This design comes from an exercise in tuning for small area, a short achievable clock period and few clock cycles per item on the open sky130 flow, not from production work. RTL that was checked went through simulation tests only; none was proved equivalent to the original. Not every run is shown, and edits may drop behaviour that the tests do not exercise. For runs 2 to 4, only the layout was checked, not whether the RTL still works. Power is estimated from default activity; no workload was simulated.

[run.sh]
#!/bin/bash
# synth_recipe.tcl (not shown) runs the flow's synth.tcl, then flattens the netlist and writes it again
# the make line also repeats each setting of config.mk as NAME=value (left out here)
make -C /OpenROAD-flow-scripts/flow DESIGN_CONFIG=/design/flow/config.mk WORK_HOME=/design/flow/orfs CLKGATE_MAP_FILE= SYNTH_SCRIPT=/design/flow/synth_recipe.tcl finish
[config.mk]
export PLATFORM = sky130hd
export DESIGN_NAME = net_16_16_8_4_16_1_8
export DESIGN_NICKNAME = net_16_16_8_4_16_1_8
export VERILOG_FILES = /design/flow/design.v
export SDC_FILE = /design/flow/constraint.sdc
export NUM_CORES = 4
export LEC_CHECK = 0
export CAP_MARGIN = 20
export CORE_MARGIN = 2
export CORE_UTILIZATION = 40
export SLEW_MARGIN = 20
[constraint.sdc]
create_clock -name core_clock -period 10.0 [get_ports {clk}]
set_input_delay 2.0000 -clock core_clock [delete_from_list [all_inputs] [get_ports {clk}]]
set_output_delay 2.0000 -clock core_clock [all_outputs]
set_load 0.01 [all_outputs]
[design.v]
module datapath(clk, reset, input_data, addr_x, wr_en_x, value_w, en_pipe, clear_acc, en_acc, output_data,relu);
parameter DATA_LENGTH = 14;
parameter MATRIX_ROW_LENGTH = 8;
parameter MATRIX_COL_LENGTH = 8;
parameter PIPELINE_LENGTH = 8;
localparam MATRIX_SIZE = MATRIX_ROW_LENGTH * MATRIX_COL_LENGTH/PIPELINE_LENGTH;
localparam VECTOR_SIZE = MATRIX_COL_LENGTH;
input clk, reset, wr_en_x, clear_acc, en_acc, en_pipe, relu;
input signed [DATA_LENGTH-1:0] input_data;
input [$clog2(VECTOR_SIZE)-1:0] addr_x ;
input signed [DATA_LENGTH-1:0] value_w;
output logic signed [DATA_LENGTH-1:0] output_data;
logic signed [DATA_LENGTH-1: 0]input_data_holder;                                      
wire [DATA_LENGTH-1:0] wire_mem_x_data_out;
wire [DATA_LENGTH-1:0] wire_mult_to_pipe;
wire [DATA_LENGTH-1:0] wire_pipe_to_add;
wire [DATA_LENGTH-1:0] wire_add_to_reg28b;
wire [DATA_LENGTH-1:0] wire_reg28b_to_Relu;
always_ff @(posedge clk)begin
   input_data_holder <= input_data ;
end
memory #(DATA_LENGTH,VECTOR_SIZE) memoryXInst(.clk(clk), .data_in(input_data_holder), .data_out(wire_mem_x_data_out), .addr(addr_x), .wr_en(wr_en_x));
multiplier #(DATA_LENGTH) multiplier_inst(.a_in(wire_mem_x_data_out), .b_in(value_w), .mult_out(wire_mult_to_pipe));
register28b #(DATA_LENGTH) pipelineReg_inst(.data(wire_mult_to_pipe), .en(en_pipe), .clk(clk), .reset(reset), .out(wire_pipe_to_add));
adder #(DATA_LENGTH) adder_inst(.productAB(wire_pipe_to_add), .preSum(wire_reg28b_to_Relu), .out(wire_add_to_reg28b));
register28b #(DATA_LENGTH) reg28b_add_to_out_inst(.clk(clk), .reset(clear_acc), .en(en_acc), .data(wire_add_to_reg28b), .out(wire_reg28b_to_Relu));
relumod #(DATA_LENGTH) relu_inst(.relu(relu), .d_in(wire_reg28b_to_Relu), .d_out(output_data));
endmodule
module control(clk, reset, done_out, done_P, input_valid, input_ready, output_valid, output_ready, addr_x, wr_en_x, addr_w, clear_acc, en_acc,en_pipe);
parameter unsigned MATRIX_ROW_LENGTH = 8;
parameter unsigned MATRIX_COL_LENGTH = 8;
parameter unsigned PIPELINE_LENGTH = 8;
localparam unsigned MATRIX_SIZE = MATRIX_ROW_LENGTH * MATRIX_COL_LENGTH/PIPELINE_LENGTH;
localparam unsigned VECTOR_SIZE = MATRIX_COL_LENGTH;
localparam unsigned DATA_SIZE = VECTOR_SIZE;
input clk, reset, input_valid, output_ready,done_out,done_P;
output logic [$clog2(VECTOR_SIZE)-1:0] addr_x;
output logic [$clog2(MATRIX_SIZE)-1:0] addr_w;
output logic wr_en_x, clear_acc, en_acc, input_ready, output_valid,en_pipe;
logic local_valid, local_ready,local_wr_en_x; 
logic start_computing;          
logic unsigned [$clog2(DATA_SIZE):0]count_input_data;                                     
logic unsigned [$clog2(MATRIX_SIZE):0]count_w_addr;
logic unsigned [$clog2(VECTOR_SIZE):0]count_x_addr;
logic unsigned [$clog2(MATRIX_SIZE):0]count_compute;
logic unsigned [$clog2(3+DATA_SIZE):0]counter;
always_ff @(posedge clk) begin 
    if(reset)begin                                                                                 
        local_ready <= 1;                                                                   
        input_ready <= 1;
        local_valid <= 0;
        output_valid <= 0;
        count_input_data <= 0;
        count_w_addr <= 0;
        count_x_addr <= 0;
        count_compute <= 0;
        counter <= 0;
        addr_x <=0;
        addr_w <=0 ;
        local_wr_en_x <= 0;
        wr_en_x <= 0;
        en_acc <= 0;
	    en_pipe <= 0;
        clear_acc <= 1;
        start_computing <= 0;    
   end 
    else begin
        if(count_input_data != DATA_SIZE &&(!input_valid && !start_computing))begin                
            if (local_wr_en_x == 1) begin
                local_wr_en_x <= 0;
                wr_en_x <= 0;
            end
        end
        else if((input_valid && local_ready)||count_input_data == DATA_SIZE) begin                  
            if(count_input_data < DATA_SIZE) begin                                                  
                local_wr_en_x <= 1;
                wr_en_x <= 1;
                count_input_data <= count_input_data +1;                                                
                if(count_input_data != 0)begin                                                                  
                    count_x_addr <= count_x_addr +1;
                    addr_x <= count_x_addr +1 ;
                end
            end                                                                          
            else if(count_input_data == DATA_SIZE) begin                                                
                start_computing <= 1;                                                                    
                count_w_addr <= 0;                                                                       
                addr_w <=  0 ;                                                                           
                addr_x <= 0;
                count_x_addr <= 0;
                count_input_data <= 0;
                local_wr_en_x <= 0;
                wr_en_x <= 0;
                count_compute <= count_compute+1;
                counter <= 1;
            end   
            if(count_input_data +1 == DATA_SIZE)begin                                                    
                local_ready <= 0 ;                                                                       
                input_ready <= 0;
            end
        end
        else if(start_computing) begin                                                                   
            if( count_compute%MATRIX_COL_LENGTH != 0)begin                                               
                counter <= counter +1;
                count_w_addr <= count_w_addr +1;
                addr_w <= count_w_addr +1 ;                                       
                count_x_addr <= count_x_addr +1;
                addr_x <= count_x_addr +1 ;    
                count_compute <= count_compute +1;
                if(counter+1 == 2)begin
                    en_pipe <= 1;
                end
                else if(counter +1 == 3)begin
                    en_acc <= 1;
                    clear_acc <= 0;
                end
            end
            else if(count_compute%MATRIX_COL_LENGTH == 0) begin                                          
                if(count_compute != MATRIX_SIZE) begin 
                    if(local_valid && done_P)begin                                                 
                        clear_acc <= 1;
                        output_valid <= 0;
                        local_valid <= 0;
                        count_x_addr <= 0;
                        count_w_addr <= count_w_addr +1;
                        addr_w <= count_w_addr +1 ;  
                        addr_x <= 0 ;
                        en_acc <= 0;
                        en_pipe <= 0;
                        counter <= 1;
                        count_compute <= count_compute+1;
                    end
                    else if(!output_ready && local_valid )begin                                          
                        en_acc <= 0;
                    end 
                    else if(local_valid !=1)begin   
                        counter <= counter +1;
                        if(counter + 1 == 3)begin
                            en_acc <= 1;
                            clear_acc <= 0;
                        end                                                                               
                        else if(counter + 1 == unsigned'(VECTOR_SIZE + 3))begin                                   
                            local_valid <= 1;
                            output_valid <= 1;
                            en_acc <= 0;
                        end
                    end
                end
                else begin                                                                               
                    if(local_valid && done_out)begin                                                 
                        start_computing <= 0;
                        en_acc <= 0;
                        en_pipe <= 0;
                        clear_acc <= 1;
                        local_valid <= 0;
                        output_valid <= 0;
                        counter <= 0;
                        count_compute <= 0;
                        count_w_addr <= 0;
                        count_x_addr <= 0;
                        addr_w <= 0;
                        addr_x <= 0;
                        local_ready <= 1;
                        input_ready<=1;   
                    end
                    else if(!output_ready && local_valid )begin                                          
                        en_acc <= 0;
                    end 
                    else if(local_valid !=1)begin                                                      
                        counter <= counter +1;
                        if(counter +1 == 3)begin
                            en_acc <= 1;
                            clear_acc <= 0;
                        end
                        else if(counter + 1 == unsigned'(VECTOR_SIZE + 3))begin
                            local_valid <= 1;
                            output_valid <= 1;
                            en_acc <= 0;
                        end
                    end
                end
            end
        end
    end
end  
endmodule
module memory(clk, data_in, data_out, addr, wr_en);
parameter WIDTH = 16, SIZE = 64;
localparam LOGSIZE = $clog2(SIZE);
input [WIDTH-1:0] data_in;
output logic [WIDTH-1:0] data_out;
input [LOGSIZE-1:0] addr;
input clk, wr_en;
logic [SIZE-1:0][WIDTH-1:0] mem;
always_ff @(posedge clk) begin
    data_out <= mem[addr];
if (wr_en)
    mem[addr] <= data_in;
end
endmodule
module adder(preSum, productAB, out);
parameter WIDTH = 28;
input signed[WIDTH-1:0] preSum, productAB;
output logic signed[WIDTH-1:0] out;
logic signed[WIDTH-1:0] local_value;
always_comb begin
    local_value = productAB + preSum;
    if(preSum>0 && productAB >0 && local_value<0) begin
        local_value[WIDTH-1]=0;
            for(int i =0; i<WIDTH-1; i++)begin
                local_value[i] = 1;
            end
    end
    else if(preSum <0 && productAB <0 && local_value>=0) begin
        local_value[WIDTH-1]=1;
            for(int i =0; i<WIDTH-1; i++)begin
                local_value[i] = 0;
            end
    end
    out = local_value;
end
endmodule
module multiplier(a_in, b_in, mult_out);
parameter WIDTH = 14;
localparam WIDTH2 = WIDTH +WIDTH ;      
input logic signed [WIDTH-1:0] a_in, b_in;
output logic signed [WIDTH-1:0] mult_out;
logic signed [WIDTH2-1:0] local_value;
logic signed [WIDTH-1:0] smallest_value;
logic signed [WIDTH-1:0] biggest_value;
always_comb begin
    smallest_value[WIDTH-1] = 1;
    biggest_value [WIDTH-1] = 0;
    for(int i =0; i < WIDTH-1; i++)begin
        smallest_value[i] = 0;
        biggest_value [i] = 1;
    end
    local_value = a_in * b_in;
    mult_out = 0;
    if(local_value > biggest_value || local_value < smallest_value)begin 
        if((a_in >0 && b_in >0) || (a_in <0 && b_in <0))begin 
                mult_out = biggest_value;
        end
        else if((a_in >0 && b_in <0) || (a_in <0 && b_in >0))begin 
                mult_out = smallest_value;
        end
    end
    else begin
        mult_out = local_value;
    end
end   
endmodule
module register28b(data, en, clk, reset, out);
parameter WIDTH = 28;
input logic signed [WIDTH-1:0] data;
input en, reset, clk ;
output logic signed [WIDTH-1:0] out;
always_ff @(posedge clk) begin
    if (reset) begin
        out <= 0;
    end
    else if (en) begin
        out <= data;
    end
end
endmodule
module relumod(relu, d_in, d_out);
    parameter WIDTH = 14;
    input logic relu;
    input logic signed[WIDTH-1:0] d_in;
    output logic signed[WIDTH-1:0] d_out;
    always_comb begin
    if(relu == 1)
        if(d_in <= 0)
            d_out = 0; 
        else 
            d_out = d_in;
    else 
        d_out = d_in;
    end
endmodule
module demux(clk,reset,out_ready,local_valid,data,valid_out, out_data, done_out, done_P);
parameter DATA_LENGTH = 14;
parameter MATRIX_ROW_LENGTH = 8;
parameter PIPELINE_LENGTH = 8;
input clk,reset,out_ready,local_valid;
input logic signed [PIPELINE_LENGTH-1:0][DATA_LENGTH-1:0] data;
output logic signed [DATA_LENGTH-1:0] out_data;
output logic valid_out, done_out, done_P;
logic unsigned [$clog2(MATRIX_ROW_LENGTH):0] counter;
logic unsigned [$clog2(PIPELINE_LENGTH):0] counterP;
logic wait_one;
always_ff @(posedge clk) begin
    if (reset) begin
        out_data <= 0;
        counter <= 0;
        counterP <= 0;
        done_out <= 0;
        done_P <= 0;
        valid_out <= 0;
    end
    else if(out_ready && local_valid)begin
        if(counterP == PIPELINE_LENGTH)begin
            if(counter == MATRIX_ROW_LENGTH)begin
            valid_out <= 0;
            out_data <= 0;
            done_out <= 1;
            counter <= 0;
            end
            else begin
            valid_out <= 0;
            out_data <= 0;
            done_P <= 1;
            end
            counterP <= 0 ;
            wait_one <= 1;
        end
        else begin
        if(!wait_one)begin
        done_out <= 0;
        done_P <= 0;
        valid_out <= 1;
        out_data <= data[counterP];
        counter <= counter+1;
        counterP <= counterP+1;
        end
        end
    end
    else if(!local_valid)begin 
        done_out <= 0;
        done_P <= 0;
        wait_one <= 0;
    end 
end
endmodule
module net_16_16_8_4_16_1_8(clk, reset, input_valid, input_ready, input_data, output_valid, output_ready, output_data);
parameter DATA_LENGTH = 16 ;
parameter N = 16 ;
parameter M1 = 16 ;
parameter M2 =8 ;
parameter M3 =4 ;
parameter P1 =1 ;
parameter P2 =1 ;
parameter P3 =1 ;
input logic clk, reset, input_valid, output_ready ; 
input signed [DATA_LENGTH-1:0] input_data;
output signed [DATA_LENGTH-1:0] output_data;
output output_valid, input_ready;
wire signed[DATA_LENGTH-1:0] wire_l1_output_data;
wire wire_l1_output_valid;
wire wire_l1_output_ready;
wire signed[DATA_LENGTH-1:0] wire_l2_output_data;
wire wire_l2_output_valid;
wire wire_l2_output_ready;
l1_fc_16_16_16_1_1#(DATA_LENGTH,M1,P1,N) l1_inst(.clk(clk), .reset(reset), .input_valid(input_valid), .input_ready(input_ready), .input_data(input_data), .output_valid(wire_l1_output_valid), .output_ready(wire_l1_output_ready), .output_data(wire_l1_output_data));
l2_fc_8_16_16_1_1#(DATA_LENGTH,M2,P2,M1) l2_inst(.clk(clk), .reset(reset), .input_valid(wire_l1_output_valid), .input_ready(wire_l1_output_ready), .input_data(wire_l1_output_data), .output_valid(wire_l2_output_valid), .output_ready(wire_l2_output_ready), .output_data(wire_l2_output_data));
l3_fc_4_8_16_1_1#(DATA_LENGTH,M3,P3,M2) l3_inst(.clk(clk), .reset(reset), .input_valid(wire_l2_output_valid), .input_ready(wire_l2_output_ready), .input_data(wire_l2_output_data), .output_valid(output_valid), .output_ready(output_ready), .output_data(output_data));
endmodule
module l1_fc_16_16_16_1_1(clk, reset, input_valid, input_ready, input_data, output_valid, output_ready, output_data);
parameter DATA_LENGTH = 16 ;
parameter MATRIX_ROW_LENGTH = 16 ;
parameter PIPELINE_LENGTH = 1 ;
parameter MATRIX_COL_LENGTH = 16 ;
localparam MATRIX_SIZE = MATRIX_ROW_LENGTH * MATRIX_COL_LENGTH/PIPELINE_LENGTH;
localparam VECTOR_SIZE = MATRIX_COL_LENGTH;
input clk, reset, input_valid, output_ready;
input signed [DATA_LENGTH-1:0] input_data;
output signed [DATA_LENGTH-1:0] output_data;
output output_valid, input_ready;
wire [$clog2(VECTOR_SIZE)-1:0]wire_addr_x;
wire wire_wr_en_x;
wire [$clog2(MATRIX_SIZE)-1:0]wire_addr_w;
wire wire_clear_acc;
wire wire_en_acc;
wire wire_en_pipe;
wire wire_done_out;
logic wire_relu;
wire signed [PIPELINE_LENGTH-1:0][DATA_LENGTH-1:0] wire_demux_data; 
wire wire_output_valid;
wire wire_done_P;
wire signed [DATA_LENGTH-1:0] wire_mem_w_data_out0;
always_ff @(posedge clk)begin
if(reset)begin
wire_relu <= 1 ;
end 
end 
control #(MATRIX_ROW_LENGTH,MATRIX_COL_LENGTH,PIPELINE_LENGTH) control_inst(.clk(clk), .reset(reset), .done_out(wire_done_out), .done_P(wire_done_P), .input_valid(input_valid), .addr_x(wire_addr_x), .wr_en_x(wire_wr_en_x), .addr_w(wire_addr_w), .clear_acc(wire_clear_acc), .en_acc(wire_en_acc), .en_pipe(wire_en_pipe), .input_ready(input_ready), .output_valid(wire_output_valid), .output_ready(output_ready));
l1_fc_16_16_16_1_1_W_rom0 ROMWInst0(.clk(clk), .z(wire_mem_w_data_out0), .addr(wire_addr_w));
datapath #(DATA_LENGTH,MATRIX_ROW_LENGTH,MATRIX_COL_LENGTH,PIPELINE_LENGTH) datapath_inst0(.clk(clk), .reset(reset), .input_data(input_data), .addr_x(wire_addr_x), .wr_en_x(wire_wr_en_x), .value_w(wire_mem_w_data_out0), .clear_acc(wire_clear_acc), .en_pipe(wire_en_pipe), .en_acc(wire_en_acc), .output_data(wire_demux_data[0]), .relu(wire_relu));
demux #(DATA_LENGTH,MATRIX_ROW_LENGTH,PIPELINE_LENGTH) demux_inst(.clk(clk), .reset(reset), .out_ready(output_ready),.local_valid(wire_output_valid), .data(wire_demux_data), .valid_out(output_valid), .out_data(output_data), .done_out(wire_done_out) , .done_P(wire_done_P));
endmodule
module l1_fc_16_16_16_1_1_W_rom0(clk, addr, z);
   input clk;
   input [7:0] addr;
   output logic signed [15:0] z;
   always_ff @(posedge clk) begin
      case(addr)
        0: z <= signed'(16'd118);
        1: z <= signed'(-16'd55);
        2: z <= signed'(16'd120);
        3: z <= signed'(-16'd4);
        4: z <= signed'(16'd103);
        5: z <= signed'(16'd56);
        6: z <= signed'(-16'd74);
        7: z <= signed'(16'd61);
        8: z <= signed'(-16'd22);
        9: z <= signed'(-16'd66);
        10: z <= signed'(16'd97);
        11: z <= signed'(-16'd46);
        12: z <= signed'(-16'd117);
        13: z <= signed'(-16'd58);
        14: z <= signed'(-16'd31);
        15: z <= signed'(16'd81);
        16: z <= signed'(16'd16);
        17: z <= signed'(16'd67);
        18: z <= signed'(16'd120);
        19: z <= signed'(16'd39);
        20: z <= signed'(16'd57);
        21: z <= signed'(16'd72);
        22: z <= signed'(-16'd19);
        23: z <= signed'(16'd25);
        24: z <= signed'(16'd52);
        25: z <= signed'(-16'd61);
        26: z <= signed'(-16'd104);
        27: z <= signed'(-16'd37);
        28: z <= signed'(-16'd116);
        29: z <= signed'(16'd97);
        30: z <= signed'(-16'd125);
        31: z <= signed'(16'd120);
        32: z <= signed'(-16'd27);
        33: z <= signed'(-16'd123);
        34: z <= signed'(16'd0);
        35: z <= signed'(-16'd120);
        36: z <= signed'(16'd29);
        37: z <= signed'(-16'd52);
        38: z <= signed'(16'd67);
        39: z <= signed'(16'd79);
        40: z <= signed'(-16'd53);
        41: z <= signed'(-16'd94);
        42: z <= signed'(16'd59);
        43: z <= signed'(-16'd105);
        44: z <= signed'(16'd127);
        45: z <= signed'(-16'd74);
        46: z <= signed'(-16'd97);
        47: z <= signed'(-16'd128);
        48: z <= signed'(-16'd46);
        49: z <= signed'(16'd13);
        50: z <= signed'(16'd104);
        51: z <= signed'(-16'd121);
        52: z <= signed'(-16'd16);
        53: z <= signed'(-16'd57);
        54: z <= signed'(-16'd37);
        55: z <= signed'(-16'd110);
        56: z <= signed'(-16'd41);
        57: z <= signed'(16'd84);
        58: z <= signed'(16'd29);
        59: z <= signed'(-16'd35);
        60: z <= signed'(16'd109);
        61: z <= signed'(16'd40);
        62: z <= signed'(16'd86);
        63: z <= signed'(16'd69);
        64: z <= signed'(16'd87);
        65: z <= signed'(16'd1);
        66: z <= signed'(-16'd127);
        67: z <= signed'(16'd124);
        68: z <= signed'(16'd14);
        69: z <= signed'(16'd103);
        70: z <= signed'(-16'd93);
        71: z <= signed'(16'd36);
        72: z <= signed'(16'd87);
        73: z <= signed'(-16'd96);
        74: z <= signed'(-16'd46);
        75: z <= signed'(-16'd49);
        76: z <= signed'(16'd50);
        77: z <= signed'(16'd62);
        78: z <= signed'(16'd118);
        79: z <= signed'(16'd31);
        80: z <= signed'(-16'd104);
        81: z <= signed'(16'd61);
        82: z <= signed'(-16'd61);
        83: z <= signed'(-16'd59);
        84: z <= signed'(16'd48);
        85: z <= signed'(-16'd33);
        86: z <= signed'(16'd49);
        87: z <= signed'(16'd67);
        88: z <= signed'(-16'd39);
        89: z <= signed'(16'd34);
        90: z <= signed'(-16'd107);
        91: z <= signed'(-16'd59);
        92: z <= signed'(-16'd44);
        93: z <= signed'(-16'd120);
        94: z <= signed'(-16'd14);
        95: z <= signed'(16'd30);
        96: z <= signed'(16'd8);
        97: z <= signed'(-16'd32);
        98: z <= signed'(-16'd114);
        99: z <= signed'(-16'd91);
        100: z <= signed'(-16'd113);
        101: z <= signed'(16'd73);
        102: z <= signed'(-16'd52);
        103: z <= signed'(16'd0);
        104: z <= signed'(-16'd29);
        105: z <= signed'(16'd64);
        106: z <= signed'(-16'd106);
        107: z <= signed'(16'd41);
        108: z <= signed'(16'd28);
        109: z <= signed'(-16'd87);
        110: z <= signed'(16'd81);
        111: z <= signed'(-16'd66);
        112: z <= signed'(-16'd7);
        113: z <= signed'(16'd61);
        114: z <= signed'(-16'd99);
        115: z <= signed'(16'd74);
        116: z <= signed'(-16'd112);
        117: z <= signed'(16'd92);
        118: z <= signed'(-16'd113);
        119: z <= signed'(16'd23);
        120: z <= signed'(-16'd83);
        121: z <= signed'(-16'd116);
        122: z <= signed'(16'd49);
        123: z <= signed'(16'd42);
        124: z <= signed'(16'd32);
        125: z <= signed'(-16'd74);
        126: z <= signed'(16'd84);
        127: z <= signed'(16'd70);
        128: z <= signed'(16'd2);
        129: z <= signed'(16'd88);
        130: z <= signed'(16'd30);
        131: z <= signed'(-16'd92);
        132: z <= signed'(-16'd99);
        133: z <= signed'(16'd116);
        134: z <= signed'(16'd72);
        135: z <= signed'(16'd73);
        136: z <= signed'(-16'd119);
        137: z <= signed'(16'd122);
        138: z <= signed'(16'd19);
        139: z <= signed'(16'd106);
        140: z <= signed'(16'd87);
        141: z <= signed'(16'd42);
        142: z <= signed'(16'd80);
        143: z <= signed'(-16'd27);
        144: z <= signed'(-16'd89);
        145: z <= signed'(16'd64);
        146: z <= signed'(-16'd83);
        147: z <= signed'(-16'd14);
        148: z <= signed'(16'd88);
        149: z <= signed'(-16'd96);
        150: z <= signed'(-16'd105);
        151: z <= signed'(16'd75);
        152: z <= signed'(16'd50);
        153: z <= signed'(16'd37);
        154: z <= signed'(16'd98);
        155: z <= signed'(16'd24);
        156: z <= signed'(16'd55);
        157: z <= signed'(-16'd124);
        158: z <= signed'(-16'd93);
        159: z <= signed'(-16'd56);
        160: z <= signed'(-16'd52);
        161: z <= signed'(16'd2);
        162: z <= signed'(16'd74);
        163: z <= signed'(-16'd29);
        164: z <= signed'(-16'd121);
        165: z <= signed'(-16'd25);
        166: z <= signed'(16'd54);
        167: z <= signed'(16'd53);
        168: z <= signed'(-16'd104);
        169: z <= signed'(-16'd2);
        170: z <= signed'(16'd98);
        171: z <= signed'(-16'd86);
        172: z <= signed'(-16'd41);
        173: z <= signed'(16'd71);
        174: z <= signed'(16'd40);
        175: z <= signed'(-16'd127);
        176: z <= signed'(16'd21);
        177: z <= signed'(16'd15);
        178: z <= signed'(-16'd75);
        179: z <= signed'(-16'd29);
        180: z <= signed'(16'd106);
        181: z <= signed'(-16'd48);
        182: z <= signed'(-16'd100);
        183: z <= signed'(16'd122);
        184: z <= signed'(16'd42);
        185: z <= signed'(16'd75);
        186: z <= signed'(16'd93);
        187: z <= signed'(16'd55);
        188: z <= signed'(16'd91);
        189: z <= signed'(16'd110);
        190: z <= signed'(-16'd71);
        191: z <= signed'(16'd102);
        192: z <= signed'(-16'd108);
        193: z <= signed'(16'd87);
        194: z <= signed'(16'd64);
        195: z <= signed'(-16'd16);
        196: z <= signed'(-16'd17);
        197: z <= signed'(16'd78);
        198: z <= signed'(-16'd49);
        199: z <= signed'(-16'd8);
        200: z <= signed'(16'd106);
        201: z <= signed'(16'd17);
        202: z <= signed'(16'd63);
        203: z <= signed'(-16'd115);
        204: z <= signed'(16'd122);
        205: z <= signed'(-16'd49);
        206: z <= signed'(-16'd119);
        207: z <= signed'(-16'd78);
        208: z <= signed'(16'd94);
        209: z <= signed'(16'd64);
        210: z <= signed'(16'd83);
        211: z <= signed'(-16'd40);
        212: z <= signed'(16'd14);
        213: z <= signed'(16'd33);
        214: z <= signed'(16'd37);
        215: z <= signed'(16'd33);
        216: z <= signed'(16'd112);
        217: z <= signed'(16'd63);
        218: z <= signed'(16'd42);
        219: z <= signed'(16'd65);
        220: z <= signed'(16'd78);
        221: z <= signed'(16'd95);
        222: z <= signed'(-16'd14);
        223: z <= signed'(-16'd12);
        224: z <= signed'(-16'd9);
        225: z <= signed'(-16'd64);
        226: z <= signed'(16'd114);
        227: z <= signed'(-16'd117);
        228: z <= signed'(-16'd80);
        229: z <= signed'(-16'd90);
        230: z <= signed'(-16'd62);
        231: z <= signed'(-16'd56);
        232: z <= signed'(-16'd22);
        233: z <= signed'(-16'd94);
        234: z <= signed'(-16'd98);
        235: z <= signed'(-16'd106);
        236: z <= signed'(-16'd94);
        237: z <= signed'(-16'd48);
        238: z <= signed'(16'd55);
        239: z <= signed'(-16'd121);
        240: z <= signed'(16'd114);
        241: z <= signed'(16'd65);
        242: z <= signed'(-16'd121);
        243: z <= signed'(16'd48);
        244: z <= signed'(16'd119);
        245: z <= signed'(-16'd18);
        246: z <= signed'(-16'd109);
        247: z <= signed'(-16'd23);
        248: z <= signed'(-16'd12);
        249: z <= signed'(16'd44);
        250: z <= signed'(-16'd122);
        251: z <= signed'(16'd19);
        252: z <= signed'(-16'd105);
        253: z <= signed'(16'd91);
        254: z <= signed'(16'd115);
        255: z <= signed'(-16'd102);
      endcase
   end
endmodule
module l2_fc_8_16_16_1_1(clk, reset, input_valid, input_ready, input_data, output_valid, output_ready, output_data);
parameter DATA_LENGTH = 16 ;
parameter MATRIX_ROW_LENGTH = 8 ;
parameter PIPELINE_LENGTH = 1 ;
parameter MATRIX_COL_LENGTH = 16 ;
localparam MATRIX_SIZE = MATRIX_ROW_LENGTH * MATRIX_COL_LENGTH/PIPELINE_LENGTH;
localparam VECTOR_SIZE = MATRIX_COL_LENGTH;
input clk, reset, input_valid, output_ready;
input signed [DATA_LENGTH-1:0] input_data;
output signed [DATA_LENGTH-1:0] output_data;
output output_valid, input_ready;
wire [$clog2(VECTOR_SIZE)-1:0]wire_addr_x;
wire wire_wr_en_x;
wire [$clog2(MATRIX_SIZE)-1:0]wire_addr_w;
wire wire_clear_acc;
wire wire_en_acc;
wire wire_en_pipe;
wire wire_done_out;
logic wire_relu;
wire signed [PIPELINE_LENGTH-1:0][DATA_LENGTH-1:0] wire_demux_data; 
wire wire_output_valid;
wire wire_done_P;
wire signed [DATA_LENGTH-1:0] wire_mem_w_data_out0;
always_ff @(posedge clk)begin
if(reset)begin
wire_relu <= 1 ;
end 
end 
control #(MATRIX_ROW_LENGTH,MATRIX_COL_LENGTH,PIPELINE_LENGTH) control_inst(.clk(clk), .reset(reset), .done_out(wire_done_out), .done_P(wire_done_P), .input_valid(input_valid), .addr_x(wire_addr_x), .wr_en_x(wire_wr_en_x), .addr_w(wire_addr_w), .clear_acc(wire_clear_acc), .en_acc(wire_en_acc), .en_pipe(wire_en_pipe), .input_ready(input_ready), .output_valid(wire_output_valid), .output_ready(output_ready));
l2_fc_8_16_16_1_1_W_rom0 ROMWInst0(.clk(clk), .z(wire_mem_w_data_out0), .addr(wire_addr_w));
datapath #(DATA_LENGTH,MATRIX_ROW_LENGTH,MATRIX_COL_LENGTH,PIPELINE_LENGTH) datapath_inst0(.clk(clk), .reset(reset), .input_data(input_data), .addr_x(wire_addr_x), .wr_en_x(wire_wr_en_x), .value_w(wire_mem_w_data_out0), .clear_acc(wire_clear_acc), .en_pipe(wire_en_pipe), .en_acc(wire_en_acc), .output_data(wire_demux_data[0]), .relu(wire_relu));
demux #(DATA_LENGTH,MATRIX_ROW_LENGTH,PIPELINE_LENGTH) demux_inst(.clk(clk), .reset(reset), .out_ready(output_ready),.local_valid(wire_output_valid), .data(wire_demux_data), .valid_out(output_valid), .out_data(output_data), .done_out(wire_done_out) , .done_P(wire_done_P));
endmodule
module l2_fc_8_16_16_1_1_W_rom0(clk, addr, z);
   input clk;
   input [6:0] addr;
   output logic signed [15:0] z;
   always_ff @(posedge clk) begin
      case(addr)
        0: z <= signed'(16'd22);
        1: z <= signed'(-16'd126);
        2: z <= signed'(16'd68);
        3: z <= signed'(-16'd112);
        4: z <= signed'(-16'd77);
        5: z <= signed'(-16'd102);
        6: z <= signed'(-16'd70);
        7: z <= signed'(-16'd13);
        8: z <= signed'(16'd74);
        9: z <= signed'(16'd104);
        10: z <= signed'(16'd59);
        11: z <= signed'(-16'd49);
        12: z <= signed'(16'd53);
        13: z <= signed'(16'd18);
        14: z <= signed'(-16'd36);
        15: z <= signed'(-16'd3);
        16: z <= signed'(16'd122);
        17: z <= signed'(16'd119);
        18: z <= signed'(-16'd49);
        19: z <= signed'(-16'd61);
        20: z <= signed'(16'd96);
        21: z <= signed'(-16'd47);
        22: z <= signed'(-16'd51);
        23: z <= signed'(16'd59);
        24: z <= signed'(16'd67);
        25: z <= signed'(16'd62);
        26: z <= signed'(16'd34);
        27: z <= signed'(-16'd47);
        28: z <= signed'(-16'd106);
        29: z <= signed'(-16'd11);
        30: z <= signed'(16'd51);
        31: z <= signed'(16'd11);
        32: z <= signed'(-16'd104);
        33: z <= signed'(16'd61);
        34: z <= signed'(16'd17);
        35: z <= signed'(-16'd77);
        36: z <= signed'(-16'd41);
        37: z <= signed'(-16'd110);
        38: z <= signed'(16'd8);
        39: z <= signed'(-16'd67);
        40: z <= signed'(-16'd15);
        41: z <= signed'(16'd68);
        42: z <= signed'(16'd105);
        43: z <= signed'(16'd80);
        44: z <= signed'(16'd45);
        45: z <= signed'(16'd27);
        46: z <= signed'(-16'd68);
        47: z <= signed'(16'd21);
        48: z <= signed'(16'd31);
        49: z <= signed'(16'd17);
        50: z <= signed'(16'd44);
        51: z <= signed'(-16'd45);
        52: z <= signed'(16'd103);
        53: z <= signed'(-16'd33);
        54: z <= signed'(16'd102);
        55: z <= signed'(16'd79);
        56: z <= signed'(16'd52);
        57: z <= signed'(16'd75);
        58: z <= signed'(16'd99);
        59: z <= signed'(-16'd27);
        60: z <= signed'(-16'd28);
        61: z <= signed'(16'd94);
        62: z <= signed'(16'd112);
        63: z <= signed'(16'd14);
        64: z <= signed'(16'd122);
        65: z <= signed'(-16'd44);
        66: z <= signed'(16'd127);
        67: z <= signed'(16'd101);
        68: z <= signed'(-16'd84);
        69: z <= signed'(16'd96);
        70: z <= signed'(-16'd60);
        71: z <= signed'(16'd80);
        72: z <= signed'(-16'd6);
        73: z <= signed'(16'd7);
        74: z <= signed'(-16'd69);
        75: z <= signed'(16'd93);
        76: z <= signed'(16'd101);
        77: z <= signed'(16'd97);
        78: z <= signed'(16'd112);
        79: z <= signed'(-16'd41);
        80: z <= signed'(-16'd50);
        81: z <= signed'(-16'd22);
        82: z <= signed'(16'd58);
        83: z <= signed'(-16'd4);
        84: z <= signed'(-16'd31);
        85: z <= signed'(-16'd111);
        86: z <= signed'(-16'd36);
        87: z <= signed'(-16'd123);
        88: z <= signed'(16'd15);
        89: z <= signed'(16'd114);
        90: z <= signed'(16'd114);
        91: z <= signed'(16'd30);
        92: z <= signed'(-16'd67);
        93: z <= signed'(-16'd128);
        94: z <= signed'(16'd47);
        95: z <= signed'(-16'd61);
        96: z <= signed'(-16'd70);
        97: z <= signed'(-16'd79);
        98: z <= signed'(16'd80);
        99: z <= signed'(16'd85);
        100: z <= signed'(16'd16);
        101: z <= signed'(16'd59);
        102: z <= signed'(16'd126);
        103: z <= signed'(16'd70);
        104: z <= signed'(-16'd80);
        105: z <= signed'(16'd6);
        106: z <= signed'(16'd62);
        107: z <= signed'(16'd124);
        108: z <= signed'(16'd42);
        109: z <= signed'(16'd29);
        110: z <= signed'(-16'd54);
        111: z <= signed'(-16'd26);
        112: z <= signed'(16'd69);
        113: z <= signed'(16'd11);
        114: z <= signed'(-16'd91);
        115: z <= signed'(16'd93);
        116: z <= signed'(16'd118);
        117: z <= signed'(-16'd77);
        118: z <= signed'(16'd77);
        119: z <= signed'(16'd51);
        120: z <= signed'(-16'd17);
        121: z <= signed'(16'd13);
        122: z <= signed'(-16'd43);
        123: z <= signed'(16'd61);
        124: z <= signed'(16'd41);
        125: z <= signed'(16'd3);
        126: z <= signed'(-16'd56);
        127: z <= signed'(16'd56);
      endcase
   end
endmodule
module l3_fc_4_8_16_1_1(clk, reset, input_valid, input_ready, input_data, output_valid, output_ready, output_data);
parameter DATA_LENGTH = 16 ;
parameter MATRIX_ROW_LENGTH = 4 ;
parameter PIPELINE_LENGTH = 1 ;
parameter MATRIX_COL_LENGTH = 8 ;
localparam MATRIX_SIZE = MATRIX_ROW_LENGTH * MATRIX_COL_LENGTH/PIPELINE_LENGTH;
localparam VECTOR_SIZE = MATRIX_COL_LENGTH;
input clk, reset, input_valid, output_ready;
input signed [DATA_LENGTH-1:0] input_data;
output signed [DATA_LENGTH-1:0] output_data;
output output_valid, input_ready;
wire [$clog2(VECTOR_SIZE)-1:0]wire_addr_x;
wire wire_wr_en_x;
wire [$clog2(MATRIX_SIZE)-1:0]wire_addr_w;
wire wire_clear_acc;
wire wire_en_acc;
wire wire_en_pipe;
wire wire_done_out;
logic wire_relu;
wire signed [PIPELINE_LENGTH-1:0][DATA_LENGTH-1:0] wire_demux_data; 
wire wire_output_valid;
wire wire_done_P;
wire signed [DATA_LENGTH-1:0] wire_mem_w_data_out0;
always_ff @(posedge clk)begin
if(reset)begin
wire_relu <= 1 ;
end 
end 
control #(MATRIX_ROW_LENGTH,MATRIX_COL_LENGTH,PIPELINE_LENGTH) control_inst(.clk(clk), .reset(reset), .done_out(wire_done_out), .done_P(wire_done_P), .input_valid(input_valid), .addr_x(wire_addr_x), .wr_en_x(wire_wr_en_x), .addr_w(wire_addr_w), .clear_acc(wire_clear_acc), .en_acc(wire_en_acc), .en_pipe(wire_en_pipe), .input_ready(input_ready), .output_valid(wire_output_valid), .output_ready(output_ready));
l3_fc_4_8_16_1_1_W_rom0 ROMWInst0(.clk(clk), .z(wire_mem_w_data_out0), .addr(wire_addr_w));
datapath #(DATA_LENGTH,MATRIX_ROW_LENGTH,MATRIX_COL_LENGTH,PIPELINE_LENGTH) datapath_inst0(.clk(clk), .reset(reset), .input_data(input_data), .addr_x(wire_addr_x), .wr_en_x(wire_wr_en_x), .value_w(wire_mem_w_data_out0), .clear_acc(wire_clear_acc), .en_pipe(wire_en_pipe), .en_acc(wire_en_acc), .output_data(wire_demux_data[0]), .relu(wire_relu));
demux #(DATA_LENGTH,MATRIX_ROW_LENGTH,PIPELINE_LENGTH) demux_inst(.clk(clk), .reset(reset), .out_ready(output_ready),.local_valid(wire_output_valid), .data(wire_demux_data), .valid_out(output_valid), .out_data(output_data), .done_out(wire_done_out) , .done_P(wire_done_P));
endmodule
module l3_fc_4_8_16_1_1_W_rom0(clk, addr, z);
   input clk;
   input [4:0] addr;
   output logic signed [15:0] z;
   always_ff @(posedge clk) begin
      case(addr)
        0: z <= signed'(16'd114);
        1: z <= signed'(16'd26);
        2: z <= signed'(16'd17);
        3: z <= signed'(16'd44);
        4: z <= signed'(-16'd20);
        5: z <= signed'(-16'd59);
        6: z <= signed'(16'd1);
        7: z <= signed'(-16'd20);
        8: z <= signed'(-16'd54);
        9: z <= signed'(16'd121);
        10: z <= signed'(16'd41);
        11: z <= signed'(-16'd123);
        12: z <= signed'(-16'd114);
        13: z <= signed'(-16'd97);
        14: z <= signed'(-16'd3);
        15: z <= signed'(16'd34);
        16: z <= signed'(-16'd21);
        17: z <= signed'(16'd58);
        18: z <= signed'(-16'd40);
        19: z <= signed'(-16'd85);
        20: z <= signed'(-16'd57);
        21: z <= signed'(-16'd93);
        22: z <= signed'(-16'd120);
        23: z <= signed'(-16'd106);
        24: z <= signed'(-16'd122);
        25: z <= signed'(16'd13);
        26: z <= signed'(-16'd36);
        27: z <= signed'(-16'd23);
        28: z <= signed'(16'd105);
        29: z <= signed'(-16'd25);
        30: z <= signed'(-16'd5);
        31: z <= signed'(-16'd115);
      endcase
   end
endmodule
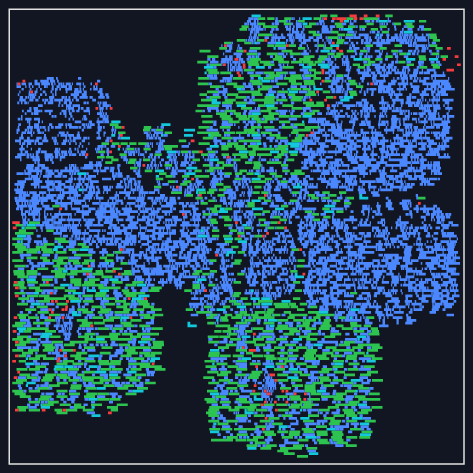
(run_1/placement_by_type.png)
Drawn at 1 px/micron.
[cyan] clock drivers and dummy loads | cells: 219
[red] other buffers and delay cells | cells: 142
[blue] combinational and other logic | cells: 6316
[green] flops | cells: 1043

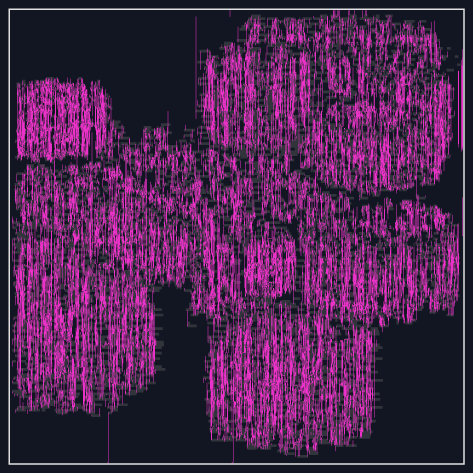
(run_1/layer_met2.png)
Drawn at 1 px/micron. Cells faint in the background.
longest straight run: 158 microns
main direction: vertical
Vias: 59800
met2 usage in global routing: 0.355
final wirelength: 221000 microns

==> results.toml, run 1 <==
[status]
status = "timing/DRC/antenna clean"

[yosys]
synth.net_count = 8903
yosys.area_share.simple = 0.121
ys_ff_latch = 1043
yosys.cell_types.count = 98
synth.area.top_cells = "edfxtp_1, fa_1, dfxtp_1"
synthFlopType = "edfxtp_1"
synth_top_family_by_area = "adder cells"
netlist_area_sq_um = 80700
synth_edf_count = 643
yosysSeqAreaShare = 0.338

[setup_path]
reg2reg_slack_ns = 1.31
crit_cells = 23
critical_path.cell_chain = "inv_1 > nor2_1 > a21oi_1 > fa_1 > inv_1 > fa_1 > fa_1 > fa_1 > inv_1 > fa_1 > inv_1 > ha_1 > nand4_1 > or4_1 > o31ai_1 > o41ai_1 > xnor2_1 > a2111oi_0 > nand4_1 > o41ai_4 > buf_4 > o21ai_2 > a311oi_1"
regToRegEndpoint = "l2_inst.datapath_inst0.pipelineReg_inst.out[4]"
start_kind = "flip-flop"
cp.required_ns = 10.63
path_max_fanout = 35
crit_start = "l2_inst.ROMWInst0.z[14]"
critical_path_buf_inv_count = 5
r2r-start = "l2_inst.ROMWInst0.z[14]"
crit_family = "adder cells"
path_class = "flip-flop to flip-flop"

[grt]
gr-usage-met3 = 0.0250
grt_pass1_wl_microns = 350000
grt_pass1_vias = 60500
use_met1 = 0.294
gr-max-usage-layer = "met2"

[route]
antenna_left = 0
met3WireLength_microns = 12800
drt_iter0_drc = 5418
routed-wl-met2_microns = 105000
routedWlPerCell_microns = 21.3
drtPass1Iterations = 6

[timing]
layout_min_cycle_time_ns = 8.69
rsz0062_at_grt = "no"
whs_ns = 0.348
hold_viol_final = 0
fin_setup_tns_ns = 0

[die]
die_w_microns = 453
n_tap_cell = 2656
initial_core_util = 0.403
num_rows = 164
io_pins = 38

[clocking]
clk_path_buf_depth = 3
cts_tree = "yes"
cts_buffers = 116
ctsRootBufferMaster = "clkbuf_16"
clkTransAtPathRegs_ns = 0.06

[pwr]
combinationalPower_uw = 5510
maxPowerGroup = "combinational logic"
switching_share = 0.363
power_frac_clock = 0.308
pg_seq_uw = 4650
peakVddDrop_mv = 0.367
clk-power_uw = 4530

[finish]
drive_above_1_share = 0.0992
buffer_area_frac = 0.0135
layout_common_cells = "inv_1, fa_1, edfxtp_1, nand2_1, nor2_1"
design_area_sq_um = 87600
buffers = 142
nClkBuffers = 156
final_util = 0.438
seq_cells = 1043
layout_commonest_cell = "inv_1"
sh_seq_area = 0.312
inverters = 977
finalNetCount = 8670
regArea_sq_um = 27400

[min_path]
min_from = "l2_inst.demux_inst.out_data[2]"
hold_path.class = "flip-flop to flip-flop"

[placement]
port_buffers = 37
dp_slack_ns = 1.45
routabilityCongestion = 0.895
placed_area_sq_um = 83400
Testbench counts for the RTL of run 1, summed over its fixed seeds: cycles 94,000, vectors 192.
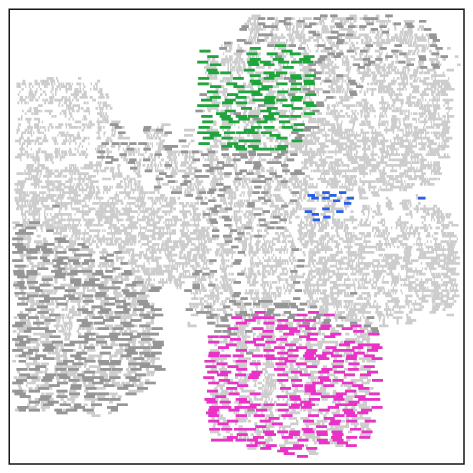
(run_1/flops_by_reg.png)
Drawn at 1 px/micron. Other sequential cells in the stronger grey, the rest of the logic in the fainter grey.
[blue] l2_inst.datapath_inst0.pipelineReg_inst.out | flops: 16
[magenta] l2_inst.datapath_inst0.memoryXInst.mem | flops: 256
[green] l3_inst.datapath_inst0.memoryXInst.mem | flops: 128 | where: north
not coloured: 643

==> run_1/io_fan.png <==
Drawn at 1 px/micron.
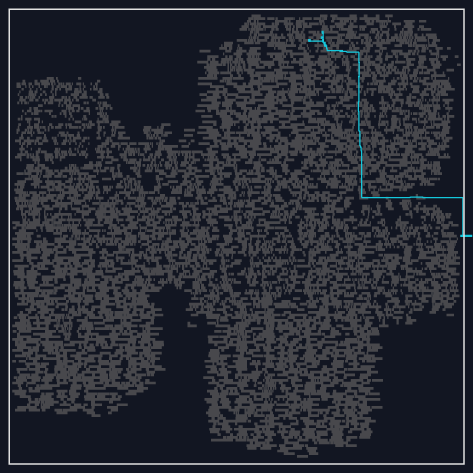

==> run 2: a larger rewrite; changed files in full <==
==> design.v <==
module mac_s (input clk, input [15:0] x, input [11:0] code, input fp, output reg [15:0] acc);
  wire n1 = ((code[1] & x[0])) ^ code[0];
  wire n2 = ((code[1] & x[1]) | (code[2] & x[0])) ^ code[0];
  wire n3 = ((code[1] & x[2]) | (code[2] & x[1])) ^ code[0];
  wire n4 = ((code[1] & x[3]) | (code[2] & x[2])) ^ code[0];
  wire n5 = ((code[1] & x[4]) | (code[2] & x[3])) ^ code[0];
  wire n6 = ((code[1] & x[5]) | (code[2] & x[4])) ^ code[0];
  wire n7 = ((code[1] & x[6]) | (code[2] & x[5])) ^ code[0];
  wire n8 = ((code[1] & x[7]) | (code[2] & x[6])) ^ code[0];
  wire n9 = ((code[1] & x[8]) | (code[2] & x[7])) ^ code[0];
  wire n10 = ((code[1] & x[9]) | (code[2] & x[8])) ^ code[0];
  wire n11 = ((code[1] & x[10]) | (code[2] & x[9])) ^ code[0];
  wire n12 = ((code[1] & x[11]) | (code[2] & x[10])) ^ code[0];
  wire n13 = ((code[1] & x[12]) | (code[2] & x[11])) ^ code[0];
  wire n14 = ((code[1] & x[13]) | (code[2] & x[12])) ^ code[0];
  wire n15 = ((code[1] & x[14]) | (code[2] & x[13])) ^ code[0];
  wire n16 = ((code[1] & x[15]) | (code[2] & x[14])) ^ code[0];
  wire n17 = ((code[1] & x[15]) | (code[2] & x[15])) ^ code[0];
  wire n18 = ~n17;
  wire n19 = ((code[4] & x[0])) ^ code[3];
  wire n20 = ((code[4] & x[1]) | (code[5] & x[0])) ^ code[3];
  wire n21 = ((code[4] & x[2]) | (code[5] & x[1])) ^ code[3];
  wire n22 = ((code[4] & x[3]) | (code[5] & x[2])) ^ code[3];
  wire n23 = ((code[4] & x[4]) | (code[5] & x[3])) ^ code[3];
  wire n24 = ((code[4] & x[5]) | (code[5] & x[4])) ^ code[3];
  wire n25 = ((code[4] & x[6]) | (code[5] & x[5])) ^ code[3];
  wire n26 = ((code[4] & x[7]) | (code[5] & x[6])) ^ code[3];
  wire n27 = ((code[4] & x[8]) | (code[5] & x[7])) ^ code[3];
  wire n28 = ((code[4] & x[9]) | (code[5] & x[8])) ^ code[3];
  wire n29 = ((code[4] & x[10]) | (code[5] & x[9])) ^ code[3];
  wire n30 = ((code[4] & x[11]) | (code[5] & x[10])) ^ code[3];
  wire n31 = ((code[4] & x[12]) | (code[5] & x[11])) ^ code[3];
  wire n32 = ((code[4] & x[13]) | (code[5] & x[12])) ^ code[3];
  wire n33 = ((code[4] & x[14]) | (code[5] & x[13])) ^ code[3];
  wire n34 = ((code[4] & x[15]) | (code[5] & x[14])) ^ code[3];
  wire n35 = ((code[4] & x[15]) | (code[5] & x[15])) ^ code[3];
  wire n36 = ~n35;
  wire n37 = ((code[7] & x[0])) ^ code[6];
  wire n38 = ((code[7] & x[1]) | (code[8] & x[0])) ^ code[6];
  wire n39 = ((code[7] & x[2]) | (code[8] & x[1])) ^ code[6];
  wire n40 = ((code[7] & x[3]) | (code[8] & x[2])) ^ code[6];
  wire n41 = ((code[7] & x[4]) | (code[8] & x[3])) ^ code[6];
  wire n42 = ((code[7] & x[5]) | (code[8] & x[4])) ^ code[6];
  wire n43 = ((code[7] & x[6]) | (code[8] & x[5])) ^ code[6];
  wire n44 = ((code[7] & x[7]) | (code[8] & x[6])) ^ code[6];
  wire n45 = ((code[7] & x[8]) | (code[8] & x[7])) ^ code[6];
  wire n46 = ((code[7] & x[9]) | (code[8] & x[8])) ^ code[6];
  wire n47 = ((code[7] & x[10]) | (code[8] & x[9])) ^ code[6];
  wire n48 = ((code[7] & x[11]) | (code[8] & x[10])) ^ code[6];
  wire n49 = ((code[7] & x[12]) | (code[8] & x[11])) ^ code[6];
  wire n50 = ((code[7] & x[13]) | (code[8] & x[12])) ^ code[6];
  wire n51 = ((code[7] & x[14]) | (code[8] & x[13])) ^ code[6];
  wire n52 = ((code[7] & x[15]) | (code[8] & x[14])) ^ code[6];
  wire n53 = ((code[7] & x[15]) | (code[8] & x[15])) ^ code[6];
  wire n54 = ~n53;
  wire n55 = ((code[10] & x[0])) ^ code[9];
  wire n56 = ((code[10] & x[1]) | (code[11] & x[0])) ^ code[9];
  wire n57 = ((code[10] & x[2]) | (code[11] & x[1])) ^ code[9];
  wire n58 = ((code[10] & x[3]) | (code[11] & x[2])) ^ code[9];
  wire n59 = ((code[10] & x[4]) | (code[11] & x[3])) ^ code[9];
  wire n60 = ((code[10] & x[5]) | (code[11] & x[4])) ^ code[9];
  wire n61 = ((code[10] & x[6]) | (code[11] & x[5])) ^ code[9];
  wire n62 = ((code[10] & x[7]) | (code[11] & x[6])) ^ code[9];
  wire n63 = ((code[10] & x[8]) | (code[11] & x[7])) ^ code[9];
  wire n64 = ((code[10] & x[9]) | (code[11] & x[8])) ^ code[9];
  wire n65 = ((code[10] & x[10]) | (code[11] & x[9])) ^ code[9];
  wire n66 = ((code[10] & x[11]) | (code[11] & x[10])) ^ code[9];
  wire n67 = ((code[10] & x[12]) | (code[11] & x[11])) ^ code[9];
  wire n68 = ((code[10] & x[13]) | (code[11] & x[12])) ^ code[9];
  wire n69 = ((code[10] & x[14]) | (code[11] & x[13])) ^ code[9];
  wire n70 = ((code[10] & x[15]) | (code[11] & x[14])) ^ code[9];
  wire n71 = ((code[10] & x[15]) | (code[11] & x[15])) ^ code[9];
  wire n72 = ~n71;
  wire n73 = ~n18;
  wire n74 = ~n34;
  wire n75 = ~n52;
  wire n76 = ~n70;
  wire n77 = n7 ^ n23; wire n78 = n7 & n23;
  wire n79 = n8 ^ n24; wire n80 = n8 & n24;
  wire n81 = n9 ^ n25; wire n82 = n9 & n25;
  wire n83 = n10 ^ n26; wire n84 = n10 & n26;
  wire n85 = n11 ^ n27; wire n86 = n11 & n27;
  wire n87 = n12 ^ n28; wire n88 = n12 & n28;
  wire n89 = n13 ^ n29; wire n90 = n13 & n29;
  wire n91 = n14 ^ n30; wire n92 = n14 & n30;
  wire n93 = n15 ^ n31; wire n94 = n15 & n31;
  wire n95 = n16 ^ n32; wire n96 = n16 & n32;
  wire n97 = n33 ^ n49; wire n98 = n33 & n49;
  wire n99 = n50 ^ n66; wire n100 = n50 & n66;
  wire n101 = n36 ^ n51; wire n102 = n36 & n51;
  wire n103 = n5 ^ n21; wire n104 = n5 & n21;
  wire n105 = n6 ^ n22; wire n106 = n6 & n22;
  wire n107 = n39 ^ n55 ^ code[9]; wire n108 = (n39 & n55) | (n39 & code[9]) | (n55 & code[9]);
  wire n109 = n40 ^ n56 ^ n79; wire n110 = (n40 & n56) | (n40 & n79) | (n56 & n79);
  wire n111 = n41 ^ n57 ^ n81; wire n112 = (n41 & n57) | (n41 & n81) | (n57 & n81);
  wire n113 = n42 ^ n58 ^ n83; wire n114 = (n42 & n58) | (n42 & n83) | (n58 & n83);
  wire n115 = n43 ^ n59 ^ n85; wire n116 = (n43 & n59) | (n43 & n85) | (n59 & n85);
  wire n117 = n44 ^ n60 ^ n87; wire n118 = (n44 & n60) | (n44 & n87) | (n60 & n87);
  wire n119 = n45 ^ n61 ^ n89; wire n120 = (n45 & n61) | (n45 & n89) | (n61 & n89);
  wire n121 = n46 ^ n62 ^ n91; wire n122 = (n46 & n62) | (n46 & n91) | (n62 & n91);
  wire n123 = n47 ^ n63 ^ n93; wire n124 = (n47 & n63) | (n47 & n93) | (n63 & n93);
  wire n125 = n48 ^ n64 ^ n95; wire n126 = (n48 & n64) | (n48 & n95) | (n64 & n95);
  wire n127 = n65 ^ n73 ^ n97; wire n128 = (n65 & n73) | (n65 & n97) | (n73 & n97);
  wire n129 = n18 ^ n74 ^ n99; wire n130 = (n18 & n74) | (n18 & n99) | (n74 & n99);
  wire n131 = n67 ^ n34 ^ n101; wire n132 = (n67 & n34) | (n67 & n101) | (n34 & n101);
  wire n133 = n68 ^ n75; wire n134 = n68 & n75;
  wire n135 = n54 ^ n69; wire n136 = n54 & n69;
  wire n137 = n3 ^ n19; wire n138 = n3 & n19;
  wire n139 = n4 ^ n20; wire n140 = n4 & n20;
  wire n141 = n37 ^ code[6] ^ n103; wire n142 = (n37 & code[6]) | (n37 & n103) | (code[6] & n103);
  wire n143 = n38 ^ n105 ^ n104; wire n144 = (n38 & n105) | (n38 & n104) | (n105 & n104);
  wire n145 = n77 ^ n107 ^ n106; wire n146 = (n77 & n107) | (n77 & n106) | (n107 & n106);
  wire n147 = n78 ^ n109 ^ n108; wire n148 = (n78 & n109) | (n78 & n108) | (n109 & n108);
  wire n149 = n80 ^ n111 ^ n110; wire n150 = (n80 & n111) | (n80 & n110) | (n111 & n110);
  wire n151 = n82 ^ n113 ^ n112; wire n152 = (n82 & n113) | (n82 & n112) | (n113 & n112);
  wire n153 = n84 ^ n115 ^ n114; wire n154 = (n84 & n115) | (n84 & n114) | (n115 & n114);
  wire n155 = n86 ^ n117 ^ n116; wire n156 = (n86 & n117) | (n86 & n116) | (n117 & n116);
  wire n157 = n88 ^ n119 ^ n118; wire n158 = (n88 & n119) | (n88 & n118) | (n119 & n118);
  wire n159 = n90 ^ n121 ^ n120; wire n160 = (n90 & n121) | (n90 & n120) | (n121 & n120);
  wire n161 = n92 ^ n123 ^ n122; wire n162 = (n92 & n123) | (n92 & n122) | (n123 & n122);
  wire n163 = n94 ^ n125 ^ n124; wire n164 = (n94 & n125) | (n94 & n124) | (n125 & n124);
  wire n165 = n96 ^ n127 ^ n126; wire n166 = (n96 & n127) | (n96 & n126) | (n127 & n126);
  wire n167 = n98 ^ n129 ^ n128; wire n168 = (n98 & n129) | (n98 & n128) | (n129 & n128);
  wire n169 = n100 ^ n131 ^ n130; wire n170 = (n100 & n131) | (n100 & n130) | (n131 & n130);
  wire n171 = n102 ^ n133 ^ n132; wire n172 = (n102 & n133) | (n102 & n132) | (n133 & n132);
  wire n173 = n52 ^ n135 ^ n134; wire n174 = (n52 & n135) | (n52 & n134) | (n135 & n134);
  wire n175 = n76 ^ n136; wire n176 = n76 & n136;
  wire n177 = n72 ^ n70; wire n178 = n72 & n70;
  wire [23:0] aw = {1'b1, n177, n175, n173, n171, n169, n167, n165, n163, n161, n159, n157, n155, n153, n151, n149, n147, n145, n143, n141, n139, code[3], n2, n1};
  wire [23:0] bw = {n178, n176, n174, n172, n170, n168, n166, n164, n162, n160, n158, n156, n154, n152, n150, n148, n146, n144, n142, n140, n138, n137, 1'b0, code[0]};
  reg [23:0] ca, cb;
  always @(posedge clk) begin ca <= aw; cb <= bw; end
  wire m1 = ca[0] ^ cb[0]; wire m2 = ca[0] & cb[0];
  wire m3 = ca[1] ^ cb[1]; wire m4 = ca[1] & cb[1];
  wire m5 = ca[2] ^ cb[2]; wire m6 = ca[2] & cb[2];
  wire m7 = ca[3] ^ cb[3]; wire m8 = ca[3] & cb[3];
  wire m9 = ca[4] ^ cb[4]; wire m10 = ca[4] & cb[4];
  wire m11 = ca[5] ^ cb[5]; wire m12 = ca[5] & cb[5];
  wire m13 = ca[6] ^ cb[6]; wire m14 = ca[6] & cb[6];
  wire m15 = ca[7] ^ cb[7]; wire m16 = ca[7] & cb[7];
  wire m17 = ca[8] ^ cb[8]; wire m18 = ca[8] & cb[8];
  wire m19 = ca[9] ^ cb[9]; wire m20 = ca[9] & cb[9];
  wire m21 = ca[10] ^ cb[10]; wire m22 = ca[10] & cb[10];
  wire m23 = ca[11] ^ cb[11]; wire m24 = ca[11] & cb[11];
  wire m25 = ca[12] ^ cb[12]; wire m26 = ca[12] & cb[12];
  wire m27 = ca[13] ^ cb[13]; wire m28 = ca[13] & cb[13];
  wire m29 = ca[14] ^ cb[14]; wire m30 = ca[14] & cb[14];
  wire m31 = ca[15] ^ cb[15]; wire m32 = ca[15] & cb[15];
  wire m33 = ca[16] ^ cb[16]; wire m34 = ca[16] & cb[16];
  wire m35 = ca[17] ^ cb[17]; wire m36 = ca[17] & cb[17];
  wire m37 = ca[18] ^ cb[18]; wire m38 = ca[18] & cb[18];
  wire m39 = ca[19] ^ cb[19]; wire m40 = ca[19] & cb[19];
  wire m41 = ca[20] ^ cb[20]; wire m42 = ca[20] & cb[20];
  wire m43 = ca[21] ^ cb[21]; wire m44 = ca[21] & cb[21];
  wire m45 = ca[22] ^ cb[22]; wire m46 = ca[22] & cb[22];
  wire m47 = ca[23] ^ cb[23]; wire m48 = ca[23] & cb[23];
  wire m49 = m4 | (m3 & m2);
  wire m50 = m3 & m1;
  wire m51 = m8 | (m7 & m6);
  wire m52 = m7 & m5;
  wire m53 = m12 | (m11 & m10);
  wire m54 = m11 & m9;
  wire m55 = m16 | (m15 & m14);
  wire m56 = m15 & m13;
  wire m57 = m20 | (m19 & m18);
  wire m58 = m19 & m17;
  wire m59 = m24 | (m23 & m22);
  wire m60 = m23 & m21;
  wire m61 = m28 | (m27 & m26);
  wire m62 = m27 & m25;
  wire m63 = m32 | (m31 & m30);
  wire m64 = m31 & m29;
  wire m65 = m36 | (m35 & m34);
  wire m66 = m35 & m33;
  wire m67 = m40 | (m39 & m38);
  wire m68 = m39 & m37;
  wire m69 = m44 | (m43 & m42);
  wire m70 = m43 & m41;
  wire m71 = m48 | (m47 & m46);
  wire m72 = m47 & m45;
  wire m73 = m51 | (m52 & m49);
  wire m74 = m52 & m50;
  wire m75 = m55 | (m56 & m53);
  wire m76 = m56 & m54;
  wire m77 = m59 | (m60 & m57);
  wire m78 = m60 & m58;
  wire m79 = m63 | (m64 & m61);
  wire m80 = m64 & m62;
  wire m81 = m67 | (m68 & m65);
  wire m82 = m68 & m66;
  wire m83 = m71 | (m72 & m69);
  wire m84 = m72 & m70;
  wire m85 = m75 | (m76 & m73);
  wire m86 = m76 & m74;
  wire m87 = m79 | (m80 & m77);
  wire m88 = m80 & m78;
  wire m89 = m83 | (m84 & m81);
  wire m90 = m84 & m82;
  wire m91 = m87 | (m88 & m85);
  wire m92 = m88 & m86;
  wire m93 = m89 | (m90 & m91);
  wire m94 = m90 & m92;
  wire m95 = m77 | (m78 & m85);
  wire m96 = m78 & m86;
  wire m97 = m81 | (m82 & m91);
  wire m98 = m82 & m92;
  wire m99 = m53 | (m54 & m73);
  wire m100 = m54 & m74;
  wire m101 = m57 | (m58 & m85);
  wire m102 = m58 & m86;
  wire m103 = m61 | (m62 & m95);
  wire m104 = m62 & m96;
  wire m105 = m65 | (m66 & m91);
  wire m106 = m66 & m92;
  wire m107 = m69 | (m70 & m97);
  wire m108 = m70 & m98;
  wire m109 = m6 | (m5 & m49);
  wire m110 = m5 & m50;
  wire m111 = m10 | (m9 & m73);
  wire m112 = m9 & m74;
  wire m113 = m14 | (m13 & m99);
  wire m114 = m13 & m100;
  wire m115 = m18 | (m17 & m85);
  wire m116 = m17 & m86;
  wire m117 = m22 | (m21 & m101);
  wire m118 = m21 & m102;
  wire m119 = m26 | (m25 & m95);
  wire m120 = m25 & m96;
  wire m121 = m30 | (m29 & m103);
  wire m122 = m29 & m104;
  wire m123 = m34 | (m33 & m91);
  wire m124 = m33 & m92;
  wire m125 = m38 | (m37 & m105);
  wire m126 = m37 & m106;
  wire m127 = m42 | (m41 & m97);
  wire m128 = m41 & m98;
  wire m129 = m46 | (m45 & m107);
  wire m130 = m45 & m108;
  wire m131 = m3 ^ m2;
  wire m132 = m5 ^ m49;
  wire m133 = m7 ^ m109;
  wire m134 = m9 ^ m73;
  wire m135 = m11 ^ m111;
  wire m136 = m13 ^ m99;
  wire m137 = m15 ^ m113;
  wire m138 = m17 ^ m85;
  wire m139 = m19 ^ m115;
  wire m140 = m21 ^ m101;
  wire m141 = m23 ^ m117;
  wire m142 = m25 ^ m95;
  wire m143 = m27 ^ m119;
  wire m144 = m29 ^ m103;
  wire m145 = m31 ^ m121;
  wire m146 = m33 ^ m91;
  wire m147 = m35 ^ m123;
  wire m148 = m37 ^ m105;
  wire m149 = m39 ^ m125;
  wire m150 = m41 ^ m97;
  wire m151 = m43 ^ m127;
  wire m152 = m45 ^ m107;
  wire m153 = m47 ^ m129;
  wire [23:0] pr = {m153, m152, m151, m150, m149, m148, m147, m146, m145, m144, m143, m142, m141, m140, m139, m138, m137, m136, m135, m134, m133, m132, m131, m1};
  wire povf = ~((&pr[23:15]) | ~(|pr[23:15]));
  reg [15:0] p;
  always @(posedge clk) p <= povf ? {pr[23], {15{~pr[23]}}} : pr[15:0];
  wire k1 = acc[0] ^ p[0]; wire k2 = acc[0] & p[0];
  wire k3 = acc[1] ^ p[1]; wire k4 = acc[1] & p[1];
  wire k5 = acc[2] ^ p[2]; wire k6 = acc[2] & p[2];
  wire k7 = acc[3] ^ p[3]; wire k8 = acc[3] & p[3];
  wire k9 = acc[4] ^ p[4]; wire k10 = acc[4] & p[4];
  wire k11 = acc[5] ^ p[5]; wire k12 = acc[5] & p[5];
  wire k13 = acc[6] ^ p[6]; wire k14 = acc[6] & p[6];
  wire k15 = acc[7] ^ p[7]; wire k16 = acc[7] & p[7];
  wire k17 = acc[8] ^ p[8]; wire k18 = acc[8] & p[8];
  wire k19 = acc[9] ^ p[9]; wire k20 = acc[9] & p[9];
  wire k21 = acc[10] ^ p[10]; wire k22 = acc[10] & p[10];
  wire k23 = acc[11] ^ p[11]; wire k24 = acc[11] & p[11];
  wire k25 = acc[12] ^ p[12]; wire k26 = acc[12] & p[12];
  wire k27 = acc[13] ^ p[13]; wire k28 = acc[13] & p[13];
  wire k29 = acc[14] ^ p[14]; wire k30 = acc[14] & p[14];
  wire k31 = acc[15] ^ p[15]; wire k32 = acc[15] & p[15];
  wire k33 = k4 | (k3 & k2);
  wire k34 = k3 & k1;
  wire k35 = k8 | (k7 & k6);
  wire k36 = k7 & k5;
  wire k37 = k12 | (k11 & k10);
  wire k38 = k11 & k9;
  wire k39 = k16 | (k15 & k14);
  wire k40 = k15 & k13;
  wire k41 = k20 | (k19 & k18);
  wire k42 = k19 & k17;
  wire k43 = k24 | (k23 & k22);
  wire k44 = k23 & k21;
  wire k45 = k28 | (k27 & k26);
  wire k46 = k27 & k25;
  wire k47 = k32 | (k31 & k30);
  wire k48 = k31 & k29;
  wire k49 = k35 | (k36 & k33);
  wire k50 = k36 & k34;
  wire k51 = k39 | (k40 & k37);
  wire k52 = k40 & k38;
  wire k53 = k43 | (k44 & k41);
  wire k54 = k44 & k42;
  wire k55 = k47 | (k48 & k45);
  wire k56 = k48 & k46;
  wire k57 = k51 | (k52 & k49);
  wire k58 = k52 & k50;
  wire k59 = k55 | (k56 & k53);
  wire k60 = k56 & k54;
  wire k61 = k59 | (k60 & k57);
  wire k62 = k60 & k58;
  wire k63 = k53 | (k54 & k57);
  wire k64 = k54 & k58;
  wire k65 = k37 | (k38 & k49);
  wire k66 = k38 & k50;
  wire k67 = k41 | (k42 & k57);
  wire k68 = k42 & k58;
  wire k69 = k45 | (k46 & k63);
  wire k70 = k46 & k64;
  wire k71 = k6 | (k5 & k33);
  wire k72 = k5 & k34;
  wire k73 = k10 | (k9 & k49);
  wire k74 = k9 & k50;
  wire k75 = k14 | (k13 & k65);
  wire k76 = k13 & k66;
  wire k77 = k18 | (k17 & k57);
  wire k78 = k17 & k58;
  wire k79 = k22 | (k21 & k67);
  wire k80 = k21 & k68;
  wire k81 = k26 | (k25 & k63);
  wire k82 = k25 & k64;
  wire k83 = k30 | (k29 & k69);
  wire k84 = k29 & k70;
  wire k85 = k3 ^ k2;
  wire k86 = k5 ^ k33;
  wire k87 = k7 ^ k71;
  wire k88 = k9 ^ k49;
  wire k89 = k11 ^ k73;
  wire k90 = k13 ^ k65;
  wire k91 = k15 ^ k75;
  wire k92 = k17 ^ k57;
  wire k93 = k19 ^ k77;
  wire k94 = k21 ^ k67;
  wire k95 = k23 ^ k79;
  wire k96 = k25 ^ k63;
  wire k97 = k27 ^ k81;
  wire k98 = k29 ^ k69;
  wire k99 = k31 ^ k83;
  wire [15:0] s = {k99, k98, k97, k96, k95, k94, k93, k92, k91, k90, k89, k88, k87, k86, k85, k1};
  wire sovf = (acc[15] == p[15]) & (s[15] != p[15]);
  always @(posedge clk) acc <= fp ? p : sovf ? {p[15], {15{~p[15]}}} : s;
endmodule
module mac_u (input clk, input [15:0] x, input [11:0] code, input fp, output reg [15:0] acc);
  wire n1 = ((code[1] & x[0])) ^ code[0];
  wire n2 = ((code[1] & x[1]) | (code[2] & x[0])) ^ code[0];
  wire n3 = ((code[1] & x[2]) | (code[2] & x[1])) ^ code[0];
  wire n4 = ((code[1] & x[3]) | (code[2] & x[2])) ^ code[0];
  wire n5 = ((code[1] & x[4]) | (code[2] & x[3])) ^ code[0];
  wire n6 = ((code[1] & x[5]) | (code[2] & x[4])) ^ code[0];
  wire n7 = ((code[1] & x[6]) | (code[2] & x[5])) ^ code[0];
  wire n8 = ((code[1] & x[7]) | (code[2] & x[6])) ^ code[0];
  wire n9 = ((code[1] & x[8]) | (code[2] & x[7])) ^ code[0];
  wire n10 = ((code[1] & x[9]) | (code[2] & x[8])) ^ code[0];
  wire n11 = ((code[1] & x[10]) | (code[2] & x[9])) ^ code[0];
  wire n12 = ((code[1] & x[11]) | (code[2] & x[10])) ^ code[0];
  wire n13 = ((code[1] & x[12]) | (code[2] & x[11])) ^ code[0];
  wire n14 = ((code[1] & x[13]) | (code[2] & x[12])) ^ code[0];
  wire n15 = ((code[1] & x[14]) | (code[2] & x[13])) ^ code[0];
  wire n16 = ((code[2] & x[14])) ^ code[0];
  wire n17 = (1'b0) ^ code[0];
  wire n18 = ~n17;
  wire n19 = ((code[4] & x[0])) ^ code[3];
  wire n20 = ((code[4] & x[1]) | (code[5] & x[0])) ^ code[3];
  wire n21 = ((code[4] & x[2]) | (code[5] & x[1])) ^ code[3];
  wire n22 = ((code[4] & x[3]) | (code[5] & x[2])) ^ code[3];
  wire n23 = ((code[4] & x[4]) | (code[5] & x[3])) ^ code[3];
  wire n24 = ((code[4] & x[5]) | (code[5] & x[4])) ^ code[3];
  wire n25 = ((code[4] & x[6]) | (code[5] & x[5])) ^ code[3];
  wire n26 = ((code[4] & x[7]) | (code[5] & x[6])) ^ code[3];
  wire n27 = ((code[4] & x[8]) | (code[5] & x[7])) ^ code[3];
  wire n28 = ((code[4] & x[9]) | (code[5] & x[8])) ^ code[3];
  wire n29 = ((code[4] & x[10]) | (code[5] & x[9])) ^ code[3];
  wire n30 = ((code[4] & x[11]) | (code[5] & x[10])) ^ code[3];
  wire n31 = ((code[4] & x[12]) | (code[5] & x[11])) ^ code[3];
  wire n32 = ((code[4] & x[13]) | (code[5] & x[12])) ^ code[3];
  wire n33 = ((code[4] & x[14]) | (code[5] & x[13])) ^ code[3];
  wire n34 = ((code[5] & x[14])) ^ code[3];
  wire n35 = (1'b0) ^ code[3];
  wire n36 = ~n35;
  wire n37 = ((code[7] & x[0])) ^ code[6];
  wire n38 = ((code[7] & x[1]) | (code[8] & x[0])) ^ code[6];
  wire n39 = ((code[7] & x[2]) | (code[8] & x[1])) ^ code[6];
  wire n40 = ((code[7] & x[3]) | (code[8] & x[2])) ^ code[6];
  wire n41 = ((code[7] & x[4]) | (code[8] & x[3])) ^ code[6];
  wire n42 = ((code[7] & x[5]) | (code[8] & x[4])) ^ code[6];
  wire n43 = ((code[7] & x[6]) | (code[8] & x[5])) ^ code[6];
  wire n44 = ((code[7] & x[7]) | (code[8] & x[6])) ^ code[6];
  wire n45 = ((code[7] & x[8]) | (code[8] & x[7])) ^ code[6];
  wire n46 = ((code[7] & x[9]) | (code[8] & x[8])) ^ code[6];
  wire n47 = ((code[7] & x[10]) | (code[8] & x[9])) ^ code[6];
  wire n48 = ((code[7] & x[11]) | (code[8] & x[10])) ^ code[6];
  wire n49 = ((code[7] & x[12]) | (code[8] & x[11])) ^ code[6];
  wire n50 = ((code[7] & x[13]) | (code[8] & x[12])) ^ code[6];
  wire n51 = ((code[7] & x[14]) | (code[8] & x[13])) ^ code[6];
  wire n52 = ((code[8] & x[14])) ^ code[6];
  wire n53 = (1'b0) ^ code[6];
  wire n54 = ~n53;
  wire n55 = ((code[10] & x[0])) ^ code[9];
  wire n56 = ((code[10] & x[1]) | (code[11] & x[0])) ^ code[9];
  wire n57 = ((code[10] & x[2]) | (code[11] & x[1])) ^ code[9];
  wire n58 = ((code[10] & x[3]) | (code[11] & x[2])) ^ code[9];
  wire n59 = ((code[10] & x[4]) | (code[11] & x[3])) ^ code[9];
  wire n60 = ((code[10] & x[5]) | (code[11] & x[4])) ^ code[9];
  wire n61 = ((code[10] & x[6]) | (code[11] & x[5])) ^ code[9];
  wire n62 = ((code[10] & x[7]) | (code[11] & x[6])) ^ code[9];
  wire n63 = ((code[10] & x[8]) | (code[11] & x[7])) ^ code[9];
  wire n64 = ((code[10] & x[9]) | (code[11] & x[8])) ^ code[9];
  wire n65 = ((code[10] & x[10]) | (code[11] & x[9])) ^ code[9];
  wire n66 = ((code[10] & x[11]) | (code[11] & x[10])) ^ code[9];
  wire n67 = ((code[10] & x[12]) | (code[11] & x[11])) ^ code[9];
  wire n68 = ((code[10] & x[13]) | (code[11] & x[12])) ^ code[9];
  wire n69 = ((code[10] & x[14]) | (code[11] & x[13])) ^ code[9];
  wire n70 = ((code[11] & x[14])) ^ code[9];
  wire n71 = (1'b0) ^ code[9];
  wire n72 = ~n71;
  wire n73 = ~n18;
  wire n74 = ~n34;
  wire n75 = ~n52;
  wire n76 = ~n70;
  wire n77 = n7 ^ n23; wire n78 = n7 & n23;
  wire n79 = n8 ^ n24; wire n80 = n8 & n24;
  wire n81 = n9 ^ n25; wire n82 = n9 & n25;
  wire n83 = n10 ^ n26; wire n84 = n10 & n26;
  wire n85 = n11 ^ n27; wire n86 = n11 & n27;
  wire n87 = n12 ^ n28; wire n88 = n12 & n28;
  wire n89 = n13 ^ n29; wire n90 = n13 & n29;
  wire n91 = n14 ^ n30; wire n92 = n14 & n30;
  wire n93 = n15 ^ n31; wire n94 = n15 & n31;
  wire n95 = n16 ^ n32; wire n96 = n16 & n32;
  wire n97 = n33 ^ n49; wire n98 = n33 & n49;
  wire n99 = n50 ^ n66; wire n100 = n50 & n66;
  wire n101 = n36 ^ n51; wire n102 = n36 & n51;
  wire n103 = n5 ^ n21; wire n104 = n5 & n21;
  wire n105 = n6 ^ n22; wire n106 = n6 & n22;
  wire n107 = n39 ^ n55 ^ code[9]; wire n108 = (n39 & n55) | (n39 & code[9]) | (n55 & code[9]);
  wire n109 = n40 ^ n56 ^ n79; wire n110 = (n40 & n56) | (n40 & n79) | (n56 & n79);
  wire n111 = n41 ^ n57 ^ n81; wire n112 = (n41 & n57) | (n41 & n81) | (n57 & n81);
  wire n113 = n42 ^ n58 ^ n83; wire n114 = (n42 & n58) | (n42 & n83) | (n58 & n83);
  wire n115 = n43 ^ n59 ^ n85; wire n116 = (n43 & n59) | (n43 & n85) | (n59 & n85);
  wire n117 = n44 ^ n60 ^ n87; wire n118 = (n44 & n60) | (n44 & n87) | (n60 & n87);
  wire n119 = n45 ^ n61 ^ n89; wire n120 = (n45 & n61) | (n45 & n89) | (n61 & n89);
  wire n121 = n46 ^ n62 ^ n91; wire n122 = (n46 & n62) | (n46 & n91) | (n62 & n91);
  wire n123 = n47 ^ n63 ^ n93; wire n124 = (n47 & n63) | (n47 & n93) | (n63 & n93);
  wire n125 = n48 ^ n64 ^ n95; wire n126 = (n48 & n64) | (n48 & n95) | (n64 & n95);
  wire n127 = n65 ^ n73 ^ n97; wire n128 = (n65 & n73) | (n65 & n97) | (n73 & n97);
  wire n129 = n18 ^ n74 ^ n99; wire n130 = (n18 & n74) | (n18 & n99) | (n74 & n99);
  wire n131 = n67 ^ n34 ^ n101; wire n132 = (n67 & n34) | (n67 & n101) | (n34 & n101);
  wire n133 = n68 ^ n75; wire n134 = n68 & n75;
  wire n135 = n54 ^ n69; wire n136 = n54 & n69;
  wire n137 = n3 ^ n19; wire n138 = n3 & n19;
  wire n139 = n4 ^ n20; wire n140 = n4 & n20;
  wire n141 = n37 ^ code[6] ^ n103; wire n142 = (n37 & code[6]) | (n37 & n103) | (code[6] & n103);
  wire n143 = n38 ^ n105 ^ n104; wire n144 = (n38 & n105) | (n38 & n104) | (n105 & n104);
  wire n145 = n77 ^ n107 ^ n106; wire n146 = (n77 & n107) | (n77 & n106) | (n107 & n106);
  wire n147 = n78 ^ n109 ^ n108; wire n148 = (n78 & n109) | (n78 & n108) | (n109 & n108);
  wire n149 = n80 ^ n111 ^ n110; wire n150 = (n80 & n111) | (n80 & n110) | (n111 & n110);
  wire n151 = n82 ^ n113 ^ n112; wire n152 = (n82 & n113) | (n82 & n112) | (n113 & n112);
  wire n153 = n84 ^ n115 ^ n114; wire n154 = (n84 & n115) | (n84 & n114) | (n115 & n114);
  wire n155 = n86 ^ n117 ^ n116; wire n156 = (n86 & n117) | (n86 & n116) | (n117 & n116);
  wire n157 = n88 ^ n119 ^ n118; wire n158 = (n88 & n119) | (n88 & n118) | (n119 & n118);
  wire n159 = n90 ^ n121 ^ n120; wire n160 = (n90 & n121) | (n90 & n120) | (n121 & n120);
  wire n161 = n92 ^ n123 ^ n122; wire n162 = (n92 & n123) | (n92 & n122) | (n123 & n122);
  wire n163 = n94 ^ n125 ^ n124; wire n164 = (n94 & n125) | (n94 & n124) | (n125 & n124);
  wire n165 = n96 ^ n127 ^ n126; wire n166 = (n96 & n127) | (n96 & n126) | (n127 & n126);
  wire n167 = n98 ^ n129 ^ n128; wire n168 = (n98 & n129) | (n98 & n128) | (n129 & n128);
  wire n169 = n100 ^ n131 ^ n130; wire n170 = (n100 & n131) | (n100 & n130) | (n131 & n130);
  wire n171 = n102 ^ n133 ^ n132; wire n172 = (n102 & n133) | (n102 & n132) | (n133 & n132);
  wire n173 = n52 ^ n135 ^ n134; wire n174 = (n52 & n135) | (n52 & n134) | (n135 & n134);
  wire n175 = n76 ^ n136; wire n176 = n76 & n136;
  wire n177 = n72 ^ n70; wire n178 = n72 & n70;
  wire [23:0] aw = {1'b1, n177, n175, n173, n171, n169, n167, n165, n163, n161, n159, n157, n155, n153, n151, n149, n147, n145, n143, n141, n139, code[3], n2, n1};
  wire [23:0] bw = {n178, n176, n174, n172, n170, n168, n166, n164, n162, n160, n158, n156, n154, n152, n150, n148, n146, n144, n142, n140, n138, n137, 1'b0, code[0]};
  reg [23:0] ca, cb;
  always @(posedge clk) begin ca <= aw; cb <= bw; end
  wire m1 = ca[0] ^ cb[0]; wire m2 = ca[0] & cb[0];
  wire m3 = ca[1] ^ cb[1]; wire m4 = ca[1] & cb[1];
  wire m5 = ca[2] ^ cb[2]; wire m6 = ca[2] & cb[2];
  wire m7 = ca[3] ^ cb[3]; wire m8 = ca[3] & cb[3];
  wire m9 = ca[4] ^ cb[4]; wire m10 = ca[4] & cb[4];
  wire m11 = ca[5] ^ cb[5]; wire m12 = ca[5] & cb[5];
  wire m13 = ca[6] ^ cb[6]; wire m14 = ca[6] & cb[6];
  wire m15 = ca[7] ^ cb[7]; wire m16 = ca[7] & cb[7];
  wire m17 = ca[8] ^ cb[8]; wire m18 = ca[8] & cb[8];
  wire m19 = ca[9] ^ cb[9]; wire m20 = ca[9] & cb[9];
  wire m21 = ca[10] ^ cb[10]; wire m22 = ca[10] & cb[10];
  wire m23 = ca[11] ^ cb[11]; wire m24 = ca[11] & cb[11];
  wire m25 = ca[12] ^ cb[12]; wire m26 = ca[12] & cb[12];
  wire m27 = ca[13] ^ cb[13]; wire m28 = ca[13] & cb[13];
  wire m29 = ca[14] ^ cb[14]; wire m30 = ca[14] & cb[14];
  wire m31 = ca[15] ^ cb[15]; wire m32 = ca[15] & cb[15];
  wire m33 = ca[16] ^ cb[16]; wire m34 = ca[16] & cb[16];
  wire m35 = ca[17] ^ cb[17]; wire m36 = ca[17] & cb[17];
  wire m37 = ca[18] ^ cb[18]; wire m38 = ca[18] & cb[18];
  wire m39 = ca[19] ^ cb[19]; wire m40 = ca[19] & cb[19];
  wire m41 = ca[20] ^ cb[20]; wire m42 = ca[20] & cb[20];
  wire m43 = ca[21] ^ cb[21]; wire m44 = ca[21] & cb[21];
  wire m45 = ca[22] ^ cb[22]; wire m46 = ca[22] & cb[22];
  wire m47 = ca[23] ^ cb[23]; wire m48 = ca[23] & cb[23];
  wire m49 = m4 | (m3 & m2);
  wire m50 = m3 & m1;
  wire m51 = m8 | (m7 & m6);
  wire m52 = m7 & m5;
  wire m53 = m12 | (m11 & m10);
  wire m54 = m11 & m9;
  wire m55 = m16 | (m15 & m14);
  wire m56 = m15 & m13;
  wire m57 = m20 | (m19 & m18);
  wire m58 = m19 & m17;
  wire m59 = m24 | (m23 & m22);
  wire m60 = m23 & m21;
  wire m61 = m28 | (m27 & m26);
  wire m62 = m27 & m25;
  wire m63 = m32 | (m31 & m30);
  wire m64 = m31 & m29;
  wire m65 = m36 | (m35 & m34);
  wire m66 = m35 & m33;
  wire m67 = m40 | (m39 & m38);
  wire m68 = m39 & m37;
  wire m69 = m44 | (m43 & m42);
  wire m70 = m43 & m41;
  wire m71 = m48 | (m47 & m46);
  wire m72 = m47 & m45;
  wire m73 = m51 | (m52 & m49);
  wire m74 = m52 & m50;
  wire m75 = m55 | (m56 & m53);
  wire m76 = m56 & m54;
  wire m77 = m59 | (m60 & m57);
  wire m78 = m60 & m58;
  wire m79 = m63 | (m64 & m61);
  wire m80 = m64 & m62;
  wire m81 = m67 | (m68 & m65);
  wire m82 = m68 & m66;
  wire m83 = m71 | (m72 & m69);
  wire m84 = m72 & m70;
  wire m85 = m75 | (m76 & m73);
  wire m86 = m76 & m74;
  wire m87 = m79 | (m80 & m77);
  wire m88 = m80 & m78;
  wire m89 = m83 | (m84 & m81);
  wire m90 = m84 & m82;
  wire m91 = m87 | (m88 & m85);
  wire m92 = m88 & m86;
  wire m93 = m89 | (m90 & m91);
  wire m94 = m90 & m92;
  wire m95 = m77 | (m78 & m85);
  wire m96 = m78 & m86;
  wire m97 = m81 | (m82 & m91);
  wire m98 = m82 & m92;
  wire m99 = m53 | (m54 & m73);
  wire m100 = m54 & m74;
  wire m101 = m57 | (m58 & m85);
  wire m102 = m58 & m86;
  wire m103 = m61 | (m62 & m95);
  wire m104 = m62 & m96;
  wire m105 = m65 | (m66 & m91);
  wire m106 = m66 & m92;
  wire m107 = m69 | (m70 & m97);
  wire m108 = m70 & m98;
  wire m109 = m6 | (m5 & m49);
  wire m110 = m5 & m50;
  wire m111 = m10 | (m9 & m73);
  wire m112 = m9 & m74;
  wire m113 = m14 | (m13 & m99);
  wire m114 = m13 & m100;
  wire m115 = m18 | (m17 & m85);
  wire m116 = m17 & m86;
  wire m117 = m22 | (m21 & m101);
  wire m118 = m21 & m102;
  wire m119 = m26 | (m25 & m95);
  wire m120 = m25 & m96;
  wire m121 = m30 | (m29 & m103);
  wire m122 = m29 & m104;
  wire m123 = m34 | (m33 & m91);
  wire m124 = m33 & m92;
  wire m125 = m38 | (m37 & m105);
  wire m126 = m37 & m106;
  wire m127 = m42 | (m41 & m97);
  wire m128 = m41 & m98;
  wire m129 = m46 | (m45 & m107);
  wire m130 = m45 & m108;
  wire m131 = m3 ^ m2;
  wire m132 = m5 ^ m49;
  wire m133 = m7 ^ m109;
  wire m134 = m9 ^ m73;
  wire m135 = m11 ^ m111;
  wire m136 = m13 ^ m99;
  wire m137 = m15 ^ m113;
  wire m138 = m17 ^ m85;
  wire m139 = m19 ^ m115;
  wire m140 = m21 ^ m101;
  wire m141 = m23 ^ m117;
  wire m142 = m25 ^ m95;
  wire m143 = m27 ^ m119;
  wire m144 = m29 ^ m103;
  wire m145 = m31 ^ m121;
  wire m146 = m33 ^ m91;
  wire m147 = m35 ^ m123;
  wire m148 = m37 ^ m105;
  wire m149 = m39 ^ m125;
  wire m150 = m41 ^ m97;
  wire m151 = m43 ^ m127;
  wire m152 = m45 ^ m107;
  wire m153 = m47 ^ m129;
  wire [23:0] pr = {m153, m152, m151, m150, m149, m148, m147, m146, m145, m144, m143, m142, m141, m140, m139, m138, m137, m136, m135, m134, m133, m132, m131, m1};
  wire povf = ~((&pr[23:15]) | ~(|pr[23:15]));
  reg [15:0] p;
  always @(posedge clk) p <= povf ? {pr[23], {15{~pr[23]}}} : pr[15:0];
  wire k1 = acc[0] ^ p[0]; wire k2 = acc[0] & p[0];
  wire k3 = acc[1] ^ p[1]; wire k4 = acc[1] & p[1];
  wire k5 = acc[2] ^ p[2]; wire k6 = acc[2] & p[2];
  wire k7 = acc[3] ^ p[3]; wire k8 = acc[3] & p[3];
  wire k9 = acc[4] ^ p[4]; wire k10 = acc[4] & p[4];
  wire k11 = acc[5] ^ p[5]; wire k12 = acc[5] & p[5];
  wire k13 = acc[6] ^ p[6]; wire k14 = acc[6] & p[6];
  wire k15 = acc[7] ^ p[7]; wire k16 = acc[7] & p[7];
  wire k17 = acc[8] ^ p[8]; wire k18 = acc[8] & p[8];
  wire k19 = acc[9] ^ p[9]; wire k20 = acc[9] & p[9];
  wire k21 = acc[10] ^ p[10]; wire k22 = acc[10] & p[10];
  wire k23 = acc[11] ^ p[11]; wire k24 = acc[11] & p[11];
  wire k25 = acc[12] ^ p[12]; wire k26 = acc[12] & p[12];
  wire k27 = acc[13] ^ p[13]; wire k28 = acc[13] & p[13];
  wire k29 = acc[14] ^ p[14]; wire k30 = acc[14] & p[14];
  wire k31 = acc[15] ^ p[15]; wire k32 = acc[15] & p[15];
  wire k33 = k4 | (k3 & k2);
  wire k34 = k3 & k1;
  wire k35 = k8 | (k7 & k6);
  wire k36 = k7 & k5;
  wire k37 = k12 | (k11 & k10);
  wire k38 = k11 & k9;
  wire k39 = k16 | (k15 & k14);
  wire k40 = k15 & k13;
  wire k41 = k20 | (k19 & k18);
  wire k42 = k19 & k17;
  wire k43 = k24 | (k23 & k22);
  wire k44 = k23 & k21;
  wire k45 = k28 | (k27 & k26);
  wire k46 = k27 & k25;
  wire k47 = k32 | (k31 & k30);
  wire k48 = k31 & k29;
  wire k49 = k35 | (k36 & k33);
  wire k50 = k36 & k34;
  wire k51 = k39 | (k40 & k37);
  wire k52 = k40 & k38;
  wire k53 = k43 | (k44 & k41);
  wire k54 = k44 & k42;
  wire k55 = k47 | (k48 & k45);
  wire k56 = k48 & k46;
  wire k57 = k51 | (k52 & k49);
  wire k58 = k52 & k50;
  wire k59 = k55 | (k56 & k53);
  wire k60 = k56 & k54;
  wire k61 = k59 | (k60 & k57);
  wire k62 = k60 & k58;
  wire k63 = k53 | (k54 & k57);
  wire k64 = k54 & k58;
  wire k65 = k37 | (k38 & k49);
  wire k66 = k38 & k50;
  wire k67 = k41 | (k42 & k57);
  wire k68 = k42 & k58;
  wire k69 = k45 | (k46 & k63);
  wire k70 = k46 & k64;
  wire k71 = k6 | (k5 & k33);
  wire k72 = k5 & k34;
  wire k73 = k10 | (k9 & k49);
  wire k74 = k9 & k50;
  wire k75 = k14 | (k13 & k65);
  wire k76 = k13 & k66;
  wire k77 = k18 | (k17 & k57);
  wire k78 = k17 & k58;
  wire k79 = k22 | (k21 & k67);
  wire k80 = k21 & k68;
  wire k81 = k26 | (k25 & k63);
  wire k82 = k25 & k64;
  wire k83 = k30 | (k29 & k69);
  wire k84 = k29 & k70;
  wire k85 = k3 ^ k2;
  wire k86 = k5 ^ k33;
  wire k87 = k7 ^ k71;
  wire k88 = k9 ^ k49;
  wire k89 = k11 ^ k73;
  wire k90 = k13 ^ k65;
  wire k91 = k15 ^ k75;
  wire k92 = k17 ^ k57;
  wire k93 = k19 ^ k77;
  wire k94 = k21 ^ k67;
  wire k95 = k23 ^ k79;
  wire k96 = k25 ^ k63;
  wire k97 = k27 ^ k81;
  wire k98 = k29 ^ k69;
  wire k99 = k31 ^ k83;
  wire [15:0] s = {k99, k98, k97, k96, k95, k94, k93, k92, k91, k90, k89, k88, k87, k86, k85, k1};
  wire sovf = (acc[15] == p[15]) & (s[15] != p[15]);
  always @(posedge clk) acc <= fp ? p : sovf ? {p[15], {15{~p[15]}}} : s;
endmodule
module net_16_16_8_4_16_1_8(clk, reset, input_valid, input_ready, input_data, output_valid, output_ready, output_data);
input clk, reset, input_valid, output_ready;
input signed [15:0] input_data;
output signed [15:0] output_data;
output output_valid, input_ready;
reg [3:0] col1;
reg rdy;
assign input_ready = rdy;
wire in_fire = input_valid & rdy;
reg [15:0] x1;
reg f1x, l1x, f1m, l1m, f1p, l1p, done1;
reg [15:0] x2buf [0:15];
reg x2full; reg [3:0] col2;
reg [15:0] x2;
reg f2x, l2x, f2m, l2m, f2p, l2p, done2;
reg [15:0] x3buf [0:7];
reg x3full; reg [2:0] col3;
reg [15:0] x3;
reg f3x, l3x, f3m, l3m, f3p, l3p, done3;
reg [15:0] ob [0:3];
reg [3:0] ov;
assign output_data = ob[0];
assign output_valid = ov[0];
wire out_fire = ov[0] & output_ready;
wire ob_empty = ~ov[0];
wire [15:0] acc1 [0:15];
wire [15:0] acc2 [0:7];
wire [15:0] acc3 [0:3];
wire l3_pending = l3x | l3m | l3p | done3;
wire x3_free4 = ~x3full | ((col3 >= 3'd3) & ob_empty & ~l3_pending);
wire issue3 = x3full & ((col3 != 3'd7) | ob_empty);
wire issue2 = x2full & ((col2 != 4'd15) | x3_free4);
wire x2_free5 = ~x2full | ((col2 >= 4'd10) & x3_free4);
wire [3:0] col1_n = col1 + {3'd0, in_fire};
wire [15:0] x2sel = x2buf[col2];
wire [15:0] x3sel = x3buf[col3];
always @(posedge clk) begin
  x1 <= in_fire ? input_data : 16'd0;
  f1x <= in_fire & (col1 == 4'd0); l1x <= in_fire & (col1 == 4'd15);
  f1m <= f1x; l1m <= l1x; f1p <= f1m; l1p <= l1m;
  x2 <= issue2 ? {1'b0, x2sel[14:0] & {15{~x2sel[15]}}} : 16'd0;
  f2x <= issue2 & (col2 == 4'd0); l2x <= issue2 & (col2 == 4'd15);
  f2m <= f2x; l2m <= l2x; f2p <= f2m; l2p <= l2m;
  x3 <= issue3 ? {1'b0, x3sel[14:0] & {15{~x3sel[15]}}} : 16'd0;
  f3x <= issue3 & (col3 == 3'd0); l3x <= issue3 & (col3 == 3'd7);
  f3m <= f3x; l3m <= l3x; f3p <= f3m; l3p <= l3m;
  if (reset) begin
    col1 <= 4'd0; rdy <= 1'b1;
    f1x <= 1'b0; l1x <= 1'b0; f1m <= 1'b0; l1m <= 1'b0; f1p <= 1'b0; l1p <= 1'b0; done1 <= 1'b0;
    x2full <= 1'b0; col2 <= 4'd0;
    f2x <= 1'b0; l2x <= 1'b0; f2m <= 1'b0; l2m <= 1'b0; f2p <= 1'b0; l2p <= 1'b0; done2 <= 1'b0;
    x3full <= 1'b0; col3 <= 3'd0;
    f3x <= 1'b0; l3x <= 1'b0; f3m <= 1'b0; l3m <= 1'b0; f3p <= 1'b0; l3p <= 1'b0; done3 <= 1'b0;
    ov <= 4'd0;
  end else begin
    col1 <= col1_n;
    rdy <= (col1_n != 4'd15) | x2_free5;
    done1 <= l1p;
    if (issue2) col2 <= col2 + 4'd1;
    if (done1) x2full <= 1'b1; else if (issue2 & (col2 == 4'd15)) x2full <= 1'b0;
    done2 <= l2p;
    if (issue3) col3 <= col3 + 3'd1;
    if (done2) x3full <= 1'b1; else if (issue3 & (col3 == 3'd7)) x3full <= 1'b0;
    done3 <= l3p;
    if (done3) ov <= 4'b1111; else if (out_fire) ov <= {1'b0, ov[3:1]};
  end
end
always @(posedge clk) begin
  if (done1) begin
    x2buf[0] <= acc1[0];
    x2buf[1] <= acc1[1];
    x2buf[2] <= acc1[2];
    x2buf[3] <= acc1[3];
    x2buf[4] <= acc1[4];
    x2buf[5] <= acc1[5];
    x2buf[6] <= acc1[6];
    x2buf[7] <= acc1[7];
    x2buf[8] <= acc1[8];
    x2buf[9] <= acc1[9];
    x2buf[10] <= acc1[10];
    x2buf[11] <= acc1[11];
    x2buf[12] <= acc1[12];
    x2buf[13] <= acc1[13];
    x2buf[14] <= acc1[14];
    x2buf[15] <= acc1[15];
  end
  if (done2) begin
    x3buf[0] <= acc2[0];
    x3buf[1] <= acc2[1];
    x3buf[2] <= acc2[2];
    x3buf[3] <= acc2[3];
    x3buf[4] <= acc2[4];
    x3buf[5] <= acc2[5];
    x3buf[6] <= acc2[6];
    x3buf[7] <= acc2[7];
  end
  if (done3) begin
    ob[0] <= {1'b0, acc3[0][14:0] & {15{~acc3[0][15]}}};
    ob[1] <= {1'b0, acc3[1][14:0] & {15{~acc3[1][15]}}};
    ob[2] <= {1'b0, acc3[2][14:0] & {15{~acc3[2][15]}}};
    ob[3] <= {1'b0, acc3[3][14:0] & {15{~acc3[3][15]}}};
  end else if (out_fire) begin
    ob[0] <= ob[1];
    ob[1] <= ob[2];
    ob[2] <= ob[3];
  end
end
localparam [191:0] m1_0_T = 192'h482142625a9b6959426050dd41a6e54289630188286aa8e5;
reg [11:0] m1_0_k;
always @(posedge clk) m1_0_k <= m1_0_T[col1*12 +: 12];
mac_s m1_0 (.clk(clk), .x(x1), .code(m1_0_k), .fp(f1p), .acc(acc1[0]));
localparam [191:0] m1_1_T = 192'h828a13942a9871bb286134d012a0da4a842a563828413080;
reg [11:0] m1_1_k;
always @(posedge clk) m1_1_k <= m1_1_T[col1*12 +: 12];
mac_s m1_1 (.clk(clk), .x(x1), .code(m1_1_k), .fp(f1p), .acc(acc1[1]));
localparam [191:0] m1_2_T = 192'ha00b036e5803aa341b75569b48341369811aaa8000a12152;
reg [11:0] m1_2_k;
always @(posedge clk) m1_2_k <= m1_2_T[col1*12 +: 12];
mac_s m1_2 (.clk(clk), .x(x1), .code(m1_2_k), .fp(f1p), .acc(acc1[2]));
localparam [191:0] m1_3_T = 192'h4124a54e88da71a11a4906a3a9571b6230c0a238e809a695;
reg [11:0] m1_3_k;
always @(posedge clk) m1_3_k <= m1_3_T[col1*12 +: 12];
mac_s m1_3 (.clk(clk), .x(x1), .code(m1_3_k), .fp(f1p), .acc(acc1[3]));
localparam [191:0] m1_4_T = 192'h1038e54054d56836957404a3550753963085818a020024a3;
reg [11:0] m1_4_k;
always @(posedge clk) m1_4_k <= m1_4_T[col1*12 +: 12];
mac_s m1_4 (.clk(clk), .x(x1), .code(m1_4_k), .fp(f1p), .acc(acc1[4]));
localparam [191:0] m1_5_T = 192'h1050d5aa8690612a9255572a4134c27034c061261341ab28;
reg [11:0] m1_5_k;
always @(posedge clk) m1_5_k <= m1_5_T[col1*12 +: 12];
mac_s m1_5 (.clk(clk), .x(x1), .code(m1_5_k), .fp(f1p), .acc(acc1[5]));
localparam [191:0] m1_6_T = 192'h6054826ea1184eaaa54001530006984aaa83752a851400a8;
reg [11:0] m1_6_k;
always @(posedge clk) m1_6_k <= m1_6_T[col1*12 +: 12];
mac_s m1_6 (.clk(clk), .x(x1), .code(m1_6_k), .fp(f1p), .acc(acc1[6]));
localparam [191:0] m1_7_T = 192'h4254906e55404dd4c2a986da0a3a83518a8049db1a41a02a;
reg [11:0] m1_7_k;
always @(posedge clk) m1_7_k <= m1_7_T[col1*12 +: 12];
mac_s m1_7 (.clk(clk), .x(x1), .code(m1_7_k), .fp(f1p), .acc(acc1[7]));
localparam [191:0] m1_8_T = 192'h1524804dd4a38dd09381daaa4aa4a88d0b1a750105528015;
reg [11:0] m1_8_k;
always @(posedge clk) m1_8_k <= m1_8_T[col1*12 +: 12];
mac_s m1_8 (.clk(clk), .x(x1), .code(m1_8_k), .fp(f1p), .acc(acc1[8]));
localparam [191:0] m1_9_T = 192'h6a8753a104e31289555524d549baa37405280d56da400763;
reg [11:0] m1_9_k;
always @(posedge clk) m1_9_k <= m1_9_T[col1*12 +: 12];
mac_s m1_9 (.clk(clk), .x(x1), .code(m1_9_k), .fp(f1p), .acc(acc1[9]));
localparam [191:0] m1_10_T = 192'ha024e84236a36dd955005b284d24e5163a2315349d015698;
reg [11:0] m1_10_k;
always @(posedge clk) m1_10_k <= m1_10_T[col1*12 +: 12];
mac_s m1_10 (.clk(clk), .x(x1), .code(m1_10_k), .fp(f1p), .acc(acc1[10]));
localparam [191:0] m1_11_T = 192'h96562a8c551b4e351a49b4dd81db186808dd1536d2083092;
reg [11:0] m1_11_k;
always @(posedge clk) m1_11_k <= m1_11_T[col1*12 +: 12];
mac_s m1_11 (.clk(clk), .x(x1), .code(m1_11_k), .fp(f1p), .acc(acc1[11]));
localparam [191:0] m1_12_T = 192'h6d5aaa68381da9a4030828dd0286834850c30c04004a3a90;
reg [11:0] m1_12_k;
always @(posedge clk) m1_12_k <= m1_12_T[col1*12 +: 12];
mac_s m1_12 (.clk(clk), .x(x1), .code(m1_12_k), .fp(f1p), .acc(acc1[12]));
localparam [191:0] m1_13_T = 192'hd00d55034854024dd4038c0542552542085728493400505;
reg [11:0] m1_13_k;
always @(posedge clk) m1_13_k <= m1_13_T[col1*12 +: 12];
mac_s m1_13 (.clk(clk), .x(x1), .code(m1_13_k), .fp(f1p), .acc(acc1[13]));
localparam [191:0] m1_14_T = 192'ha234e3680755aa5b057550dd6a86157656c0a9b8d56000e3;
reg [11:0] m1_14_k;
always @(posedge clk) m1_14_k <= m1_14_T[col1*12 +: 12];
mac_s m1_14 (.clk(clk), .x(x1), .code(m1_14_k), .fp(f1p), .acc(acc1[14]));
localparam [191:0] m1_15_T = 192'hb1d8d351baa3093a254d80d00eaa930c58e34c0a234028d5;
reg [11:0] m1_15_k;
always @(posedge clk) m1_15_k <= m1_15_T[col1*12 +: 12];
mac_s m1_15 (.clk(clk), .x(x1), .code(m1_15_k), .fp(f1p), .acc(acc1[15]));
localparam [191:0] m2_0_T = 192'h1a7180954d268341b8e849d0d361db1d6d3a80410a150a5;
reg [11:0] m2_0_k;
always @(posedge clk) m2_0_k <= m2_0_T[col2*12 +: 12];
mac_u m2_0 (.clk(clk), .x(x2), .code(m2_0_k), .fp(f2p), .acc(acc2[0]));
localparam [191:0] m2_1_T = 192'h9b4d30d2aa568255540541341b69a6829406136838e381d;
reg [11:0] m2_1_k;
always @(posedge clk) m2_1_k <= m2_1_T[col2*12 +: 12];
mac_u m2_1 (.clk(clk), .x(x2), .code(m2_1_k), .fp(f2p), .acc(acc2[1]));
localparam [191:0] m2_2_T = 192'h9261811b4da4808ea4100c261a0a8a956a36d308241ab28;
reg [11:0] m2_2_k;
always @(posedge clk) m2_2_k <= m2_2_T[col2*12 +: 12];
mac_u m2_2 (.clk(clk), .x(x2), .code(m2_2_k), .fp(f2p), .acc(acc2[2]));
localparam [191:0] m2_3_T = 192'h858c050515015295349b4d04839657039636934d8082103;
reg [11:0] m2_3_k;
always @(posedge clk) m2_3_k <= m2_3_T[col2*12 +: 12];
mac_u m2_3 (.clk(clk), .x(x2), .code(m2_3_k), .fp(f2p), .acc(acc2[3]));
localparam [191:0] m2_4_T = 192'h6a38c094295251a61b02301d4806109406d895280369081d;
reg [11:0] m2_4_k;
always @(posedge clk) m2_4_k <= m2_4_T[col2*12 +: 12];
mac_u m2_4 (.clk(clk), .x(x2), .code(m2_4_k), .fp(f2p), .acc(acc2[4]));
localparam [191:0] m2_5_T = 192'h6134c3a0061a1058d58d5083a12718a8214201841d0dd685;
reg [11:0] m2_5_k;
always @(posedge clk) m2_5_k <= m2_5_T[col2*12 +: 12];
mac_u m2_5 (.clk(clk), .x(x2), .code(m2_5_k), .fp(f2p), .acc(acc2[5]));
localparam [191:0] m2_6_T = 192'h16569d11a4dd8184050256c042580541b0804924806c261d;
reg [11:0] m2_6_k;
always @(posedge clk) m2_6_k <= m2_6_T[col2*12 +: 12];
mac_u m2_6 (.clk(clk), .x(x2), .code(m2_6_k), .fp(f2p), .acc(acc2[6]));
localparam [191:0] m2_7_T = 192'h4286a80134ea41a69209a0c34d349a6d38e551a75209b412;
reg [11:0] m2_7_k;
always @(posedge clk) m2_7_k <= m2_7_T[col2*12 +: 12];
mac_u m2_7 (.clk(clk), .x(x2), .code(m2_7_k), .fp(f2p), .acc(acc2[7]));
localparam [95:0] m3_0_T = 96'hd80026120d84d808211d8d5;
reg [11:0] m3_0_k;
always @(posedge clk) m3_0_k <= m3_0_T[col3*12 +: 12];
mac_u m3_0 (.clk(clk), .x(x3), .code(m3_0_k), .fp(f3p), .acc(acc3[0]));
localparam [95:0] m3_1_T = 96'h55501ab03a85a124ea82a69d;
reg [11:0] m3_1_k;
always @(posedge clk) m3_1_k <= m3_1_T[col3*12 +: 12];
mac_u m3_1 (.clk(clk), .x(x3), .code(m3_1_k), .fp(f3p), .acc(acc3[1]));
localparam [95:0] m3_2_T = 96'haa5aa87536236db72841d0db;
reg [11:0] m3_2_k;
always @(posedge clk) m3_2_k <= m3_2_T[col3*12 +: 12];
mac_u m3_2 (.clk(clk), .x(x3), .code(m3_2_k), .fp(f3p), .acc(acc3[2]));
localparam [95:0] m3_3_T = 96'ha9a01b1638ea0ea71809aa25;
reg [11:0] m3_3_k;
always @(posedge clk) m3_3_k <= m3_3_T[col3*12 +: 12];
mac_u m3_3 (.clk(clk), .x(x3), .code(m3_3_k), .fp(f3p), .acc(acc3[3]));
endmodule
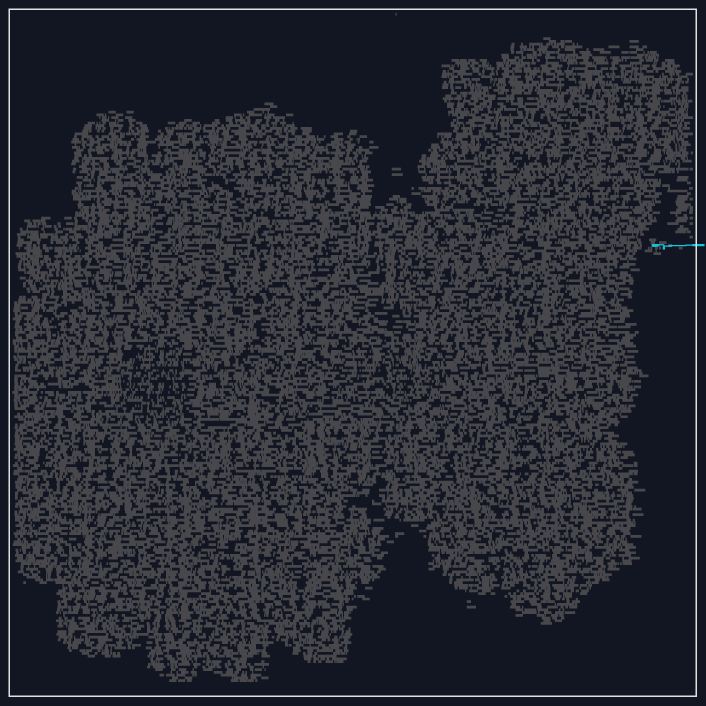
(run_2/io_fan.png)
Drawn at 1 px/micron.
[cyan] output_ready | bits: 1 | direction: input | edge: east | end cells: 4 | buffers: 1 | wire: 52.3 microns

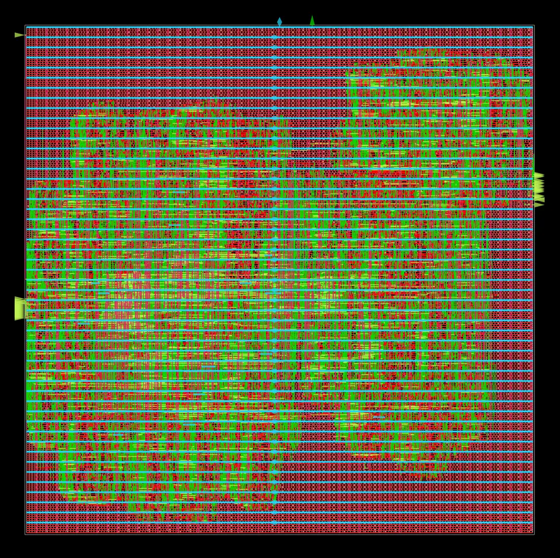
(run_2/layout.png)
Die Y-Extent: 686 microns
num rows: 250

==> results.toml, run 2 <==
[finish]
final_util = 0.439
regMostFlops = "x2buf"
stdcell_count = 24400
antenna_cells = 18
drive_above_1_share = 0.0599
sh_seq_area = 0.321
inverters = 2151
buffer_area_frac = 0.00892
seq_cells = 3031
layout_commonest_cell = "dfxtp_1"
design_area_sq_um = 203000
multi_input_area_share = 0.533
reg.largest.list = "x2buf (256), x3buf (128), ob (60)"
buffers = 225
regArea_sq_um = 65300
area_delta_synth_final_pct = 9.26
multi_input_area_sq_um = 108000
top_area_cell_class = "multi-input gates"
nClkBuffers = 474
finalNetCount = 20800
fill_cells = 43900
largest_reg_flops = 256
layout_common_cells = "dfxtp_1, inv_1, a22oi_1, ha_1, xnor2_1"
num-multi-input-gates = 12100

[clocking]
cts_buffers = 348
htreeDepth = 5
clkTransAtPathRegs_ns = 0.06
postCtsSetupBuffers = 0
clk_path_buf_depth = 4
cts-resized-gates = 0
cts_tree = "yes"
clk-insertion-delay-late_ns = 0.98
postCtsHoldBufs = 0
clock-sinks = 3031
ctsRootBufferMaster = "clkbuf_16"

[yosys]
synth_top_area_frac = 0.279
synth.net_count = 21500
ys_ff_latch = 3031
netlist_area_sq_um = 186000
synth.area.top_cells = "dfxtp_1, fa_1, ha_1"
synth_top_family_by_area = "adder cells"
synth_edf_count = 444
yosysSeqAreaShare = 0.350
ys_async_sr_fraction = 0
yosys.area_share.xor_xnor = 0.109
synth.most_common_cell = "dfxtp_1"
synthCells = 18600
yosys.area_share.simple = 0.0534
synthFlopType = "dfxtp_1"
synth_common_cells = "dfxtp_1, inv_1, a22oi_1"
synthAdderAreaFrac = 0.250
synthMuxAreaShare = 0.00584
yosys.cell_types.count = 75
avgSynthCellArea_sq_um = 10.0
ys.warnings.count = 9
synth-compound-area-share = 0.162

[grt]
grt_pass1_vias = 132000
grt_pass1_wl_microns = 801000
overflow = 0
gr-max-usage-layer = "met2"
use_met1 = 0.286
antenna_found_initial = 28
grt_max_degree = 209
gr-usage-met2 = 0.355
gr-usage-met3 = 0.0332
grt.total_usage = 0.217

[pwr]
switching_share = 0.348
peakVddDrop_mv = 0.137
combinationalPower_uw = 14000
maxPowerGroup = "sequential cells"
p_sw_uw = 15600
leakagePower_uw = 0.0858
p_seq_frac = 0.389
power_density_nw_per_um2 = 220
pg_seq_uw = 17400
power.internal_uw = 29100
clk-power_uw = 13200
power_frac_clock = 0.297
power_uw = 44600
comb_power_share = 0.314

[min_path]
min_path_cells = 1
hold_path.class = "flip-flop to flip-flop"
min_from = "l2p"
hold_end = "done2"

[route]
drt_wl_total_microns = 520000
num_vias = 131000
routed-wl-met2_microns = 238000
met3WireLength_microns = 33600
drtPass1Iterations = 9
drc = 0
top_layer = "met5"
routedWlPerCell_microns = 21.3
antenna_left = 0
drt_iter0_drc = 11000

[timing]
setup_viol = 0
fmax_mhz = 230
layout_min_cycle_time_ns = 4.35
fin_setup_tns_ns = 0
slew_headroom = 0.154
setup_ws_ns = 5.65
worstMarginPinSlew_ns = 1.26
rsz0062_at_grt = "no"
skew_ns = 0.0610
finalCritPeriodShare = 0.435
whs_ns = 0.433
finalMaxSlewViolations = 0
hold_viol_final = 0

[die]
io_pins = 38
core_sq_um = 463000
die_w_microns = 686
n_tap_cell = 6174
initial_core_util = 0.401

[setup_path]
path_max_fanout = 15
crit_start = "m1_14.cb[0]"
reg2reg_slack_ns = 5.65
r2r-start = "m1_14.cb[0]"
regToRegEndpoint = "m1_14.p[3]"
cp-end-kind = "flip-flop"
cp.required_ns = 10.79
crit_family = "compound AO/OA/AOI/OAI gates"
critical_path_buf_inv_count = 0
start_kind = "flip-flop"
path_class = "flip-flop to flip-flop"
reg2regPathDepth = 13
critPathArrivalTime_ns = 5.14
crit_cells = 13
critical_path.cell_chain = "ha_1 > ha_1 > a211oi_1 > o211ai_1 > a221oi_1 > a21oi_1 > a31o_2 > fa_1 > nor4bb_1 > nand2_1 > nor4_1 > a21oi_1 > o21ai_0"
crit_end = "m1_14.p[3]"
slowest_delay_ns = 0.88
cpMaxStageDelayCell = "a21oi_1"

[placement]
dp.cells = 23700
placed_area_sq_um = 191000
routabilityCongestion = 0.964
port_buffers = 36
dp_slack_ns = 5.35
hpwl_microns = 368000

[status]
status = "timing/DRC/antenna clean"

[flow_run]
maxCapViolations = 0
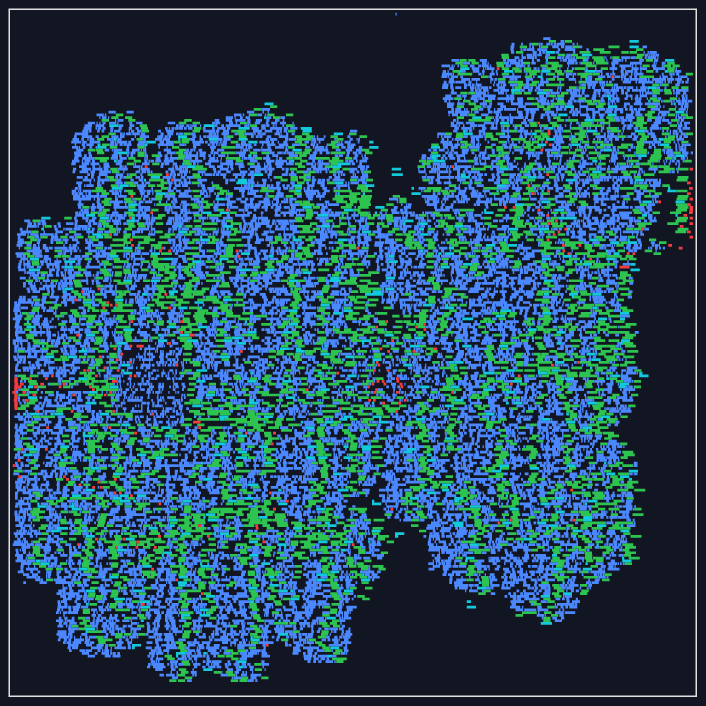
(run_2/placement_by_type.png)
Drawn at 1 px/micron.
[green] flops | cells: 3031
[blue] combinational and other logic | cells: 14275
[red] other buffers and delay cells | cells: 225
[cyan] clock drivers and dummy loads | cells: 652

==> run_2/routing.png <==
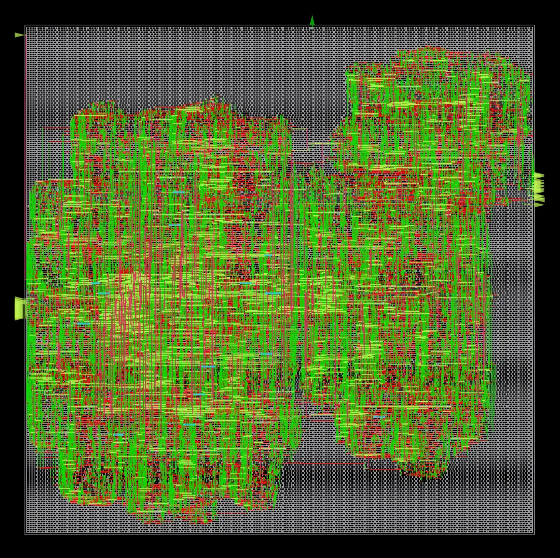

==> run 3, diff against run 2 <==
--- a/config.mk
+++ b/config.mk
@@ -5,7 +5,8 @@
 export SDC_FILE = /design/flow/constraint.sdc
 export NUM_CORES = 4
 export LEC_CHECK = 0
+export ABC_CLOCK_PERIOD_IN_PS = 3000
 export CAP_MARGIN = 20
 export CORE_MARGIN = 2
-export CORE_UTILIZATION = 40
+export CORE_UTILIZATION = 60
 export SLEW_MARGIN = 20
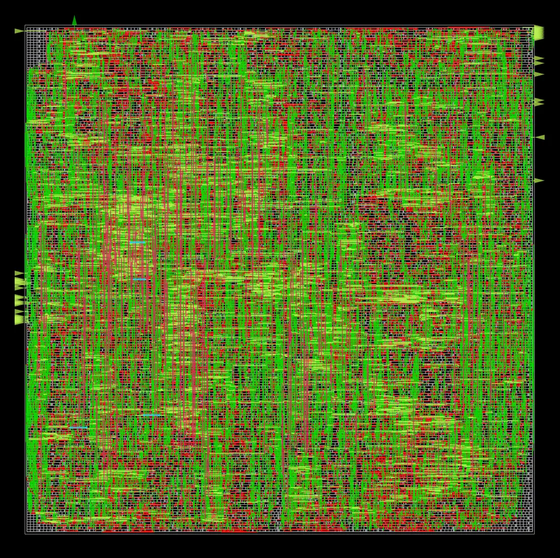
(run_3/routing.png)
Vias: 131000
GRT Overall Usage: 0.324
Routed met2 length: 238000 microns
metal3 WL: 35500 microns
post-DR wirelength/cell: 23.1 microns

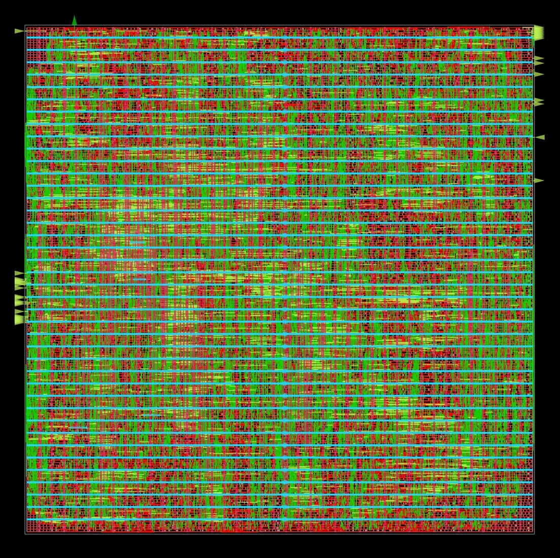
(run_3/layout.png)
final non-filler cell area: 200000 sq um
final core occ: 0.648
Die X: 560 microns
final wirelength: 515000 microns
num rows: 204

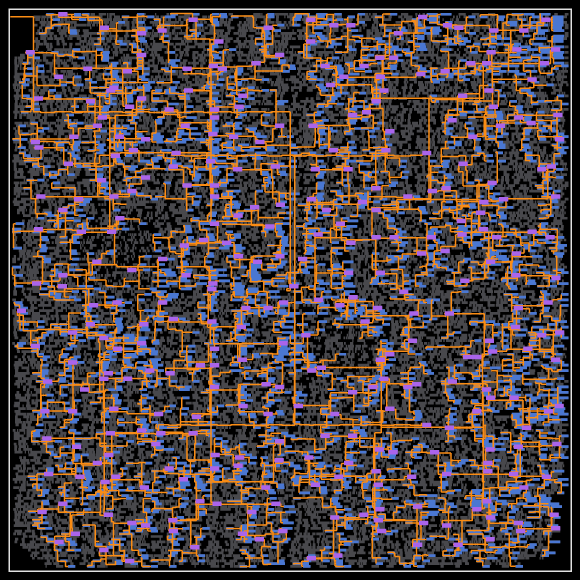
(run_3/clk_routes.png)
Drawn at 1 px/micron.
[blue] flip-flops | count: 3031
[purple] clock drivers | count: 336
[orange] clock wires | length: 38.7 mm
flops lie: spread over the die
insertion delay to the later sink of the worst-skew pair: 0.93 ns
Clock Power: 12800 uW
clock network fraction of total power: 0.289
clk_skew: 0.0385 ns

==> results.toml, run 3 <==
[placement]
dp.cells = 21700
hpwl_microns = 364000
dp_slack_ns = 5.36
placed_area_sq_um = 188000
port_buffers = 36
routabilityCongestion = 0.956

[timing]
worstMarginPinSlew_ns = 1.19
finalMaxSlewViolations = 0
whs_ns = 0.418
setup_ws_ns = 5.47
fin_setup_tns_ns = 0
layout_min_cycle_time_ns = 4.53
fmax_mhz = 221
setup_viol = 0
rsz0062_at_grt = "no"
slew_headroom = 0.203

[finish]
regMostFlops = "x2buf"
sh_seq_area = 0.326
area_delta_synth_final_pct = 7.70
multi_input_area_sq_um = 108000
layout_commonest_cell = "dfxtp_1"
reg.largest.list = "x2buf (256), x3buf (128), ob (60)"
finalNetCount = 20800
multi_input_area_share = 0.540
largest_reg_flops = 256
fill_cells = 25400
drive_above_1_share = 0.0588
stdcell_count = 22300
buffer_area_frac = 0.00977
antenna_cells = 20
buffers = 235
layout_common_cells = "dfxtp_1, inv_1, a22oi_1, ha_1, xnor2_1"
num-multi-input-gates = 12100
regArea_sq_um = 65200
nClkBuffers = 471

[setup_path]
path_max_fanout = 16
reg2reg_slack_ns = 5.47
cpMaxStageDelayCell = "a31oi_1"
critPathArrivalTime_ns = 5.36
crit_start = "m2_3.cb[0]"
path_class = "flip-flop to flip-flop"
crit_family = "compound AO/OA/AOI/OAI gates"
regToRegEndpoint = "m2_3.p[8]"
crit_end = "m2_3.p[8]"
start_kind = "flip-flop"
cp.required_ns = 10.83
critical_path_buf_inv_count = 0
slowest_delay_ns = 0.80
cp-end-kind = "flip-flop"
r2r-start = "m2_3.cb[0]"

[die]
n_tap_cell = 4120
initial_core_util = 0.602
io_pins = 38
core_sq_um = 309000

[route]
antenna_left = 0
top_layer = "met5"
drt_iter0_drc = 12300
drc = 0

[yosys]
yosys.area_share.xor_xnor = 0.109
synth.net_count = 21500
yosys.area_share.simple = 0.0534
synthMuxAreaShare = 0.00584
synth_edf_count = 444
synth_common_cells = "dfxtp_1, inv_1, a22oi_1"
ys_async_sr_fraction = 0
netlist_area_sq_um = 186000
synth.area.top_cells = "dfxtp_1, fa_1, ha_1"
synth.most_common_cell = "dfxtp_1"
synth_top_area_frac = 0.279
yosys.cell_types.count = 75
synthCells = 18600
ys.warnings.count = 9
synth_top_family_by_area = "adder cells"
avgSynthCellArea_sq_um = 10.0
ys_ff_latch = 3031
synthFlopType = "dfxtp_1"
yosysSeqAreaShare = 0.350
synth-compound-area-share = 0.162

[pwr]
power_uw = 44300
p_seq_frac = 0.394
maxPowerGroup = "sequential cells"
peakVddDrop_mv = 0.150
leakagePower_uw = 0.0857
power.internal_uw = 28900
p_sw_uw = 15400
power_density_nw_per_um2 = 221
combinationalPower_uw = 14000
comb_power_share = 0.316
switching_share = 0.348

[grt]
gr-usage-met2 = 0.527
grt_pass1_wl_microns = 791000
use_met1 = 0.430
gr-usage-met3 = 0.0463
grt_pass1_vias = 130000
overflow = 0
gr-max-usage-layer = "met2"
antenna_found_initial = 31
grt_max_degree = 251

[clocking]
cts-resized-gates = 0
cts_buffers = 336
postCtsSetupBuffers = 0
clock-sinks = 3031
ctsRootBufferMaster = "clkbuf_16"
clkTransAtPathRegs_ns = 0.06
htreeDepth = 5
cts_tree = "yes"
postCtsHoldBufs = 0
clk_path_buf_depth = 4

[min_path]
min_path_cells = 1
min_from = "f1m"
hold_path.class = "flip-flop to flip-flop"
hold_end = "f1p"

[flow_run]
maxCapViolations = 0

[status]
status = "timing/DRC/antenna clean"
==> run_3/placement_by_type.png <==
Drawn at 1 px/micron.
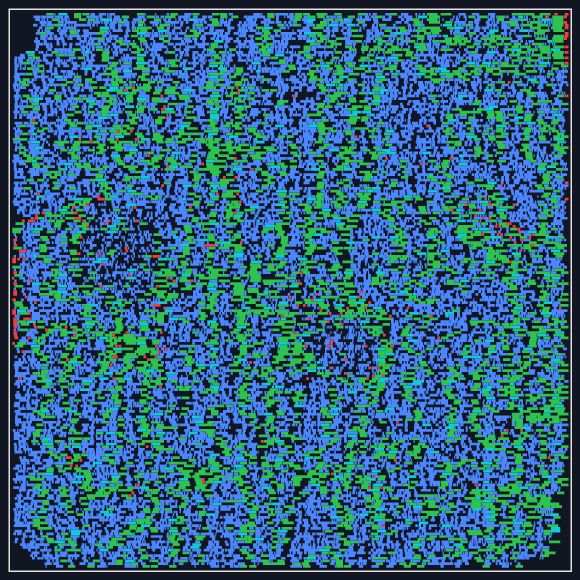

==> run 4, diff against run 3 <==
==> flow/run.sh (new file) <==
#!/bin/bash
# Standard ORFS layout (standard.sh), with timing repair aimed at a tighter
# setup target than the 10 ns clock: repair_timing treats paths with less than
# SETUP_SLACK_MARGIN ns of slack as violations. Constraints (SDC) are unchanged.
set -o pipefail
MARGIN=$(cat flow/margin.txt 2>/dev/null || echo 6.4)
bash standard.sh SETUP_SLACK_MARGIN=$MARGIN finish 2>&1 | tee flow_make.log
==> flow/margin.txt (new file) <==
6.4
==> standard.sh (new file) <==
#!/bin/bash
# synth_recipe.tcl (not shown) runs the flow's synth.tcl, then flattens the netlist and writes it again
# the make line also repeats each setting of config.mk as NAME=value (left out here)
make -C /OpenROAD-flow-scripts/flow DESIGN_CONFIG=/design/flow/config.mk WORK_HOME=/design/flow/orfs CLKGATE_MAP_FILE= SYNTH_SCRIPT=/design/flow/synth_recipe.tcl "${@:-finish}"
--- a/config.mk
+++ b/config.mk
@@ -5,8 +5,7 @@
 export SDC_FILE = /design/flow/constraint.sdc
 export NUM_CORES = 4
 export LEC_CHECK = 0
-export ABC_CLOCK_PERIOD_IN_PS = 3000
 export CAP_MARGIN = 20
 export CORE_MARGIN = 2
-export CORE_UTILIZATION = 60
+export CORE_UTILIZATION = 40
 export SLEW_MARGIN = 20
removed: run.sh
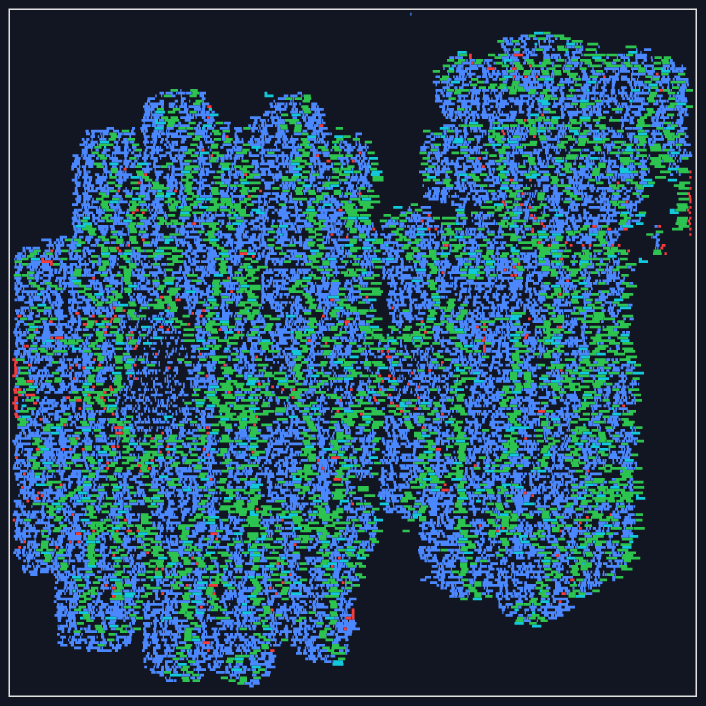
(run_4/placement_by_type.png)
Drawn at 1 px/micron.
[green] flops | cells: 3031
[red] other buffers and delay cells | cells: 387
[cyan] clock drivers and dummy loads | cells: 629
[blue] combinational and other logic | cells: 14311
final core occ: 0.451
CORE AREA: 463000 sq um
Seq area share: 0.313
final non-filler cell area: 209000 sq um

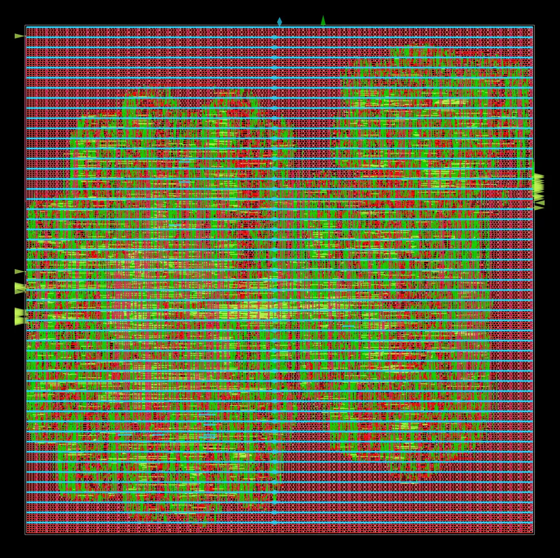
(run_4/layout.png)
num rows: 250
Final Non-Filler Cells: 24500
final wirelength: 530000 microns

==> results.toml, run 4 <==
[pwr]
peakVddDrop_mv = 0.158
switching_share = 0.354
leakagePower_uw = 0.0880
p_seq_frac = 0.374
power_frac_clock = 0.286
combinationalPower_uw = 15800
maxPowerGroup = "sequential cells"
power_uw = 46600
clk-power_uw = 13300
p_sw_uw = 16500
comb_power_share = 0.340

[setup_path]
regToRegEndpoint = "x3[2]"
path_max_fanout = 13
crit_start = "col3[0]"
cp-end-kind = "flip-flop"
critical_path_buf_inv_count = 2
start_kind = "flip-flop"
reg2regPathDepth = 8
slowest_delay_ns = 1.12
cpMaxStageDelayCell = "a222oi_1"
cp.required_ns = 10.82

[min_path]
hold_end = "done1"
min_from = "l1p"
min_path_cells = 1
hold_path.class = "flip-flop to flip-flop"

[yosys]
ys_async_sr_fraction = 0
synth.most_common_cell = "dfxtp_1"
synthCells = 18600
ys_ff_latch = 3031
synth_common_cells = "dfxtp_1, inv_1, a22oi_1"
synth_edf_count = 444
synth.area.top_cells = "dfxtp_1, fa_1, ha_1"
yosysSeqAreaShare = 0.350
synth-compound-area-share = 0.162
synth_top_family_by_area = "adder cells"
netlist_area_sq_um = 186000

[clocking]
ctsRootBufferMaster = "clkbuf_16"
clock-sinks = 3031
cts_tree = "yes"
clkTransAtPathRegs_ns = 0.06
postCtsSetupBuffers = 57
clk_path_buf_depth = 4
postCtsHoldBufs = 0

[grt]
overflow = 0
gr-max-usage-layer = "met2"
grt_pass1_vias = 132000
gr-usage-met3 = 0.0300
grt_pass1_wl_microns = 804000
use_met1 = 0.286
grt_max_degree = 110

[status]
status = "timing/DRC/antenna clean"

[finish]
regMostFlops = "x2buf"
drive_above_1_share = 0.0957
multi_input_area_sq_um = 112000
nClkBuffers = 461
inverters = 2151
antenna_cells = 15
buffers = 387
buffer_area_frac = 0.0153
reg.largest.list = "x2buf (256), x3buf (128), ob (60)"
area_delta_synth_final_pct = 12.2

[placement]
dp.cells = 23700
dp_slack_ns = 5.32
hpwl_microns = 369000

[timing]
setup_viol = 0
layout_min_cycle_time_ns = 3.58
hold_viol_final = 0
fmax_mhz = 280
whs_ns = 0.432
finalMaxSlewViolations = 0

[route]
drc = 0
drt_iter0_drc = 10700
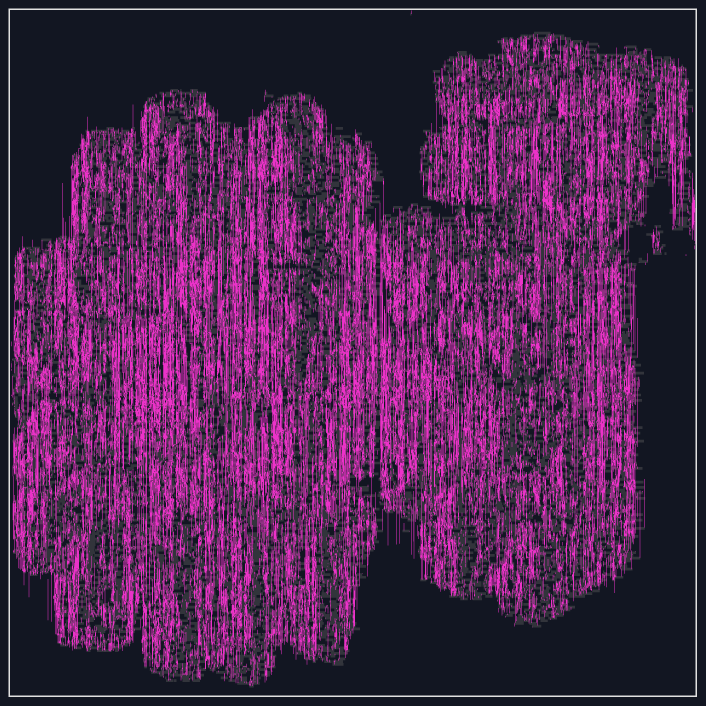
(run_4/layer_met2.png)
Drawn at 1 px/micron. Cells faint in the background.
main direction: vertical
nets with wire on the layer: 16742
met2 usage in global routing: 0.355
Vias: 132000

==> run_4/clk_routes.png <==
Drawn at 1 px/micron.
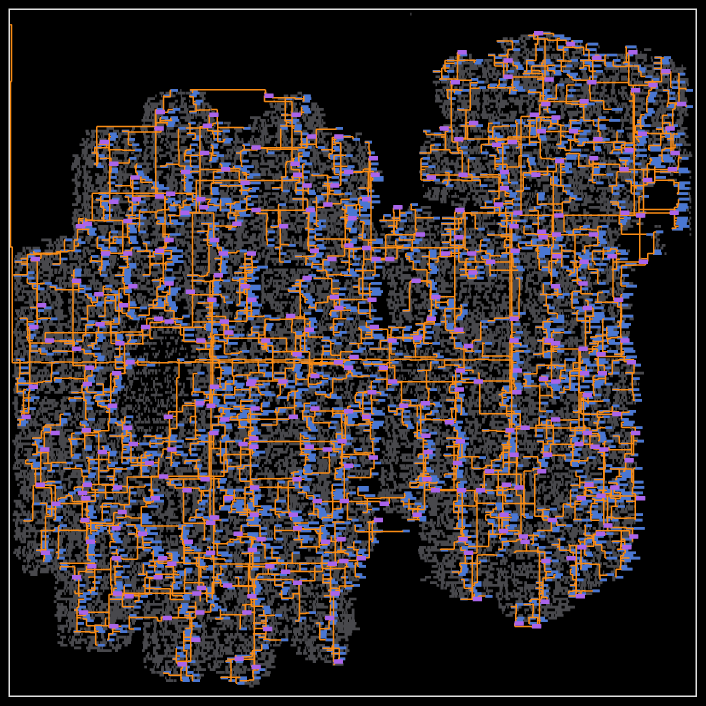

==> run 5, diff against run 4 <==
--- a/design.v
+++ b/design.v
@@ -702,6 +702,359 @@
   wire sovf = (acc[15] == p[15]) & (s[15] != p[15]);
   always @(posedge clk) acc <= fp ? p : sovf ? {p[15], {15{~p[15]}}} : s;
 endmodule
+module mac_r (input clk, input [15:0] x, input [11:0] code, input fp, output reg [15:0] acc, output reg [15:0] acc2);
+  wire n1 = ((code[1] & x[0])) ^ code[0];
+  wire n2 = ((code[1] & x[1]) | (code[2] & x[0])) ^ code[0];
+  wire n3 = ((code[1] & x[2]) | (code[2] & x[1])) ^ code[0];
+  wire n4 = ((code[1] & x[3]) | (code[2] & x[2])) ^ code[0];
+  wire n5 = ((code[1] & x[4]) | (code[2] & x[3])) ^ code[0];
+  wire n6 = ((code[1] & x[5]) | (code[2] & x[4])) ^ code[0];
+  wire n7 = ((code[1] & x[6]) | (code[2] & x[5])) ^ code[0];
+  wire n8 = ((code[1] & x[7]) | (code[2] & x[6])) ^ code[0];
+  wire n9 = ((code[1] & x[8]) | (code[2] & x[7])) ^ code[0];
+  wire n10 = ((code[1] & x[9]) | (code[2] & x[8])) ^ code[0];
+  wire n11 = ((code[1] & x[10]) | (code[2] & x[9])) ^ code[0];
+  wire n12 = ((code[1] & x[11]) | (code[2] & x[10])) ^ code[0];
+  wire n13 = ((code[1] & x[12]) | (code[2] & x[11])) ^ code[0];
+  wire n14 = ((code[1] & x[13]) | (code[2] & x[12])) ^ code[0];
+  wire n15 = ((code[1] & x[14]) | (code[2] & x[13])) ^ code[0];
+  wire n16 = ((code[2] & x[14])) ^ code[0];
+  wire n17 = (1'b0) ^ code[0];
+  wire n18 = ~n17;
+  wire n19 = ((code[4] & x[0])) ^ code[3];
+  wire n20 = ((code[4] & x[1]) | (code[5] & x[0])) ^ code[3];
+  wire n21 = ((code[4] & x[2]) | (code[5] & x[1])) ^ code[3];
+  wire n22 = ((code[4] & x[3]) | (code[5] & x[2])) ^ code[3];
+  wire n23 = ((code[4] & x[4]) | (code[5] & x[3])) ^ code[3];
+  wire n24 = ((code[4] & x[5]) | (code[5] & x[4])) ^ code[3];
+  wire n25 = ((code[4] & x[6]) | (code[5] & x[5])) ^ code[3];
+  wire n26 = ((code[4] & x[7]) | (code[5] & x[6])) ^ code[3];
+  wire n27 = ((code[4] & x[8]) | (code[5] & x[7])) ^ code[3];
+  wire n28 = ((code[4] & x[9]) | (code[5] & x[8])) ^ code[3];
+  wire n29 = ((code[4] & x[10]) | (code[5] & x[9])) ^ code[3];
+  wire n30 = ((code[4] & x[11]) | (code[5] & x[10])) ^ code[3];
+  wire n31 = ((code[4] & x[12]) | (code[5] & x[11])) ^ code[3];
+  wire n32 = ((code[4] & x[13]) | (code[5] & x[12])) ^ code[3];
+  wire n33 = ((code[4] & x[14]) | (code[5] & x[13])) ^ code[3];
+  wire n34 = ((code[5] & x[14])) ^ code[3];
+  wire n35 = (1'b0) ^ code[3];
+  wire n36 = ~n35;
+  wire n37 = ((code[7] & x[0])) ^ code[6];
+  wire n38 = ((code[7] & x[1]) | (code[8] & x[0])) ^ code[6];
+  wire n39 = ((code[7] & x[2]) | (code[8] & x[1])) ^ code[6];
+  wire n40 = ((code[7] & x[3]) | (code[8] & x[2])) ^ code[6];
+  wire n41 = ((code[7] & x[4]) | (code[8] & x[3])) ^ code[6];
+  wire n42 = ((code[7] & x[5]) | (code[8] & x[4])) ^ code[6];
+  wire n43 = ((code[7] & x[6]) | (code[8] & x[5])) ^ code[6];
+  wire n44 = ((code[7] & x[7]) | (code[8] & x[6])) ^ code[6];
+  wire n45 = ((code[7] & x[8]) | (code[8] & x[7])) ^ code[6];
+  wire n46 = ((code[7] & x[9]) | (code[8] & x[8])) ^ code[6];
+  wire n47 = ((code[7] & x[10]) | (code[8] & x[9])) ^ code[6];
+  wire n48 = ((code[7] & x[11]) | (code[8] & x[10])) ^ code[6];
+  wire n49 = ((code[7] & x[12]) | (code[8] & x[11])) ^ code[6];
+  wire n50 = ((code[7] & x[13]) | (code[8] & x[12])) ^ code[6];
+  wire n51 = ((code[7] & x[14]) | (code[8] & x[13])) ^ code[6];
+  wire n52 = ((code[8] & x[14])) ^ code[6];
+  wire n53 = (1'b0) ^ code[6];
+  wire n54 = ~n53;
+  wire n55 = ((code[10] & x[0])) ^ code[9];
+  wire n56 = ((code[10] & x[1]) | (code[11] & x[0])) ^ code[9];
+  wire n57 = ((code[10] & x[2]) | (code[11] & x[1])) ^ code[9];
+  wire n58 = ((code[10] & x[3]) | (code[11] & x[2])) ^ code[9];
+  wire n59 = ((code[10] & x[4]) | (code[11] & x[3])) ^ code[9];
+  wire n60 = ((code[10] & x[5]) | (code[11] & x[4])) ^ code[9];
+  wire n61 = ((code[10] & x[6]) | (code[11] & x[5])) ^ code[9];
+  wire n62 = ((code[10] & x[7]) | (code[11] & x[6])) ^ code[9];
+  wire n63 = ((code[10] & x[8]) | (code[11] & x[7])) ^ code[9];
+  wire n64 = ((code[10] & x[9]) | (code[11] & x[8])) ^ code[9];
+  wire n65 = ((code[10] & x[10]) | (code[11] & x[9])) ^ code[9];
+  wire n66 = ((code[10] & x[11]) | (code[11] & x[10])) ^ code[9];
+  wire n67 = ((code[10] & x[12]) | (code[11] & x[11])) ^ code[9];
+  wire n68 = ((code[10] & x[13]) | (code[11] & x[12])) ^ code[9];
+  wire n69 = ((code[10] & x[14]) | (code[11] & x[13])) ^ code[9];
+  wire n70 = ((code[11] & x[14])) ^ code[9];
+  wire n71 = (1'b0) ^ code[9];
+  wire n72 = ~n71;
+  wire n73 = ~n18;
+  wire n74 = ~n34;
+  wire n75 = ~n52;
+  wire n76 = ~n70;
+  wire n77 = n7 ^ n23; wire n78 = n7 & n23;
+  wire n79 = n8 ^ n24; wire n80 = n8 & n24;
+  wire n81 = n9 ^ n25; wire n82 = n9 & n25;
+  wire n83 = n10 ^ n26; wire n84 = n10 & n26;
+  wire n85 = n11 ^ n27; wire n86 = n11 & n27;
+  wire n87 = n12 ^ n28; wire n88 = n12 & n28;
+  wire n89 = n13 ^ n29; wire n90 = n13 & n29;
+  wire n91 = n14 ^ n30; wire n92 = n14 & n30;
+  wire n93 = n15 ^ n31; wire n94 = n15 & n31;
+  wire n95 = n16 ^ n32; wire n96 = n16 & n32;
+  wire n97 = n33 ^ n49; wire n98 = n33 & n49;
+  wire n99 = n50 ^ n66; wire n100 = n50 & n66;
+  wire n101 = n36 ^ n51; wire n102 = n36 & n51;
+  wire n103 = n5 ^ n21; wire n104 = n5 & n21;
+  wire n105 = n6 ^ n22; wire n106 = n6 & n22;
+  wire n107 = n39 ^ n55 ^ code[9]; wire n108 = (n39 & n55) | (n39 & code[9]) | (n55 & code[9]);
+  wire n109 = n40 ^ n56 ^ n79; wire n110 = (n40 & n56) | (n40 & n79) | (n56 & n79);
+  wire n111 = n41 ^ n57 ^ n81; wire n112 = (n41 & n57) | (n41 & n81) | (n57 & n81);
+  wire n113 = n42 ^ n58 ^ n83; wire n114 = (n42 & n58) | (n42 & n83) | (n58 & n83);
+  wire n115 = n43 ^ n59 ^ n85; wire n116 = (n43 & n59) | (n43 & n85) | (n59 & n85);
+  wire n117 = n44 ^ n60 ^ n87; wire n118 = (n44 & n60) | (n44 & n87) | (n60 & n87);
+  wire n119 = n45 ^ n61 ^ n89; wire n120 = (n45 & n61) | (n45 & n89) | (n61 & n89);
+  wire n121 = n46 ^ n62 ^ n91; wire n122 = (n46 & n62) | (n46 & n91) | (n62 & n91);
+  wire n123 = n47 ^ n63 ^ n93; wire n124 = (n47 & n63) | (n47 & n93) | (n63 & n93);
+  wire n125 = n48 ^ n64 ^ n95; wire n126 = (n48 & n64) | (n48 & n95) | (n64 & n95);
+  wire n127 = n65 ^ n73 ^ n97; wire n128 = (n65 & n73) | (n65 & n97) | (n73 & n97);
+  wire n129 = n18 ^ n74 ^ n99; wire n130 = (n18 & n74) | (n18 & n99) | (n74 & n99);
+  wire n131 = n67 ^ n34 ^ n101; wire n132 = (n67 & n34) | (n67 & n101) | (n34 & n101);
+  wire n133 = n68 ^ n75; wire n134 = n68 & n75;
+  wire n135 = n54 ^ n69; wire n136 = n54 & n69;
+  wire n137 = n3 ^ n19; wire n138 = n3 & n19;
+  wire n139 = n4 ^ n20; wire n140 = n4 & n20;
+  wire n141 = n37 ^ code[6] ^ n103; wire n142 = (n37 & code[6]) | (n37 & n103) | (code[6] & n103);
+  wire n143 = n38 ^ n105 ^ n104; wire n144 = (n38 & n105) | (n38 & n104) | (n105 & n104);
+  wire n145 = n77 ^ n107 ^ n106; wire n146 = (n77 & n107) | (n77 & n106) | (n107 & n106);
+  wire n147 = n78 ^ n109 ^ n108; wire n148 = (n78 & n109) | (n78 & n108) | (n109 & n108);
+  wire n149 = n80 ^ n111 ^ n110; wire n150 = (n80 & n111) | (n80 & n110) | (n111 & n110);
+  wire n151 = n82 ^ n113 ^ n112; wire n152 = (n82 & n113) | (n82 & n112) | (n113 & n112);
+  wire n153 = n84 ^ n115 ^ n114; wire n154 = (n84 & n115) | (n84 & n114) | (n115 & n114);
+  wire n155 = n86 ^ n117 ^ n116; wire n156 = (n86 & n117) | (n86 & n116) | (n117 & n116);
+  wire n157 = n88 ^ n119 ^ n118; wire n158 = (n88 & n119) | (n88 & n118) | (n119 & n118);
+  wire n159 = n90 ^ n121 ^ n120; wire n160 = (n90 & n121) | (n90 & n120) | (n121 & n120);
+  wire n161 = n92 ^ n123 ^ n122; wire n162 = (n92 & n123) | (n92 & n122) | (n123 & n122);
+  wire n163 = n94 ^ n125 ^ n124; wire n164 = (n94 & n125) | (n94 & n124) | (n125 & n124);
+  wire n165 = n96 ^ n127 ^ n126; wire n166 = (n96 & n127) | (n96 & n126) | (n127 & n126);
+  wire n167 = n98 ^ n129 ^ n128; wire n168 = (n98 & n129) | (n98 & n128) | (n129 & n128);
+  wire n169 = n100 ^ n131 ^ n130; wire n170 = (n100 & n131) | (n100 & n130) | (n131 & n130);
+  wire n171 = n102 ^ n133 ^ n132; wire n172 = (n102 & n133) | (n102 & n132) | (n133 & n132);
+  wire n173 = n52 ^ n135 ^ n134; wire n174 = (n52 & n135) | (n52 & n134) | (n135 & n134);
+  wire n175 = n76 ^ n136; wire n176 = n76 & n136;
+  wire n177 = n72 ^ n70; wire n178 = n72 & n70;
+  wire [23:0] aw = {1'b1, n177, n175, n173, n171, n169, n167, n165, n163, n161, n159, n157, n155, n153, n151, n149, n147, n145, n143, n141, n139, code[3], n2, n1};
+  wire [23:0] bw = {n178, n176, n174, n172, n170, n168, n166, n164, n162, n160, n158, n156, n154, n152, n150, n148, n146, n144, n142, n140, n138, n137, 1'b0, code[0]};
+  reg [23:0] ca, cb;
+  always @(posedge clk) begin ca <= aw; cb <= bw; end
+  wire m1 = ca[0] ^ cb[0]; wire m2 = ca[0] & cb[0];
+  wire m3 = ca[1] ^ cb[1]; wire m4 = ca[1] & cb[1];
+  wire m5 = ca[2] ^ cb[2]; wire m6 = ca[2] & cb[2];
+  wire m7 = ca[3] ^ cb[3]; wire m8 = ca[3] & cb[3];
+  wire m9 = ca[4] ^ cb[4]; wire m10 = ca[4] & cb[4];
+  wire m11 = ca[5] ^ cb[5]; wire m12 = ca[5] & cb[5];
+  wire m13 = ca[6] ^ cb[6]; wire m14 = ca[6] & cb[6];
+  wire m15 = ca[7] ^ cb[7]; wire m16 = ca[7] & cb[7];
+  wire m17 = ca[8] ^ cb[8]; wire m18 = ca[8] & cb[8];
+  wire m19 = ca[9] ^ cb[9]; wire m20 = ca[9] & cb[9];
+  wire m21 = ca[10] ^ cb[10]; wire m22 = ca[10] & cb[10];
+  wire m23 = ca[11] ^ cb[11]; wire m24 = ca[11] & cb[11];
+  wire m25 = ca[12] ^ cb[12]; wire m26 = ca[12] & cb[12];
+  wire m27 = ca[13] ^ cb[13]; wire m28 = ca[13] & cb[13];
+  wire m29 = ca[14] ^ cb[14]; wire m30 = ca[14] & cb[14];
+  wire m31 = ca[15] ^ cb[15]; wire m32 = ca[15] & cb[15];
+  wire m33 = ca[16] ^ cb[16]; wire m34 = ca[16] & cb[16];
+  wire m35 = ca[17] ^ cb[17]; wire m36 = ca[17] & cb[17];
+  wire m37 = ca[18] ^ cb[18]; wire m38 = ca[18] & cb[18];
+  wire m39 = ca[19] ^ cb[19]; wire m40 = ca[19] & cb[19];
+  wire m41 = ca[20] ^ cb[20]; wire m42 = ca[20] & cb[20];
+  wire m43 = ca[21] ^ cb[21]; wire m44 = ca[21] & cb[21];
+  wire m45 = ca[22] ^ cb[22]; wire m46 = ca[22] & cb[22];
+  wire m47 = ca[23] ^ cb[23]; wire m48 = ca[23] & cb[23];
+  wire m49 = m4 | (m3 & m2);
+  wire m50 = m3 & m1;
+  wire m51 = m8 | (m7 & m6);
+  wire m52 = m7 & m5;
+  wire m53 = m12 | (m11 & m10);
+  wire m54 = m11 & m9;
+  wire m55 = m16 | (m15 & m14);
+  wire m56 = m15 & m13;
+  wire m57 = m20 | (m19 & m18);
+  wire m58 = m19 & m17;
+  wire m59 = m24 | (m23 & m22);
+  wire m60 = m23 & m21;
+  wire m61 = m28 | (m27 & m26);
+  wire m62 = m27 & m25;
+  wire m63 = m32 | (m31 & m30);
+  wire m64 = m31 & m29;
+  wire m65 = m36 | (m35 & m34);
+  wire m66 = m35 & m33;
+  wire m67 = m40 | (m39 & m38);
+  wire m68 = m39 & m37;
+  wire m69 = m44 | (m43 & m42);
+  wire m70 = m43 & m41;
+  wire m71 = m48 | (m47 & m46);
+  wire m72 = m47 & m45;
+  wire m73 = m51 | (m52 & m49);
+  wire m74 = m52 & m50;
+  wire m75 = m55 | (m56 & m53);
+  wire m76 = m56 & m54;
+  wire m77 = m59 | (m60 & m57);
+  wire m78 = m60 & m58;
+  wire m79 = m63 | (m64 & m61);
+  wire m80 = m64 & m62;
+  wire m81 = m67 | (m68 & m65);
+  wire m82 = m68 & m66;
+  wire m83 = m71 | (m72 & m69);
+  wire m84 = m72 & m70;
+  wire m85 = m75 | (m76 & m73);
+  wire m86 = m76 & m74;
+  wire m87 = m79 | (m80 & m77);
+  wire m88 = m80 & m78;
+  wire m89 = m83 | (m84 & m81);
+  wire m90 = m84 & m82;
+  wire m91 = m87 | (m88 & m85);
+  wire m92 = m88 & m86;
+  wire m93 = m89 | (m90 & m91);
+  wire m94 = m90 & m92;
+  wire m95 = m77 | (m78 & m85);
+  wire m96 = m78 & m86;
+  wire m97 = m81 | (m82 & m91);
+  wire m98 = m82 & m92;
+  wire m99 = m53 | (m54 & m73);
+  wire m100 = m54 & m74;
+  wire m101 = m57 | (m58 & m85);
+  wire m102 = m58 & m86;
+  wire m103 = m61 | (m62 & m95);
+  wire m104 = m62 & m96;
+  wire m105 = m65 | (m66 & m91);
+  wire m106 = m66 & m92;
+  wire m107 = m69 | (m70 & m97);
+  wire m108 = m70 & m98;
+  wire m109 = m6 | (m5 & m49);
+  wire m110 = m5 & m50;
+  wire m111 = m10 | (m9 & m73);
+  wire m112 = m9 & m74;
+  wire m113 = m14 | (m13 & m99);
+  wire m114 = m13 & m100;
+  wire m115 = m18 | (m17 & m85);
+  wire m116 = m17 & m86;
+  wire m117 = m22 | (m21 & m101);
+  wire m118 = m21 & m102;
+  wire m119 = m26 | (m25 & m95);
+  wire m120 = m25 & m96;
+  wire m121 = m30 | (m29 & m103);
+  wire m122 = m29 & m104;
+  wire m123 = m34 | (m33 & m91);
+  wire m124 = m33 & m92;
+  wire m125 = m38 | (m37 & m105);
+  wire m126 = m37 & m106;
+  wire m127 = m42 | (m41 & m97);
+  wire m128 = m41 & m98;
+  wire m129 = m46 | (m45 & m107);
+  wire m130 = m45 & m108;
+  wire m131 = m3 ^ m2;
+  wire m132 = m5 ^ m49;
+  wire m133 = m7 ^ m109;
+  wire m134 = m9 ^ m73;
+  wire m135 = m11 ^ m111;
+  wire m136 = m13 ^ m99;
+  wire m137 = m15 ^ m113;
+  wire m138 = m17 ^ m85;
+  wire m139 = m19 ^ m115;
+  wire m140 = m21 ^ m101;
+  wire m141 = m23 ^ m117;
+  wire m142 = m25 ^ m95;
+  wire m143 = m27 ^ m119;
+  wire m144 = m29 ^ m103;
+  wire m145 = m31 ^ m121;
+  wire m146 = m33 ^ m91;
+  wire m147 = m35 ^ m123;
+  wire m148 = m37 ^ m105;
+  wire m149 = m39 ^ m125;
+  wire m150 = m41 ^ m97;
+  wire m151 = m43 ^ m127;
+  wire m152 = m45 ^ m107;
+  wire m153 = m47 ^ m129;
+  wire [23:0] pr = {m153, m152, m151, m150, m149, m148, m147, m146, m145, m144, m143, m142, m141, m140, m139, m138, m137, m136, m135, m134, m133, m132, m131, m1};
+  wire povf = ~((&pr[23:15]) | ~(|pr[23:15]));
+  reg [15:0] p;
+  always @(posedge clk) p <= povf ? {pr[23], {15{~pr[23]}}} : pr[15:0];
+  wire k1 = acc2[0] ^ p[0]; wire k2 = acc2[0] & p[0];
+  wire k3 = acc2[1] ^ p[1]; wire k4 = acc2[1] & p[1];
+  wire k5 = acc2[2] ^ p[2]; wire k6 = acc2[2] & p[2];
+  wire k7 = acc2[3] ^ p[3]; wire k8 = acc2[3] & p[3];
+  wire k9 = acc2[4] ^ p[4]; wire k10 = acc2[4] & p[4];
+  wire k11 = acc2[5] ^ p[5]; wire k12 = acc2[5] & p[5];
+  wire k13 = acc2[6] ^ p[6]; wire k14 = acc2[6] & p[6];
+  wire k15 = acc2[7] ^ p[7]; wire k16 = acc2[7] & p[7];
+  wire k17 = acc2[8] ^ p[8]; wire k18 = acc2[8] & p[8];
+  wire k19 = acc2[9] ^ p[9]; wire k20 = acc2[9] & p[9];
+  wire k21 = acc2[10] ^ p[10]; wire k22 = acc2[10] & p[10];
+  wire k23 = acc2[11] ^ p[11]; wire k24 = acc2[11] & p[11];
+  wire k25 = acc2[12] ^ p[12]; wire k26 = acc2[12] & p[12];
+  wire k27 = acc2[13] ^ p[13]; wire k28 = acc2[13] & p[13];
+  wire k29 = acc2[14] ^ p[14]; wire k30 = acc2[14] & p[14];
+  wire k31 = acc2[15] ^ p[15]; wire k32 = acc2[15] & p[15];
+  wire k33 = k4 | (k3 & k2);
+  wire k34 = k3 & k1;
+  wire k35 = k8 | (k7 & k6);
+  wire k36 = k7 & k5;
+  wire k37 = k12 | (k11 & k10);
+  wire k38 = k11 & k9;
+  wire k39 = k16 | (k15 & k14);
+  wire k40 = k15 & k13;
+  wire k41 = k20 | (k19 & k18);
+  wire k42 = k19 & k17;
+  wire k43 = k24 | (k23 & k22);
+  wire k44 = k23 & k21;
+  wire k45 = k28 | (k27 & k26);
+  wire k46 = k27 & k25;
+  wire k47 = k32 | (k31 & k30);
+  wire k48 = k31 & k29;
+  wire k49 = k35 | (k36 & k33);
+  wire k50 = k36 & k34;
+  wire k51 = k39 | (k40 & k37);
+  wire k52 = k40 & k38;
+  wire k53 = k43 | (k44 & k41);
+  wire k54 = k44 & k42;
+  wire k55 = k47 | (k48 & k45);
+  wire k56 = k48 & k46;
+  wire k57 = k51 | (k52 & k49);
+  wire k58 = k52 & k50;
+  wire k59 = k55 | (k56 & k53);
+  wire k60 = k56 & k54;
+  wire k61 = k59 | (k60 & k57);
+  wire k62 = k60 & k58;
+  wire k63 = k53 | (k54 & k57);
+  wire k64 = k54 & k58;
+  wire k65 = k37 | (k38 & k49);
+  wire k66 = k38 & k50;
+  wire k67 = k41 | (k42 & k57);
+  wire k68 = k42 & k58;
+  wire k69 = k45 | (k46 & k63);
+  wire k70 = k46 & k64;
+  wire k71 = k6 | (k5 & k33);
+  wire k72 = k5 & k34;
+  wire k73 = k10 | (k9 & k49);
+  wire k74 = k9 & k50;
+  wire k75 = k14 | (k13 & k65);
+  wire k76 = k13 & k66;
+  wire k77 = k18 | (k17 & k57);
+  wire k78 = k17 & k58;
+  wire k79 = k22 | (k21 & k67);
+  wire k80 = k21 & k68;
+  wire k81 = k26 | (k25 & k63);
+  wire k82 = k25 & k64;
+  wire k83 = k30 | (k29 & k69);
+  wire k84 = k29 & k70;
+  wire k85 = k3 ^ k2;
+  wire k86 = k5 ^ k33;
+  wire k87 = k7 ^ k71;
+  wire k88 = k9 ^ k49;
+  wire k89 = k11 ^ k73;
+  wire k90 = k13 ^ k65;
+  wire k91 = k15 ^ k75;
+  wire k92 = k17 ^ k57;
+  wire k93 = k19 ^ k77;
+  wire k94 = k21 ^ k67;
+  wire k95 = k23 ^ k79;
+  wire k96 = k25 ^ k63;
+  wire k97 = k27 ^ k81;
+  wire k98 = k29 ^ k69;
+  wire k99 = k31 ^ k83;
+  wire [15:0] s = {k99, k98, k97, k96, k95, k94, k93, k92, k91, k90, k89, k88, k87, k86, k85, k1};
+  wire sovf = (acc2[15] == p[15]) & (s[15] != p[15]);
+  always @(posedge clk) acc <= fp ? p : sovf ? {p[15], {15{~p[15]}}} : s;
+  always @(posedge clk) acc2 <= acc;
+endmodule
 module net_16_16_8_4_16_1_8(clk, reset, input_valid, input_ready, input_data, output_valid, output_ready, output_data);
 input clk, reset, input_valid, output_ready;
 input signed [15:0] input_data;
@@ -718,26 +1071,30 @@
 reg [15:0] x2;
 reg f2x, l2x, f2m, l2m, f2p, l2p, done2;
 reg [15:0] x3buf [0:7];
-reg x3full; reg [2:0] col3;
+reg x3full; reg [3:0] i3; reg run3;
 reg [15:0] x3;
 reg f3x, l3x, f3m, l3m, f3p, l3p, done3;
 reg [15:0] ob [0:3];
 reg [3:0] ov;
+reg [15:0] wb [0:3];
+reg wfull;
 assign output_data = ob[0];
 assign output_valid = ov[0];
 wire out_fire = ov[0] & output_ready;
 wire ob_empty = ~ov[0];
 wire [15:0] acc1 [0:15];
 wire [15:0] acc2 [0:7];
-wire [15:0] acc3 [0:3];
+wire [15:0] acc3 [0:3];    
 wire l3_pending = l3x | l3m | l3p | done3;
-wire x3_free4 = ~x3full | ((col3 >= 3'd3) & ob_empty & ~l3_pending);
-wire issue3 = x3full & ((col3 != 3'd7) | ob_empty);
+wire start3 = x3full & ~run3 & ((~ov[0] & ~wfull) | (~l3_pending & ~(ov[0] & wfull)));
+wire issue3 = run3 | start3;
+wire x3_free4 = ~x3full | (run3 & (i3 >= 4'd11));
 wire issue2 = x2full & ((col2 != 4'd15) | x3_free4);
-wire x2_free5 = ~x2full | ((col2 >= 4'd10) & x3_free4);
+wire x2_free5 = ~x2full | ((col2 >= 4'd10) & (~x3full | (run3 & (({1'b0, i3} + 5'd4) >= {1'b0, col2}))));
+wire move = ~ov[0] & wfull;
 wire [3:0] col1_n = col1 + {3'd0, in_fire};
 wire [15:0] x2sel = x2buf[col2];
-wire [15:0] x3sel = x3buf[col3];
+wire [15:0] x3sel = x3buf[i3[3:1]];
 always @(posedge clk) begin
   x1 <= in_fire ? input_data : 16'd0;
   f1x <= in_fire & (col1 == 4'd0); l1x <= in_fire & (col1 == 4'd15);
@@ -746,14 +1103,14 @@
   f2x <= issue2 & (col2 == 4'd0); l2x <= issue2 & (col2 == 4'd15);
   f2m <= f2x; l2m <= l2x; f2p <= f2m; l2p <= l2m;
   x3 <= issue3 ? {1'b0, x3sel[14:0] & {15{~x3sel[15]}}} : 16'd0;
-  f3x <= issue3 & (col3 == 3'd0); l3x <= issue3 & (col3 == 3'd7);
+  f3x <= issue3 & (i3[3:1] == 3'd0); l3x <= issue3 & (i3 == 4'd15);
   f3m <= f3x; l3m <= l3x; f3p <= f3m; l3p <= l3m;
   if (reset) begin
     col1 <= 4'd0; rdy <= 1'b1;
     f1x <= 1'b0; l1x <= 1'b0; f1m <= 1'b0; l1m <= 1'b0; f1p <= 1'b0; l1p <= 1'b0; done1 <= 1'b0;
     x2full <= 1'b0; col2 <= 4'd0;
     f2x <= 1'b0; l2x <= 1'b0; f2m <= 1'b0; l2m <= 1'b0; f2p <= 1'b0; l2p <= 1'b0; done2 <= 1'b0;
-    x3full <= 1'b0; col3 <= 3'd0;
+    x3full <= 1'b0; i3 <= 4'd0; run3 <= 1'b0; wfull <= 1'b0;
     f3x <= 1'b0; l3x <= 1'b0; f3m <= 1'b0; l3m <= 1'b0; f3p <= 1'b0; l3p <= 1'b0; done3 <= 1'b0;
     ov <= 4'd0;
   end else begin
@@ -763,10 +1120,12 @@
     if (issue2) col2 <= col2 + 4'd1;
     if (done1) x2full <= 1'b1; else if (issue2 & (col2 == 4'd15)) x2full <= 1'b0;
     done2 <= l2p;
-    if (issue3) col3 <= col3 + 3'd1;
-    if (done2) x3full <= 1'b1; else if (issue3 & (col3 == 3'd7)) x3full <= 1'b0;
+    if (issue3) i3 <= i3 + 4'd1;
+    if (start3) run3 <= 1'b1; else if (i3 == 4'd15) run3 <= 1'b0;
+    if (done2) x3full <= 1'b1; else if (issue3 & (i3 == 4'd15)) x3full <= 1'b0;
     done3 <= l3p;
-    if (done3) ov <= 4'b1111; else if (out_fire) ov <= {1'b0, ov[3:1]};
+    if ((done3 & ~ov[0] & ~wfull) | move) ov <= 4'b1111; else if (out_fire) ov <= {1'b0, ov[3:1]};
+    if (done3 & (ov[0] | wfull)) wfull <= 1'b1; else if (move) wfull <= 1'b0;
   end
 end
 always @(posedge clk) begin
@@ -798,7 +1157,18 @@
     x3buf[6] <= acc2[6];
     x3buf[7] <= acc2[7];
   end
-  if (done3) begin
+  if (done3 & (ov[0] | wfull)) begin
+    wb[0] <= {1'b0, acc3[0][14:0] & {15{~acc3[0][15]}}};
+    wb[1] <= {1'b0, acc3[1][14:0] & {15{~acc3[1][15]}}};
+    wb[2] <= {1'b0, acc3[2][14:0] & {15{~acc3[2][15]}}};
+    wb[3] <= {1'b0, acc3[3][14:0] & {15{~acc3[3][15]}}};
+  end
+  if (move) begin
+    ob[0] <= wb[0];
+    ob[1] <= wb[1];
+    ob[2] <= wb[2];
+    ob[3] <= wb[3];
+  end else if (done3 & ~ov[0] & ~wfull) begin
     ob[0] <= {1'b0, acc3[0][14:0] & {15{~acc3[0][15]}}};
     ob[1] <= {1'b0, acc3[1][14:0] & {15{~acc3[1][15]}}};
     ob[2] <= {1'b0, acc3[2][14:0] & {15{~acc3[2][15]}}};
@@ -905,20 +1275,12 @@
 reg [11:0] m2_7_k;
 always @(posedge clk) m2_7_k <= m2_7_T[col2*12 +: 12];
 mac_u m2_7 (.clk(clk), .x(x2), .code(m2_7_k), .fp(f2p), .acc(acc2[7]));
-localparam [95:0] m3_0_T = 96'hd80026120d84d808211d8d5;
+localparam [191:0] m3_0_T = 192'h5550d801a002b03612a850d8a124d84ea08282a11d69d8d5;
 reg [11:0] m3_0_k;
-always @(posedge clk) m3_0_k <= m3_0_T[col3*12 +: 12];
-mac_u m3_0 (.clk(clk), .x(x3), .code(m3_0_k), .fp(f3p), .acc(acc3[0]));
-localparam [95:0] m3_1_T = 96'h55501ab03a85a124ea82a69d;
+always @(posedge clk) m3_0_k <= m3_0_T[i3*12 +: 12];
+mac_r m3_0 (.clk(clk), .x(x3), .code(m3_0_k), .fp(f3p), .acc(acc3[1]), .acc2(acc3[0]));
+localparam [191:0] m3_1_T = 192'ha9aaa501baa81637538ea6230ea6db71872809a41da250db;
 reg [11:0] m3_1_k;
-always @(posedge clk) m3_1_k <= m3_1_T[col3*12 +: 12];
-mac_u m3_1 (.clk(clk), .x(x3), .code(m3_1_k), .fp(f3p), .acc(acc3[1]));
-localparam [95:0] m3_2_T = 96'haa5aa87536236db72841d0db;
-reg [11:0] m3_2_k;
-always @(posedge clk) m3_2_k <= m3_2_T[col3*12 +: 12];
-mac_u m3_2 (.clk(clk), .x(x3), .code(m3_2_k), .fp(f3p), .acc(acc3[2]));
-localparam [95:0] m3_3_T = 96'ha9a01b1638ea0ea71809aa25;
-reg [11:0] m3_3_k;
-always @(posedge clk) m3_3_k <= m3_3_T[col3*12 +: 12];
-mac_u m3_3 (.clk(clk), .x(x3), .code(m3_3_k), .fp(f3p), .acc(acc3[3]));
+always @(posedge clk) m3_1_k <= m3_1_T[i3*12 +: 12];
+mac_r m3_1 (.clk(clk), .x(x3), .code(m3_1_k), .fp(f3p), .acc(acc3[3]), .acc2(acc3[2]));
 endmodule
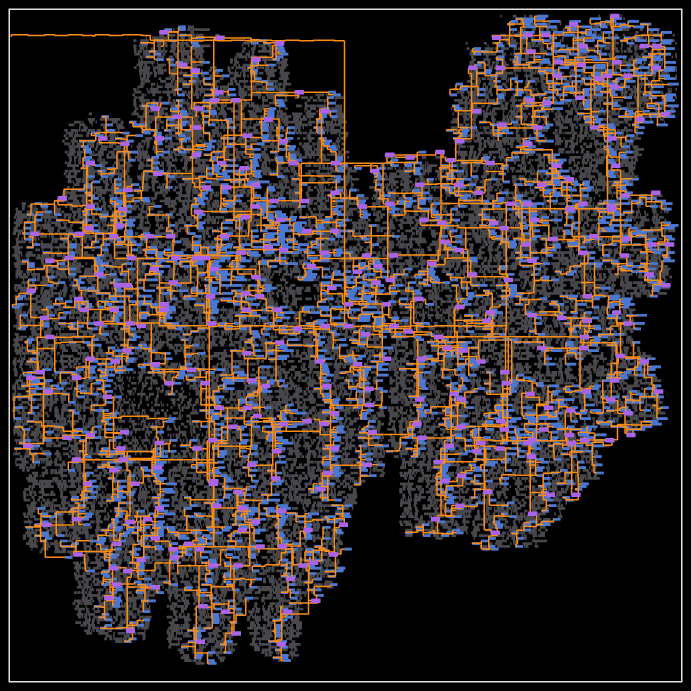
(run_5/clk_routes.png)
Drawn at 1 px/micron.
[purple] clock drivers | count: 335
[orange] clock wires | length: 38.9 mm
[blue] flip-flops | count: 2957
routed clock nets: 336
Clock Power: 13100 uW
insertion delay to the later sink of the worst-skew pair: 1.00 ns

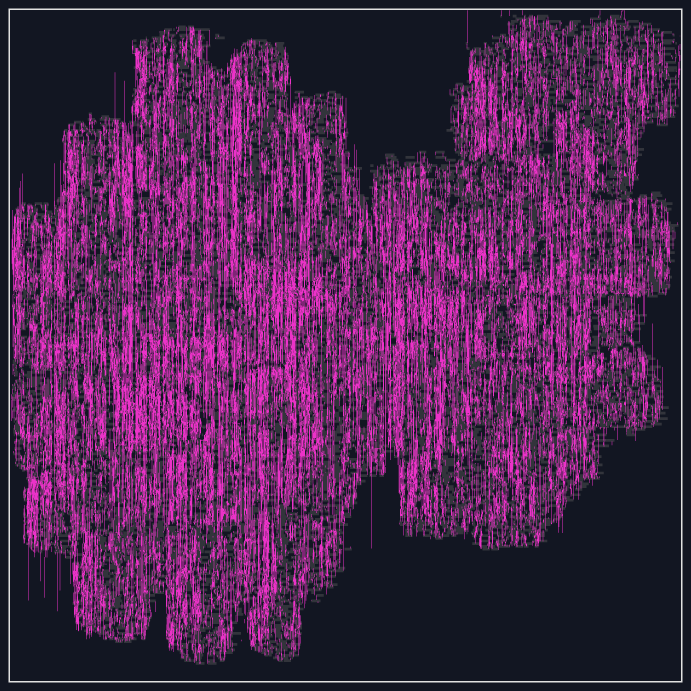
(run_5/layer_met2.png)
Drawn at 1 px/micron. Cells faint in the background.
nets with wire on the layer: 15840
wire length on this layer: 229 mm
longest straight run: 169 microns
main direction: vertical
share of all routed wire: 45%

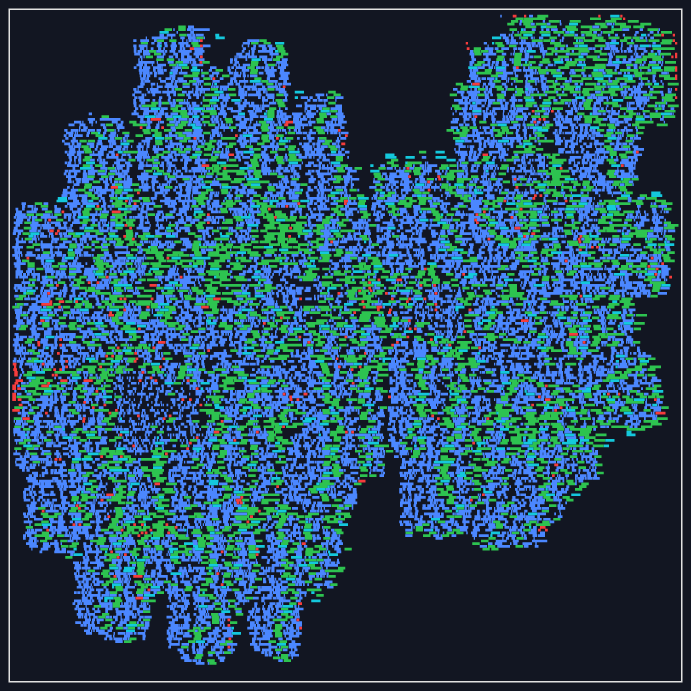
(run_5/placement_by_type.png)
Drawn at 1 px/micron.
[cyan] clock drivers and dummy loads | cells: 622
[red] other buffers and delay cells | cells: 365
[blue] combinational and other logic | cells: 13394
[green] flops | cells: 2957
num rows: 244
final non-filler cell area: 201000 sq um
Seq area share: 0.321
final core occ: 0.454
CORE AREA: 442000 sq um

==> results.toml, run 5 <==
[clocking]
clk_path_buf_depth = 4
clkTransAtPathRegs_ns = 0.06
cts-resized-gates = 386
cts_tree = "yes"
cts_buffers = 335
ctsRootBufferMaster = "clkbuf_16"
htreeDepth = 5
postCtsSetupBuffers = 54
clock-sinks = 2957
postCtsHoldBufs = 0

[timing]
setup_viol = 0
finalCritPeriodShare = 0.363
rsz0062_at_grt = "yes"
finalMaxSlewViolations = 0
hold_viol_final = 0
fin_setup_tns_ns = 0
setup_ws_ns = 6.37
fmax_mhz = 276
worstMarginPinSlew_ns = 1.34
whs_ns = 0.338
skew_ns = 0.0943
layout_min_cycle_time_ns = 3.63
slew_headroom = 0.103

[route]
antenna_left = 0
met3WireLength_microns = 33700
routed-wl-met2_microns = 229000
drt_wl_total_microns = 505000
drtPass1Iterations = 9
drt_iter0_drc = 11500
viasPerCell = 5.40
top_layer = "met5"
drt-met1-wl_microns = 213000
drc = 0
routedWlPerCell_microns = 21.7
num_vias = 126000

[yosys]
yosys.area_share.simple = 0.0518
synth_common_cells = "dfxtp_1, inv_1, a22oi_1"
synth.net_count = 20300
synth.most_common_cell = "dfxtp_1"
synth.area.top_cells = "dfxtp_1, fa_1, ha_1"
yosysSeqAreaShare = 0.361
synthFlopType = "dfxtp_1"
synth-compound-area-share = 0.161
synth_top_area_frac = 0.276
netlist_area_sq_um = 178000
synth_top_family_by_area = "adder cells"
ys_ff_latch = 2957
ys.warnings.count = 12
synthAdderAreaFrac = 0.244
yosys.cell_types.count = 88
avgSynthCellArea_sq_um = 10.2
yosys.area_share.xor_xnor = 0.107
synthCells = 17500
yosysTopAreaCell = "dfxtp_1"
synth_edf_count = 504
ys_async_sr_fraction = 0
synthMuxAreaShare = 0.00897

[grt]
use_met1 = 0.283
grt.total_usage = 0.217
gr-usage-met2 = 0.347
grt_max_degree = 177
gr-max-usage-layer = "met2"
overflow = 0
antenna_found_initial = 36
gr-usage-met3 = 0.0320
grt_pass1_wl_microns = 766000
grt_pass1_vias = 127000

[finish]
finalNetCount = 19800
reg.largest.list = "x2buf (256), x3buf (128)"
buffers = 365
layout_commonest_cell = "dfxtp_1"
multi_input_area_share = 0.530
regMostFlops = "x2buf"
multi_input_area_sq_um = 106000
stdcell_count = 23300
clkCellAreaFrac = 0.0590
nClkBuffers = 455
buffer_area_frac = 0.0155
top_area_cell_class = "multi-input gates"
drive_above_1_share = 0.101
seq_cells = 2957
area_delta_synth_final_pct = 12.8
regArea_sq_um = 64500
largest_reg_flops = 256
num-multi-input-gates = 11400
antenna_cells = 47
layout_common_cells = "dfxtp_1, inv_1, a22oi_1, xnor2_1, ha_1"
inverters = 1951
fill_cells = 41100

[pwr]
maxPowerGroup = "sequential cells"
pg_seq_uw = 17400
p_seq_frac = 0.371
power_frac_clock = 0.278
switching_share = 0.361
p_sw_uw = 16900
leakagePower_uw = 0.0842
peakVddDrop_mv = 0.157
power_density_nw_per_um2 = 234
comb_power_share = 0.351
combinationalPower_uw = 16500
power.internal_uw = 30000
power_uw = 46900

[placement]
routabilityCongestion = 0.994
port_buffers = 36
hpwl_microns = 352000
dp_slack_ns = 5.35
dp.cells = 22400
placed_area_sq_um = 183000

[setup_path]
start_kind = "flip-flop"
slowest_delay_ns = 0.71
crit_start = "col2[3]"
path_max_fanout = 80
regToRegEndpoint = "x2[10]"
cp.required_ns = 10.85
crit_family = "simple AND/OR/NAND/NOR gates"
cpMaxStageDelayCell = "nor3_4"
r2r-start = "col2[3]"
critical_path.cell_chain = "buf_4 > inv_2 > buf_4 > nor3_4 > a22oi_1 > nand4_1 > nor3_1 > nor3_1"
cp-end-kind = "flip-flop"
crit_end = "x2[10]"
critPathArrivalTime_ns = 4.48
reg2reg_slack_ns = 6.37
critical_path_buf_inv_count = 3
path_class = "flip-flop to flip-flop"
crit_cells = 8
reg2regPathDepth = 8

[die]
n_tap_cell = 5904
die_area_sq_um = 450000
io_pins = 38
die_w_microns = 671
die_h_microns = 671
initial_core_util = 0.402

[status]
status = "timing/DRC/antenna clean"

[min_path]
hold_end = "m3_1.acc2[3]"
min_path_cells = 0
hold_path.class = "flip-flop to flip-flop"
min_from = "m3_1.acc[3]"

[flow_run]
maxCapViolations = 0
Testbench counts for the RTL of run 5, summed over its fixed seeds: cycles 3,456, vectors 192.
==> run_5/layout.png <==
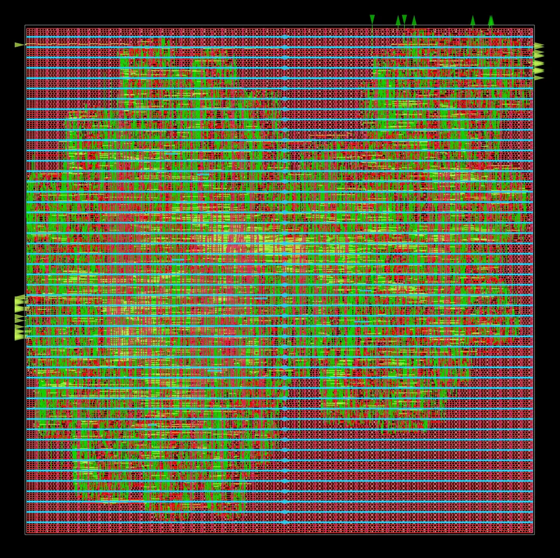

==> run 6, diff against run 5 <==
--- a/design.v
+++ b/design.v
@@ -702,7 +702,7 @@
   wire sovf = (acc[15] == p[15]) & (s[15] != p[15]);
   always @(posedge clk) acc <= fp ? p : sovf ? {p[15], {15{~p[15]}}} : s;
 endmodule
-module mac_r (input clk, input [15:0] x, input [11:0] code, input fp, output reg [15:0] acc, output reg [15:0] acc2);
+module mac_r (input clk, input [15:0] x, input [11:0] code, input fp, input en, output reg [15:0] acc, output reg [15:0] acc2);
   wire n1 = ((code[1] & x[0])) ^ code[0];
   wire n2 = ((code[1] & x[1]) | (code[2] & x[0])) ^ code[0];
   wire n3 = ((code[1] & x[2]) | (code[2] & x[1])) ^ code[0];
@@ -1052,8 +1052,7 @@
   wire k99 = k31 ^ k83;
   wire [15:0] s = {k99, k98, k97, k96, k95, k94, k93, k92, k91, k90, k89, k88, k87, k86, k85, k1};
   wire sovf = (acc2[15] == p[15]) & (s[15] != p[15]);
-  always @(posedge clk) acc <= fp ? p : sovf ? {p[15], {15{~p[15]}}} : s;
-  always @(posedge clk) acc2 <= acc;
+  always @(posedge clk) if (en) begin acc <= fp ? p : sovf ? {p[15], {15{~p[15]}}} : s; acc2 <= acc; end
 endmodule
 module net_16_16_8_4_16_1_8(clk, reset, input_valid, input_ready, input_data, output_valid, output_ready, output_data);
 input clk, reset, input_valid, output_ready;
@@ -1066,7 +1065,7 @@
 wire in_fire = input_valid & rdy;
 reg [15:0] x1;
 reg f1x, l1x, f1m, l1m, f1p, l1p, done1;
-reg [15:0] x2buf [0:15];
+reg [15:0] x2buf [0:15];    
 reg x2full; reg [3:0] col2;
 reg [15:0] x2;
 reg f2x, l2x, f2m, l2m, f2p, l2p, done2;
@@ -1076,8 +1075,7 @@
 reg f3x, l3x, f3m, l3m, f3p, l3p, done3;
 reg [15:0] ob [0:3];
 reg [3:0] ov;
-reg [15:0] wb [0:3];
-reg wfull;
+reg res3;    
 assign output_data = ob[0];
 assign output_valid = ov[0];
 wire out_fire = ov[0] & output_ready;
@@ -1086,14 +1084,15 @@
 wire [15:0] acc2 [0:7];
 wire [15:0] acc3 [0:3];    
 wire l3_pending = l3x | l3m | l3p | done3;
-wire start3 = x3full & ~run3 & ((~ov[0] & ~wfull) | (~l3_pending & ~(ov[0] & wfull)));
+wire fin3 = done3 | res3;
+wire unload3 = fin3 & ob_empty;
+wire start3 = x3full & ~run3 & ~res3 & (~l3_pending | ob_empty);
 wire issue3 = run3 | start3;
 wire x3_free4 = ~x3full | (run3 & (i3 >= 4'd11));
 wire issue2 = x2full & ((col2 != 4'd15) | x3_free4);
 wire x2_free5 = ~x2full | ((col2 >= 4'd10) & (~x3full | (run3 & (({1'b0, i3} + 5'd4) >= {1'b0, col2}))));
-wire move = ~ov[0] & wfull;
 wire [3:0] col1_n = col1 + {3'd0, in_fire};
-wire [15:0] x2sel = x2buf[col2];
+wire [15:0] x2sel = x2buf[0];
 wire [15:0] x3sel = x3buf[i3[3:1]];
 always @(posedge clk) begin
   x1 <= in_fire ? input_data : 16'd0;
@@ -1110,7 +1109,7 @@
     f1x <= 1'b0; l1x <= 1'b0; f1m <= 1'b0; l1m <= 1'b0; f1p <= 1'b0; l1p <= 1'b0; done1 <= 1'b0;
     x2full <= 1'b0; col2 <= 4'd0;
     f2x <= 1'b0; l2x <= 1'b0; f2m <= 1'b0; l2m <= 1'b0; f2p <= 1'b0; l2p <= 1'b0; done2 <= 1'b0;
-    x3full <= 1'b0; i3 <= 4'd0; run3 <= 1'b0; wfull <= 1'b0;
+    x3full <= 1'b0; i3 <= 4'd0; run3 <= 1'b0; res3 <= 1'b0;
     f3x <= 1'b0; l3x <= 1'b0; f3m <= 1'b0; l3m <= 1'b0; f3p <= 1'b0; l3p <= 1'b0; done3 <= 1'b0;
     ov <= 4'd0;
   end else begin
@@ -1124,8 +1123,8 @@
     if (start3) run3 <= 1'b1; else if (i3 == 4'd15) run3 <= 1'b0;
     if (done2) x3full <= 1'b1; else if (issue3 & (i3 == 4'd15)) x3full <= 1'b0;
     done3 <= l3p;
-    if ((done3 & ~ov[0] & ~wfull) | move) ov <= 4'b1111; else if (out_fire) ov <= {1'b0, ov[3:1]};
-    if (done3 & (ov[0] | wfull)) wfull <= 1'b1; else if (move) wfull <= 1'b0;
+    res3 <= fin3 & ~ob_empty;
+    if (unload3) ov <= 4'b1111; else if (out_fire) ov <= {1'b0, ov[3:1]};
   end
 end
 always @(posedge clk) begin
@@ -1146,6 +1145,22 @@
     x2buf[13] <= acc1[13];
     x2buf[14] <= acc1[14];
     x2buf[15] <= acc1[15];
+  end else begin
+    if (issue2) x2buf[0] <= x2buf[1];
+    x2buf[1] <= x2buf[2];
+    x2buf[2] <= x2buf[3];
+    x2buf[3] <= x2buf[4];
+    x2buf[4] <= x2buf[5];
+    x2buf[5] <= x2buf[6];
+    x2buf[6] <= x2buf[7];
+    x2buf[7] <= x2buf[8];
+    x2buf[8] <= x2buf[9];
+    x2buf[9] <= x2buf[10];
+    x2buf[10] <= x2buf[11];
+    x2buf[11] <= x2buf[12];
+    x2buf[12] <= x2buf[13];
+    x2buf[13] <= x2buf[14];
+    x2buf[14] <= x2buf[15];
   end
   if (done2) begin
     x3buf[0] <= acc2[0];
@@ -1157,18 +1172,7 @@
     x3buf[6] <= acc2[6];
     x3buf[7] <= acc2[7];
   end
-  if (done3 & (ov[0] | wfull)) begin
-    wb[0] <= {1'b0, acc3[0][14:0] & {15{~acc3[0][15]}}};
-    wb[1] <= {1'b0, acc3[1][14:0] & {15{~acc3[1][15]}}};
-    wb[2] <= {1'b0, acc3[2][14:0] & {15{~acc3[2][15]}}};
-    wb[3] <= {1'b0, acc3[3][14:0] & {15{~acc3[3][15]}}};
-  end
-  if (move) begin
-    ob[0] <= wb[0];
-    ob[1] <= wb[1];
-    ob[2] <= wb[2];
-    ob[3] <= wb[3];
-  end else if (done3 & ~ov[0] & ~wfull) begin
+  if (unload3) begin
     ob[0] <= {1'b0, acc3[0][14:0] & {15{~acc3[0][15]}}};
     ob[1] <= {1'b0, acc3[1][14:0] & {15{~acc3[1][15]}}};
     ob[2] <= {1'b0, acc3[2][14:0] & {15{~acc3[2][15]}}};
@@ -1278,9 +1282,9 @@
 localparam [191:0] m3_0_T = 192'h5550d801a002b03612a850d8a124d84ea08282a11d69d8d5;
 reg [11:0] m3_0_k;
 always @(posedge clk) m3_0_k <= m3_0_T[i3*12 +: 12];
-mac_r m3_0 (.clk(clk), .x(x3), .code(m3_0_k), .fp(f3p), .acc(acc3[1]), .acc2(acc3[0]));
+mac_r m3_0 (.clk(clk), .x(x3), .code(m3_0_k), .fp(f3p), .en(~(fin3 & ~ob_empty)), .acc(acc3[1]), .acc2(acc3[0]));
 localparam [191:0] m3_1_T = 192'ha9aaa501baa81637538ea6230ea6db71872809a41da250db;
 reg [11:0] m3_1_k;
 always @(posedge clk) m3_1_k <= m3_1_T[i3*12 +: 12];
-mac_r m3_1 (.clk(clk), .x(x3), .code(m3_1_k), .fp(f3p), .acc(acc3[3]), .acc2(acc3[2]));
+mac_r m3_1 (.clk(clk), .x(x3), .code(m3_1_k), .fp(f3p), .en(~(fin3 & ~ob_empty)), .acc(acc3[3]), .acc2(acc3[2]));
 endmodule
==> flow/margin.txt (replaced) <==
6.6
--- a/config.mk
+++ b/config.mk
@@ -5,6 +5,7 @@
 export SDC_FILE = /design/flow/constraint.sdc
 export NUM_CORES = 4
 export LEC_CHECK = 0
+export ABC_AREA = 1
 export CAP_MARGIN = 20
 export CORE_MARGIN = 2
 export CORE_UTILIZATION = 40
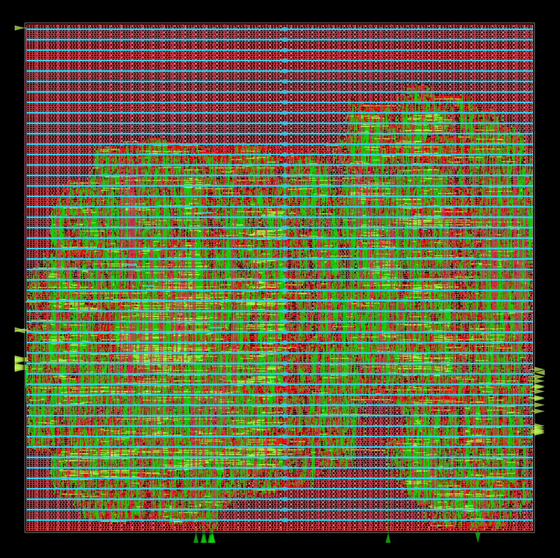
(run_6/layout.png)
Die X: 664 microns
final non-filler cell area: 192000 sq um
final core occ: 0.444

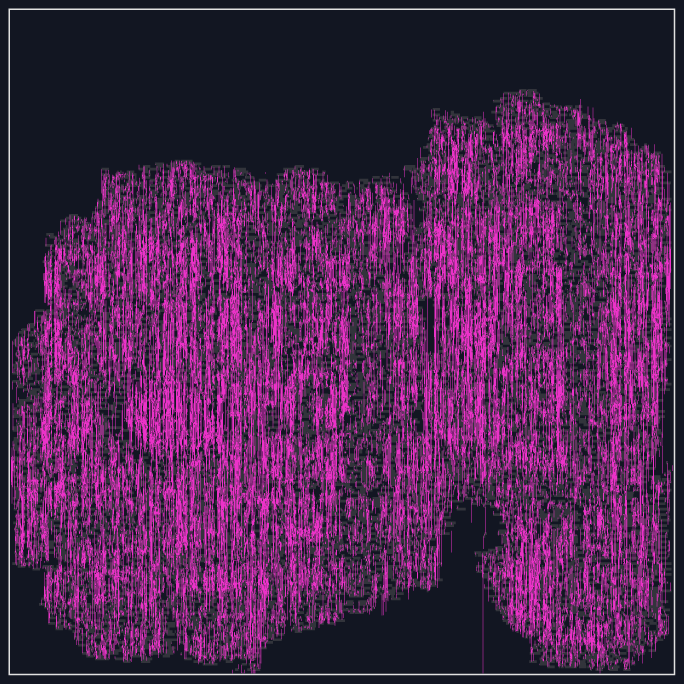
(run_6/layer_met2.png)
Drawn at 1 px/micron. Cells faint in the background.
share of all routed wire: 47%
longest straight run: 151 microns
nets with wire on the layer: 17214
Vias: 128000
final wirelength: 483000 microns

==> results.toml, run 6 <==
[die]
num_rows = 242
die_area_sq_um = 441000
initial_core_util = 0.401
n_tap_cell = 5734
core_sq_um = 434000
io_pins = 38

[yosys]
avgSynthCellArea_sq_um = 9.04
synth_edf_count = 284
synth-compound-area-share = 0.102
synth.most_common_cell = "nand2_1"
synth_top_area_frac = 0.300
yosys.area_share.xor_xnor = 0.109
yosys.area_share.simple = 0.105
yosysSeqAreaShare = 0.349
synth_common_cells = "nand2_1, inv_1, dfxtp_1"
synth.net_count = 22000
ys_async_sr_fraction = 0
ys_ff_latch = 2897
netlist_area_sq_um = 174000
synthAdderAreaFrac = 0.249
yosysTopAreaCell = "dfxtp_1"
ys.warnings.count = 10
synthCells = 19300
synth.area.top_cells = "dfxtp_1, fa_1, ha_1"
synth_top_family_by_area = "adder cells"
synthFlopType = "dfxtp_1"
yosys.cell_types.count = 58
synthMuxAreaShare = 0.0000575

[flow_run]
maxCapViolations = 0

[clocking]
clk_path_buf_depth = 4
cts_tree = "yes"
ctsRootBufferMaster = "clkbuf_16"
cts_buffers = 325
clkTransAtPathRegs_ns = 0.06
clock-sinks = 2897
cts-resized-gates = 181
postCtsSetupBuffers = 6
htreeDepth = 5
postCtsHoldBufs = 0
clk-insertion-delay-late_ns = 0.98

[finish]
reg.largest.list = "x2buf (256), x3buf (128), ob (60)"
largest_reg_flops = 256
stdcell_count = 24900
seq_cells = 2897
area_delta_synth_final_pct = 10.5
fill_cells = 41700
drive_above_1_share = 0.0617
multi_input_area_share = 0.520
num-multi-input-gates = 12500
buffer_area_frac = 0.0106
top_area_cell_class = "multi-input gates"
regArea_sq_um = 60900
finalNetCount = 21600
buffers = 239
inverters = 2861
antenna_cells = 6
clkCellAreaFrac = 0.0587
layout_common_cells = "nand2_1, inv_1, dfxtp_1, xor2_1, o22ai_1"
nClkBuffers = 432
multi_input_area_sq_um = 100000
sh_seq_area = 0.316
layout_commonest_cell = "nand2_1"
regMostFlops = "x2buf"

[grt]
grt.total_usage = 0.214
overflow = 0
antenna_found_initial = 14
gr-max-usage-layer = "met2"
gr-usage-met3 = 0.0272
grt_max_degree = 125
gr-usage-met2 = 0.355
use_met1 = 0.280
grt_pass1_vias = 128000
grt_pass1_wl_microns = 744000

[placement]
dp.cells = 24200
port_buffers = 36
routabilityCongestion = 0.956
placed_area_sq_um = 178000
hpwl_microns = 344000
dp_slack_ns = 5.78

[setup_path]
cpMaxStageDelayCell = "dfxtp_4"
slowest_delay_ns = 0.44
reg2regPathDepth = 7
critical_path_buf_inv_count = 1
cp.required_ns = 8.00
regToRegEndpoint = "m1_5_k[3]"
start_kind = "flip-flop"
crit_cells = 1
r2r-start = "col1[1]"
reg2reg_slack_ns = 6.55
critPathArrivalTime_ns = 1.53
cp-end-kind = "output port"
critical_path.cell_chain = "buf_6"
crit_end = "input_ready"
path_max_fanout = 2
crit_start = "rdy"
path_class = "flip-flop to output port"
crit_family = "flip-flops"

[timing]
setup_viol = 0
skew_ns = 0.0558
fmax_mhz = 283
slew_headroom = 0.226
worstMarginPinSlew_ns = 1.16
layout_min_cycle_time_ns = 3.53
setup_ws_ns = 6.47
rsz0062_at_grt = "yes"
whs_ns = 0.392
fin_setup_tns_ns = 0
finalMaxSlewViolations = 0
finalCritPeriodShare = 0.353
hold_viol_final = 0

[min_path]
hold_end = "f2p"
hold_path.class = "flip-flop to flip-flop"
min_from = "f2m"
min_path_cells = 2

[pwr]
maxPowerGroup = "sequential cells"
pg_seq_uw = 16500
leakagePower_uw = 0.0925
peakVddDrop_mv = 0.207
clk-power_uw = 12700
power_frac_clock = 0.278
power_uw = 45700
combinationalPower_uw = 16500
p_sw_uw = 16700
switching_share = 0.366
power.internal_uw = 29000
comb_power_share = 0.362
p_seq_frac = 0.360
power_density_nw_per_um2 = 237

[route]
drc = 0
drtPass1Iterations = 6
antenna_left = 0
drt_iter0_drc = 9734
viasPerCell = 5.14
routedWlPerCell_microns = 19.4
met3WireLength_microns = 28000
routed-wl-met2_microns = 224000

[status]
status = "timing/DRC/antenna clean"
Testbench counts for the RTL of run 6, summed over its fixed seeds: cycles 3,456, vectors 192.
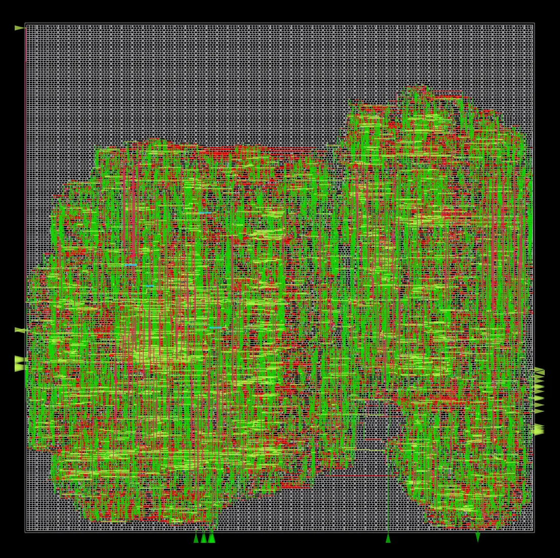
(run_6/routing.png)
Highest Signal Layer: met5
met1 WL: 208000 microns

==> run_6/placement_by_type.png <==
Drawn at 1 px/micron.
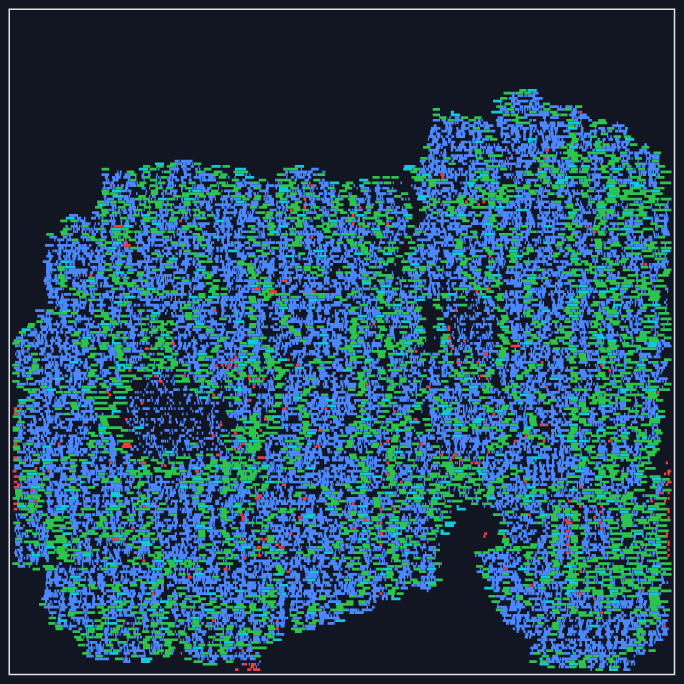

==> run 7, diff against run 6 <==
--- a/config.mk
+++ b/config.mk
@@ -9,4 +9,6 @@
 export CAP_MARGIN = 20
 export CORE_MARGIN = 2
 export CORE_UTILIZATION = 40
+export CTS_CLUSTER_DIAMETER = 100
+export CTS_CLUSTER_SIZE = 30
 export SLEW_MARGIN = 20
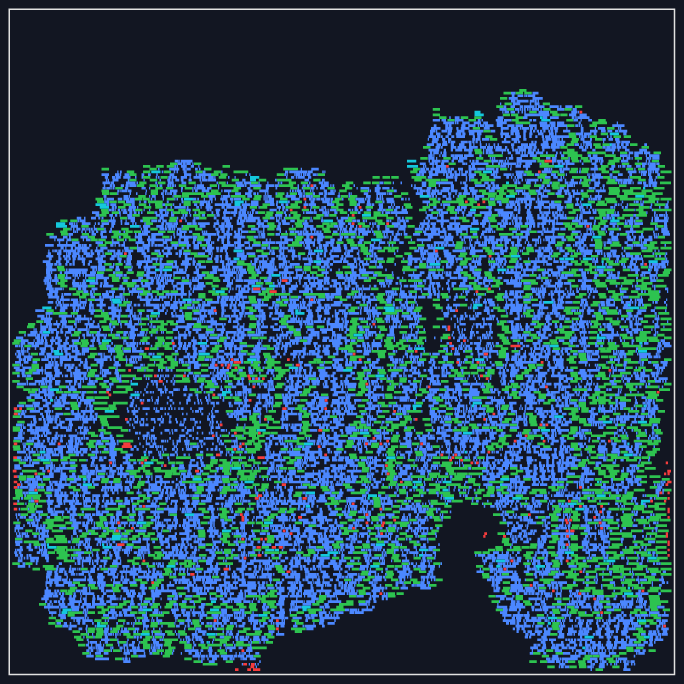
(run_7/placement_by_type.png)
Drawn at 1 px/micron.
[blue] combinational and other logic | cells: 15406
[green] flops | cells: 2897
[cyan] clock drivers and dummy loads | cells: 204
[red] other buffers and delay cells | cells: 244
num rows: 242
final non-filler cell area: 185000 sq um
CORE AREA: 434000 sq um

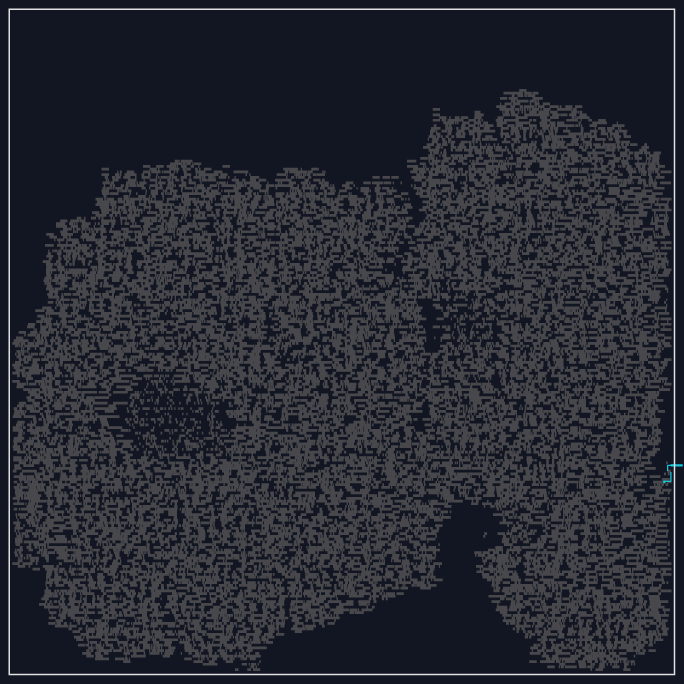
(run_7/io_fan.png)
Drawn at 1 px/micron.
[cyan] output_ready | bits: 1 | direction: input | edge: east | end cells: 1 | buffers: 1 | wire: 28.2 microns
port buffer count: 36
Top Ports: 38

==> results.toml, run 7 <==
[route]
antenna_left = 0
num_vias = 126000
met3WireLength_microns = 25600
routed-wl-met2_microns = 222000
drtPass1Iterations = 7
viasPerCell = 5.16
drc = 0
top_layer = "met5"
drt_iter0_drc = 9803

[finish]
buffers = 244
inverters = 2861
layout_commonest_cell = "nand2_1"
num-multi-input-gates = 12500
buffer_area_frac = 0.0112
fill_cells = 42400
sh_seq_area = 0.329
regMostFlops = "x2buf"
largest_reg_flops = 256
clkCellAreaFrac = 0.0216
drive_above_1_share = 0.0443
nClkBuffers = 159
antenna_cells = 6
finalNetCount = 21400
seq_cells = 2897
regArea_sq_um = 60900
area_delta_synth_final_pct = 6.37
multi_input_area_share = 0.540
top_area_cell_class = "multi-input gates"
stdcell_count = 24500
multi_input_area_sq_um = 100000

[setup_path]
start_kind = "flip-flop"
cp-end-kind = "flip-flop"
slowest_delay_ns = 0.64
reg2regPathDepth = 7
crit_cells = 7
crit_start = "col1[1]"
crit_end = "m1_5_k[3]"
critical_path_buf_inv_count = 2
path_class = "flip-flop to flip-flop"
crit_family = "simple AND/OR/NAND/NOR gates"
regToRegEndpoint = "m1_5_k[3]"
reg2reg_slack_ns = 6.42
path_max_fanout = 14
cp.required_ns = 10.65
r2r-start = "col1[1]"
critPathArrivalTime_ns = 4.22
cpMaxStageDelayCell = "nor2_1"

[pwr]
leakagePower_uw = 0.0890
power_uw = 39500
p_sw_uw = 15600
power_density_nw_per_um2 = 213
maxPowerGroup = "combinational logic"
p_seq_frac = 0.416
switching_share = 0.394
power.internal_uw = 24000
clk-power_uw = 6590
power_frac_clock = 0.167

[die]
initial_core_util = 0.401
die_w_microns = 664
n_tap_cell = 5734

[placement]
dp.cells = 24200
routabilityCongestion = 0.956
hpwl_microns = 344000
dp_slack_ns = 5.78
placed_area_sq_um = 178000

[clocking]
htreeDepth = 3
cts_tree = "yes"
postCtsSetupBuffers = 5
cts-resized-gates = 190
clk_path_buf_depth = 4
clk-insertion-delay-late_ns = 0.97
ctsRootBufferMaster = "clkbuf_16"
postCtsHoldBufs = 0
cts_buffers = 125
clkTransAtPathRegs_ns = 0.11

[timing]
setup_ws_ns = 6.42
rsz0062_at_grt = "yes"
finalMaxSlewViolations = 0
fmax_mhz = 280
slew_headroom = 0.191
whs_ns = 0.399
fin_setup_tns_ns = 0
finalCritPeriodShare = 0.358
setup_viol = 0
skew_ns = 0.0572
hold_viol_final = 0
worstMarginPinSlew_ns = 1.21

[grt]
grt_pass1_wl_microns = 733000
gr-usage-met2 = 0.352
gr-max-usage-layer = "met2"
overflow = 0
antenna_found_initial = 15
gr-usage-met3 = 0.0213
use_met1 = 0.280
grt_max_degree = 125
grt_pass1_vias = 125000
grt.total_usage = 0.210

[yosys]
synth.area.top_cells = "dfxtp_1, fa_1, ha_1"
synth_common_cells = "nand2_1, inv_1, dfxtp_1"
synthFlopType = "dfxtp_1"
synth.most_common_cell = "nand2_1"
yosys.area_share.simple = 0.105
yosys.cell_types.count = 58
yosysSeqAreaShare = 0.349
synth_top_area_frac = 0.300
synth.net_count = 22000
avgSynthCellArea_sq_um = 9.04
ys_ff_latch = 2897
yosys.area_share.xor_xnor = 0.109
ys.warnings.count = 10
synthMuxAreaShare = 0.0000575
synth-compound-area-share = 0.102
yosysTopAreaCell = "dfxtp_1"
synth_top_family_by_area = "adder cells"
synthCells = 19300
ys_async_sr_fraction = 0
netlist_area_sq_um = 174000

[min_path]
hold_end = "done2"
min_from = "l2p"
hold_path.class = "flip-flop to flip-flop"
min_path_cells = 2

[flow_run]
maxCapViolations = 0

[status]
status = "timing/DRC/antenna clean"
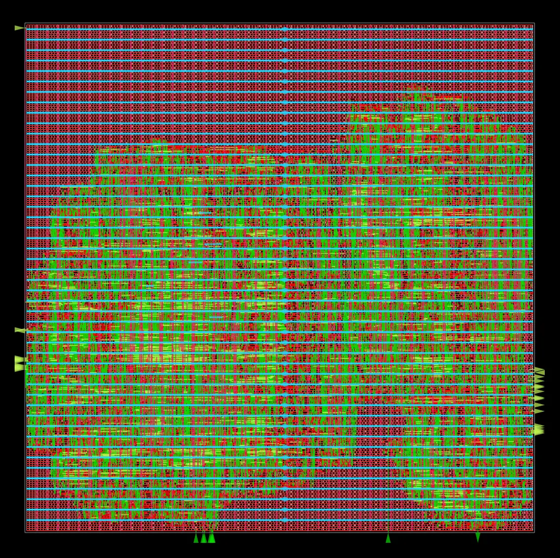
(run_7/layout.png)
die area: 441000 sq um
final wirelength: 476000 microns
final core occ: 0.427
Die Y-Extent: 664 microns

==> run_7/clk_routes.png <==
Drawn at 1 px/micron.
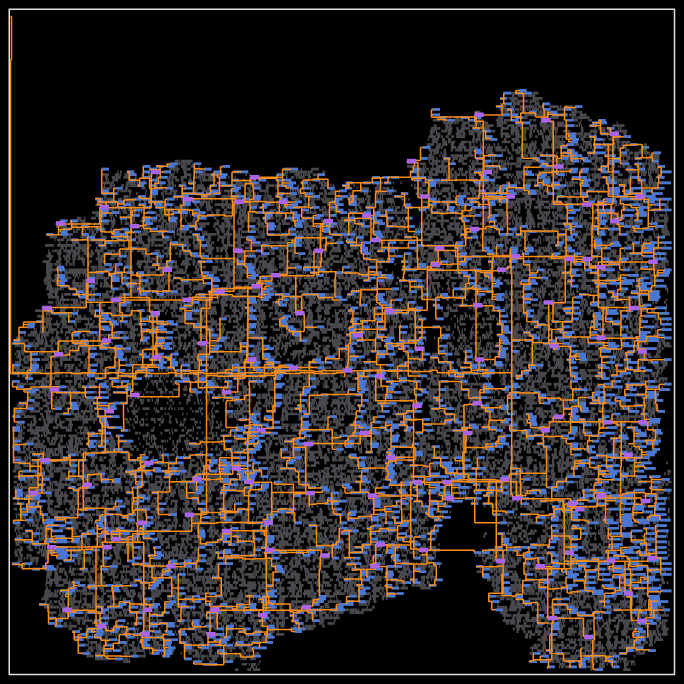

==> run 8: too many edits to list; what changed since run 7 <==
design.v: 1290 -> 1269 lines; modules unchanged: 1
  mac_s: edited, 352 -> 345 lines
  mac_u: edited, 352 -> 345 lines
  mac_r: edited, 352 -> 345 lines
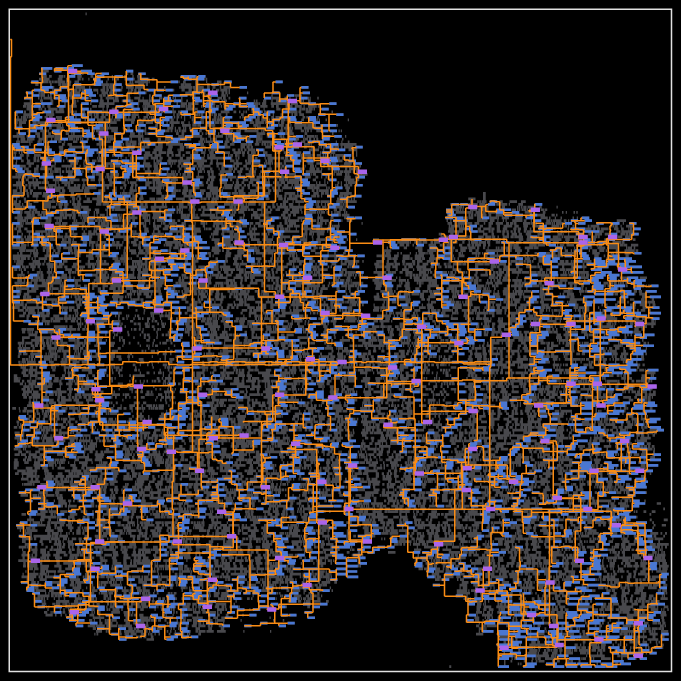
(run_8/clk_routes.png)
Drawn at 1 px/micron.
[purple] clock drivers | count: 137
[orange] clock wires | length: 34.9 mm
[blue] flip-flops | count: 2871
flops lie: spread over the die

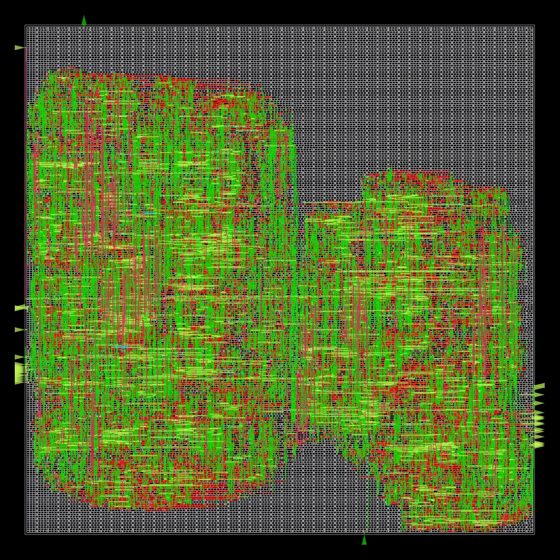
(run_8/routing.png)
Routed met2 length: 226000 microns
met1 WL: 214000 microns

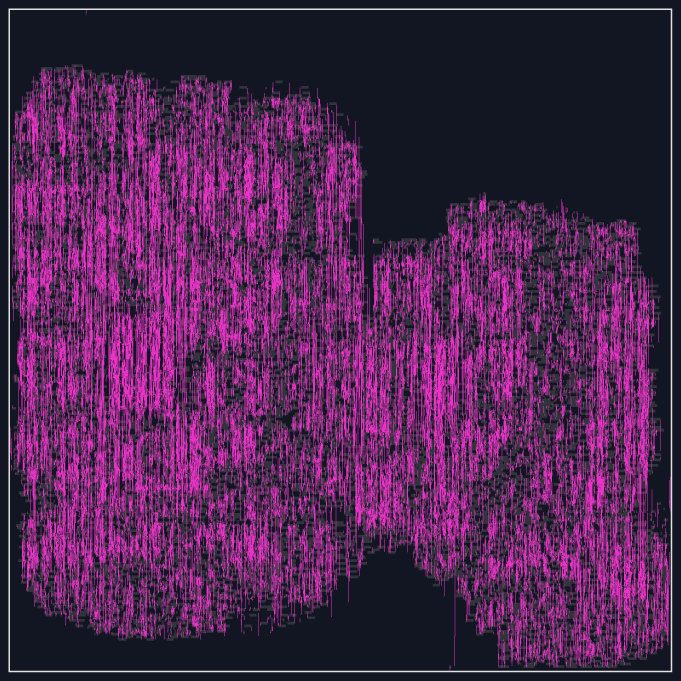
(run_8/layer_met2.png)
Drawn at 1 px/micron. Cells faint in the background.
longest straight run: 122 microns
nets with wire on the layer: 17008
share of all routed wire: 46%
main direction: vertical
final wirelength: 491000 microns
met2 usage in global routing: 0.357
Vias: 127000

==> results.toml, run 8 <==
[die]
die_h_microns = 661
die_w_microns = 661
n_tap_cell = 5710
die_area_sq_um = 437000

[finish]
final_util = 0.429
buffer_area_frac = 0.0134
inverters = 3016
finalNetCount = 21500
top_area_cell_class = "multi-input gates"
sh_seq_area = 0.327
stdcell_count = 24700
multi_input_area_sq_um = 98400
layout_commonest_cell = "nand2_1"
area_delta_synth_final_pct = 6.94
antenna_cells = 9
num-multi-input-gates = 12600
buffers = 291
fill_cells = 42100
design_area_sq_um = 185000
drive_above_1_share = 0.0425
reg.largest.list = "x2buf (256), x3buf (128), ob (60)"

[grt]
grt_pass1_wl_microns = 746000
use_met1 = 0.290
grt.total_usage = 0.217
grt_max_degree = 88
gr-usage-met3 = 0.0262

[yosys]
synthCells = 19400
avgSynthCellArea_sq_um = 8.90
yosys.area_share.xor_xnor = 0.109
ys_ff_latch = 2871
yosysTopAreaCell = "dfxtp_1"
yosys.cell_types.count = 49
synthMuxAreaShare = 0
netlist_area_sq_um = 173000
yosys.area_share.simple = 0.110
synth_edf_count = 284
synth_top_area_frac = 0.300
synthAdderAreaFrac = 0.242
synth_top_family_by_area = "adder cells"
synth.most_common_cell = "nand2_1"
ys.warnings.count = 10

[clocking]
clock-sinks = 2871
cts-resized-gates = 152
ctsRootBufferMaster = "clkbuf_16"
postCtsHoldBufs = 0
htreeDepth = 4
cts_tree = "yes"
clk_path_buf_depth = 4
cts_buffers = 137

[pwr]
leakagePower_uw = 0.0897
comb_power_share = 0.435
power.internal_uw = 25200
power_frac_clock = 0.171
p_sw_uw = 17100
maxPowerGroup = "combinational logic"
power_uw = 42300
power_density_nw_per_um2 = 229
combinationalPower_uw = 18400
pg_seq_uw = 16700

[setup_path]
start_kind = "flip-flop"
crit_family = "flip-flops"
reg2regPathDepth = 9
reg2reg_slack_ns = 6.63
regToRegEndpoint = "m1_4.ca[8]"
critical_path.cell_chain = "buf_2"
r2r-start = "x1[6]"
slowest_delay_ns = 0.49
path_max_fanout = 1
crit_cells = 1
critical_path_buf_inv_count = 1
cp-end-kind = "output port"
critPathArrivalTime_ns = 1.60
cp.required_ns = 8.00

[timing]
fin_setup_tns_ns = 0
fmax_mhz = 278
setup_ws_ns = 6.40
slew_headroom = 0.218
hold_viol_final = 0
whs_ns = 0.403

[route]
drtPass1Iterations = 8
drt_iter0_drc = 9678
routedWlPerCell_microns = 19.9
drc = 0
top_layer = "met5"

[min_path]
min_from = "l2p"
hold_end = "done2"
hold_path.class = "flip-flop to flip-flop"
min_path_cells = 2

[placement]
dp.cells = 24300
dp_slack_ns = 5.94
routabilityCongestion = 0.970

[status]
status = "timing/DRC/antenna clean"

[flow_run]
maxCapViolations = 0
Testbench counts for the RTL of run 8, summed over its fixed seeds: cycles 3,456, vectors 192.
==> run_8/io_fan.png <==
Drawn at 1 px/micron.
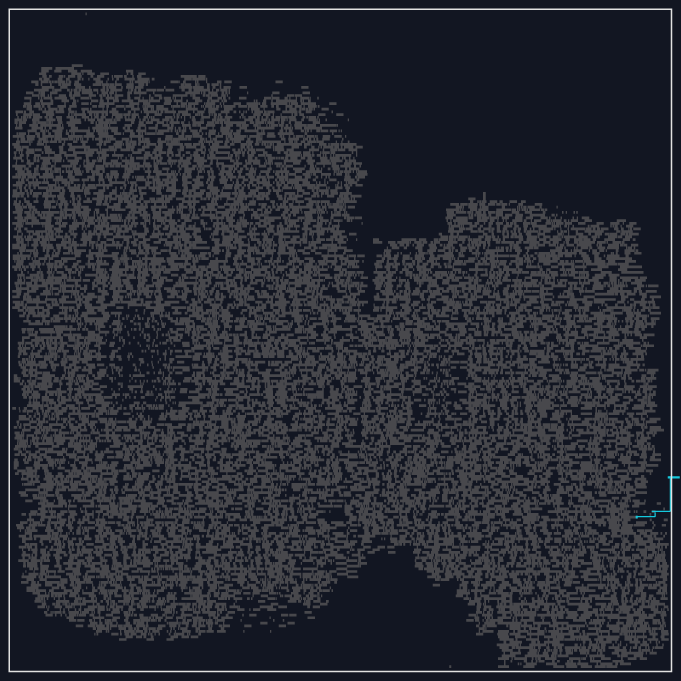

==> run 9, diff against run 8 <==
==> flow/margin.txt (replaced) <==
6.8
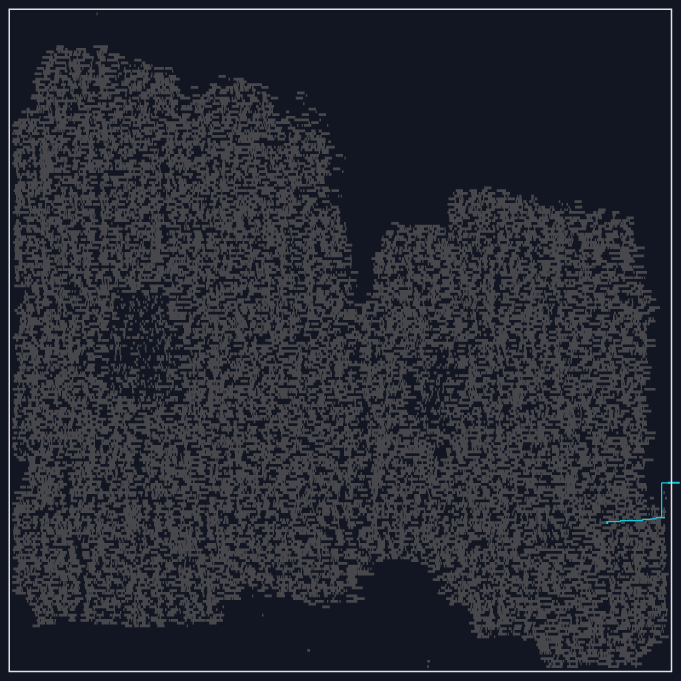
(run_9/io_fan.png)
Drawn at 1 px/micron.
[cyan] output_ready | bits: 1 | direction: input | edge: east | end cells: 1 | buffers: 1 | wire: 105 microns

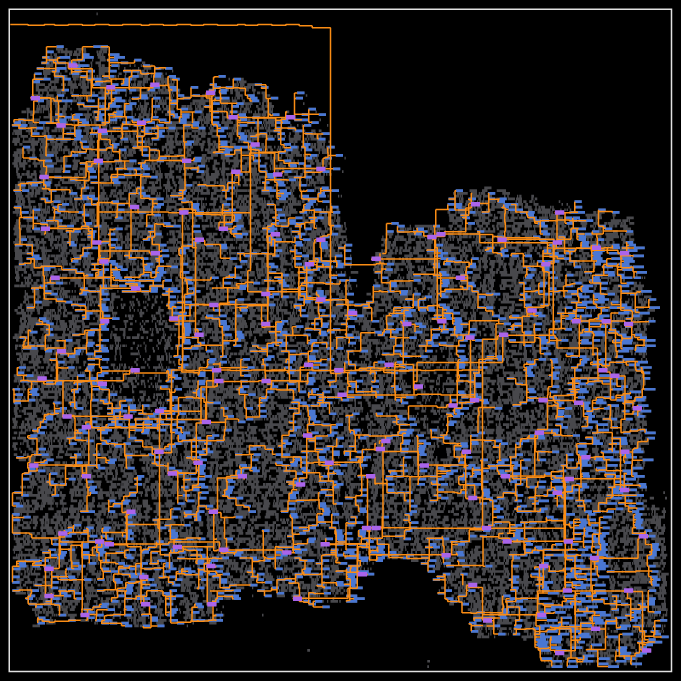
(run_9/clk_routes.png)
Drawn at 1 px/micron.
[purple] clock drivers | count: 138
[orange] clock wires | length: 34.8 mm
[blue] flip-flops | count: 2871
routed clock nets: 139
flops lie: spread over the die

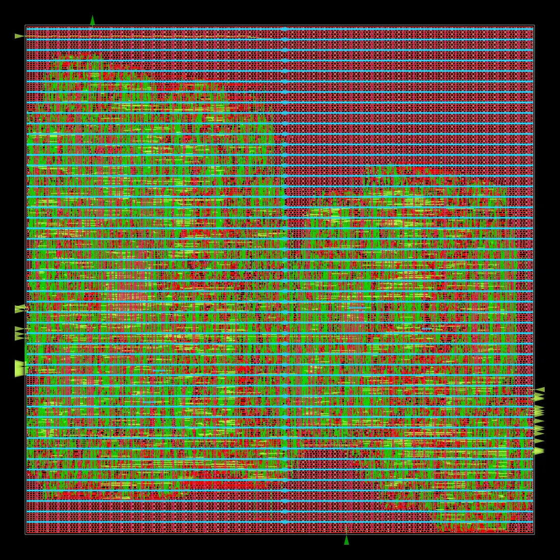
(run_9/layout.png)
die area: 437000 sq um
Die X: 661 microns

==> results.toml, run 9 <==
[clocking]
cts_buffers = 138
ctsRootBufferMaster = "clkbuf_16"
clk-insertion-delay-late_ns = 0.95
htreeDepth = 4
cts_tree = "yes"
postCtsHoldBufs = 0
clock-sinks = 2871
postCtsSetupBuffers = 95
clk_path_buf_depth = 4
cts-resized-gates = 325
clkTransAtPathRegs_ns = 0.12

[finish]
multi_input_area_share = 0.535
layout_commonest_cell = "nand2_1"
finalNetCount = 21600
regMostFlops = "x2buf"
regArea_sq_um = 60400
final_util = 0.433
reg.largest.list = "x2buf (256), x3buf (128), ob (60)"
num-multi-input-gates = 12600
fill_cells = 42000
multi_input_area_sq_um = 99700
area_delta_synth_final_pct = 8.01
top_area_cell_class = "multi-input gates"
drive_above_1_share = 0.0580
nClkBuffers = 169
sh_seq_area = 0.324
inverters = 3015
antenna_cells = 3
design_area_sq_um = 186000
buffers = 337
layout_common_cells = "nand2_1, inv_1, dfxtp_1, xor2_1, o22ai_1"
seq_cells = 2871
largest_reg_flops = 256
stdcell_count = 24800

[timing]
setup_viol = 0
finalCritPeriodShare = 0.362
fin_setup_tns_ns = 0
skew_ns = 0.0612
layout_min_cycle_time_ns = 3.62
slew_headroom = 0.230
fmax_mhz = 276
setup_ws_ns = 6.38
whs_ns = 0.394
worstMarginPinSlew_ns = 1.15
hold_viol_final = 0
rsz0062_at_grt = "yes"

[yosys]
yosysTopAreaCell = "dfxtp_1"
synth.area.top_cells = "dfxtp_1, fa_1, ha_1"
ys_async_sr_fraction = 0
ys_ff_latch = 2871
yosysSeqAreaShare = 0.350
synth_top_family_by_area = "adder cells"
synthFlopType = "dfxtp_1"
yosys.cell_types.count = 49
synth_top_area_frac = 0.300
yosys.area_share.xor_xnor = 0.109
avgSynthCellArea_sq_um = 8.90
synth_common_cells = "nand2_1, inv_1, dfxtp_1"
synthCells = 19400
synth-compound-area-share = 0.101
synth.net_count = 22000
synthMuxAreaShare = 0
synthAdderAreaFrac = 0.242
netlist_area_sq_um = 173000
synth_edf_count = 284
ys.warnings.count = 10
yosys.area_share.simple = 0.110
synth.most_common_cell = "nand2_1"

[route]
routedWlPerCell_microns = 19.6
drt_wl_total_microns = 486000
antenna_left = 0
drt-met1-wl_microns = 211000
drtPass1Iterations = 6
top_layer = "met5"
drt_iter0_drc = 9784
drc = 0
routed-wl-met2_microns = 228000
met3WireLength_microns = 25800
num_vias = 128000

[pwr]
leakagePower_uw = 0.0902
power_frac_clock = 0.169
switching_share = 0.404
power_uw = 42500
power_density_nw_per_um2 = 228
comb_power_share = 0.439
power.internal_uw = 25300
peakVddDrop_mv = 0.168
pg_seq_uw = 16700
maxPowerGroup = "combinational logic"
p_sw_uw = 17200
clk-power_uw = 7170

[setup_path]
crit_end = "output_data[13]"
crit_cells = 1
regToRegEndpoint = "m1_0_k[6]"
slowest_delay_ns = 0.49
cpMaxStageDelayCell = "edfxtp_1"
crit_start = "ob[0][13]"
path_max_fanout = 1
cp.required_ns = 8.00
cp-end-kind = "output port"
critPathArrivalTime_ns = 1.62
critical_path.cell_chain = "buf_2"
crit_family = "flip-flops"
path_class = "flip-flop to output port"
start_kind = "flip-flop"
critical_path_buf_inv_count = 1
reg2reg_slack_ns = 6.84
r2r-start = "col1[0]"

[grt]
gr-max-usage-layer = "met2"
grt.total_usage = 0.218
antenna_found_initial = 11
grt_pass1_wl_microns = 746000
gr-usage-met2 = 0.364
gr-usage-met3 = 0.0235
grt_pass1_vias = 127000
use_met1 = 0.287

[min_path]
hold_end = "x2buf[8][4]"
min_from = "x2buf[9][4]"
min_path_cells = 2
hold_path.class = "flip-flop to flip-flop"

[placement]
dp_slack_ns = 6.07
hpwl_microns = 346000
port_buffers = 36
dp.cells = 24300

[die]
io_pins = 38
num_rows = 241
core_sq_um = 430000
initial_core_util = 0.401
n_tap_cell = 5710

[status]
status = "timing/DRC/antenna clean"

[flow_run]
maxCapViolations = 0
==> run_9/routing.png <==
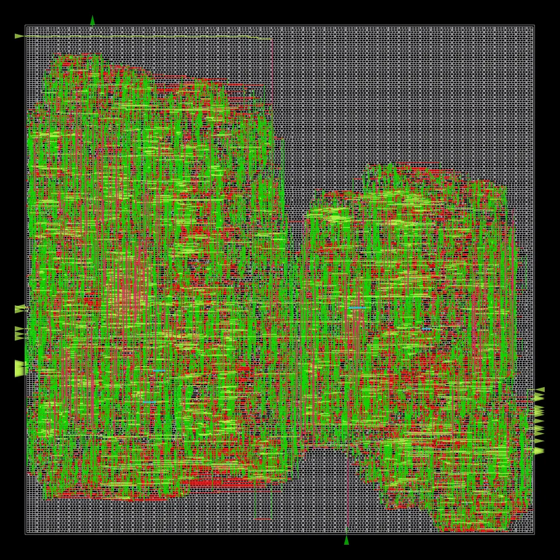

==> run 10, diff against run 9 <==
==> flow/margin.txt (replaced) <==
6.7
--- a/config.mk
+++ b/config.mk
@@ -10,5 +10,5 @@
 export CORE_MARGIN = 2
 export CORE_UTILIZATION = 40
 export CTS_CLUSTER_DIAMETER = 100
-export CTS_CLUSTER_SIZE = 30
+export CTS_CLUSTER_SIZE = 20
 export SLEW_MARGIN = 20
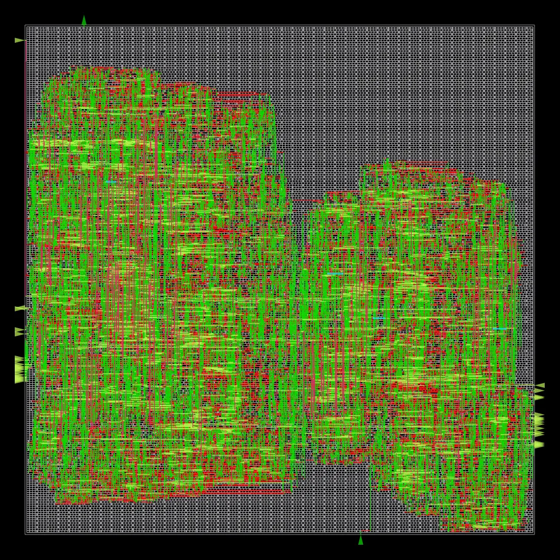
(run_10/routing.png)
Routed met2 length: 227000 microns
Vias: 128000
met1 WL: 212000 microns

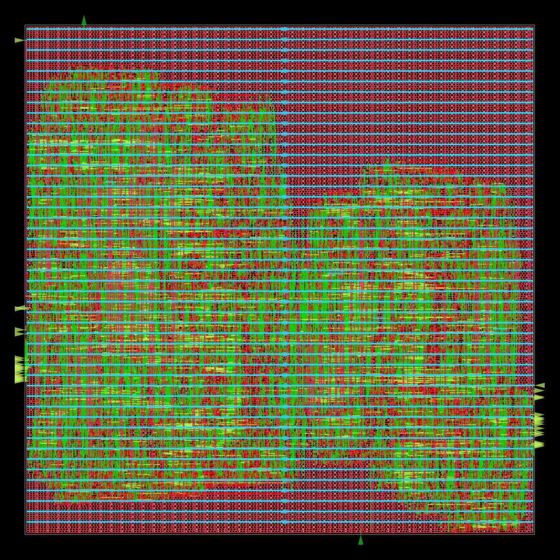
(run_10/layout.png)
final non-filler cell area: 186000 sq um
final wirelength: 488000 microns
Die Y-Extent: 661 microns
Final Non-Filler Cells: 24700
final core occ: 0.432

==> results.toml, run 10 <==
[timing]
skew_ns = 0.0646
hold_viol_final = 0
slew_headroom = 0.243
fin_setup_tns_ns = 0
whs_ns = 0.393
rsz0062_at_grt = "yes"
finalCritPeriodShare = 0.358
fmax_mhz = 280
layout_min_cycle_time_ns = 3.58

[finish]
sh_seq_area = 0.325
num-multi-input-gates = 12600
area_delta_synth_final_pct = 7.64
nClkBuffers = 215
antenna_cells = 7
buffers = 310
largest_reg_flops = 256
layout_commonest_cell = "nand2_1"
drive_above_1_share = 0.0482
regArea_sq_um = 60400
regMostFlops = "x2buf"
layout_common_cells = "nand2_1, inv_1, dfxtp_1, xor2_1, o22ai_1"
buffer_area_frac = 0.0145
reg.largest.list = "x2buf (256), x3buf (128), ob (60)"
finalNetCount = 21600
clkCellAreaFrac = 0.0267
top_area_cell_class = "multi-input gates"

[route]
routedWlPerCell_microns = 19.7
top_layer = "met5"
drt_iter0_drc = 9910
viasPerCell = 5.17
drc = 0
drtPass1Iterations = 6

[clocking]
postCtsSetupBuffers = 21
clkTransAtPathRegs_ns = 0.08
htreeDepth = 4
cts-resized-gates = 210
clock-sinks = 2871
ctsRootBufferMaster = "clkbuf_16"
clk_path_buf_depth = 4

[setup_path]
crit_family = "flip-flops"
cp-end-kind = "output port"
critPathArrivalTime_ns = 1.58
slowest_delay_ns = 0.48
reg2regPathDepth = 4
critical_path.cell_chain = "buf_2"
start_kind = "flip-flop"
critical_path_buf_inv_count = 1
path_max_fanout = 1
path_class = "flip-flop to output port"
regToRegEndpoint = "m2_1_k[9]"

[pwr]
p_sw_uw = 17000
power_density_nw_per_um2 = 230
peakVddDrop_mv = 0.175
p_seq_frac = 0.390
pg_seq_uw = 16600
switching_share = 0.398
maxPowerGroup = "combinational logic"
clk-power_uw = 7500
power.internal_uw = 25700
comb_power_share = 0.434

[yosys]
synth.net_count = 22000
synthAdderAreaFrac = 0.242
synthFlopType = "dfxtp_1"
avgSynthCellArea_sq_um = 8.90
synth-compound-area-share = 0.101
synth_top_area_frac = 0.300
yosysTopAreaCell = "dfxtp_1"
ys_ff_latch = 2871
synth_edf_count = 284
yosysSeqAreaShare = 0.350
synth.most_common_cell = "nand2_1"
netlist_area_sq_um = 173000
synthMuxAreaShare = 0

[status]
status = "timing/DRC/antenna clean"

[placement]
port_buffers = 36
placed_area_sq_um = 177000
hpwl_microns = 348000
routabilityCongestion = 0.954
dp.cells = 24300

[grt]
gr-max-usage-layer = "met2"
gr-usage-met3 = 0.0269
grt.total_usage = 0.217
antenna_found_initial = 11
use_met1 = 0.286
grt_max_degree = 113
grt_pass1_wl_microns = 744000

[die]
n_tap_cell = 5710
die_w_microns = 661
initial_core_util = 0.401
die_area_sq_um = 437000
core_sq_um = 430000

[min_path]
hold_end = "f2m"
hold_path.class = "flip-flop to flip-flop"
min_from = "f2x"
min_path_cells = 2

[flow_run]
maxCapViolations = 0
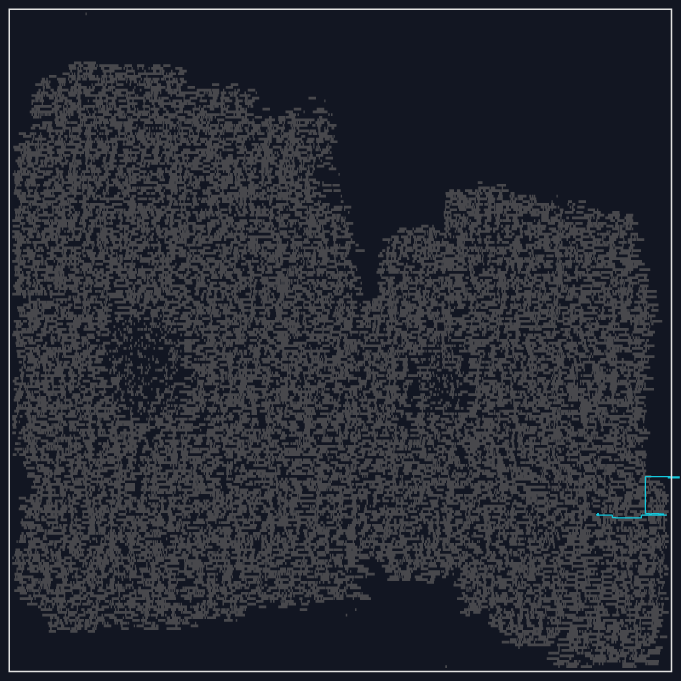
(run_10/io_fan.png)
Drawn at 1 px/micron.
[cyan] output_ready | bits: 1 | direction: input | edge: east | end cells: 1 | buffers: 1 | wire: 159 microns

==> run_10/placement_by_type.png <==
Drawn at 1 px/micron.
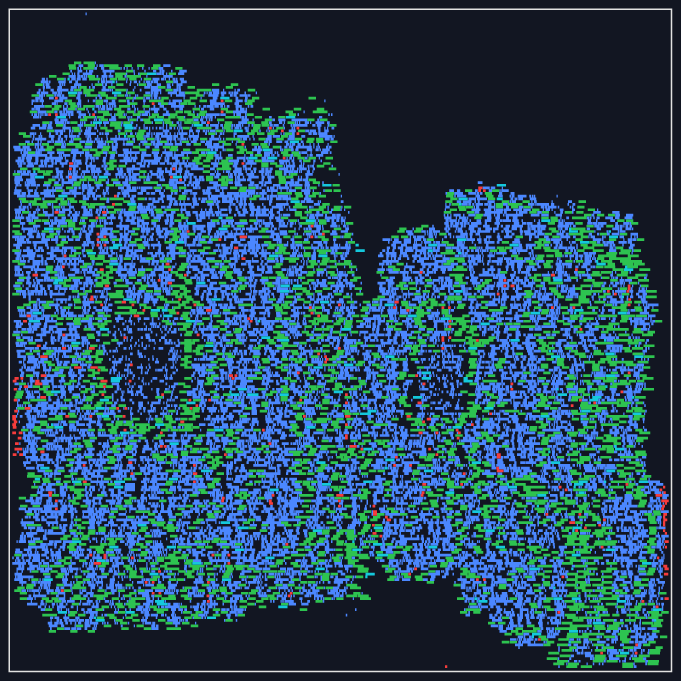

==> run 11, diff against run 10 <==
--- a/design.v
+++ b/design.v
@@ -1162,69 +1162,55 @@
     ob[2] <= ob[3];
   end
 end
-localparam [191:0] m1_0_T = 192'h482142625a9b6959426050dd41a6e54289630188286aa8e5;
+reg [15:0] oh1;    
+always @(posedge clk) if (reset) oh1 <= 16'd1; else if (in_fire) oh1 <= {oh1[14:0], oh1[15]};
 reg [11:0] m1_0_k;
-always @(posedge clk) m1_0_k <= m1_0_T[col1*12 +: 12];
+always @(posedge clk) m1_0_k <= {|(oh1 & 16'h1415), |(oh1 & 16'haae2), |(oh1 & 16'h3a42), |(oh1 & 16'h4410), |(oh1 & 16'h9943), |(oh1 & 16'h4551), |(oh1 & 16'h2077), |(oh1 & 16'h1988), |(oh1 & 16'h11ae), |(oh1 & 16'h2b41), |(oh1 & 16'hd492), |(oh1 & 16'h3b51)};
 mac_s m1_0 (.clk(clk), .x(x1), .code(m1_0_k), .fp(f1p), .acc(acc1[0]));
-localparam [191:0] m1_1_T = 192'h828a13942a9871bb286134d012a0da4a842a563828413080;
 reg [11:0] m1_1_k;
-always @(posedge clk) m1_1_k <= m1_1_T[col1*12 +: 12];
+always @(posedge clk) m1_1_k <= {|(oh1 & 16'hf404), |(oh1 & 16'h0b3a), |(oh1 & 16'h5e00), |(oh1 & 16'h2c88), |(oh1 & 16'h1161), |(oh1 & 16'h2148), |(oh1 & 16'h84bc), |(oh1 & 16'h5b42), |(oh1 & 16'h9cf4), |(oh1 & 16'h0000), |(oh1 & 16'h6ada), |(oh1 & 16'h4a0a)};
 mac_s m1_1 (.clk(clk), .x(x1), .code(m1_1_k), .fp(f1p), .acc(acc1[1]));
-localparam [191:0] m1_2_T = 192'ha00b036e5803aa341b75569b48341369811aaa8000a12152;
 reg [11:0] m1_2_k;
-always @(posedge clk) m1_2_k <= m1_2_T[col1*12 +: 12];
+always @(posedge clk) m1_2_k <= {|(oh1 & 16'hd80a), |(oh1 & 16'h27e0), |(oh1 & 16'heb2a), |(oh1 & 16'h4211), |(oh1 & 16'h29a8), |(oh1 & 16'h2201), |(oh1 & 16'h2808), |(oh1 & 16'h0773), |(oh1 & 16'h0538), |(oh1 & 16'h2200), |(oh1 & 16'h5dd3), |(oh1 & 16'h7fc0)};
 mac_s m1_2 (.clk(clk), .x(x1), .code(m1_2_k), .fp(f1p), .acc(acc1[2]));
-localparam [191:0] m1_3_T = 192'h4124a54e88da71a11a4906a3a9571b6230c0a238e809a695;
 reg [11:0] m1_3_k;
-always @(posedge clk) m1_3_k <= m1_3_T[col1*12 +: 12];
+always @(posedge clk) m1_3_k <= {|(oh1 & 16'h108c), |(oh1 & 16'heb61), |(oh1 & 16'h09e9), |(oh1 & 16'h0c40), |(oh1 & 16'h7397), |(oh1 & 16'h3014), |(oh1 & 16'h612c), |(oh1 & 16'h9ec3), |(oh1 & 16'h3c46), |(oh1 & 16'h4081), |(oh1 & 16'h9d6a), |(oh1 & 16'h41e9)};
 mac_s m1_3 (.clk(clk), .x(x1), .code(m1_3_k), .fp(f1p), .acc(acc1[3]));
-localparam [191:0] m1_4_T = 192'h1038e54054d56836957404a3550753963085818a020024a3;
 reg [11:0] m1_4_k;
-always @(posedge clk) m1_4_k <= m1_4_T[col1*12 +: 12];
+always @(posedge clk) m1_4_k <= {|(oh1 & 16'h402c), |(oh1 & 16'h3fc1), |(oh1 & 16'h0e44), |(oh1 & 16'h82e0), |(oh1 & 16'h5d11), |(oh1 & 16'h52e0), |(oh1 & 16'h4121), |(oh1 & 16'h14c8), |(oh1 & 16'h0008), |(oh1 & 16'h7410), |(oh1 & 16'h8967), |(oh1 & 16'hfd71)};
 mac_s m1_4 (.clk(clk), .x(x1), .code(m1_4_k), .fp(f1p), .acc(acc1[4]));
-localparam [191:0] m1_5_T = 192'h1050d5aa8690612a9255572a4134c27034c061261341ab28;
 reg [11:0] m1_5_k;
-always @(posedge clk) m1_5_k <= m1_5_T[col1*12 +: 12];
+always @(posedge clk) m1_5_k <= {|(oh1 & 16'h2401), |(oh1 & 16'h1bfe), |(oh1 & 16'h3d2d), |(oh1 & 16'h8321), |(oh1 & 16'h7450), |(oh1 & 16'h4250), |(oh1 & 16'h2101), |(oh1 & 16'h5e8e), |(oh1 & 16'h2103), |(oh1 & 16'hc200), |(oh1 & 16'h0dee), |(oh1 & 16'hc2a4)};
 mac_s m1_5 (.clk(clk), .x(x1), .code(m1_5_k), .fp(f1p), .acc(acc1[5]));
-localparam [191:0] m1_6_T = 192'h6054826ea1184eaaa54001530006984aaa83752a851400a8;
 reg [11:0] m1_6_k;
-always @(posedge clk) m1_6_k <= m1_6_T[col1*12 +: 12];
+always @(posedge clk) m1_6_k <= {|(oh1 & 16'h0414), |(oh1 & 16'hea68), |(oh1 & 16'ha45c), |(oh1 & 16'h110a), |(oh1 & 16'h6c75), |(oh1 & 16'h290a), |(oh1 & 16'h2c21), |(oh1 & 16'h1148), |(oh1 & 16'h3861), |(oh1 & 16'h8404), |(oh1 & 16'h6938), |(oh1 & 16'h8514)};
 mac_s m1_6 (.clk(clk), .x(x1), .code(m1_6_k), .fp(f1p), .acc(acc1[6]));
-localparam [191:0] m1_7_T = 192'h4254906e55404dd4c2a986da0a3a83518a8049db1a41a02a;
 reg [11:0] m1_7_k;
-always @(posedge clk) m1_7_k <= m1_7_T[col1*12 +: 12];
+always @(posedge clk) m1_7_k <= {|(oh1 & 16'h0254), |(oh1 & 16'hfd2a), |(oh1 & 16'h2354), |(oh1 & 16'h1024), |(oh1 & 16'h6fd8), |(oh1 & 16'h3d00), |(oh1 & 16'ha081), |(oh1 & 16'h4b2e), |(oh1 & 16'h0b2f), |(oh1 & 16'ha808), |(oh1 & 16'h05c7), |(oh1 & 16'ha8c8)};
 mac_s m1_7 (.clk(clk), .x(x1), .code(m1_7_k), .fp(f1p), .acc(acc1[7]));
-localparam [191:0] m1_8_T = 192'h1524804dd4a38dd09381daaa4aa4a88d0b1a750105528015;
 reg [11:0] m1_8_k;
-always @(posedge clk) m1_8_k <= m1_8_T[col1*12 +: 12];
+always @(posedge clk) m1_8_k <= {|(oh1 & 16'h0b30), |(oh1 & 16'h70ca), |(oh1 & 16'h0118), |(oh1 & 16'h801e), |(oh1 & 16'h7de0), |(oh1 & 16'ha828), |(oh1 & 16'h11c2), |(oh1 & 16'hae39), |(oh1 & 16'h2bd2), |(oh1 & 16'h2a05), |(oh1 & 16'h9590), |(oh1 & 16'h3e05)};
 mac_s m1_8 (.clk(clk), .x(x1), .code(m1_8_k), .fp(f1p), .acc(acc1[8]));
-localparam [191:0] m1_9_T = 192'h6a8753a104e31289555524d549baa37405280d56da400763;
 reg [11:0] m1_9_k;
-always @(posedge clk) m1_9_k <= m1_9_T[col1*12 +: 12];
+always @(posedge clk) m1_9_k <= {|(oh1 & 16'h2440), |(oh1 & 16'hd3b7), |(oh1 & 16'he065), |(oh1 & 16'h4e31), |(oh1 & 16'h91cc), |(oh1 & 16'h572d), |(oh1 & 16'h9851), |(oh1 & 16'h678c), |(oh1 & 16'h8894), |(oh1 & 16'h0508), |(oh1 & 16'h52c5), |(oh1 & 16'h55c9)};
 mac_s m1_9 (.clk(clk), .x(x1), .code(m1_9_k), .fp(f1p), .acc(acc1[9]));
-localparam [191:0] m1_10_T = 192'ha024e84236a36dd955005b284d24e5163a2315349d015698;
 reg [11:0] m1_10_k;
-always @(posedge clk) m1_10_k <= m1_10_T[col1*12 +: 12];
+always @(posedge clk) m1_10_k <= {|(oh1 & 16'h8510), |(oh1 & 16'h78c5), |(oh1 & 16'h9911), |(oh1 & 16'h0528), |(oh1 & 16'h58c5), |(oh1 & 16'h4ce8), |(oh1 & 16'h7170), |(oh1 & 16'h0c8f), |(oh1 & 16'h4905), |(oh1 & 16'h0e46), |(oh1 & 16'hb0b8), |(oh1 & 16'h3e7e)};
 mac_s m1_10 (.clk(clk), .x(x1), .code(m1_10_k), .fp(f1p), .acc(acc1[10]));
-localparam [191:0] m1_11_T = 192'h96562a8c551b4e351a49b4dd81db186808dd1536d2083092;
 reg [11:0] m1_11_k;
-always @(posedge clk) m1_11_k <= m1_11_T[col1*12 +: 12];
+always @(posedge clk) m1_11_k <= {|(oh1 & 16'ha0d0), |(oh1 & 16'h5f24), |(oh1 & 16'h4064), |(oh1 & 16'h9448), |(oh1 & 16'h2b37), |(oh1 & 16'ha91c), |(oh1 & 16'hc800), |(oh1 & 16'h17dd), |(oh1 & 16'h57d0), |(oh1 & 16'ha190), |(oh1 & 16'h5e0f), |(oh1 & 16'hbb9a)};
 mac_s m1_11 (.clk(clk), .x(x1), .code(m1_11_k), .fp(f1p), .acc(acc1[11]));
-localparam [191:0] m1_12_T = 192'h6d5aaa68381da9a4030828dd0286834850c30c04004a3a90;
 reg [11:0] m1_12_k;
-always @(posedge clk) m1_12_k <= m1_12_T[col1*12 +: 12];
+always @(posedge clk) m1_12_k <= {|(oh1 & 16'h5901), |(oh1 & 16'ha466), |(oh1 & 16'he841), |(oh1 & 16'h0000), |(oh1 & 16'heb7b), |(oh1 & 16'h8118), |(oh1 & 16'h4082), |(oh1 & 16'h9901), |(oh1 & 16'h5980), |(oh1 & 16'h9120), |(oh1 & 16'h6e52), |(oh1 & 16'hb572)};
 mac_s m1_12 (.clk(clk), .x(x1), .code(m1_12_k), .fp(f1p), .acc(acc1[12]));
-localparam [191:0] m1_13_T = 192'hd00d55034854024dd4038c0542552542085728493400505;
 reg [11:0] m1_13_k;
-always @(posedge clk) m1_13_k <= m1_13_T[col1*12 +: 12];
+always @(posedge clk) m1_13_k <= {|(oh1 & 16'h0100), |(oh1 & 16'h3eef), |(oh1 & 16'h0008), |(oh1 & 16'h20e9), |(oh1 & 16'hd514), |(oh1 & 16'hc5e0), |(oh1 & 16'h0008), |(oh1 & 16'hc444), |(oh1 & 16'h0408), |(oh1 & 16'h5411), |(oh1 & 16'h2ae4), |(oh1 & 16'h7615)};
 mac_s m1_13 (.clk(clk), .x(x1), .code(m1_13_k), .fp(f1p), .acc(acc1[13]));
-localparam [191:0] m1_14_T = 192'ha234e3680755aa5b057550dd6a86157656c0a9b8d56000e3;
 reg [11:0] m1_14_k;
-always @(posedge clk) m1_14_k <= m1_14_T[col1*12 +: 12];
+always @(posedge clk) m1_14_k <= {|(oh1 & 16'h8c0c), |(oh1 & 16'h72f2), |(oh1 & 16'hbefa), |(oh1 & 16'h1620), |(oh1 & 16'h699d), |(oh1 & 16'h5335), |(oh1 & 16'hc8a1), |(oh1 & 16'h134c), |(oh1 & 16'h0188), |(oh1 & 16'h1f64), |(oh1 & 16'hc009), |(oh1 & 16'hdf6d)};
 mac_s m1_14 (.clk(clk), .x(x1), .code(m1_14_k), .fp(f1p), .acc(acc1[14]));
-localparam [191:0] m1_15_T = 192'hb1d8d351baa3093a254d80d00eaa930c58e34c0a234028d5;
 reg [11:0] m1_15_k;
-always @(posedge clk) m1_15_k <= m1_15_T[col1*12 +: 12];
+always @(posedge clk) m1_15_k <= {|(oh1 & 16'hd455), |(oh1 & 16'h220a), |(oh1 & 16'h9444), |(oh1 & 16'ha000), |(oh1 & 16'h5bf9), |(oh1 & 16'h43b9), |(oh1 & 16'h1494), |(oh1 & 16'heb41), |(oh1 & 16'ha280), |(oh1 & 16'h8421), |(oh1 & 16'h78d6), |(oh1 & 16'hfc75)};
 mac_s m1_15 (.clk(clk), .x(x1), .code(m1_15_k), .fp(f1p), .acc(acc1[15]));
 localparam [191:0] m2_0_T = 192'h1a7180954d268341b8e849d0d361db1d6d3a80410a150a5;
 reg [11:0] m2_0_k;
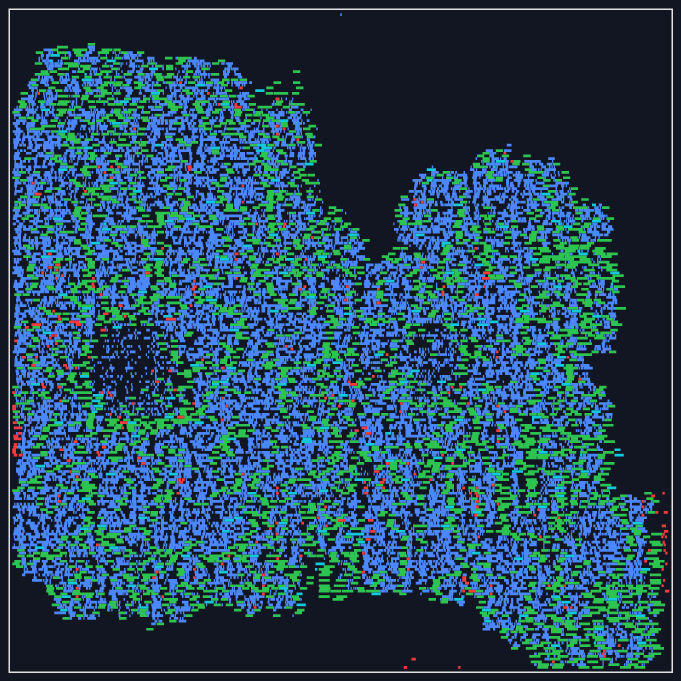
(run_11/placement_by_type.png)
Drawn at 1 px/micron.
[red] other buffers and delay cells | cells: 289
[cyan] clock drivers and dummy loads | cells: 239
[green] flops | cells: 2887
[blue] combinational and other logic | cells: 15502

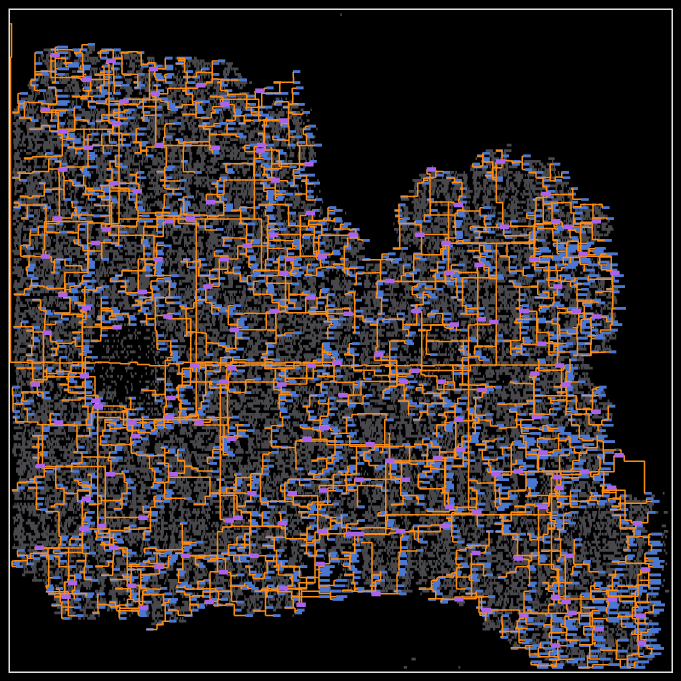
(run_11/clk_routes.png)
Drawn at 1 px/micron.
[purple] clock drivers | count: 172
[blue] flip-flops | count: 2887
[orange] clock wires | length: 36.0 mm
routed clock nets: 173
flops lie: spread over the die

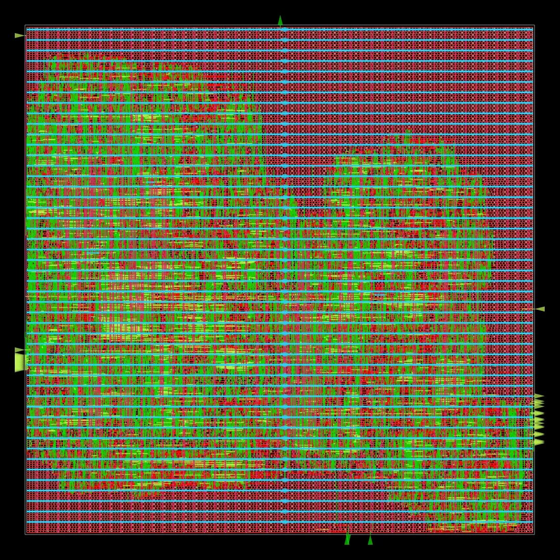
(run_11/layout.png)
Die Y-Extent: 661 microns
final core occ: 0.431

==> results.toml, run 11 <==
[finish]
reg.largest.list = "x2buf (256), x3buf (128), ob (60)"
drive_above_1_share = 0.0496
multi_input_area_share = 0.533
largest_reg_flops = 256
sh_seq_area = 0.327
regMostFlops = "x2buf"
design_area_sq_um = 186000
regArea_sq_um = 60700
inverters = 2983
num-multi-input-gates = 12500
stdcell_count = 24600
fill_cells = 42200
layout_commonest_cell = "nand2_1"
layout_common_cells = "nand2_1, inv_1, dfxtp_1, xor2_1, o22ai_1"
buffer_area_frac = 0.0138
clkCellAreaFrac = 0.0266
multi_input_area_sq_um = 98800

[setup_path]
critical_path.cell_chain = "buf_6"
crit_start = "ob[0][0]"
critPathArrivalTime_ns = 1.54
reg2regPathDepth = 9
crit_end = "output_data[0]"
path_class = "flip-flop to output port"
regToRegEndpoint = "m2_4.ca[14]"
cpMaxStageDelayCell = "edfxtp_1"
crit_family = "flip-flops"
path_max_fanout = 1
cp-end-kind = "output port"
slowest_delay_ns = 0.46
r2r-start = "x2[11]"
reg2reg_slack_ns = 6.72
critical_path_buf_inv_count = 1
start_kind = "flip-flop"

[placement]
dp.cells = 24200
port_buffers = 36
hpwl_microns = 341000
dp_slack_ns = 5.26
placed_area_sq_um = 177000
routabilityCongestion = 0.957

[pwr]
switching_share = 0.409
combinationalPower_uw = 21000
p_seq_frac = 0.374
p_sw_uw = 18600
power_density_nw_per_um2 = 245
peakVddDrop_mv = 0.162
leakagePower_uw = 0.0895
power.internal_uw = 26900
maxPowerGroup = "combinational logic"
comb_power_share = 0.461
clk-power_uw = 7520
pg_seq_uw = 17000

[clocking]
htreeDepth = 4
clkTransAtPathRegs_ns = 0.09
clock-sinks = 2887
postCtsSetupBuffers = 39
clk-insertion-delay-late_ns = 0.93
clk_path_buf_depth = 4
ctsRootBufferMaster = "clkbuf_16"
cts_buffers = 172
cts_tree = "yes"
postCtsHoldBufs = 0

[yosys]
synthCells = 19300
yosysSeqAreaShare = 0.351
yosys.cell_types.count = 55
synth_top_area_frac = 0.301
ys_ff_latch = 2887
synthFlopType = "dfxtp_1"
netlist_area_sq_um = 173000
ys.warnings.count = 10
synth_common_cells = "nand2_1, inv_1, dfxtp_1"
synth.area.top_cells = "dfxtp_1, fa_1, ha_1"
synth.net_count = 22000
synth.most_common_cell = "nand2_1"
synthAdderAreaFrac = 0.240
synthMuxAreaShare = 0.0000579
synth_edf_count = 284
yosys.area_share.xor_xnor = 0.109

[route]
num_vias = 127000
antenna_left = 0
drtPass1Iterations = 8
viasPerCell = 5.17
routed-wl-met2_microns = 225000
drt_iter0_drc = 9856
top_layer = "met5"
drc = 0
routedWlPerCell_microns = 19.6
drt-met1-wl_microns = 205000

[grt]
gr-max-usage-layer = "met2"
use_met1 = 0.277
grt.total_usage = 0.214
grt_pass1_vias = 126000
grt_max_degree = 92
grt_pass1_wl_microns = 737000
gr-usage-met2 = 0.358
antenna_found_initial = 13

[timing]
rsz0062_at_grt = "yes"
finalCritPeriodShare = 0.354
skew_ns = 0.0621
hold_viol_final = 0
setup_viol = 0
worstMarginPinSlew_ns = 1.19
setup_ws_ns = 6.46
finalMaxSlewViolations = 0
fmax_mhz = 282
layout_min_cycle_time_ns = 3.54
whs_ns = 0.364

[die]
die_w_microns = 661
core_sq_um = 431000
num_rows = 241
die_area_sq_um = 437000
initial_core_util = 0.401

[min_path]
min_from = "f2m"
hold_end = "f2p"

[status]
status = "timing/DRC/antenna clean"

[flow_run]
maxCapViolations = 0
Testbench counts for the RTL of run 11, summed over its fixed seeds: cycles 3,456, vectors 192.
==> run_11/io_fan.png <==
Drawn at 1 px/micron.
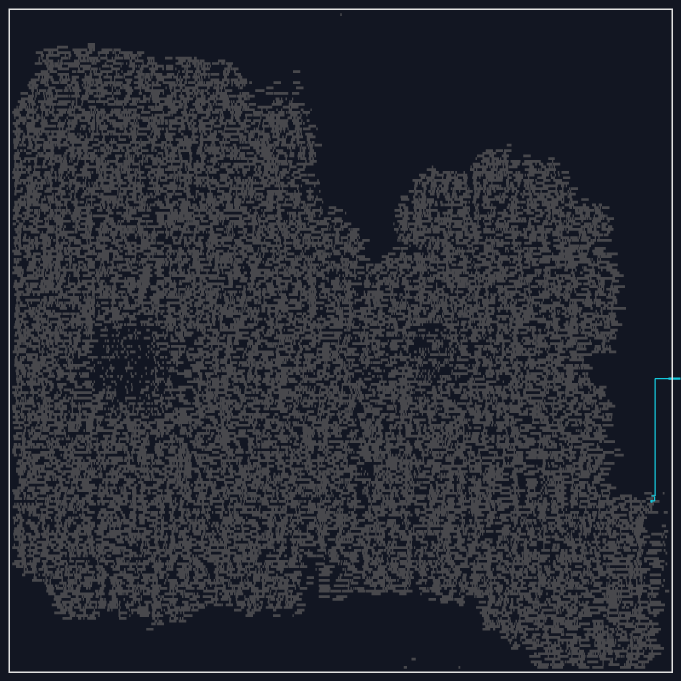

==> run 12, diff against run 11 <==
--- a/design.v
+++ b/design.v
@@ -1151,6 +1151,7 @@
     x3buf[6] <= acc2[6];
     x3buf[7] <= acc2[7];
   end
+  if (reset) ob[0] <= 16'd0; else
   if (unload3) begin
     ob[0] <= {1'b0, acc3[0][14:0] & {15{~acc3[0][15]}}};
     ob[1] <= {1'b0, acc3[1][14:0] & {15{~acc3[1][15]}}};
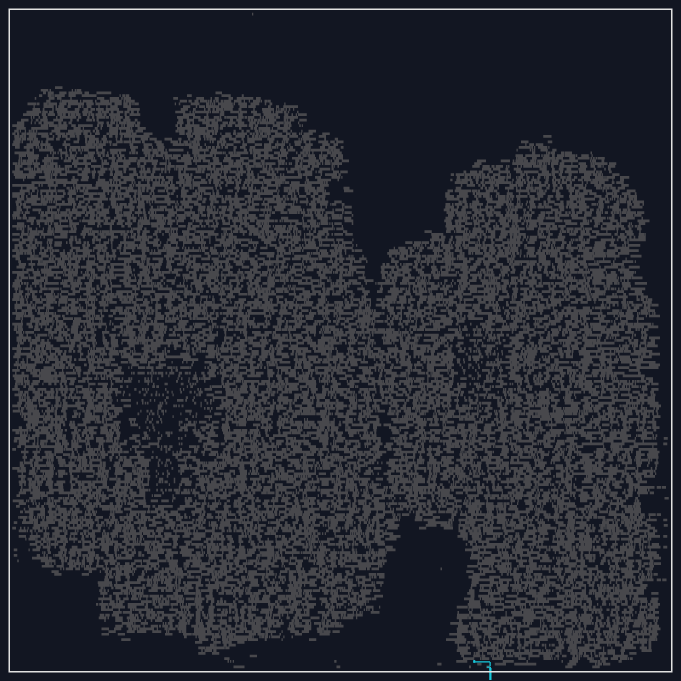
(run_12/io_fan.png)
Drawn at 1 px/micron.
[cyan] output_ready | bits: 1 | direction: input | edge: south | end cells: 1 | buffers: 1 | wire: 27.8 microns

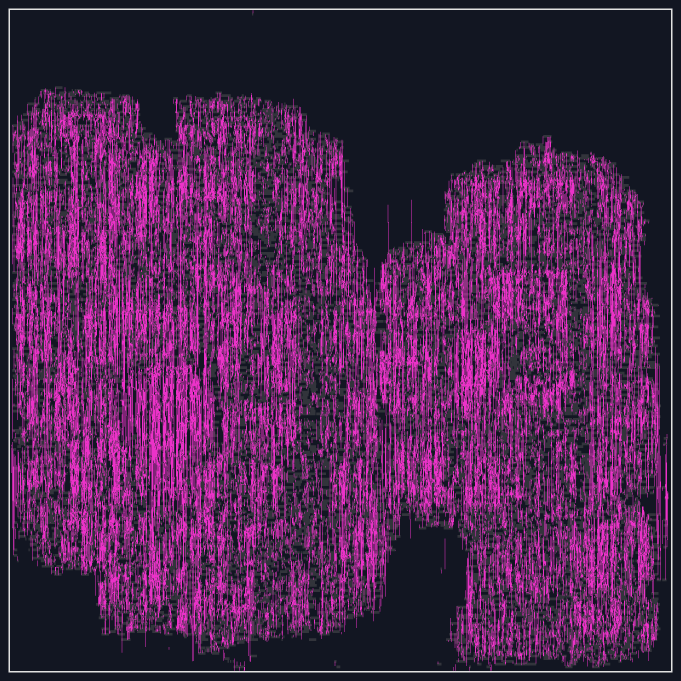
(run_12/layer_met2.png)
Drawn at 1 px/micron. Cells faint in the background.
share of all routed wire: 46%
wire length on this layer: 224 mm
nets with wire on the layer: 16829
longest straight run: 325 microns
met2 usage in global routing: 0.352
final wirelength: 489000 microns
Vias: 127000

==> results.toml, run 12 <==
[clocking]
cts-resized-gates = 285
postCtsHoldBufs = 0
clock-sinks = 2887
clk-insertion-delay-late_ns = 0.94
clkTransAtPathRegs_ns = 0.09
htreeDepth = 4

[grt]
grt_pass1_vias = 124000
gr-usage-met3 = 0.0235
use_met1 = 0.287
antenna_found_initial = 23
grt_max_degree = 158
gr-max-usage-layer = "met2"
overflow = 0

[yosys]
ys.warnings.count = 10
synthFlopType = "dfxtp_1"
ys_async_sr_fraction = 0
ys_ff_latch = 2887
avgSynthCellArea_sq_um = 8.93
synth.most_common_cell = "nand2_1"
yosysSeqAreaShare = 0.350
netlist_area_sq_um = 173000
synth_top_family_by_area = "adder cells"
synthAdderAreaFrac = 0.241
synth_common_cells = "nand2_1, inv_1, dfxtp_1"
yosys.area_share.xor_xnor = 0.109
yosys.cell_types.count = 49
synth-compound-area-share = 0.0995
synth_top_area_frac = 0.304
synth.net_count = 22000
synthCells = 19300
yosys.area_share.simple = 0.112
synthMuxAreaShare = 0
synth.area.top_cells = "dfxtp_1, fa_1, ha_1"

[pwr]
p_seq_frac = 0.374
switching_share = 0.409
p_sw_uw = 18500
peakVddDrop_mv = 0.207
clk-power_uw = 7460
leakagePower_uw = 0.0895
combinationalPower_uw = 21000
comb_power_share = 0.462
power_frac_clock = 0.164
power.internal_uw = 26800

[finish]
design_area_sq_um = 186000
fill_cells = 42000
buffer_area_frac = 0.0141
clkCellAreaFrac = 0.0263
buffers = 287
final_util = 0.431
num-multi-input-gates = 12500
nClkBuffers = 215
layout_common_cells = "nand2_1, inv_1, dfxtp_1, xor2_1, o22ai_1"
drive_above_1_share = 0.0494
regMostFlops = "x2buf"
regArea_sq_um = 60600
antenna_cells = 18
seq_cells = 2887
multi_input_area_share = 0.534
multi_input_area_sq_um = 99000
top_area_cell_class = "multi-input gates"
sh_seq_area = 0.326
largest_reg_flops = 256
area_delta_synth_final_pct = 7.49
layout_commonest_cell = "nand2_1"
stdcell_count = 24600
finalNetCount = 21500
reg.largest.list = "x2buf (256), x3buf (128), ob (60)"

[placement]
port_buffers = 36
routabilityCongestion = 0.958
placed_area_sq_um = 177000
hpwl_microns = 347000

[timing]
whs_ns = 0.378
skew_ns = 0.0471
finalMaxSlewViolations = 0
fin_setup_tns_ns = 0
rsz0062_at_grt = "yes"
setup_ws_ns = 6.49
finalCritPeriodShare = 0.351
hold_viol_final = 0
slew_headroom = 0.258
fmax_mhz = 285

[min_path]
min_from = "l2m"
hold_path.class = "flip-flop to flip-flop"
min_path_cells = 2

[setup_path]
start_kind = "flip-flop"
cp.required_ns = 8.00
slowest_delay_ns = 0.44
crit_family = "flip-flops"
reg2reg_slack_ns = 6.72
cp-end-kind = "output port"
path_class = "flip-flop to output port"
regToRegEndpoint = "m1_6.ca[7]"
critical_path.cell_chain = "buf_6"
r2r-start = "x1[0]"
critical_path_buf_inv_count = 1
crit_start = "rdy"
crit_end = "input_ready"
critPathArrivalTime_ns = 1.51
crit_cells = 1

[route]
viasPerCell = 5.13
top_layer = "met5"
drc = 0
drt_iter0_drc = 9226
met3WireLength_microns = 26400
antenna_left = 0

[die]
die_area_sq_um = 437000
die_w_microns = 661
core_sq_um = 430000
n_tap_cell = 5710
io_pins = 38
initial_core_util = 0.401
die_h_microns = 661

[status]
status = "timing/DRC/antenna clean"

[flow_run]
maxCapViolations = 0
Testbench counts for the RTL of run 12, summed over its fixed seeds: cycles 3,456, vectors 192.
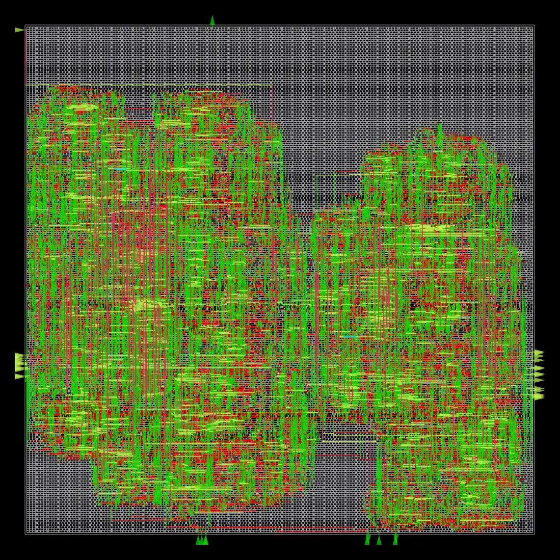
(run_12/routing.png)
GRT Overall Usage: 0.216
post-DR wirelength/cell: 19.8 microns
met1 WL: 214000 microns

==> run_12/layout.png <==
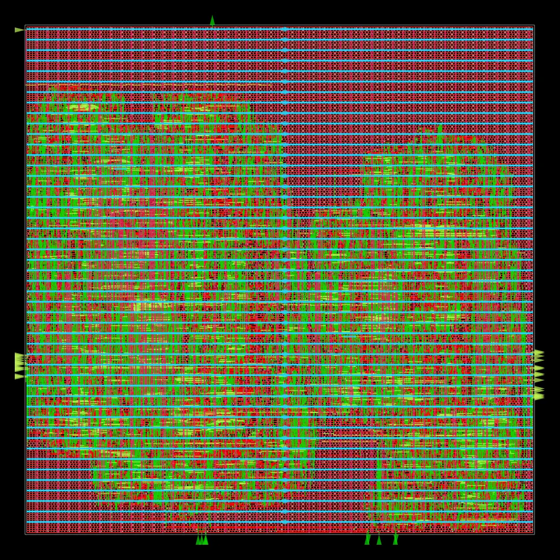

==> run 13, diff against run 12 <==
==> flow/margin.txt (replaced) <==
6.8
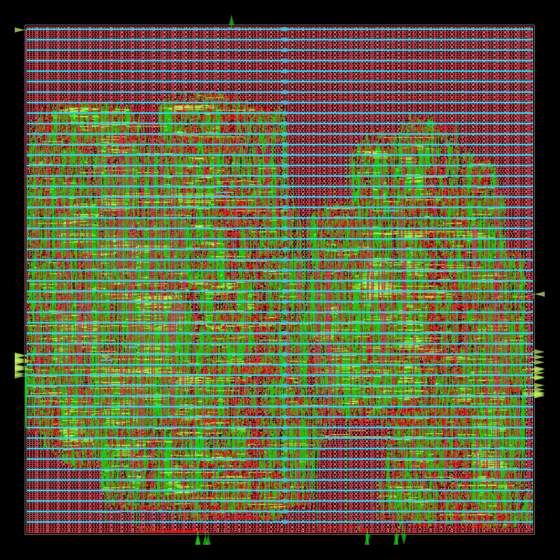
(run_13/layout.png)
num rows: 241
die area: 437000 sq um

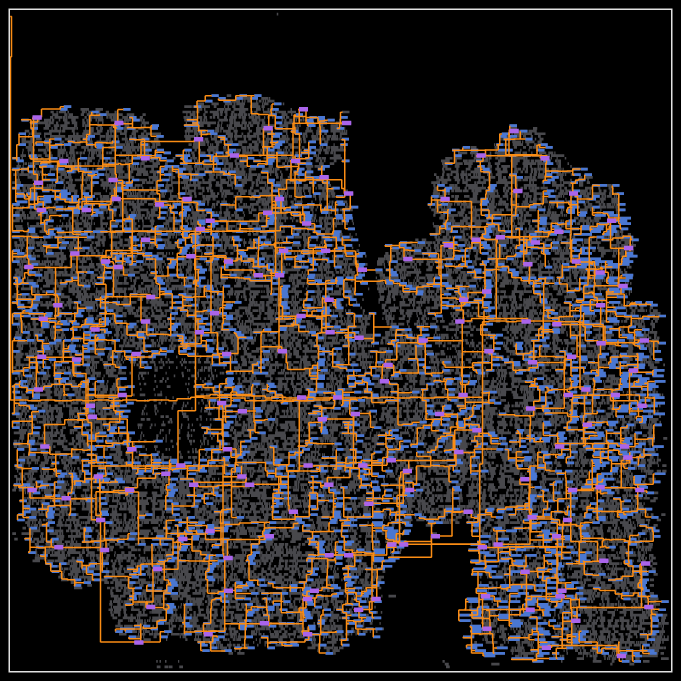
(run_13/clk_routes.png)
Drawn at 1 px/micron.
[blue] flip-flops | count: 2887
[purple] clock drivers | count: 173
[orange] clock wires | length: 35.8 mm
routed clock nets: 174
clk_skew: 0.0984 ns
clock network fraction of total power: 0.164
Clock Power: 7510 uW

==> results.toml, run 13 <==
[placement]
port_buffers = 36
hpwl_microns = 345000
placed_area_sq_um = 177000
dp_slack_ns = 5.27

[clocking]
clock-sinks = 2887
cts_buffers = 173
cts-resized-gates = 396
cts_tree = "yes"

[route]
top_layer = "met5"
drt_iter0_drc = 9702
drc = 0
routed-wl-met2_microns = 227000
drtPass1Iterations = 6
antenna_left = 0

[pwr]
power_uw = 45600
maxPowerGroup = "combinational logic"
pg_seq_uw = 16900
power.internal_uw = 27000
combinationalPower_uw = 21200
leakagePower_uw = 0.0899

[timing]
finalCritPeriodShare = 0.346
finalMaxSlewViolations = 0
whs_ns = 0.398
setup_ws_ns = 6.54
fin_setup_tns_ns = 0
worstMarginPinSlew_ns = 1.18
layout_min_cycle_time_ns = 3.46

[finish]
stdcell_count = 24700
multi_input_area_sq_um = 99800
drive_above_1_share = 0.0608
fill_cells = 41900
buffer_area_frac = 0.0171
multi_input_area_share = 0.534
clkCellAreaFrac = 0.0267
inverters = 2955
finalNetCount = 21500
num-multi-input-gates = 12500
nClkBuffers = 223
layout_commonest_cell = "nand2_1"
largest_reg_flops = 256

[setup_path]
reg2regPathDepth = 9
regToRegEndpoint = "m1_7.ca[15]"
r2r-start = "x1[14]"
crit_end = "output_data[1]"
crit_cells = 1
crit_family = "flip-flops"
slowest_delay_ns = 0.42
crit_start = "ob[0][1]"
cp.required_ns = 8.00
reg2reg_slack_ns = 6.82
path_class = "flip-flop to output port"

[yosys]
synth_top_family_by_area = "adder cells"
synth.area.top_cells = "dfxtp_1, fa_1, ha_1"
synth.net_count = 22000
synthCells = 19300
netlist_area_sq_um = 173000
ys.warnings.count = 10
yosys.area_share.simple = 0.112
synth_edf_count = 269
synthFlopType = "dfxtp_1"
yosysSeqAreaShare = 0.350
yosys.area_share.xor_xnor = 0.109
synth_top_area_frac = 0.304

[grt]
gr-usage-met3 = 0.0231
overflow = 0
grt.total_usage = 0.219

[min_path]
hold_end = "l1p"
hold_path.class = "flip-flop to flip-flop"
min_from = "l1m"

[die]
die_w_microns = 661
n_tap_cell = 5710
io_pins = 38
die_h_microns = 661
initial_core_util = 0.401

[status]
status = "timing/DRC/antenna clean"
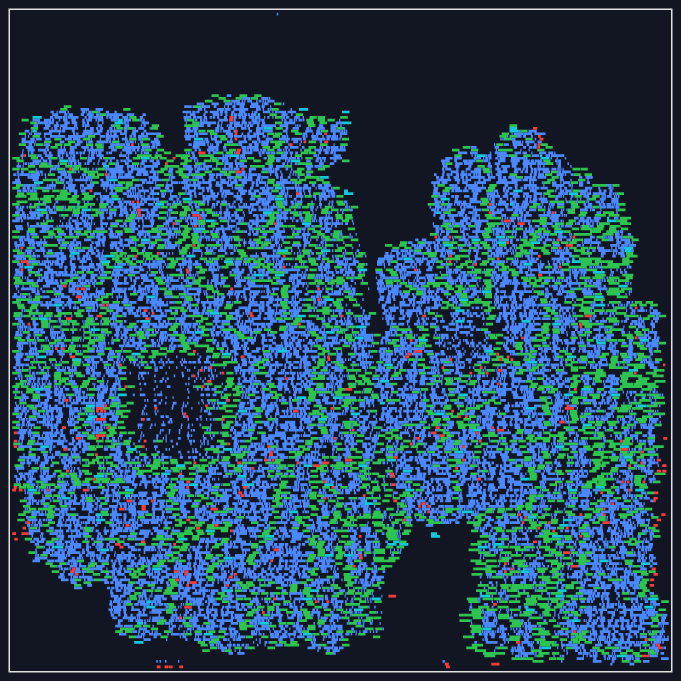
(run_13/placement_by_type.png)
Drawn at 1 px/micron.
[green] flops | cells: 2887
[cyan] clock drivers and dummy loads | cells: 246
[blue] combinational and other logic | cells: 15503
[red] other buffers and delay cells | cells: 326
CORE AREA: 430000 sq um
final non-filler cell area: 187000 sq um
Seq area share: 0.324
final core occ: 0.435

==> run_13/routing.png <==
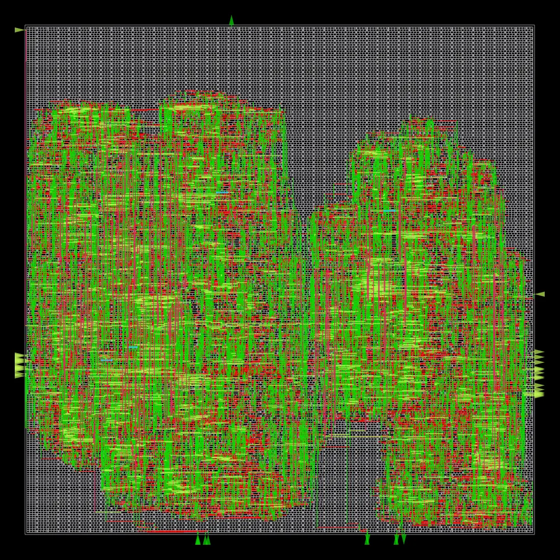

==> run 14, diff against run 13 <==
--- a/design.v
+++ b/design.v
@@ -1041,7 +1041,7 @@
 reg [3:0] col1;
 reg rdy;
 assign input_ready = rdy;
-wire in_fire = input_valid & rdy;
+wire in_fire = input_valid & ~rdy_n;
 reg [15:0] x1;
 reg f1x, l1x, f1m, l1m, f1p, l1p, done1;
 reg [15:0] x2buf [0:15];    
@@ -1055,10 +1055,11 @@
 reg [15:0] ob [0:3];
 reg [3:0] ov;
 reg res3;    
+reg rdy_n, ov0_n;    
 assign output_data = ob[0];
 assign output_valid = ov[0];
-wire out_fire = ov[0] & output_ready;
-wire ob_empty = ~ov[0];
+wire out_fire = ~ov0_n & output_ready;
+wire ob_empty = ov0_n;
 wire [15:0] acc1 [0:15];
 wire [15:0] acc2 [0:7];
 wire [15:0] acc3 [0:3];    
@@ -1084,7 +1085,7 @@
   f3x <= issue3 & (i3[3:1] == 3'd0); l3x <= issue3 & (i3 == 4'd15);
   f3m <= f3x; l3m <= l3x; f3p <= f3m; l3p <= l3m;
   if (reset) begin
-    col1 <= 4'd0; rdy <= 1'b1;
+    col1 <= 4'd0; rdy <= 1'b1; rdy_n <= 1'b0; ov0_n <= 1'b1;
     f1x <= 1'b0; l1x <= 1'b0; f1m <= 1'b0; l1m <= 1'b0; f1p <= 1'b0; l1p <= 1'b0; done1 <= 1'b0;
     x2full <= 1'b0; col2 <= 4'd0;
     f2x <= 1'b0; l2x <= 1'b0; f2m <= 1'b0; l2m <= 1'b0; f2p <= 1'b0; l2p <= 1'b0; done2 <= 1'b0;
@@ -1094,6 +1095,7 @@
   end else begin
     col1 <= col1_n;
     rdy <= (col1_n != 4'd15) | x2_free5;
+    rdy_n <= ~((col1_n != 4'd15) | x2_free5);
     done1 <= l1p;
     if (issue2) col2 <= col2 + 4'd1;
     if (done1) x2full <= 1'b1; else if (issue2 & (col2 == 4'd15)) x2full <= 1'b0;
@@ -1104,6 +1106,7 @@
     done3 <= l3p;
     res3 <= fin3 & ~ob_empty;
     if (unload3) ov <= 4'b1111; else if (out_fire) ov <= {1'b0, ov[3:1]};
+    if (unload3) ov0_n <= 1'b0; else if (out_fire) ov0_n <= ~ov[1];
   end
 end
 always @(posedge clk) begin
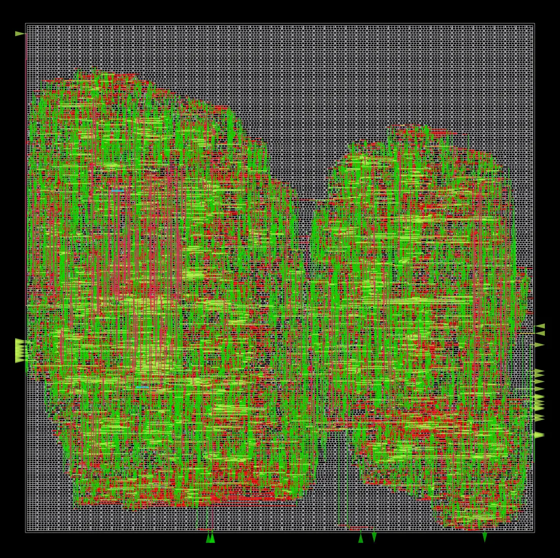
(run_14/routing.png)
Routed met2 length: 224000 microns
Vias: 128000
post-DR wirelength/cell: 19.7 microns

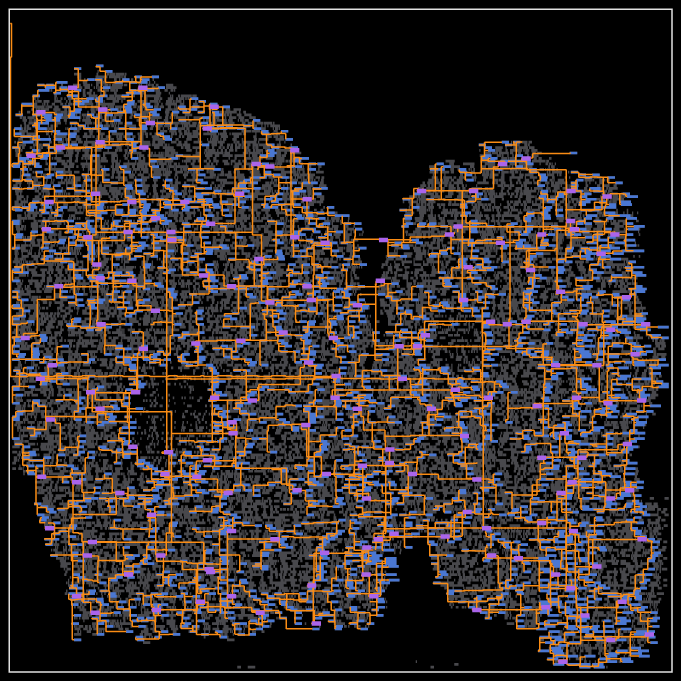
(run_14/clk_routes.png)
Drawn at 1 px/micron.
[purple] clock drivers | count: 172
[orange] clock wires | length: 36.2 mm
[blue] flip-flops | count: 2889
flops lie: spread over the die
routed clock nets: 173

==> results.toml, run 14 <==
[status]
status = "timing/DRC/antenna clean"

[clocking]
clk_path_buf_depth = 4
postCtsSetupBuffers = 78
htreeDepth = 4
cts-resized-gates = 375
ctsRootBufferMaster = "clkbuf_16"
postCtsHoldBufs = 0
clkTransAtPathRegs_ns = 0.09
clock-sinks = 2889
cts_buffers = 172
clk-insertion-delay-late_ns = 0.95
cts_tree = "yes"

[yosys]
synthAdderAreaFrac = 0.240
yosysSeqAreaShare = 0.350
yosys.area_share.xor_xnor = 0.109
ys_async_sr_fraction = 0
yosys.area_share.simple = 0.113
synthCells = 19400
synth.area.top_cells = "dfxtp_1, fa_1, ha_1"
synth_common_cells = "nand2_1, inv_1, dfxtp_1"
ys.warnings.count = 10
synth_top_family_by_area = "adder cells"
ys_ff_latch = 2889
synthFlopType = "dfxtp_1"
avgSynthCellArea_sq_um = 8.91
synth-compound-area-share = 0.0991
yosys.cell_types.count = 53
synth.most_common_cell = "nand2_1"
synth_edf_count = 269
yosysTopAreaCell = "dfxtp_1"
synth.net_count = 22000
synth_top_area_frac = 0.304
netlist_area_sq_um = 173000
synthMuxAreaShare = 0.0000579

[finish]
buffer_area_frac = 0.0169
nClkBuffers = 219
clkCellAreaFrac = 0.0263
stdcell_count = 24800
layout_commonest_cell = "nand2_1"
finalNetCount = 21600
buffers = 335
top_area_cell_class = "multi-input gates"
layout_common_cells = "nand2_1, inv_1, dfxtp_1, xor2_1, o22ai_1"
regMostFlops = "x2buf"
regArea_sq_um = 60600
multi_input_area_sq_um = 99900
num-multi-input-gates = 12600
reg.largest.list = "x2buf (256), x3buf (128), ob (60)"
antenna_cells = 8
seq_cells = 2889
inverters = 2984
multi_input_area_share = 0.534
largest_reg_flops = 256
area_delta_synth_final_pct = 8.37
fill_cells = 41900
drive_above_1_share = 0.0616

[setup_path]
critical_path.cell_chain = "buf_6"
reg2regPathDepth = 20
cpMaxStageDelayCell = "dfxtp_4"
slowest_delay_ns = 0.41
cp.required_ns = 8.00
crit_end = "output_data[4]"
path_class = "flip-flop to output port"
crit_cells = 1
cp-end-kind = "output port"
critical_path_buf_inv_count = 1
r2r-start = "m2_3.ca[0]"
crit_family = "flip-flops"
regToRegEndpoint = "m2_3.p[10]"
start_kind = "flip-flop"
reg2reg_slack_ns = 6.84
critPathArrivalTime_ns = 1.48
path_max_fanout = 2
crit_start = "ob[0][4]"

[die]
num_rows = 241
die_w_microns = 661
die_h_microns = 661
n_tap_cell = 5710
core_sq_um = 430000
initial_core_util = 0.401
die_area_sq_um = 437000
io_pins = 38

[grt]
antenna_found_initial = 20
grt.total_usage = 0.217
use_met1 = 0.286
gr-max-usage-layer = "met2"
gr-usage-met3 = 0.0282
overflow = 0
gr-usage-met2 = 0.353
grt_pass1_wl_microns = 743000
grt_pass1_vias = 126000
grt_max_degree = 143

[timing]
fin_setup_tns_ns = 0
setup_viol = 0
hold_viol_final = 0
fmax_mhz = 288
setup_ws_ns = 6.52
skew_ns = 0.0567
rsz0062_at_grt = "yes"
finalMaxSlewViolations = 0
whs_ns = 0.359
slew_headroom = 0.219
finalCritPeriodShare = 0.348
worstMarginPinSlew_ns = 1.17
layout_min_cycle_time_ns = 3.48

[min_path]
min_path_cells = 2
min_from = "f3m"
hold_path.class = "flip-flop to flip-flop"
hold_end = "f3p"

[route]
drt_wl_total_microns = 488000
drtPass1Iterations = 6
antenna_left = 0
drt-met1-wl_microns = 212000
drt_iter0_drc = 9744
met3WireLength_microns = 27800
top_layer = "met5"
viasPerCell = 5.15
drc = 0

[placement]
hpwl_microns = 344000
port_buffers = 36
dp_slack_ns = 5.69
placed_area_sq_um = 177000
dp.cells = 24300
routabilityCongestion = 0.954

[pwr]
comb_power_share = 0.464
power.internal_uw = 27000
power_uw = 45700
maxPowerGroup = "combinational logic"
combinationalPower_uw = 21200
peakVddDrop_mv = 0.251
p_seq_frac = 0.372
power_frac_clock = 0.164
switching_share = 0.409
power_density_nw_per_um2 = 244
p_sw_uw = 18700
clk-power_uw = 7490
leakagePower_uw = 0.0903
pg_seq_uw = 17000

[flow_run]
maxCapViolations = 0
Testbench counts for the RTL of run 14, summed over its fixed seeds: cycles 3,456, vectors 192.
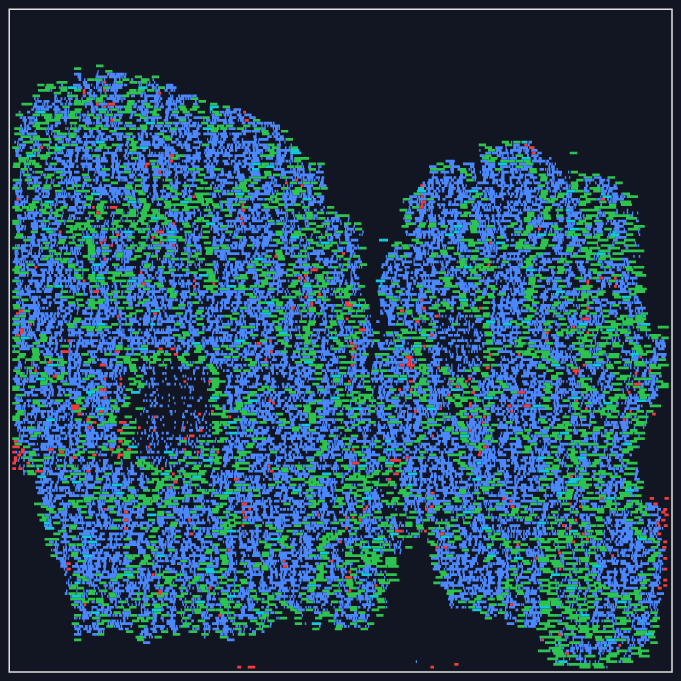
(run_14/placement_by_type.png)
Drawn at 1 px/micron.
[cyan] clock drivers and dummy loads | cells: 246
[red] other buffers and delay cells | cells: 335
[blue] combinational and other logic | cells: 15574
[green] flops | cells: 2889
final core occ: 0.435
Seq area share: 0.324
final non-filler cell area: 187000 sq um

-- re-timing with driven ports --
No port has a modelled driver above. Below, the same layouts with a new extraction and two added sets of constraints. Step 1 sets driving cells, clkbuf_16 on the clock port and buf_2 on the other inputs (assumed; they add their load-dependent delay and slew). Step 2 times the ports against the registers' clock, not the clock port: input delays grow and output delays shrink by t, the midpoint of the rising clock arrivals with the driver on. a / b / c = ideal / step 1 / step 2; a / b = the first two.
run	t (ns)	setup WS [ns]	latest minus earliest clock arrival (ns)	worst data-port slew with drivers (ns)	cell pins on the clock port's net
run 1	0.848	1.312 / 1.312 / 1.312	0.124 / 0.123	0.23	1
run 2	1.070	5.649 / 5.641 / 5.649	0.075 / 0.075	0.04	1
run 3	1.034	5.466 / 5.466 / 5.466	0.040 / 0.040	0.07	1
run 4	1.089	6.423 / 6.386 / 5.790	0.074 / 0.073	0.04	1
run 5	1.050	6.372 / 6.371 / 5.761	0.127 / 0.127	0.04	1
run 6	1.066	6.470 / 6.351 / 5.862	0.075 / 0.074	0.09	1
run 7	1.065	6.424 / 6.344 / 5.844	0.064 / 0.063	0.09	1
run 8	1.034	6.401 / 6.285 / 6.022	0.083 / 0.084	0.05	1
run 9	1.038	6.380 / 6.259 / 6.122	0.077 / 0.077	0.05	1
run 10	1.038	6.424 / 6.306 / 6.085	0.098 / 0.099	0.07	1
run 11	1.019	6.459 / 6.339 / 5.871	0.095 / 0.094	0.08	1
run 12	1.019	6.487 / 6.372 / 5.879	0.064 / 0.064	0.09	1
run 13	1.032	6.536 / 6.413 / 5.825	0.118 / 0.117	0.10	1
run 14	1.038	6.524 / 6.406 / 6.028	0.068 / 0.067	0.06	1
After both steps setup and hold are still met in every run listed. The setup slack of run 13, which loses most, moves by -0.123 ns with the drivers and by -0.711 ns with both steps.
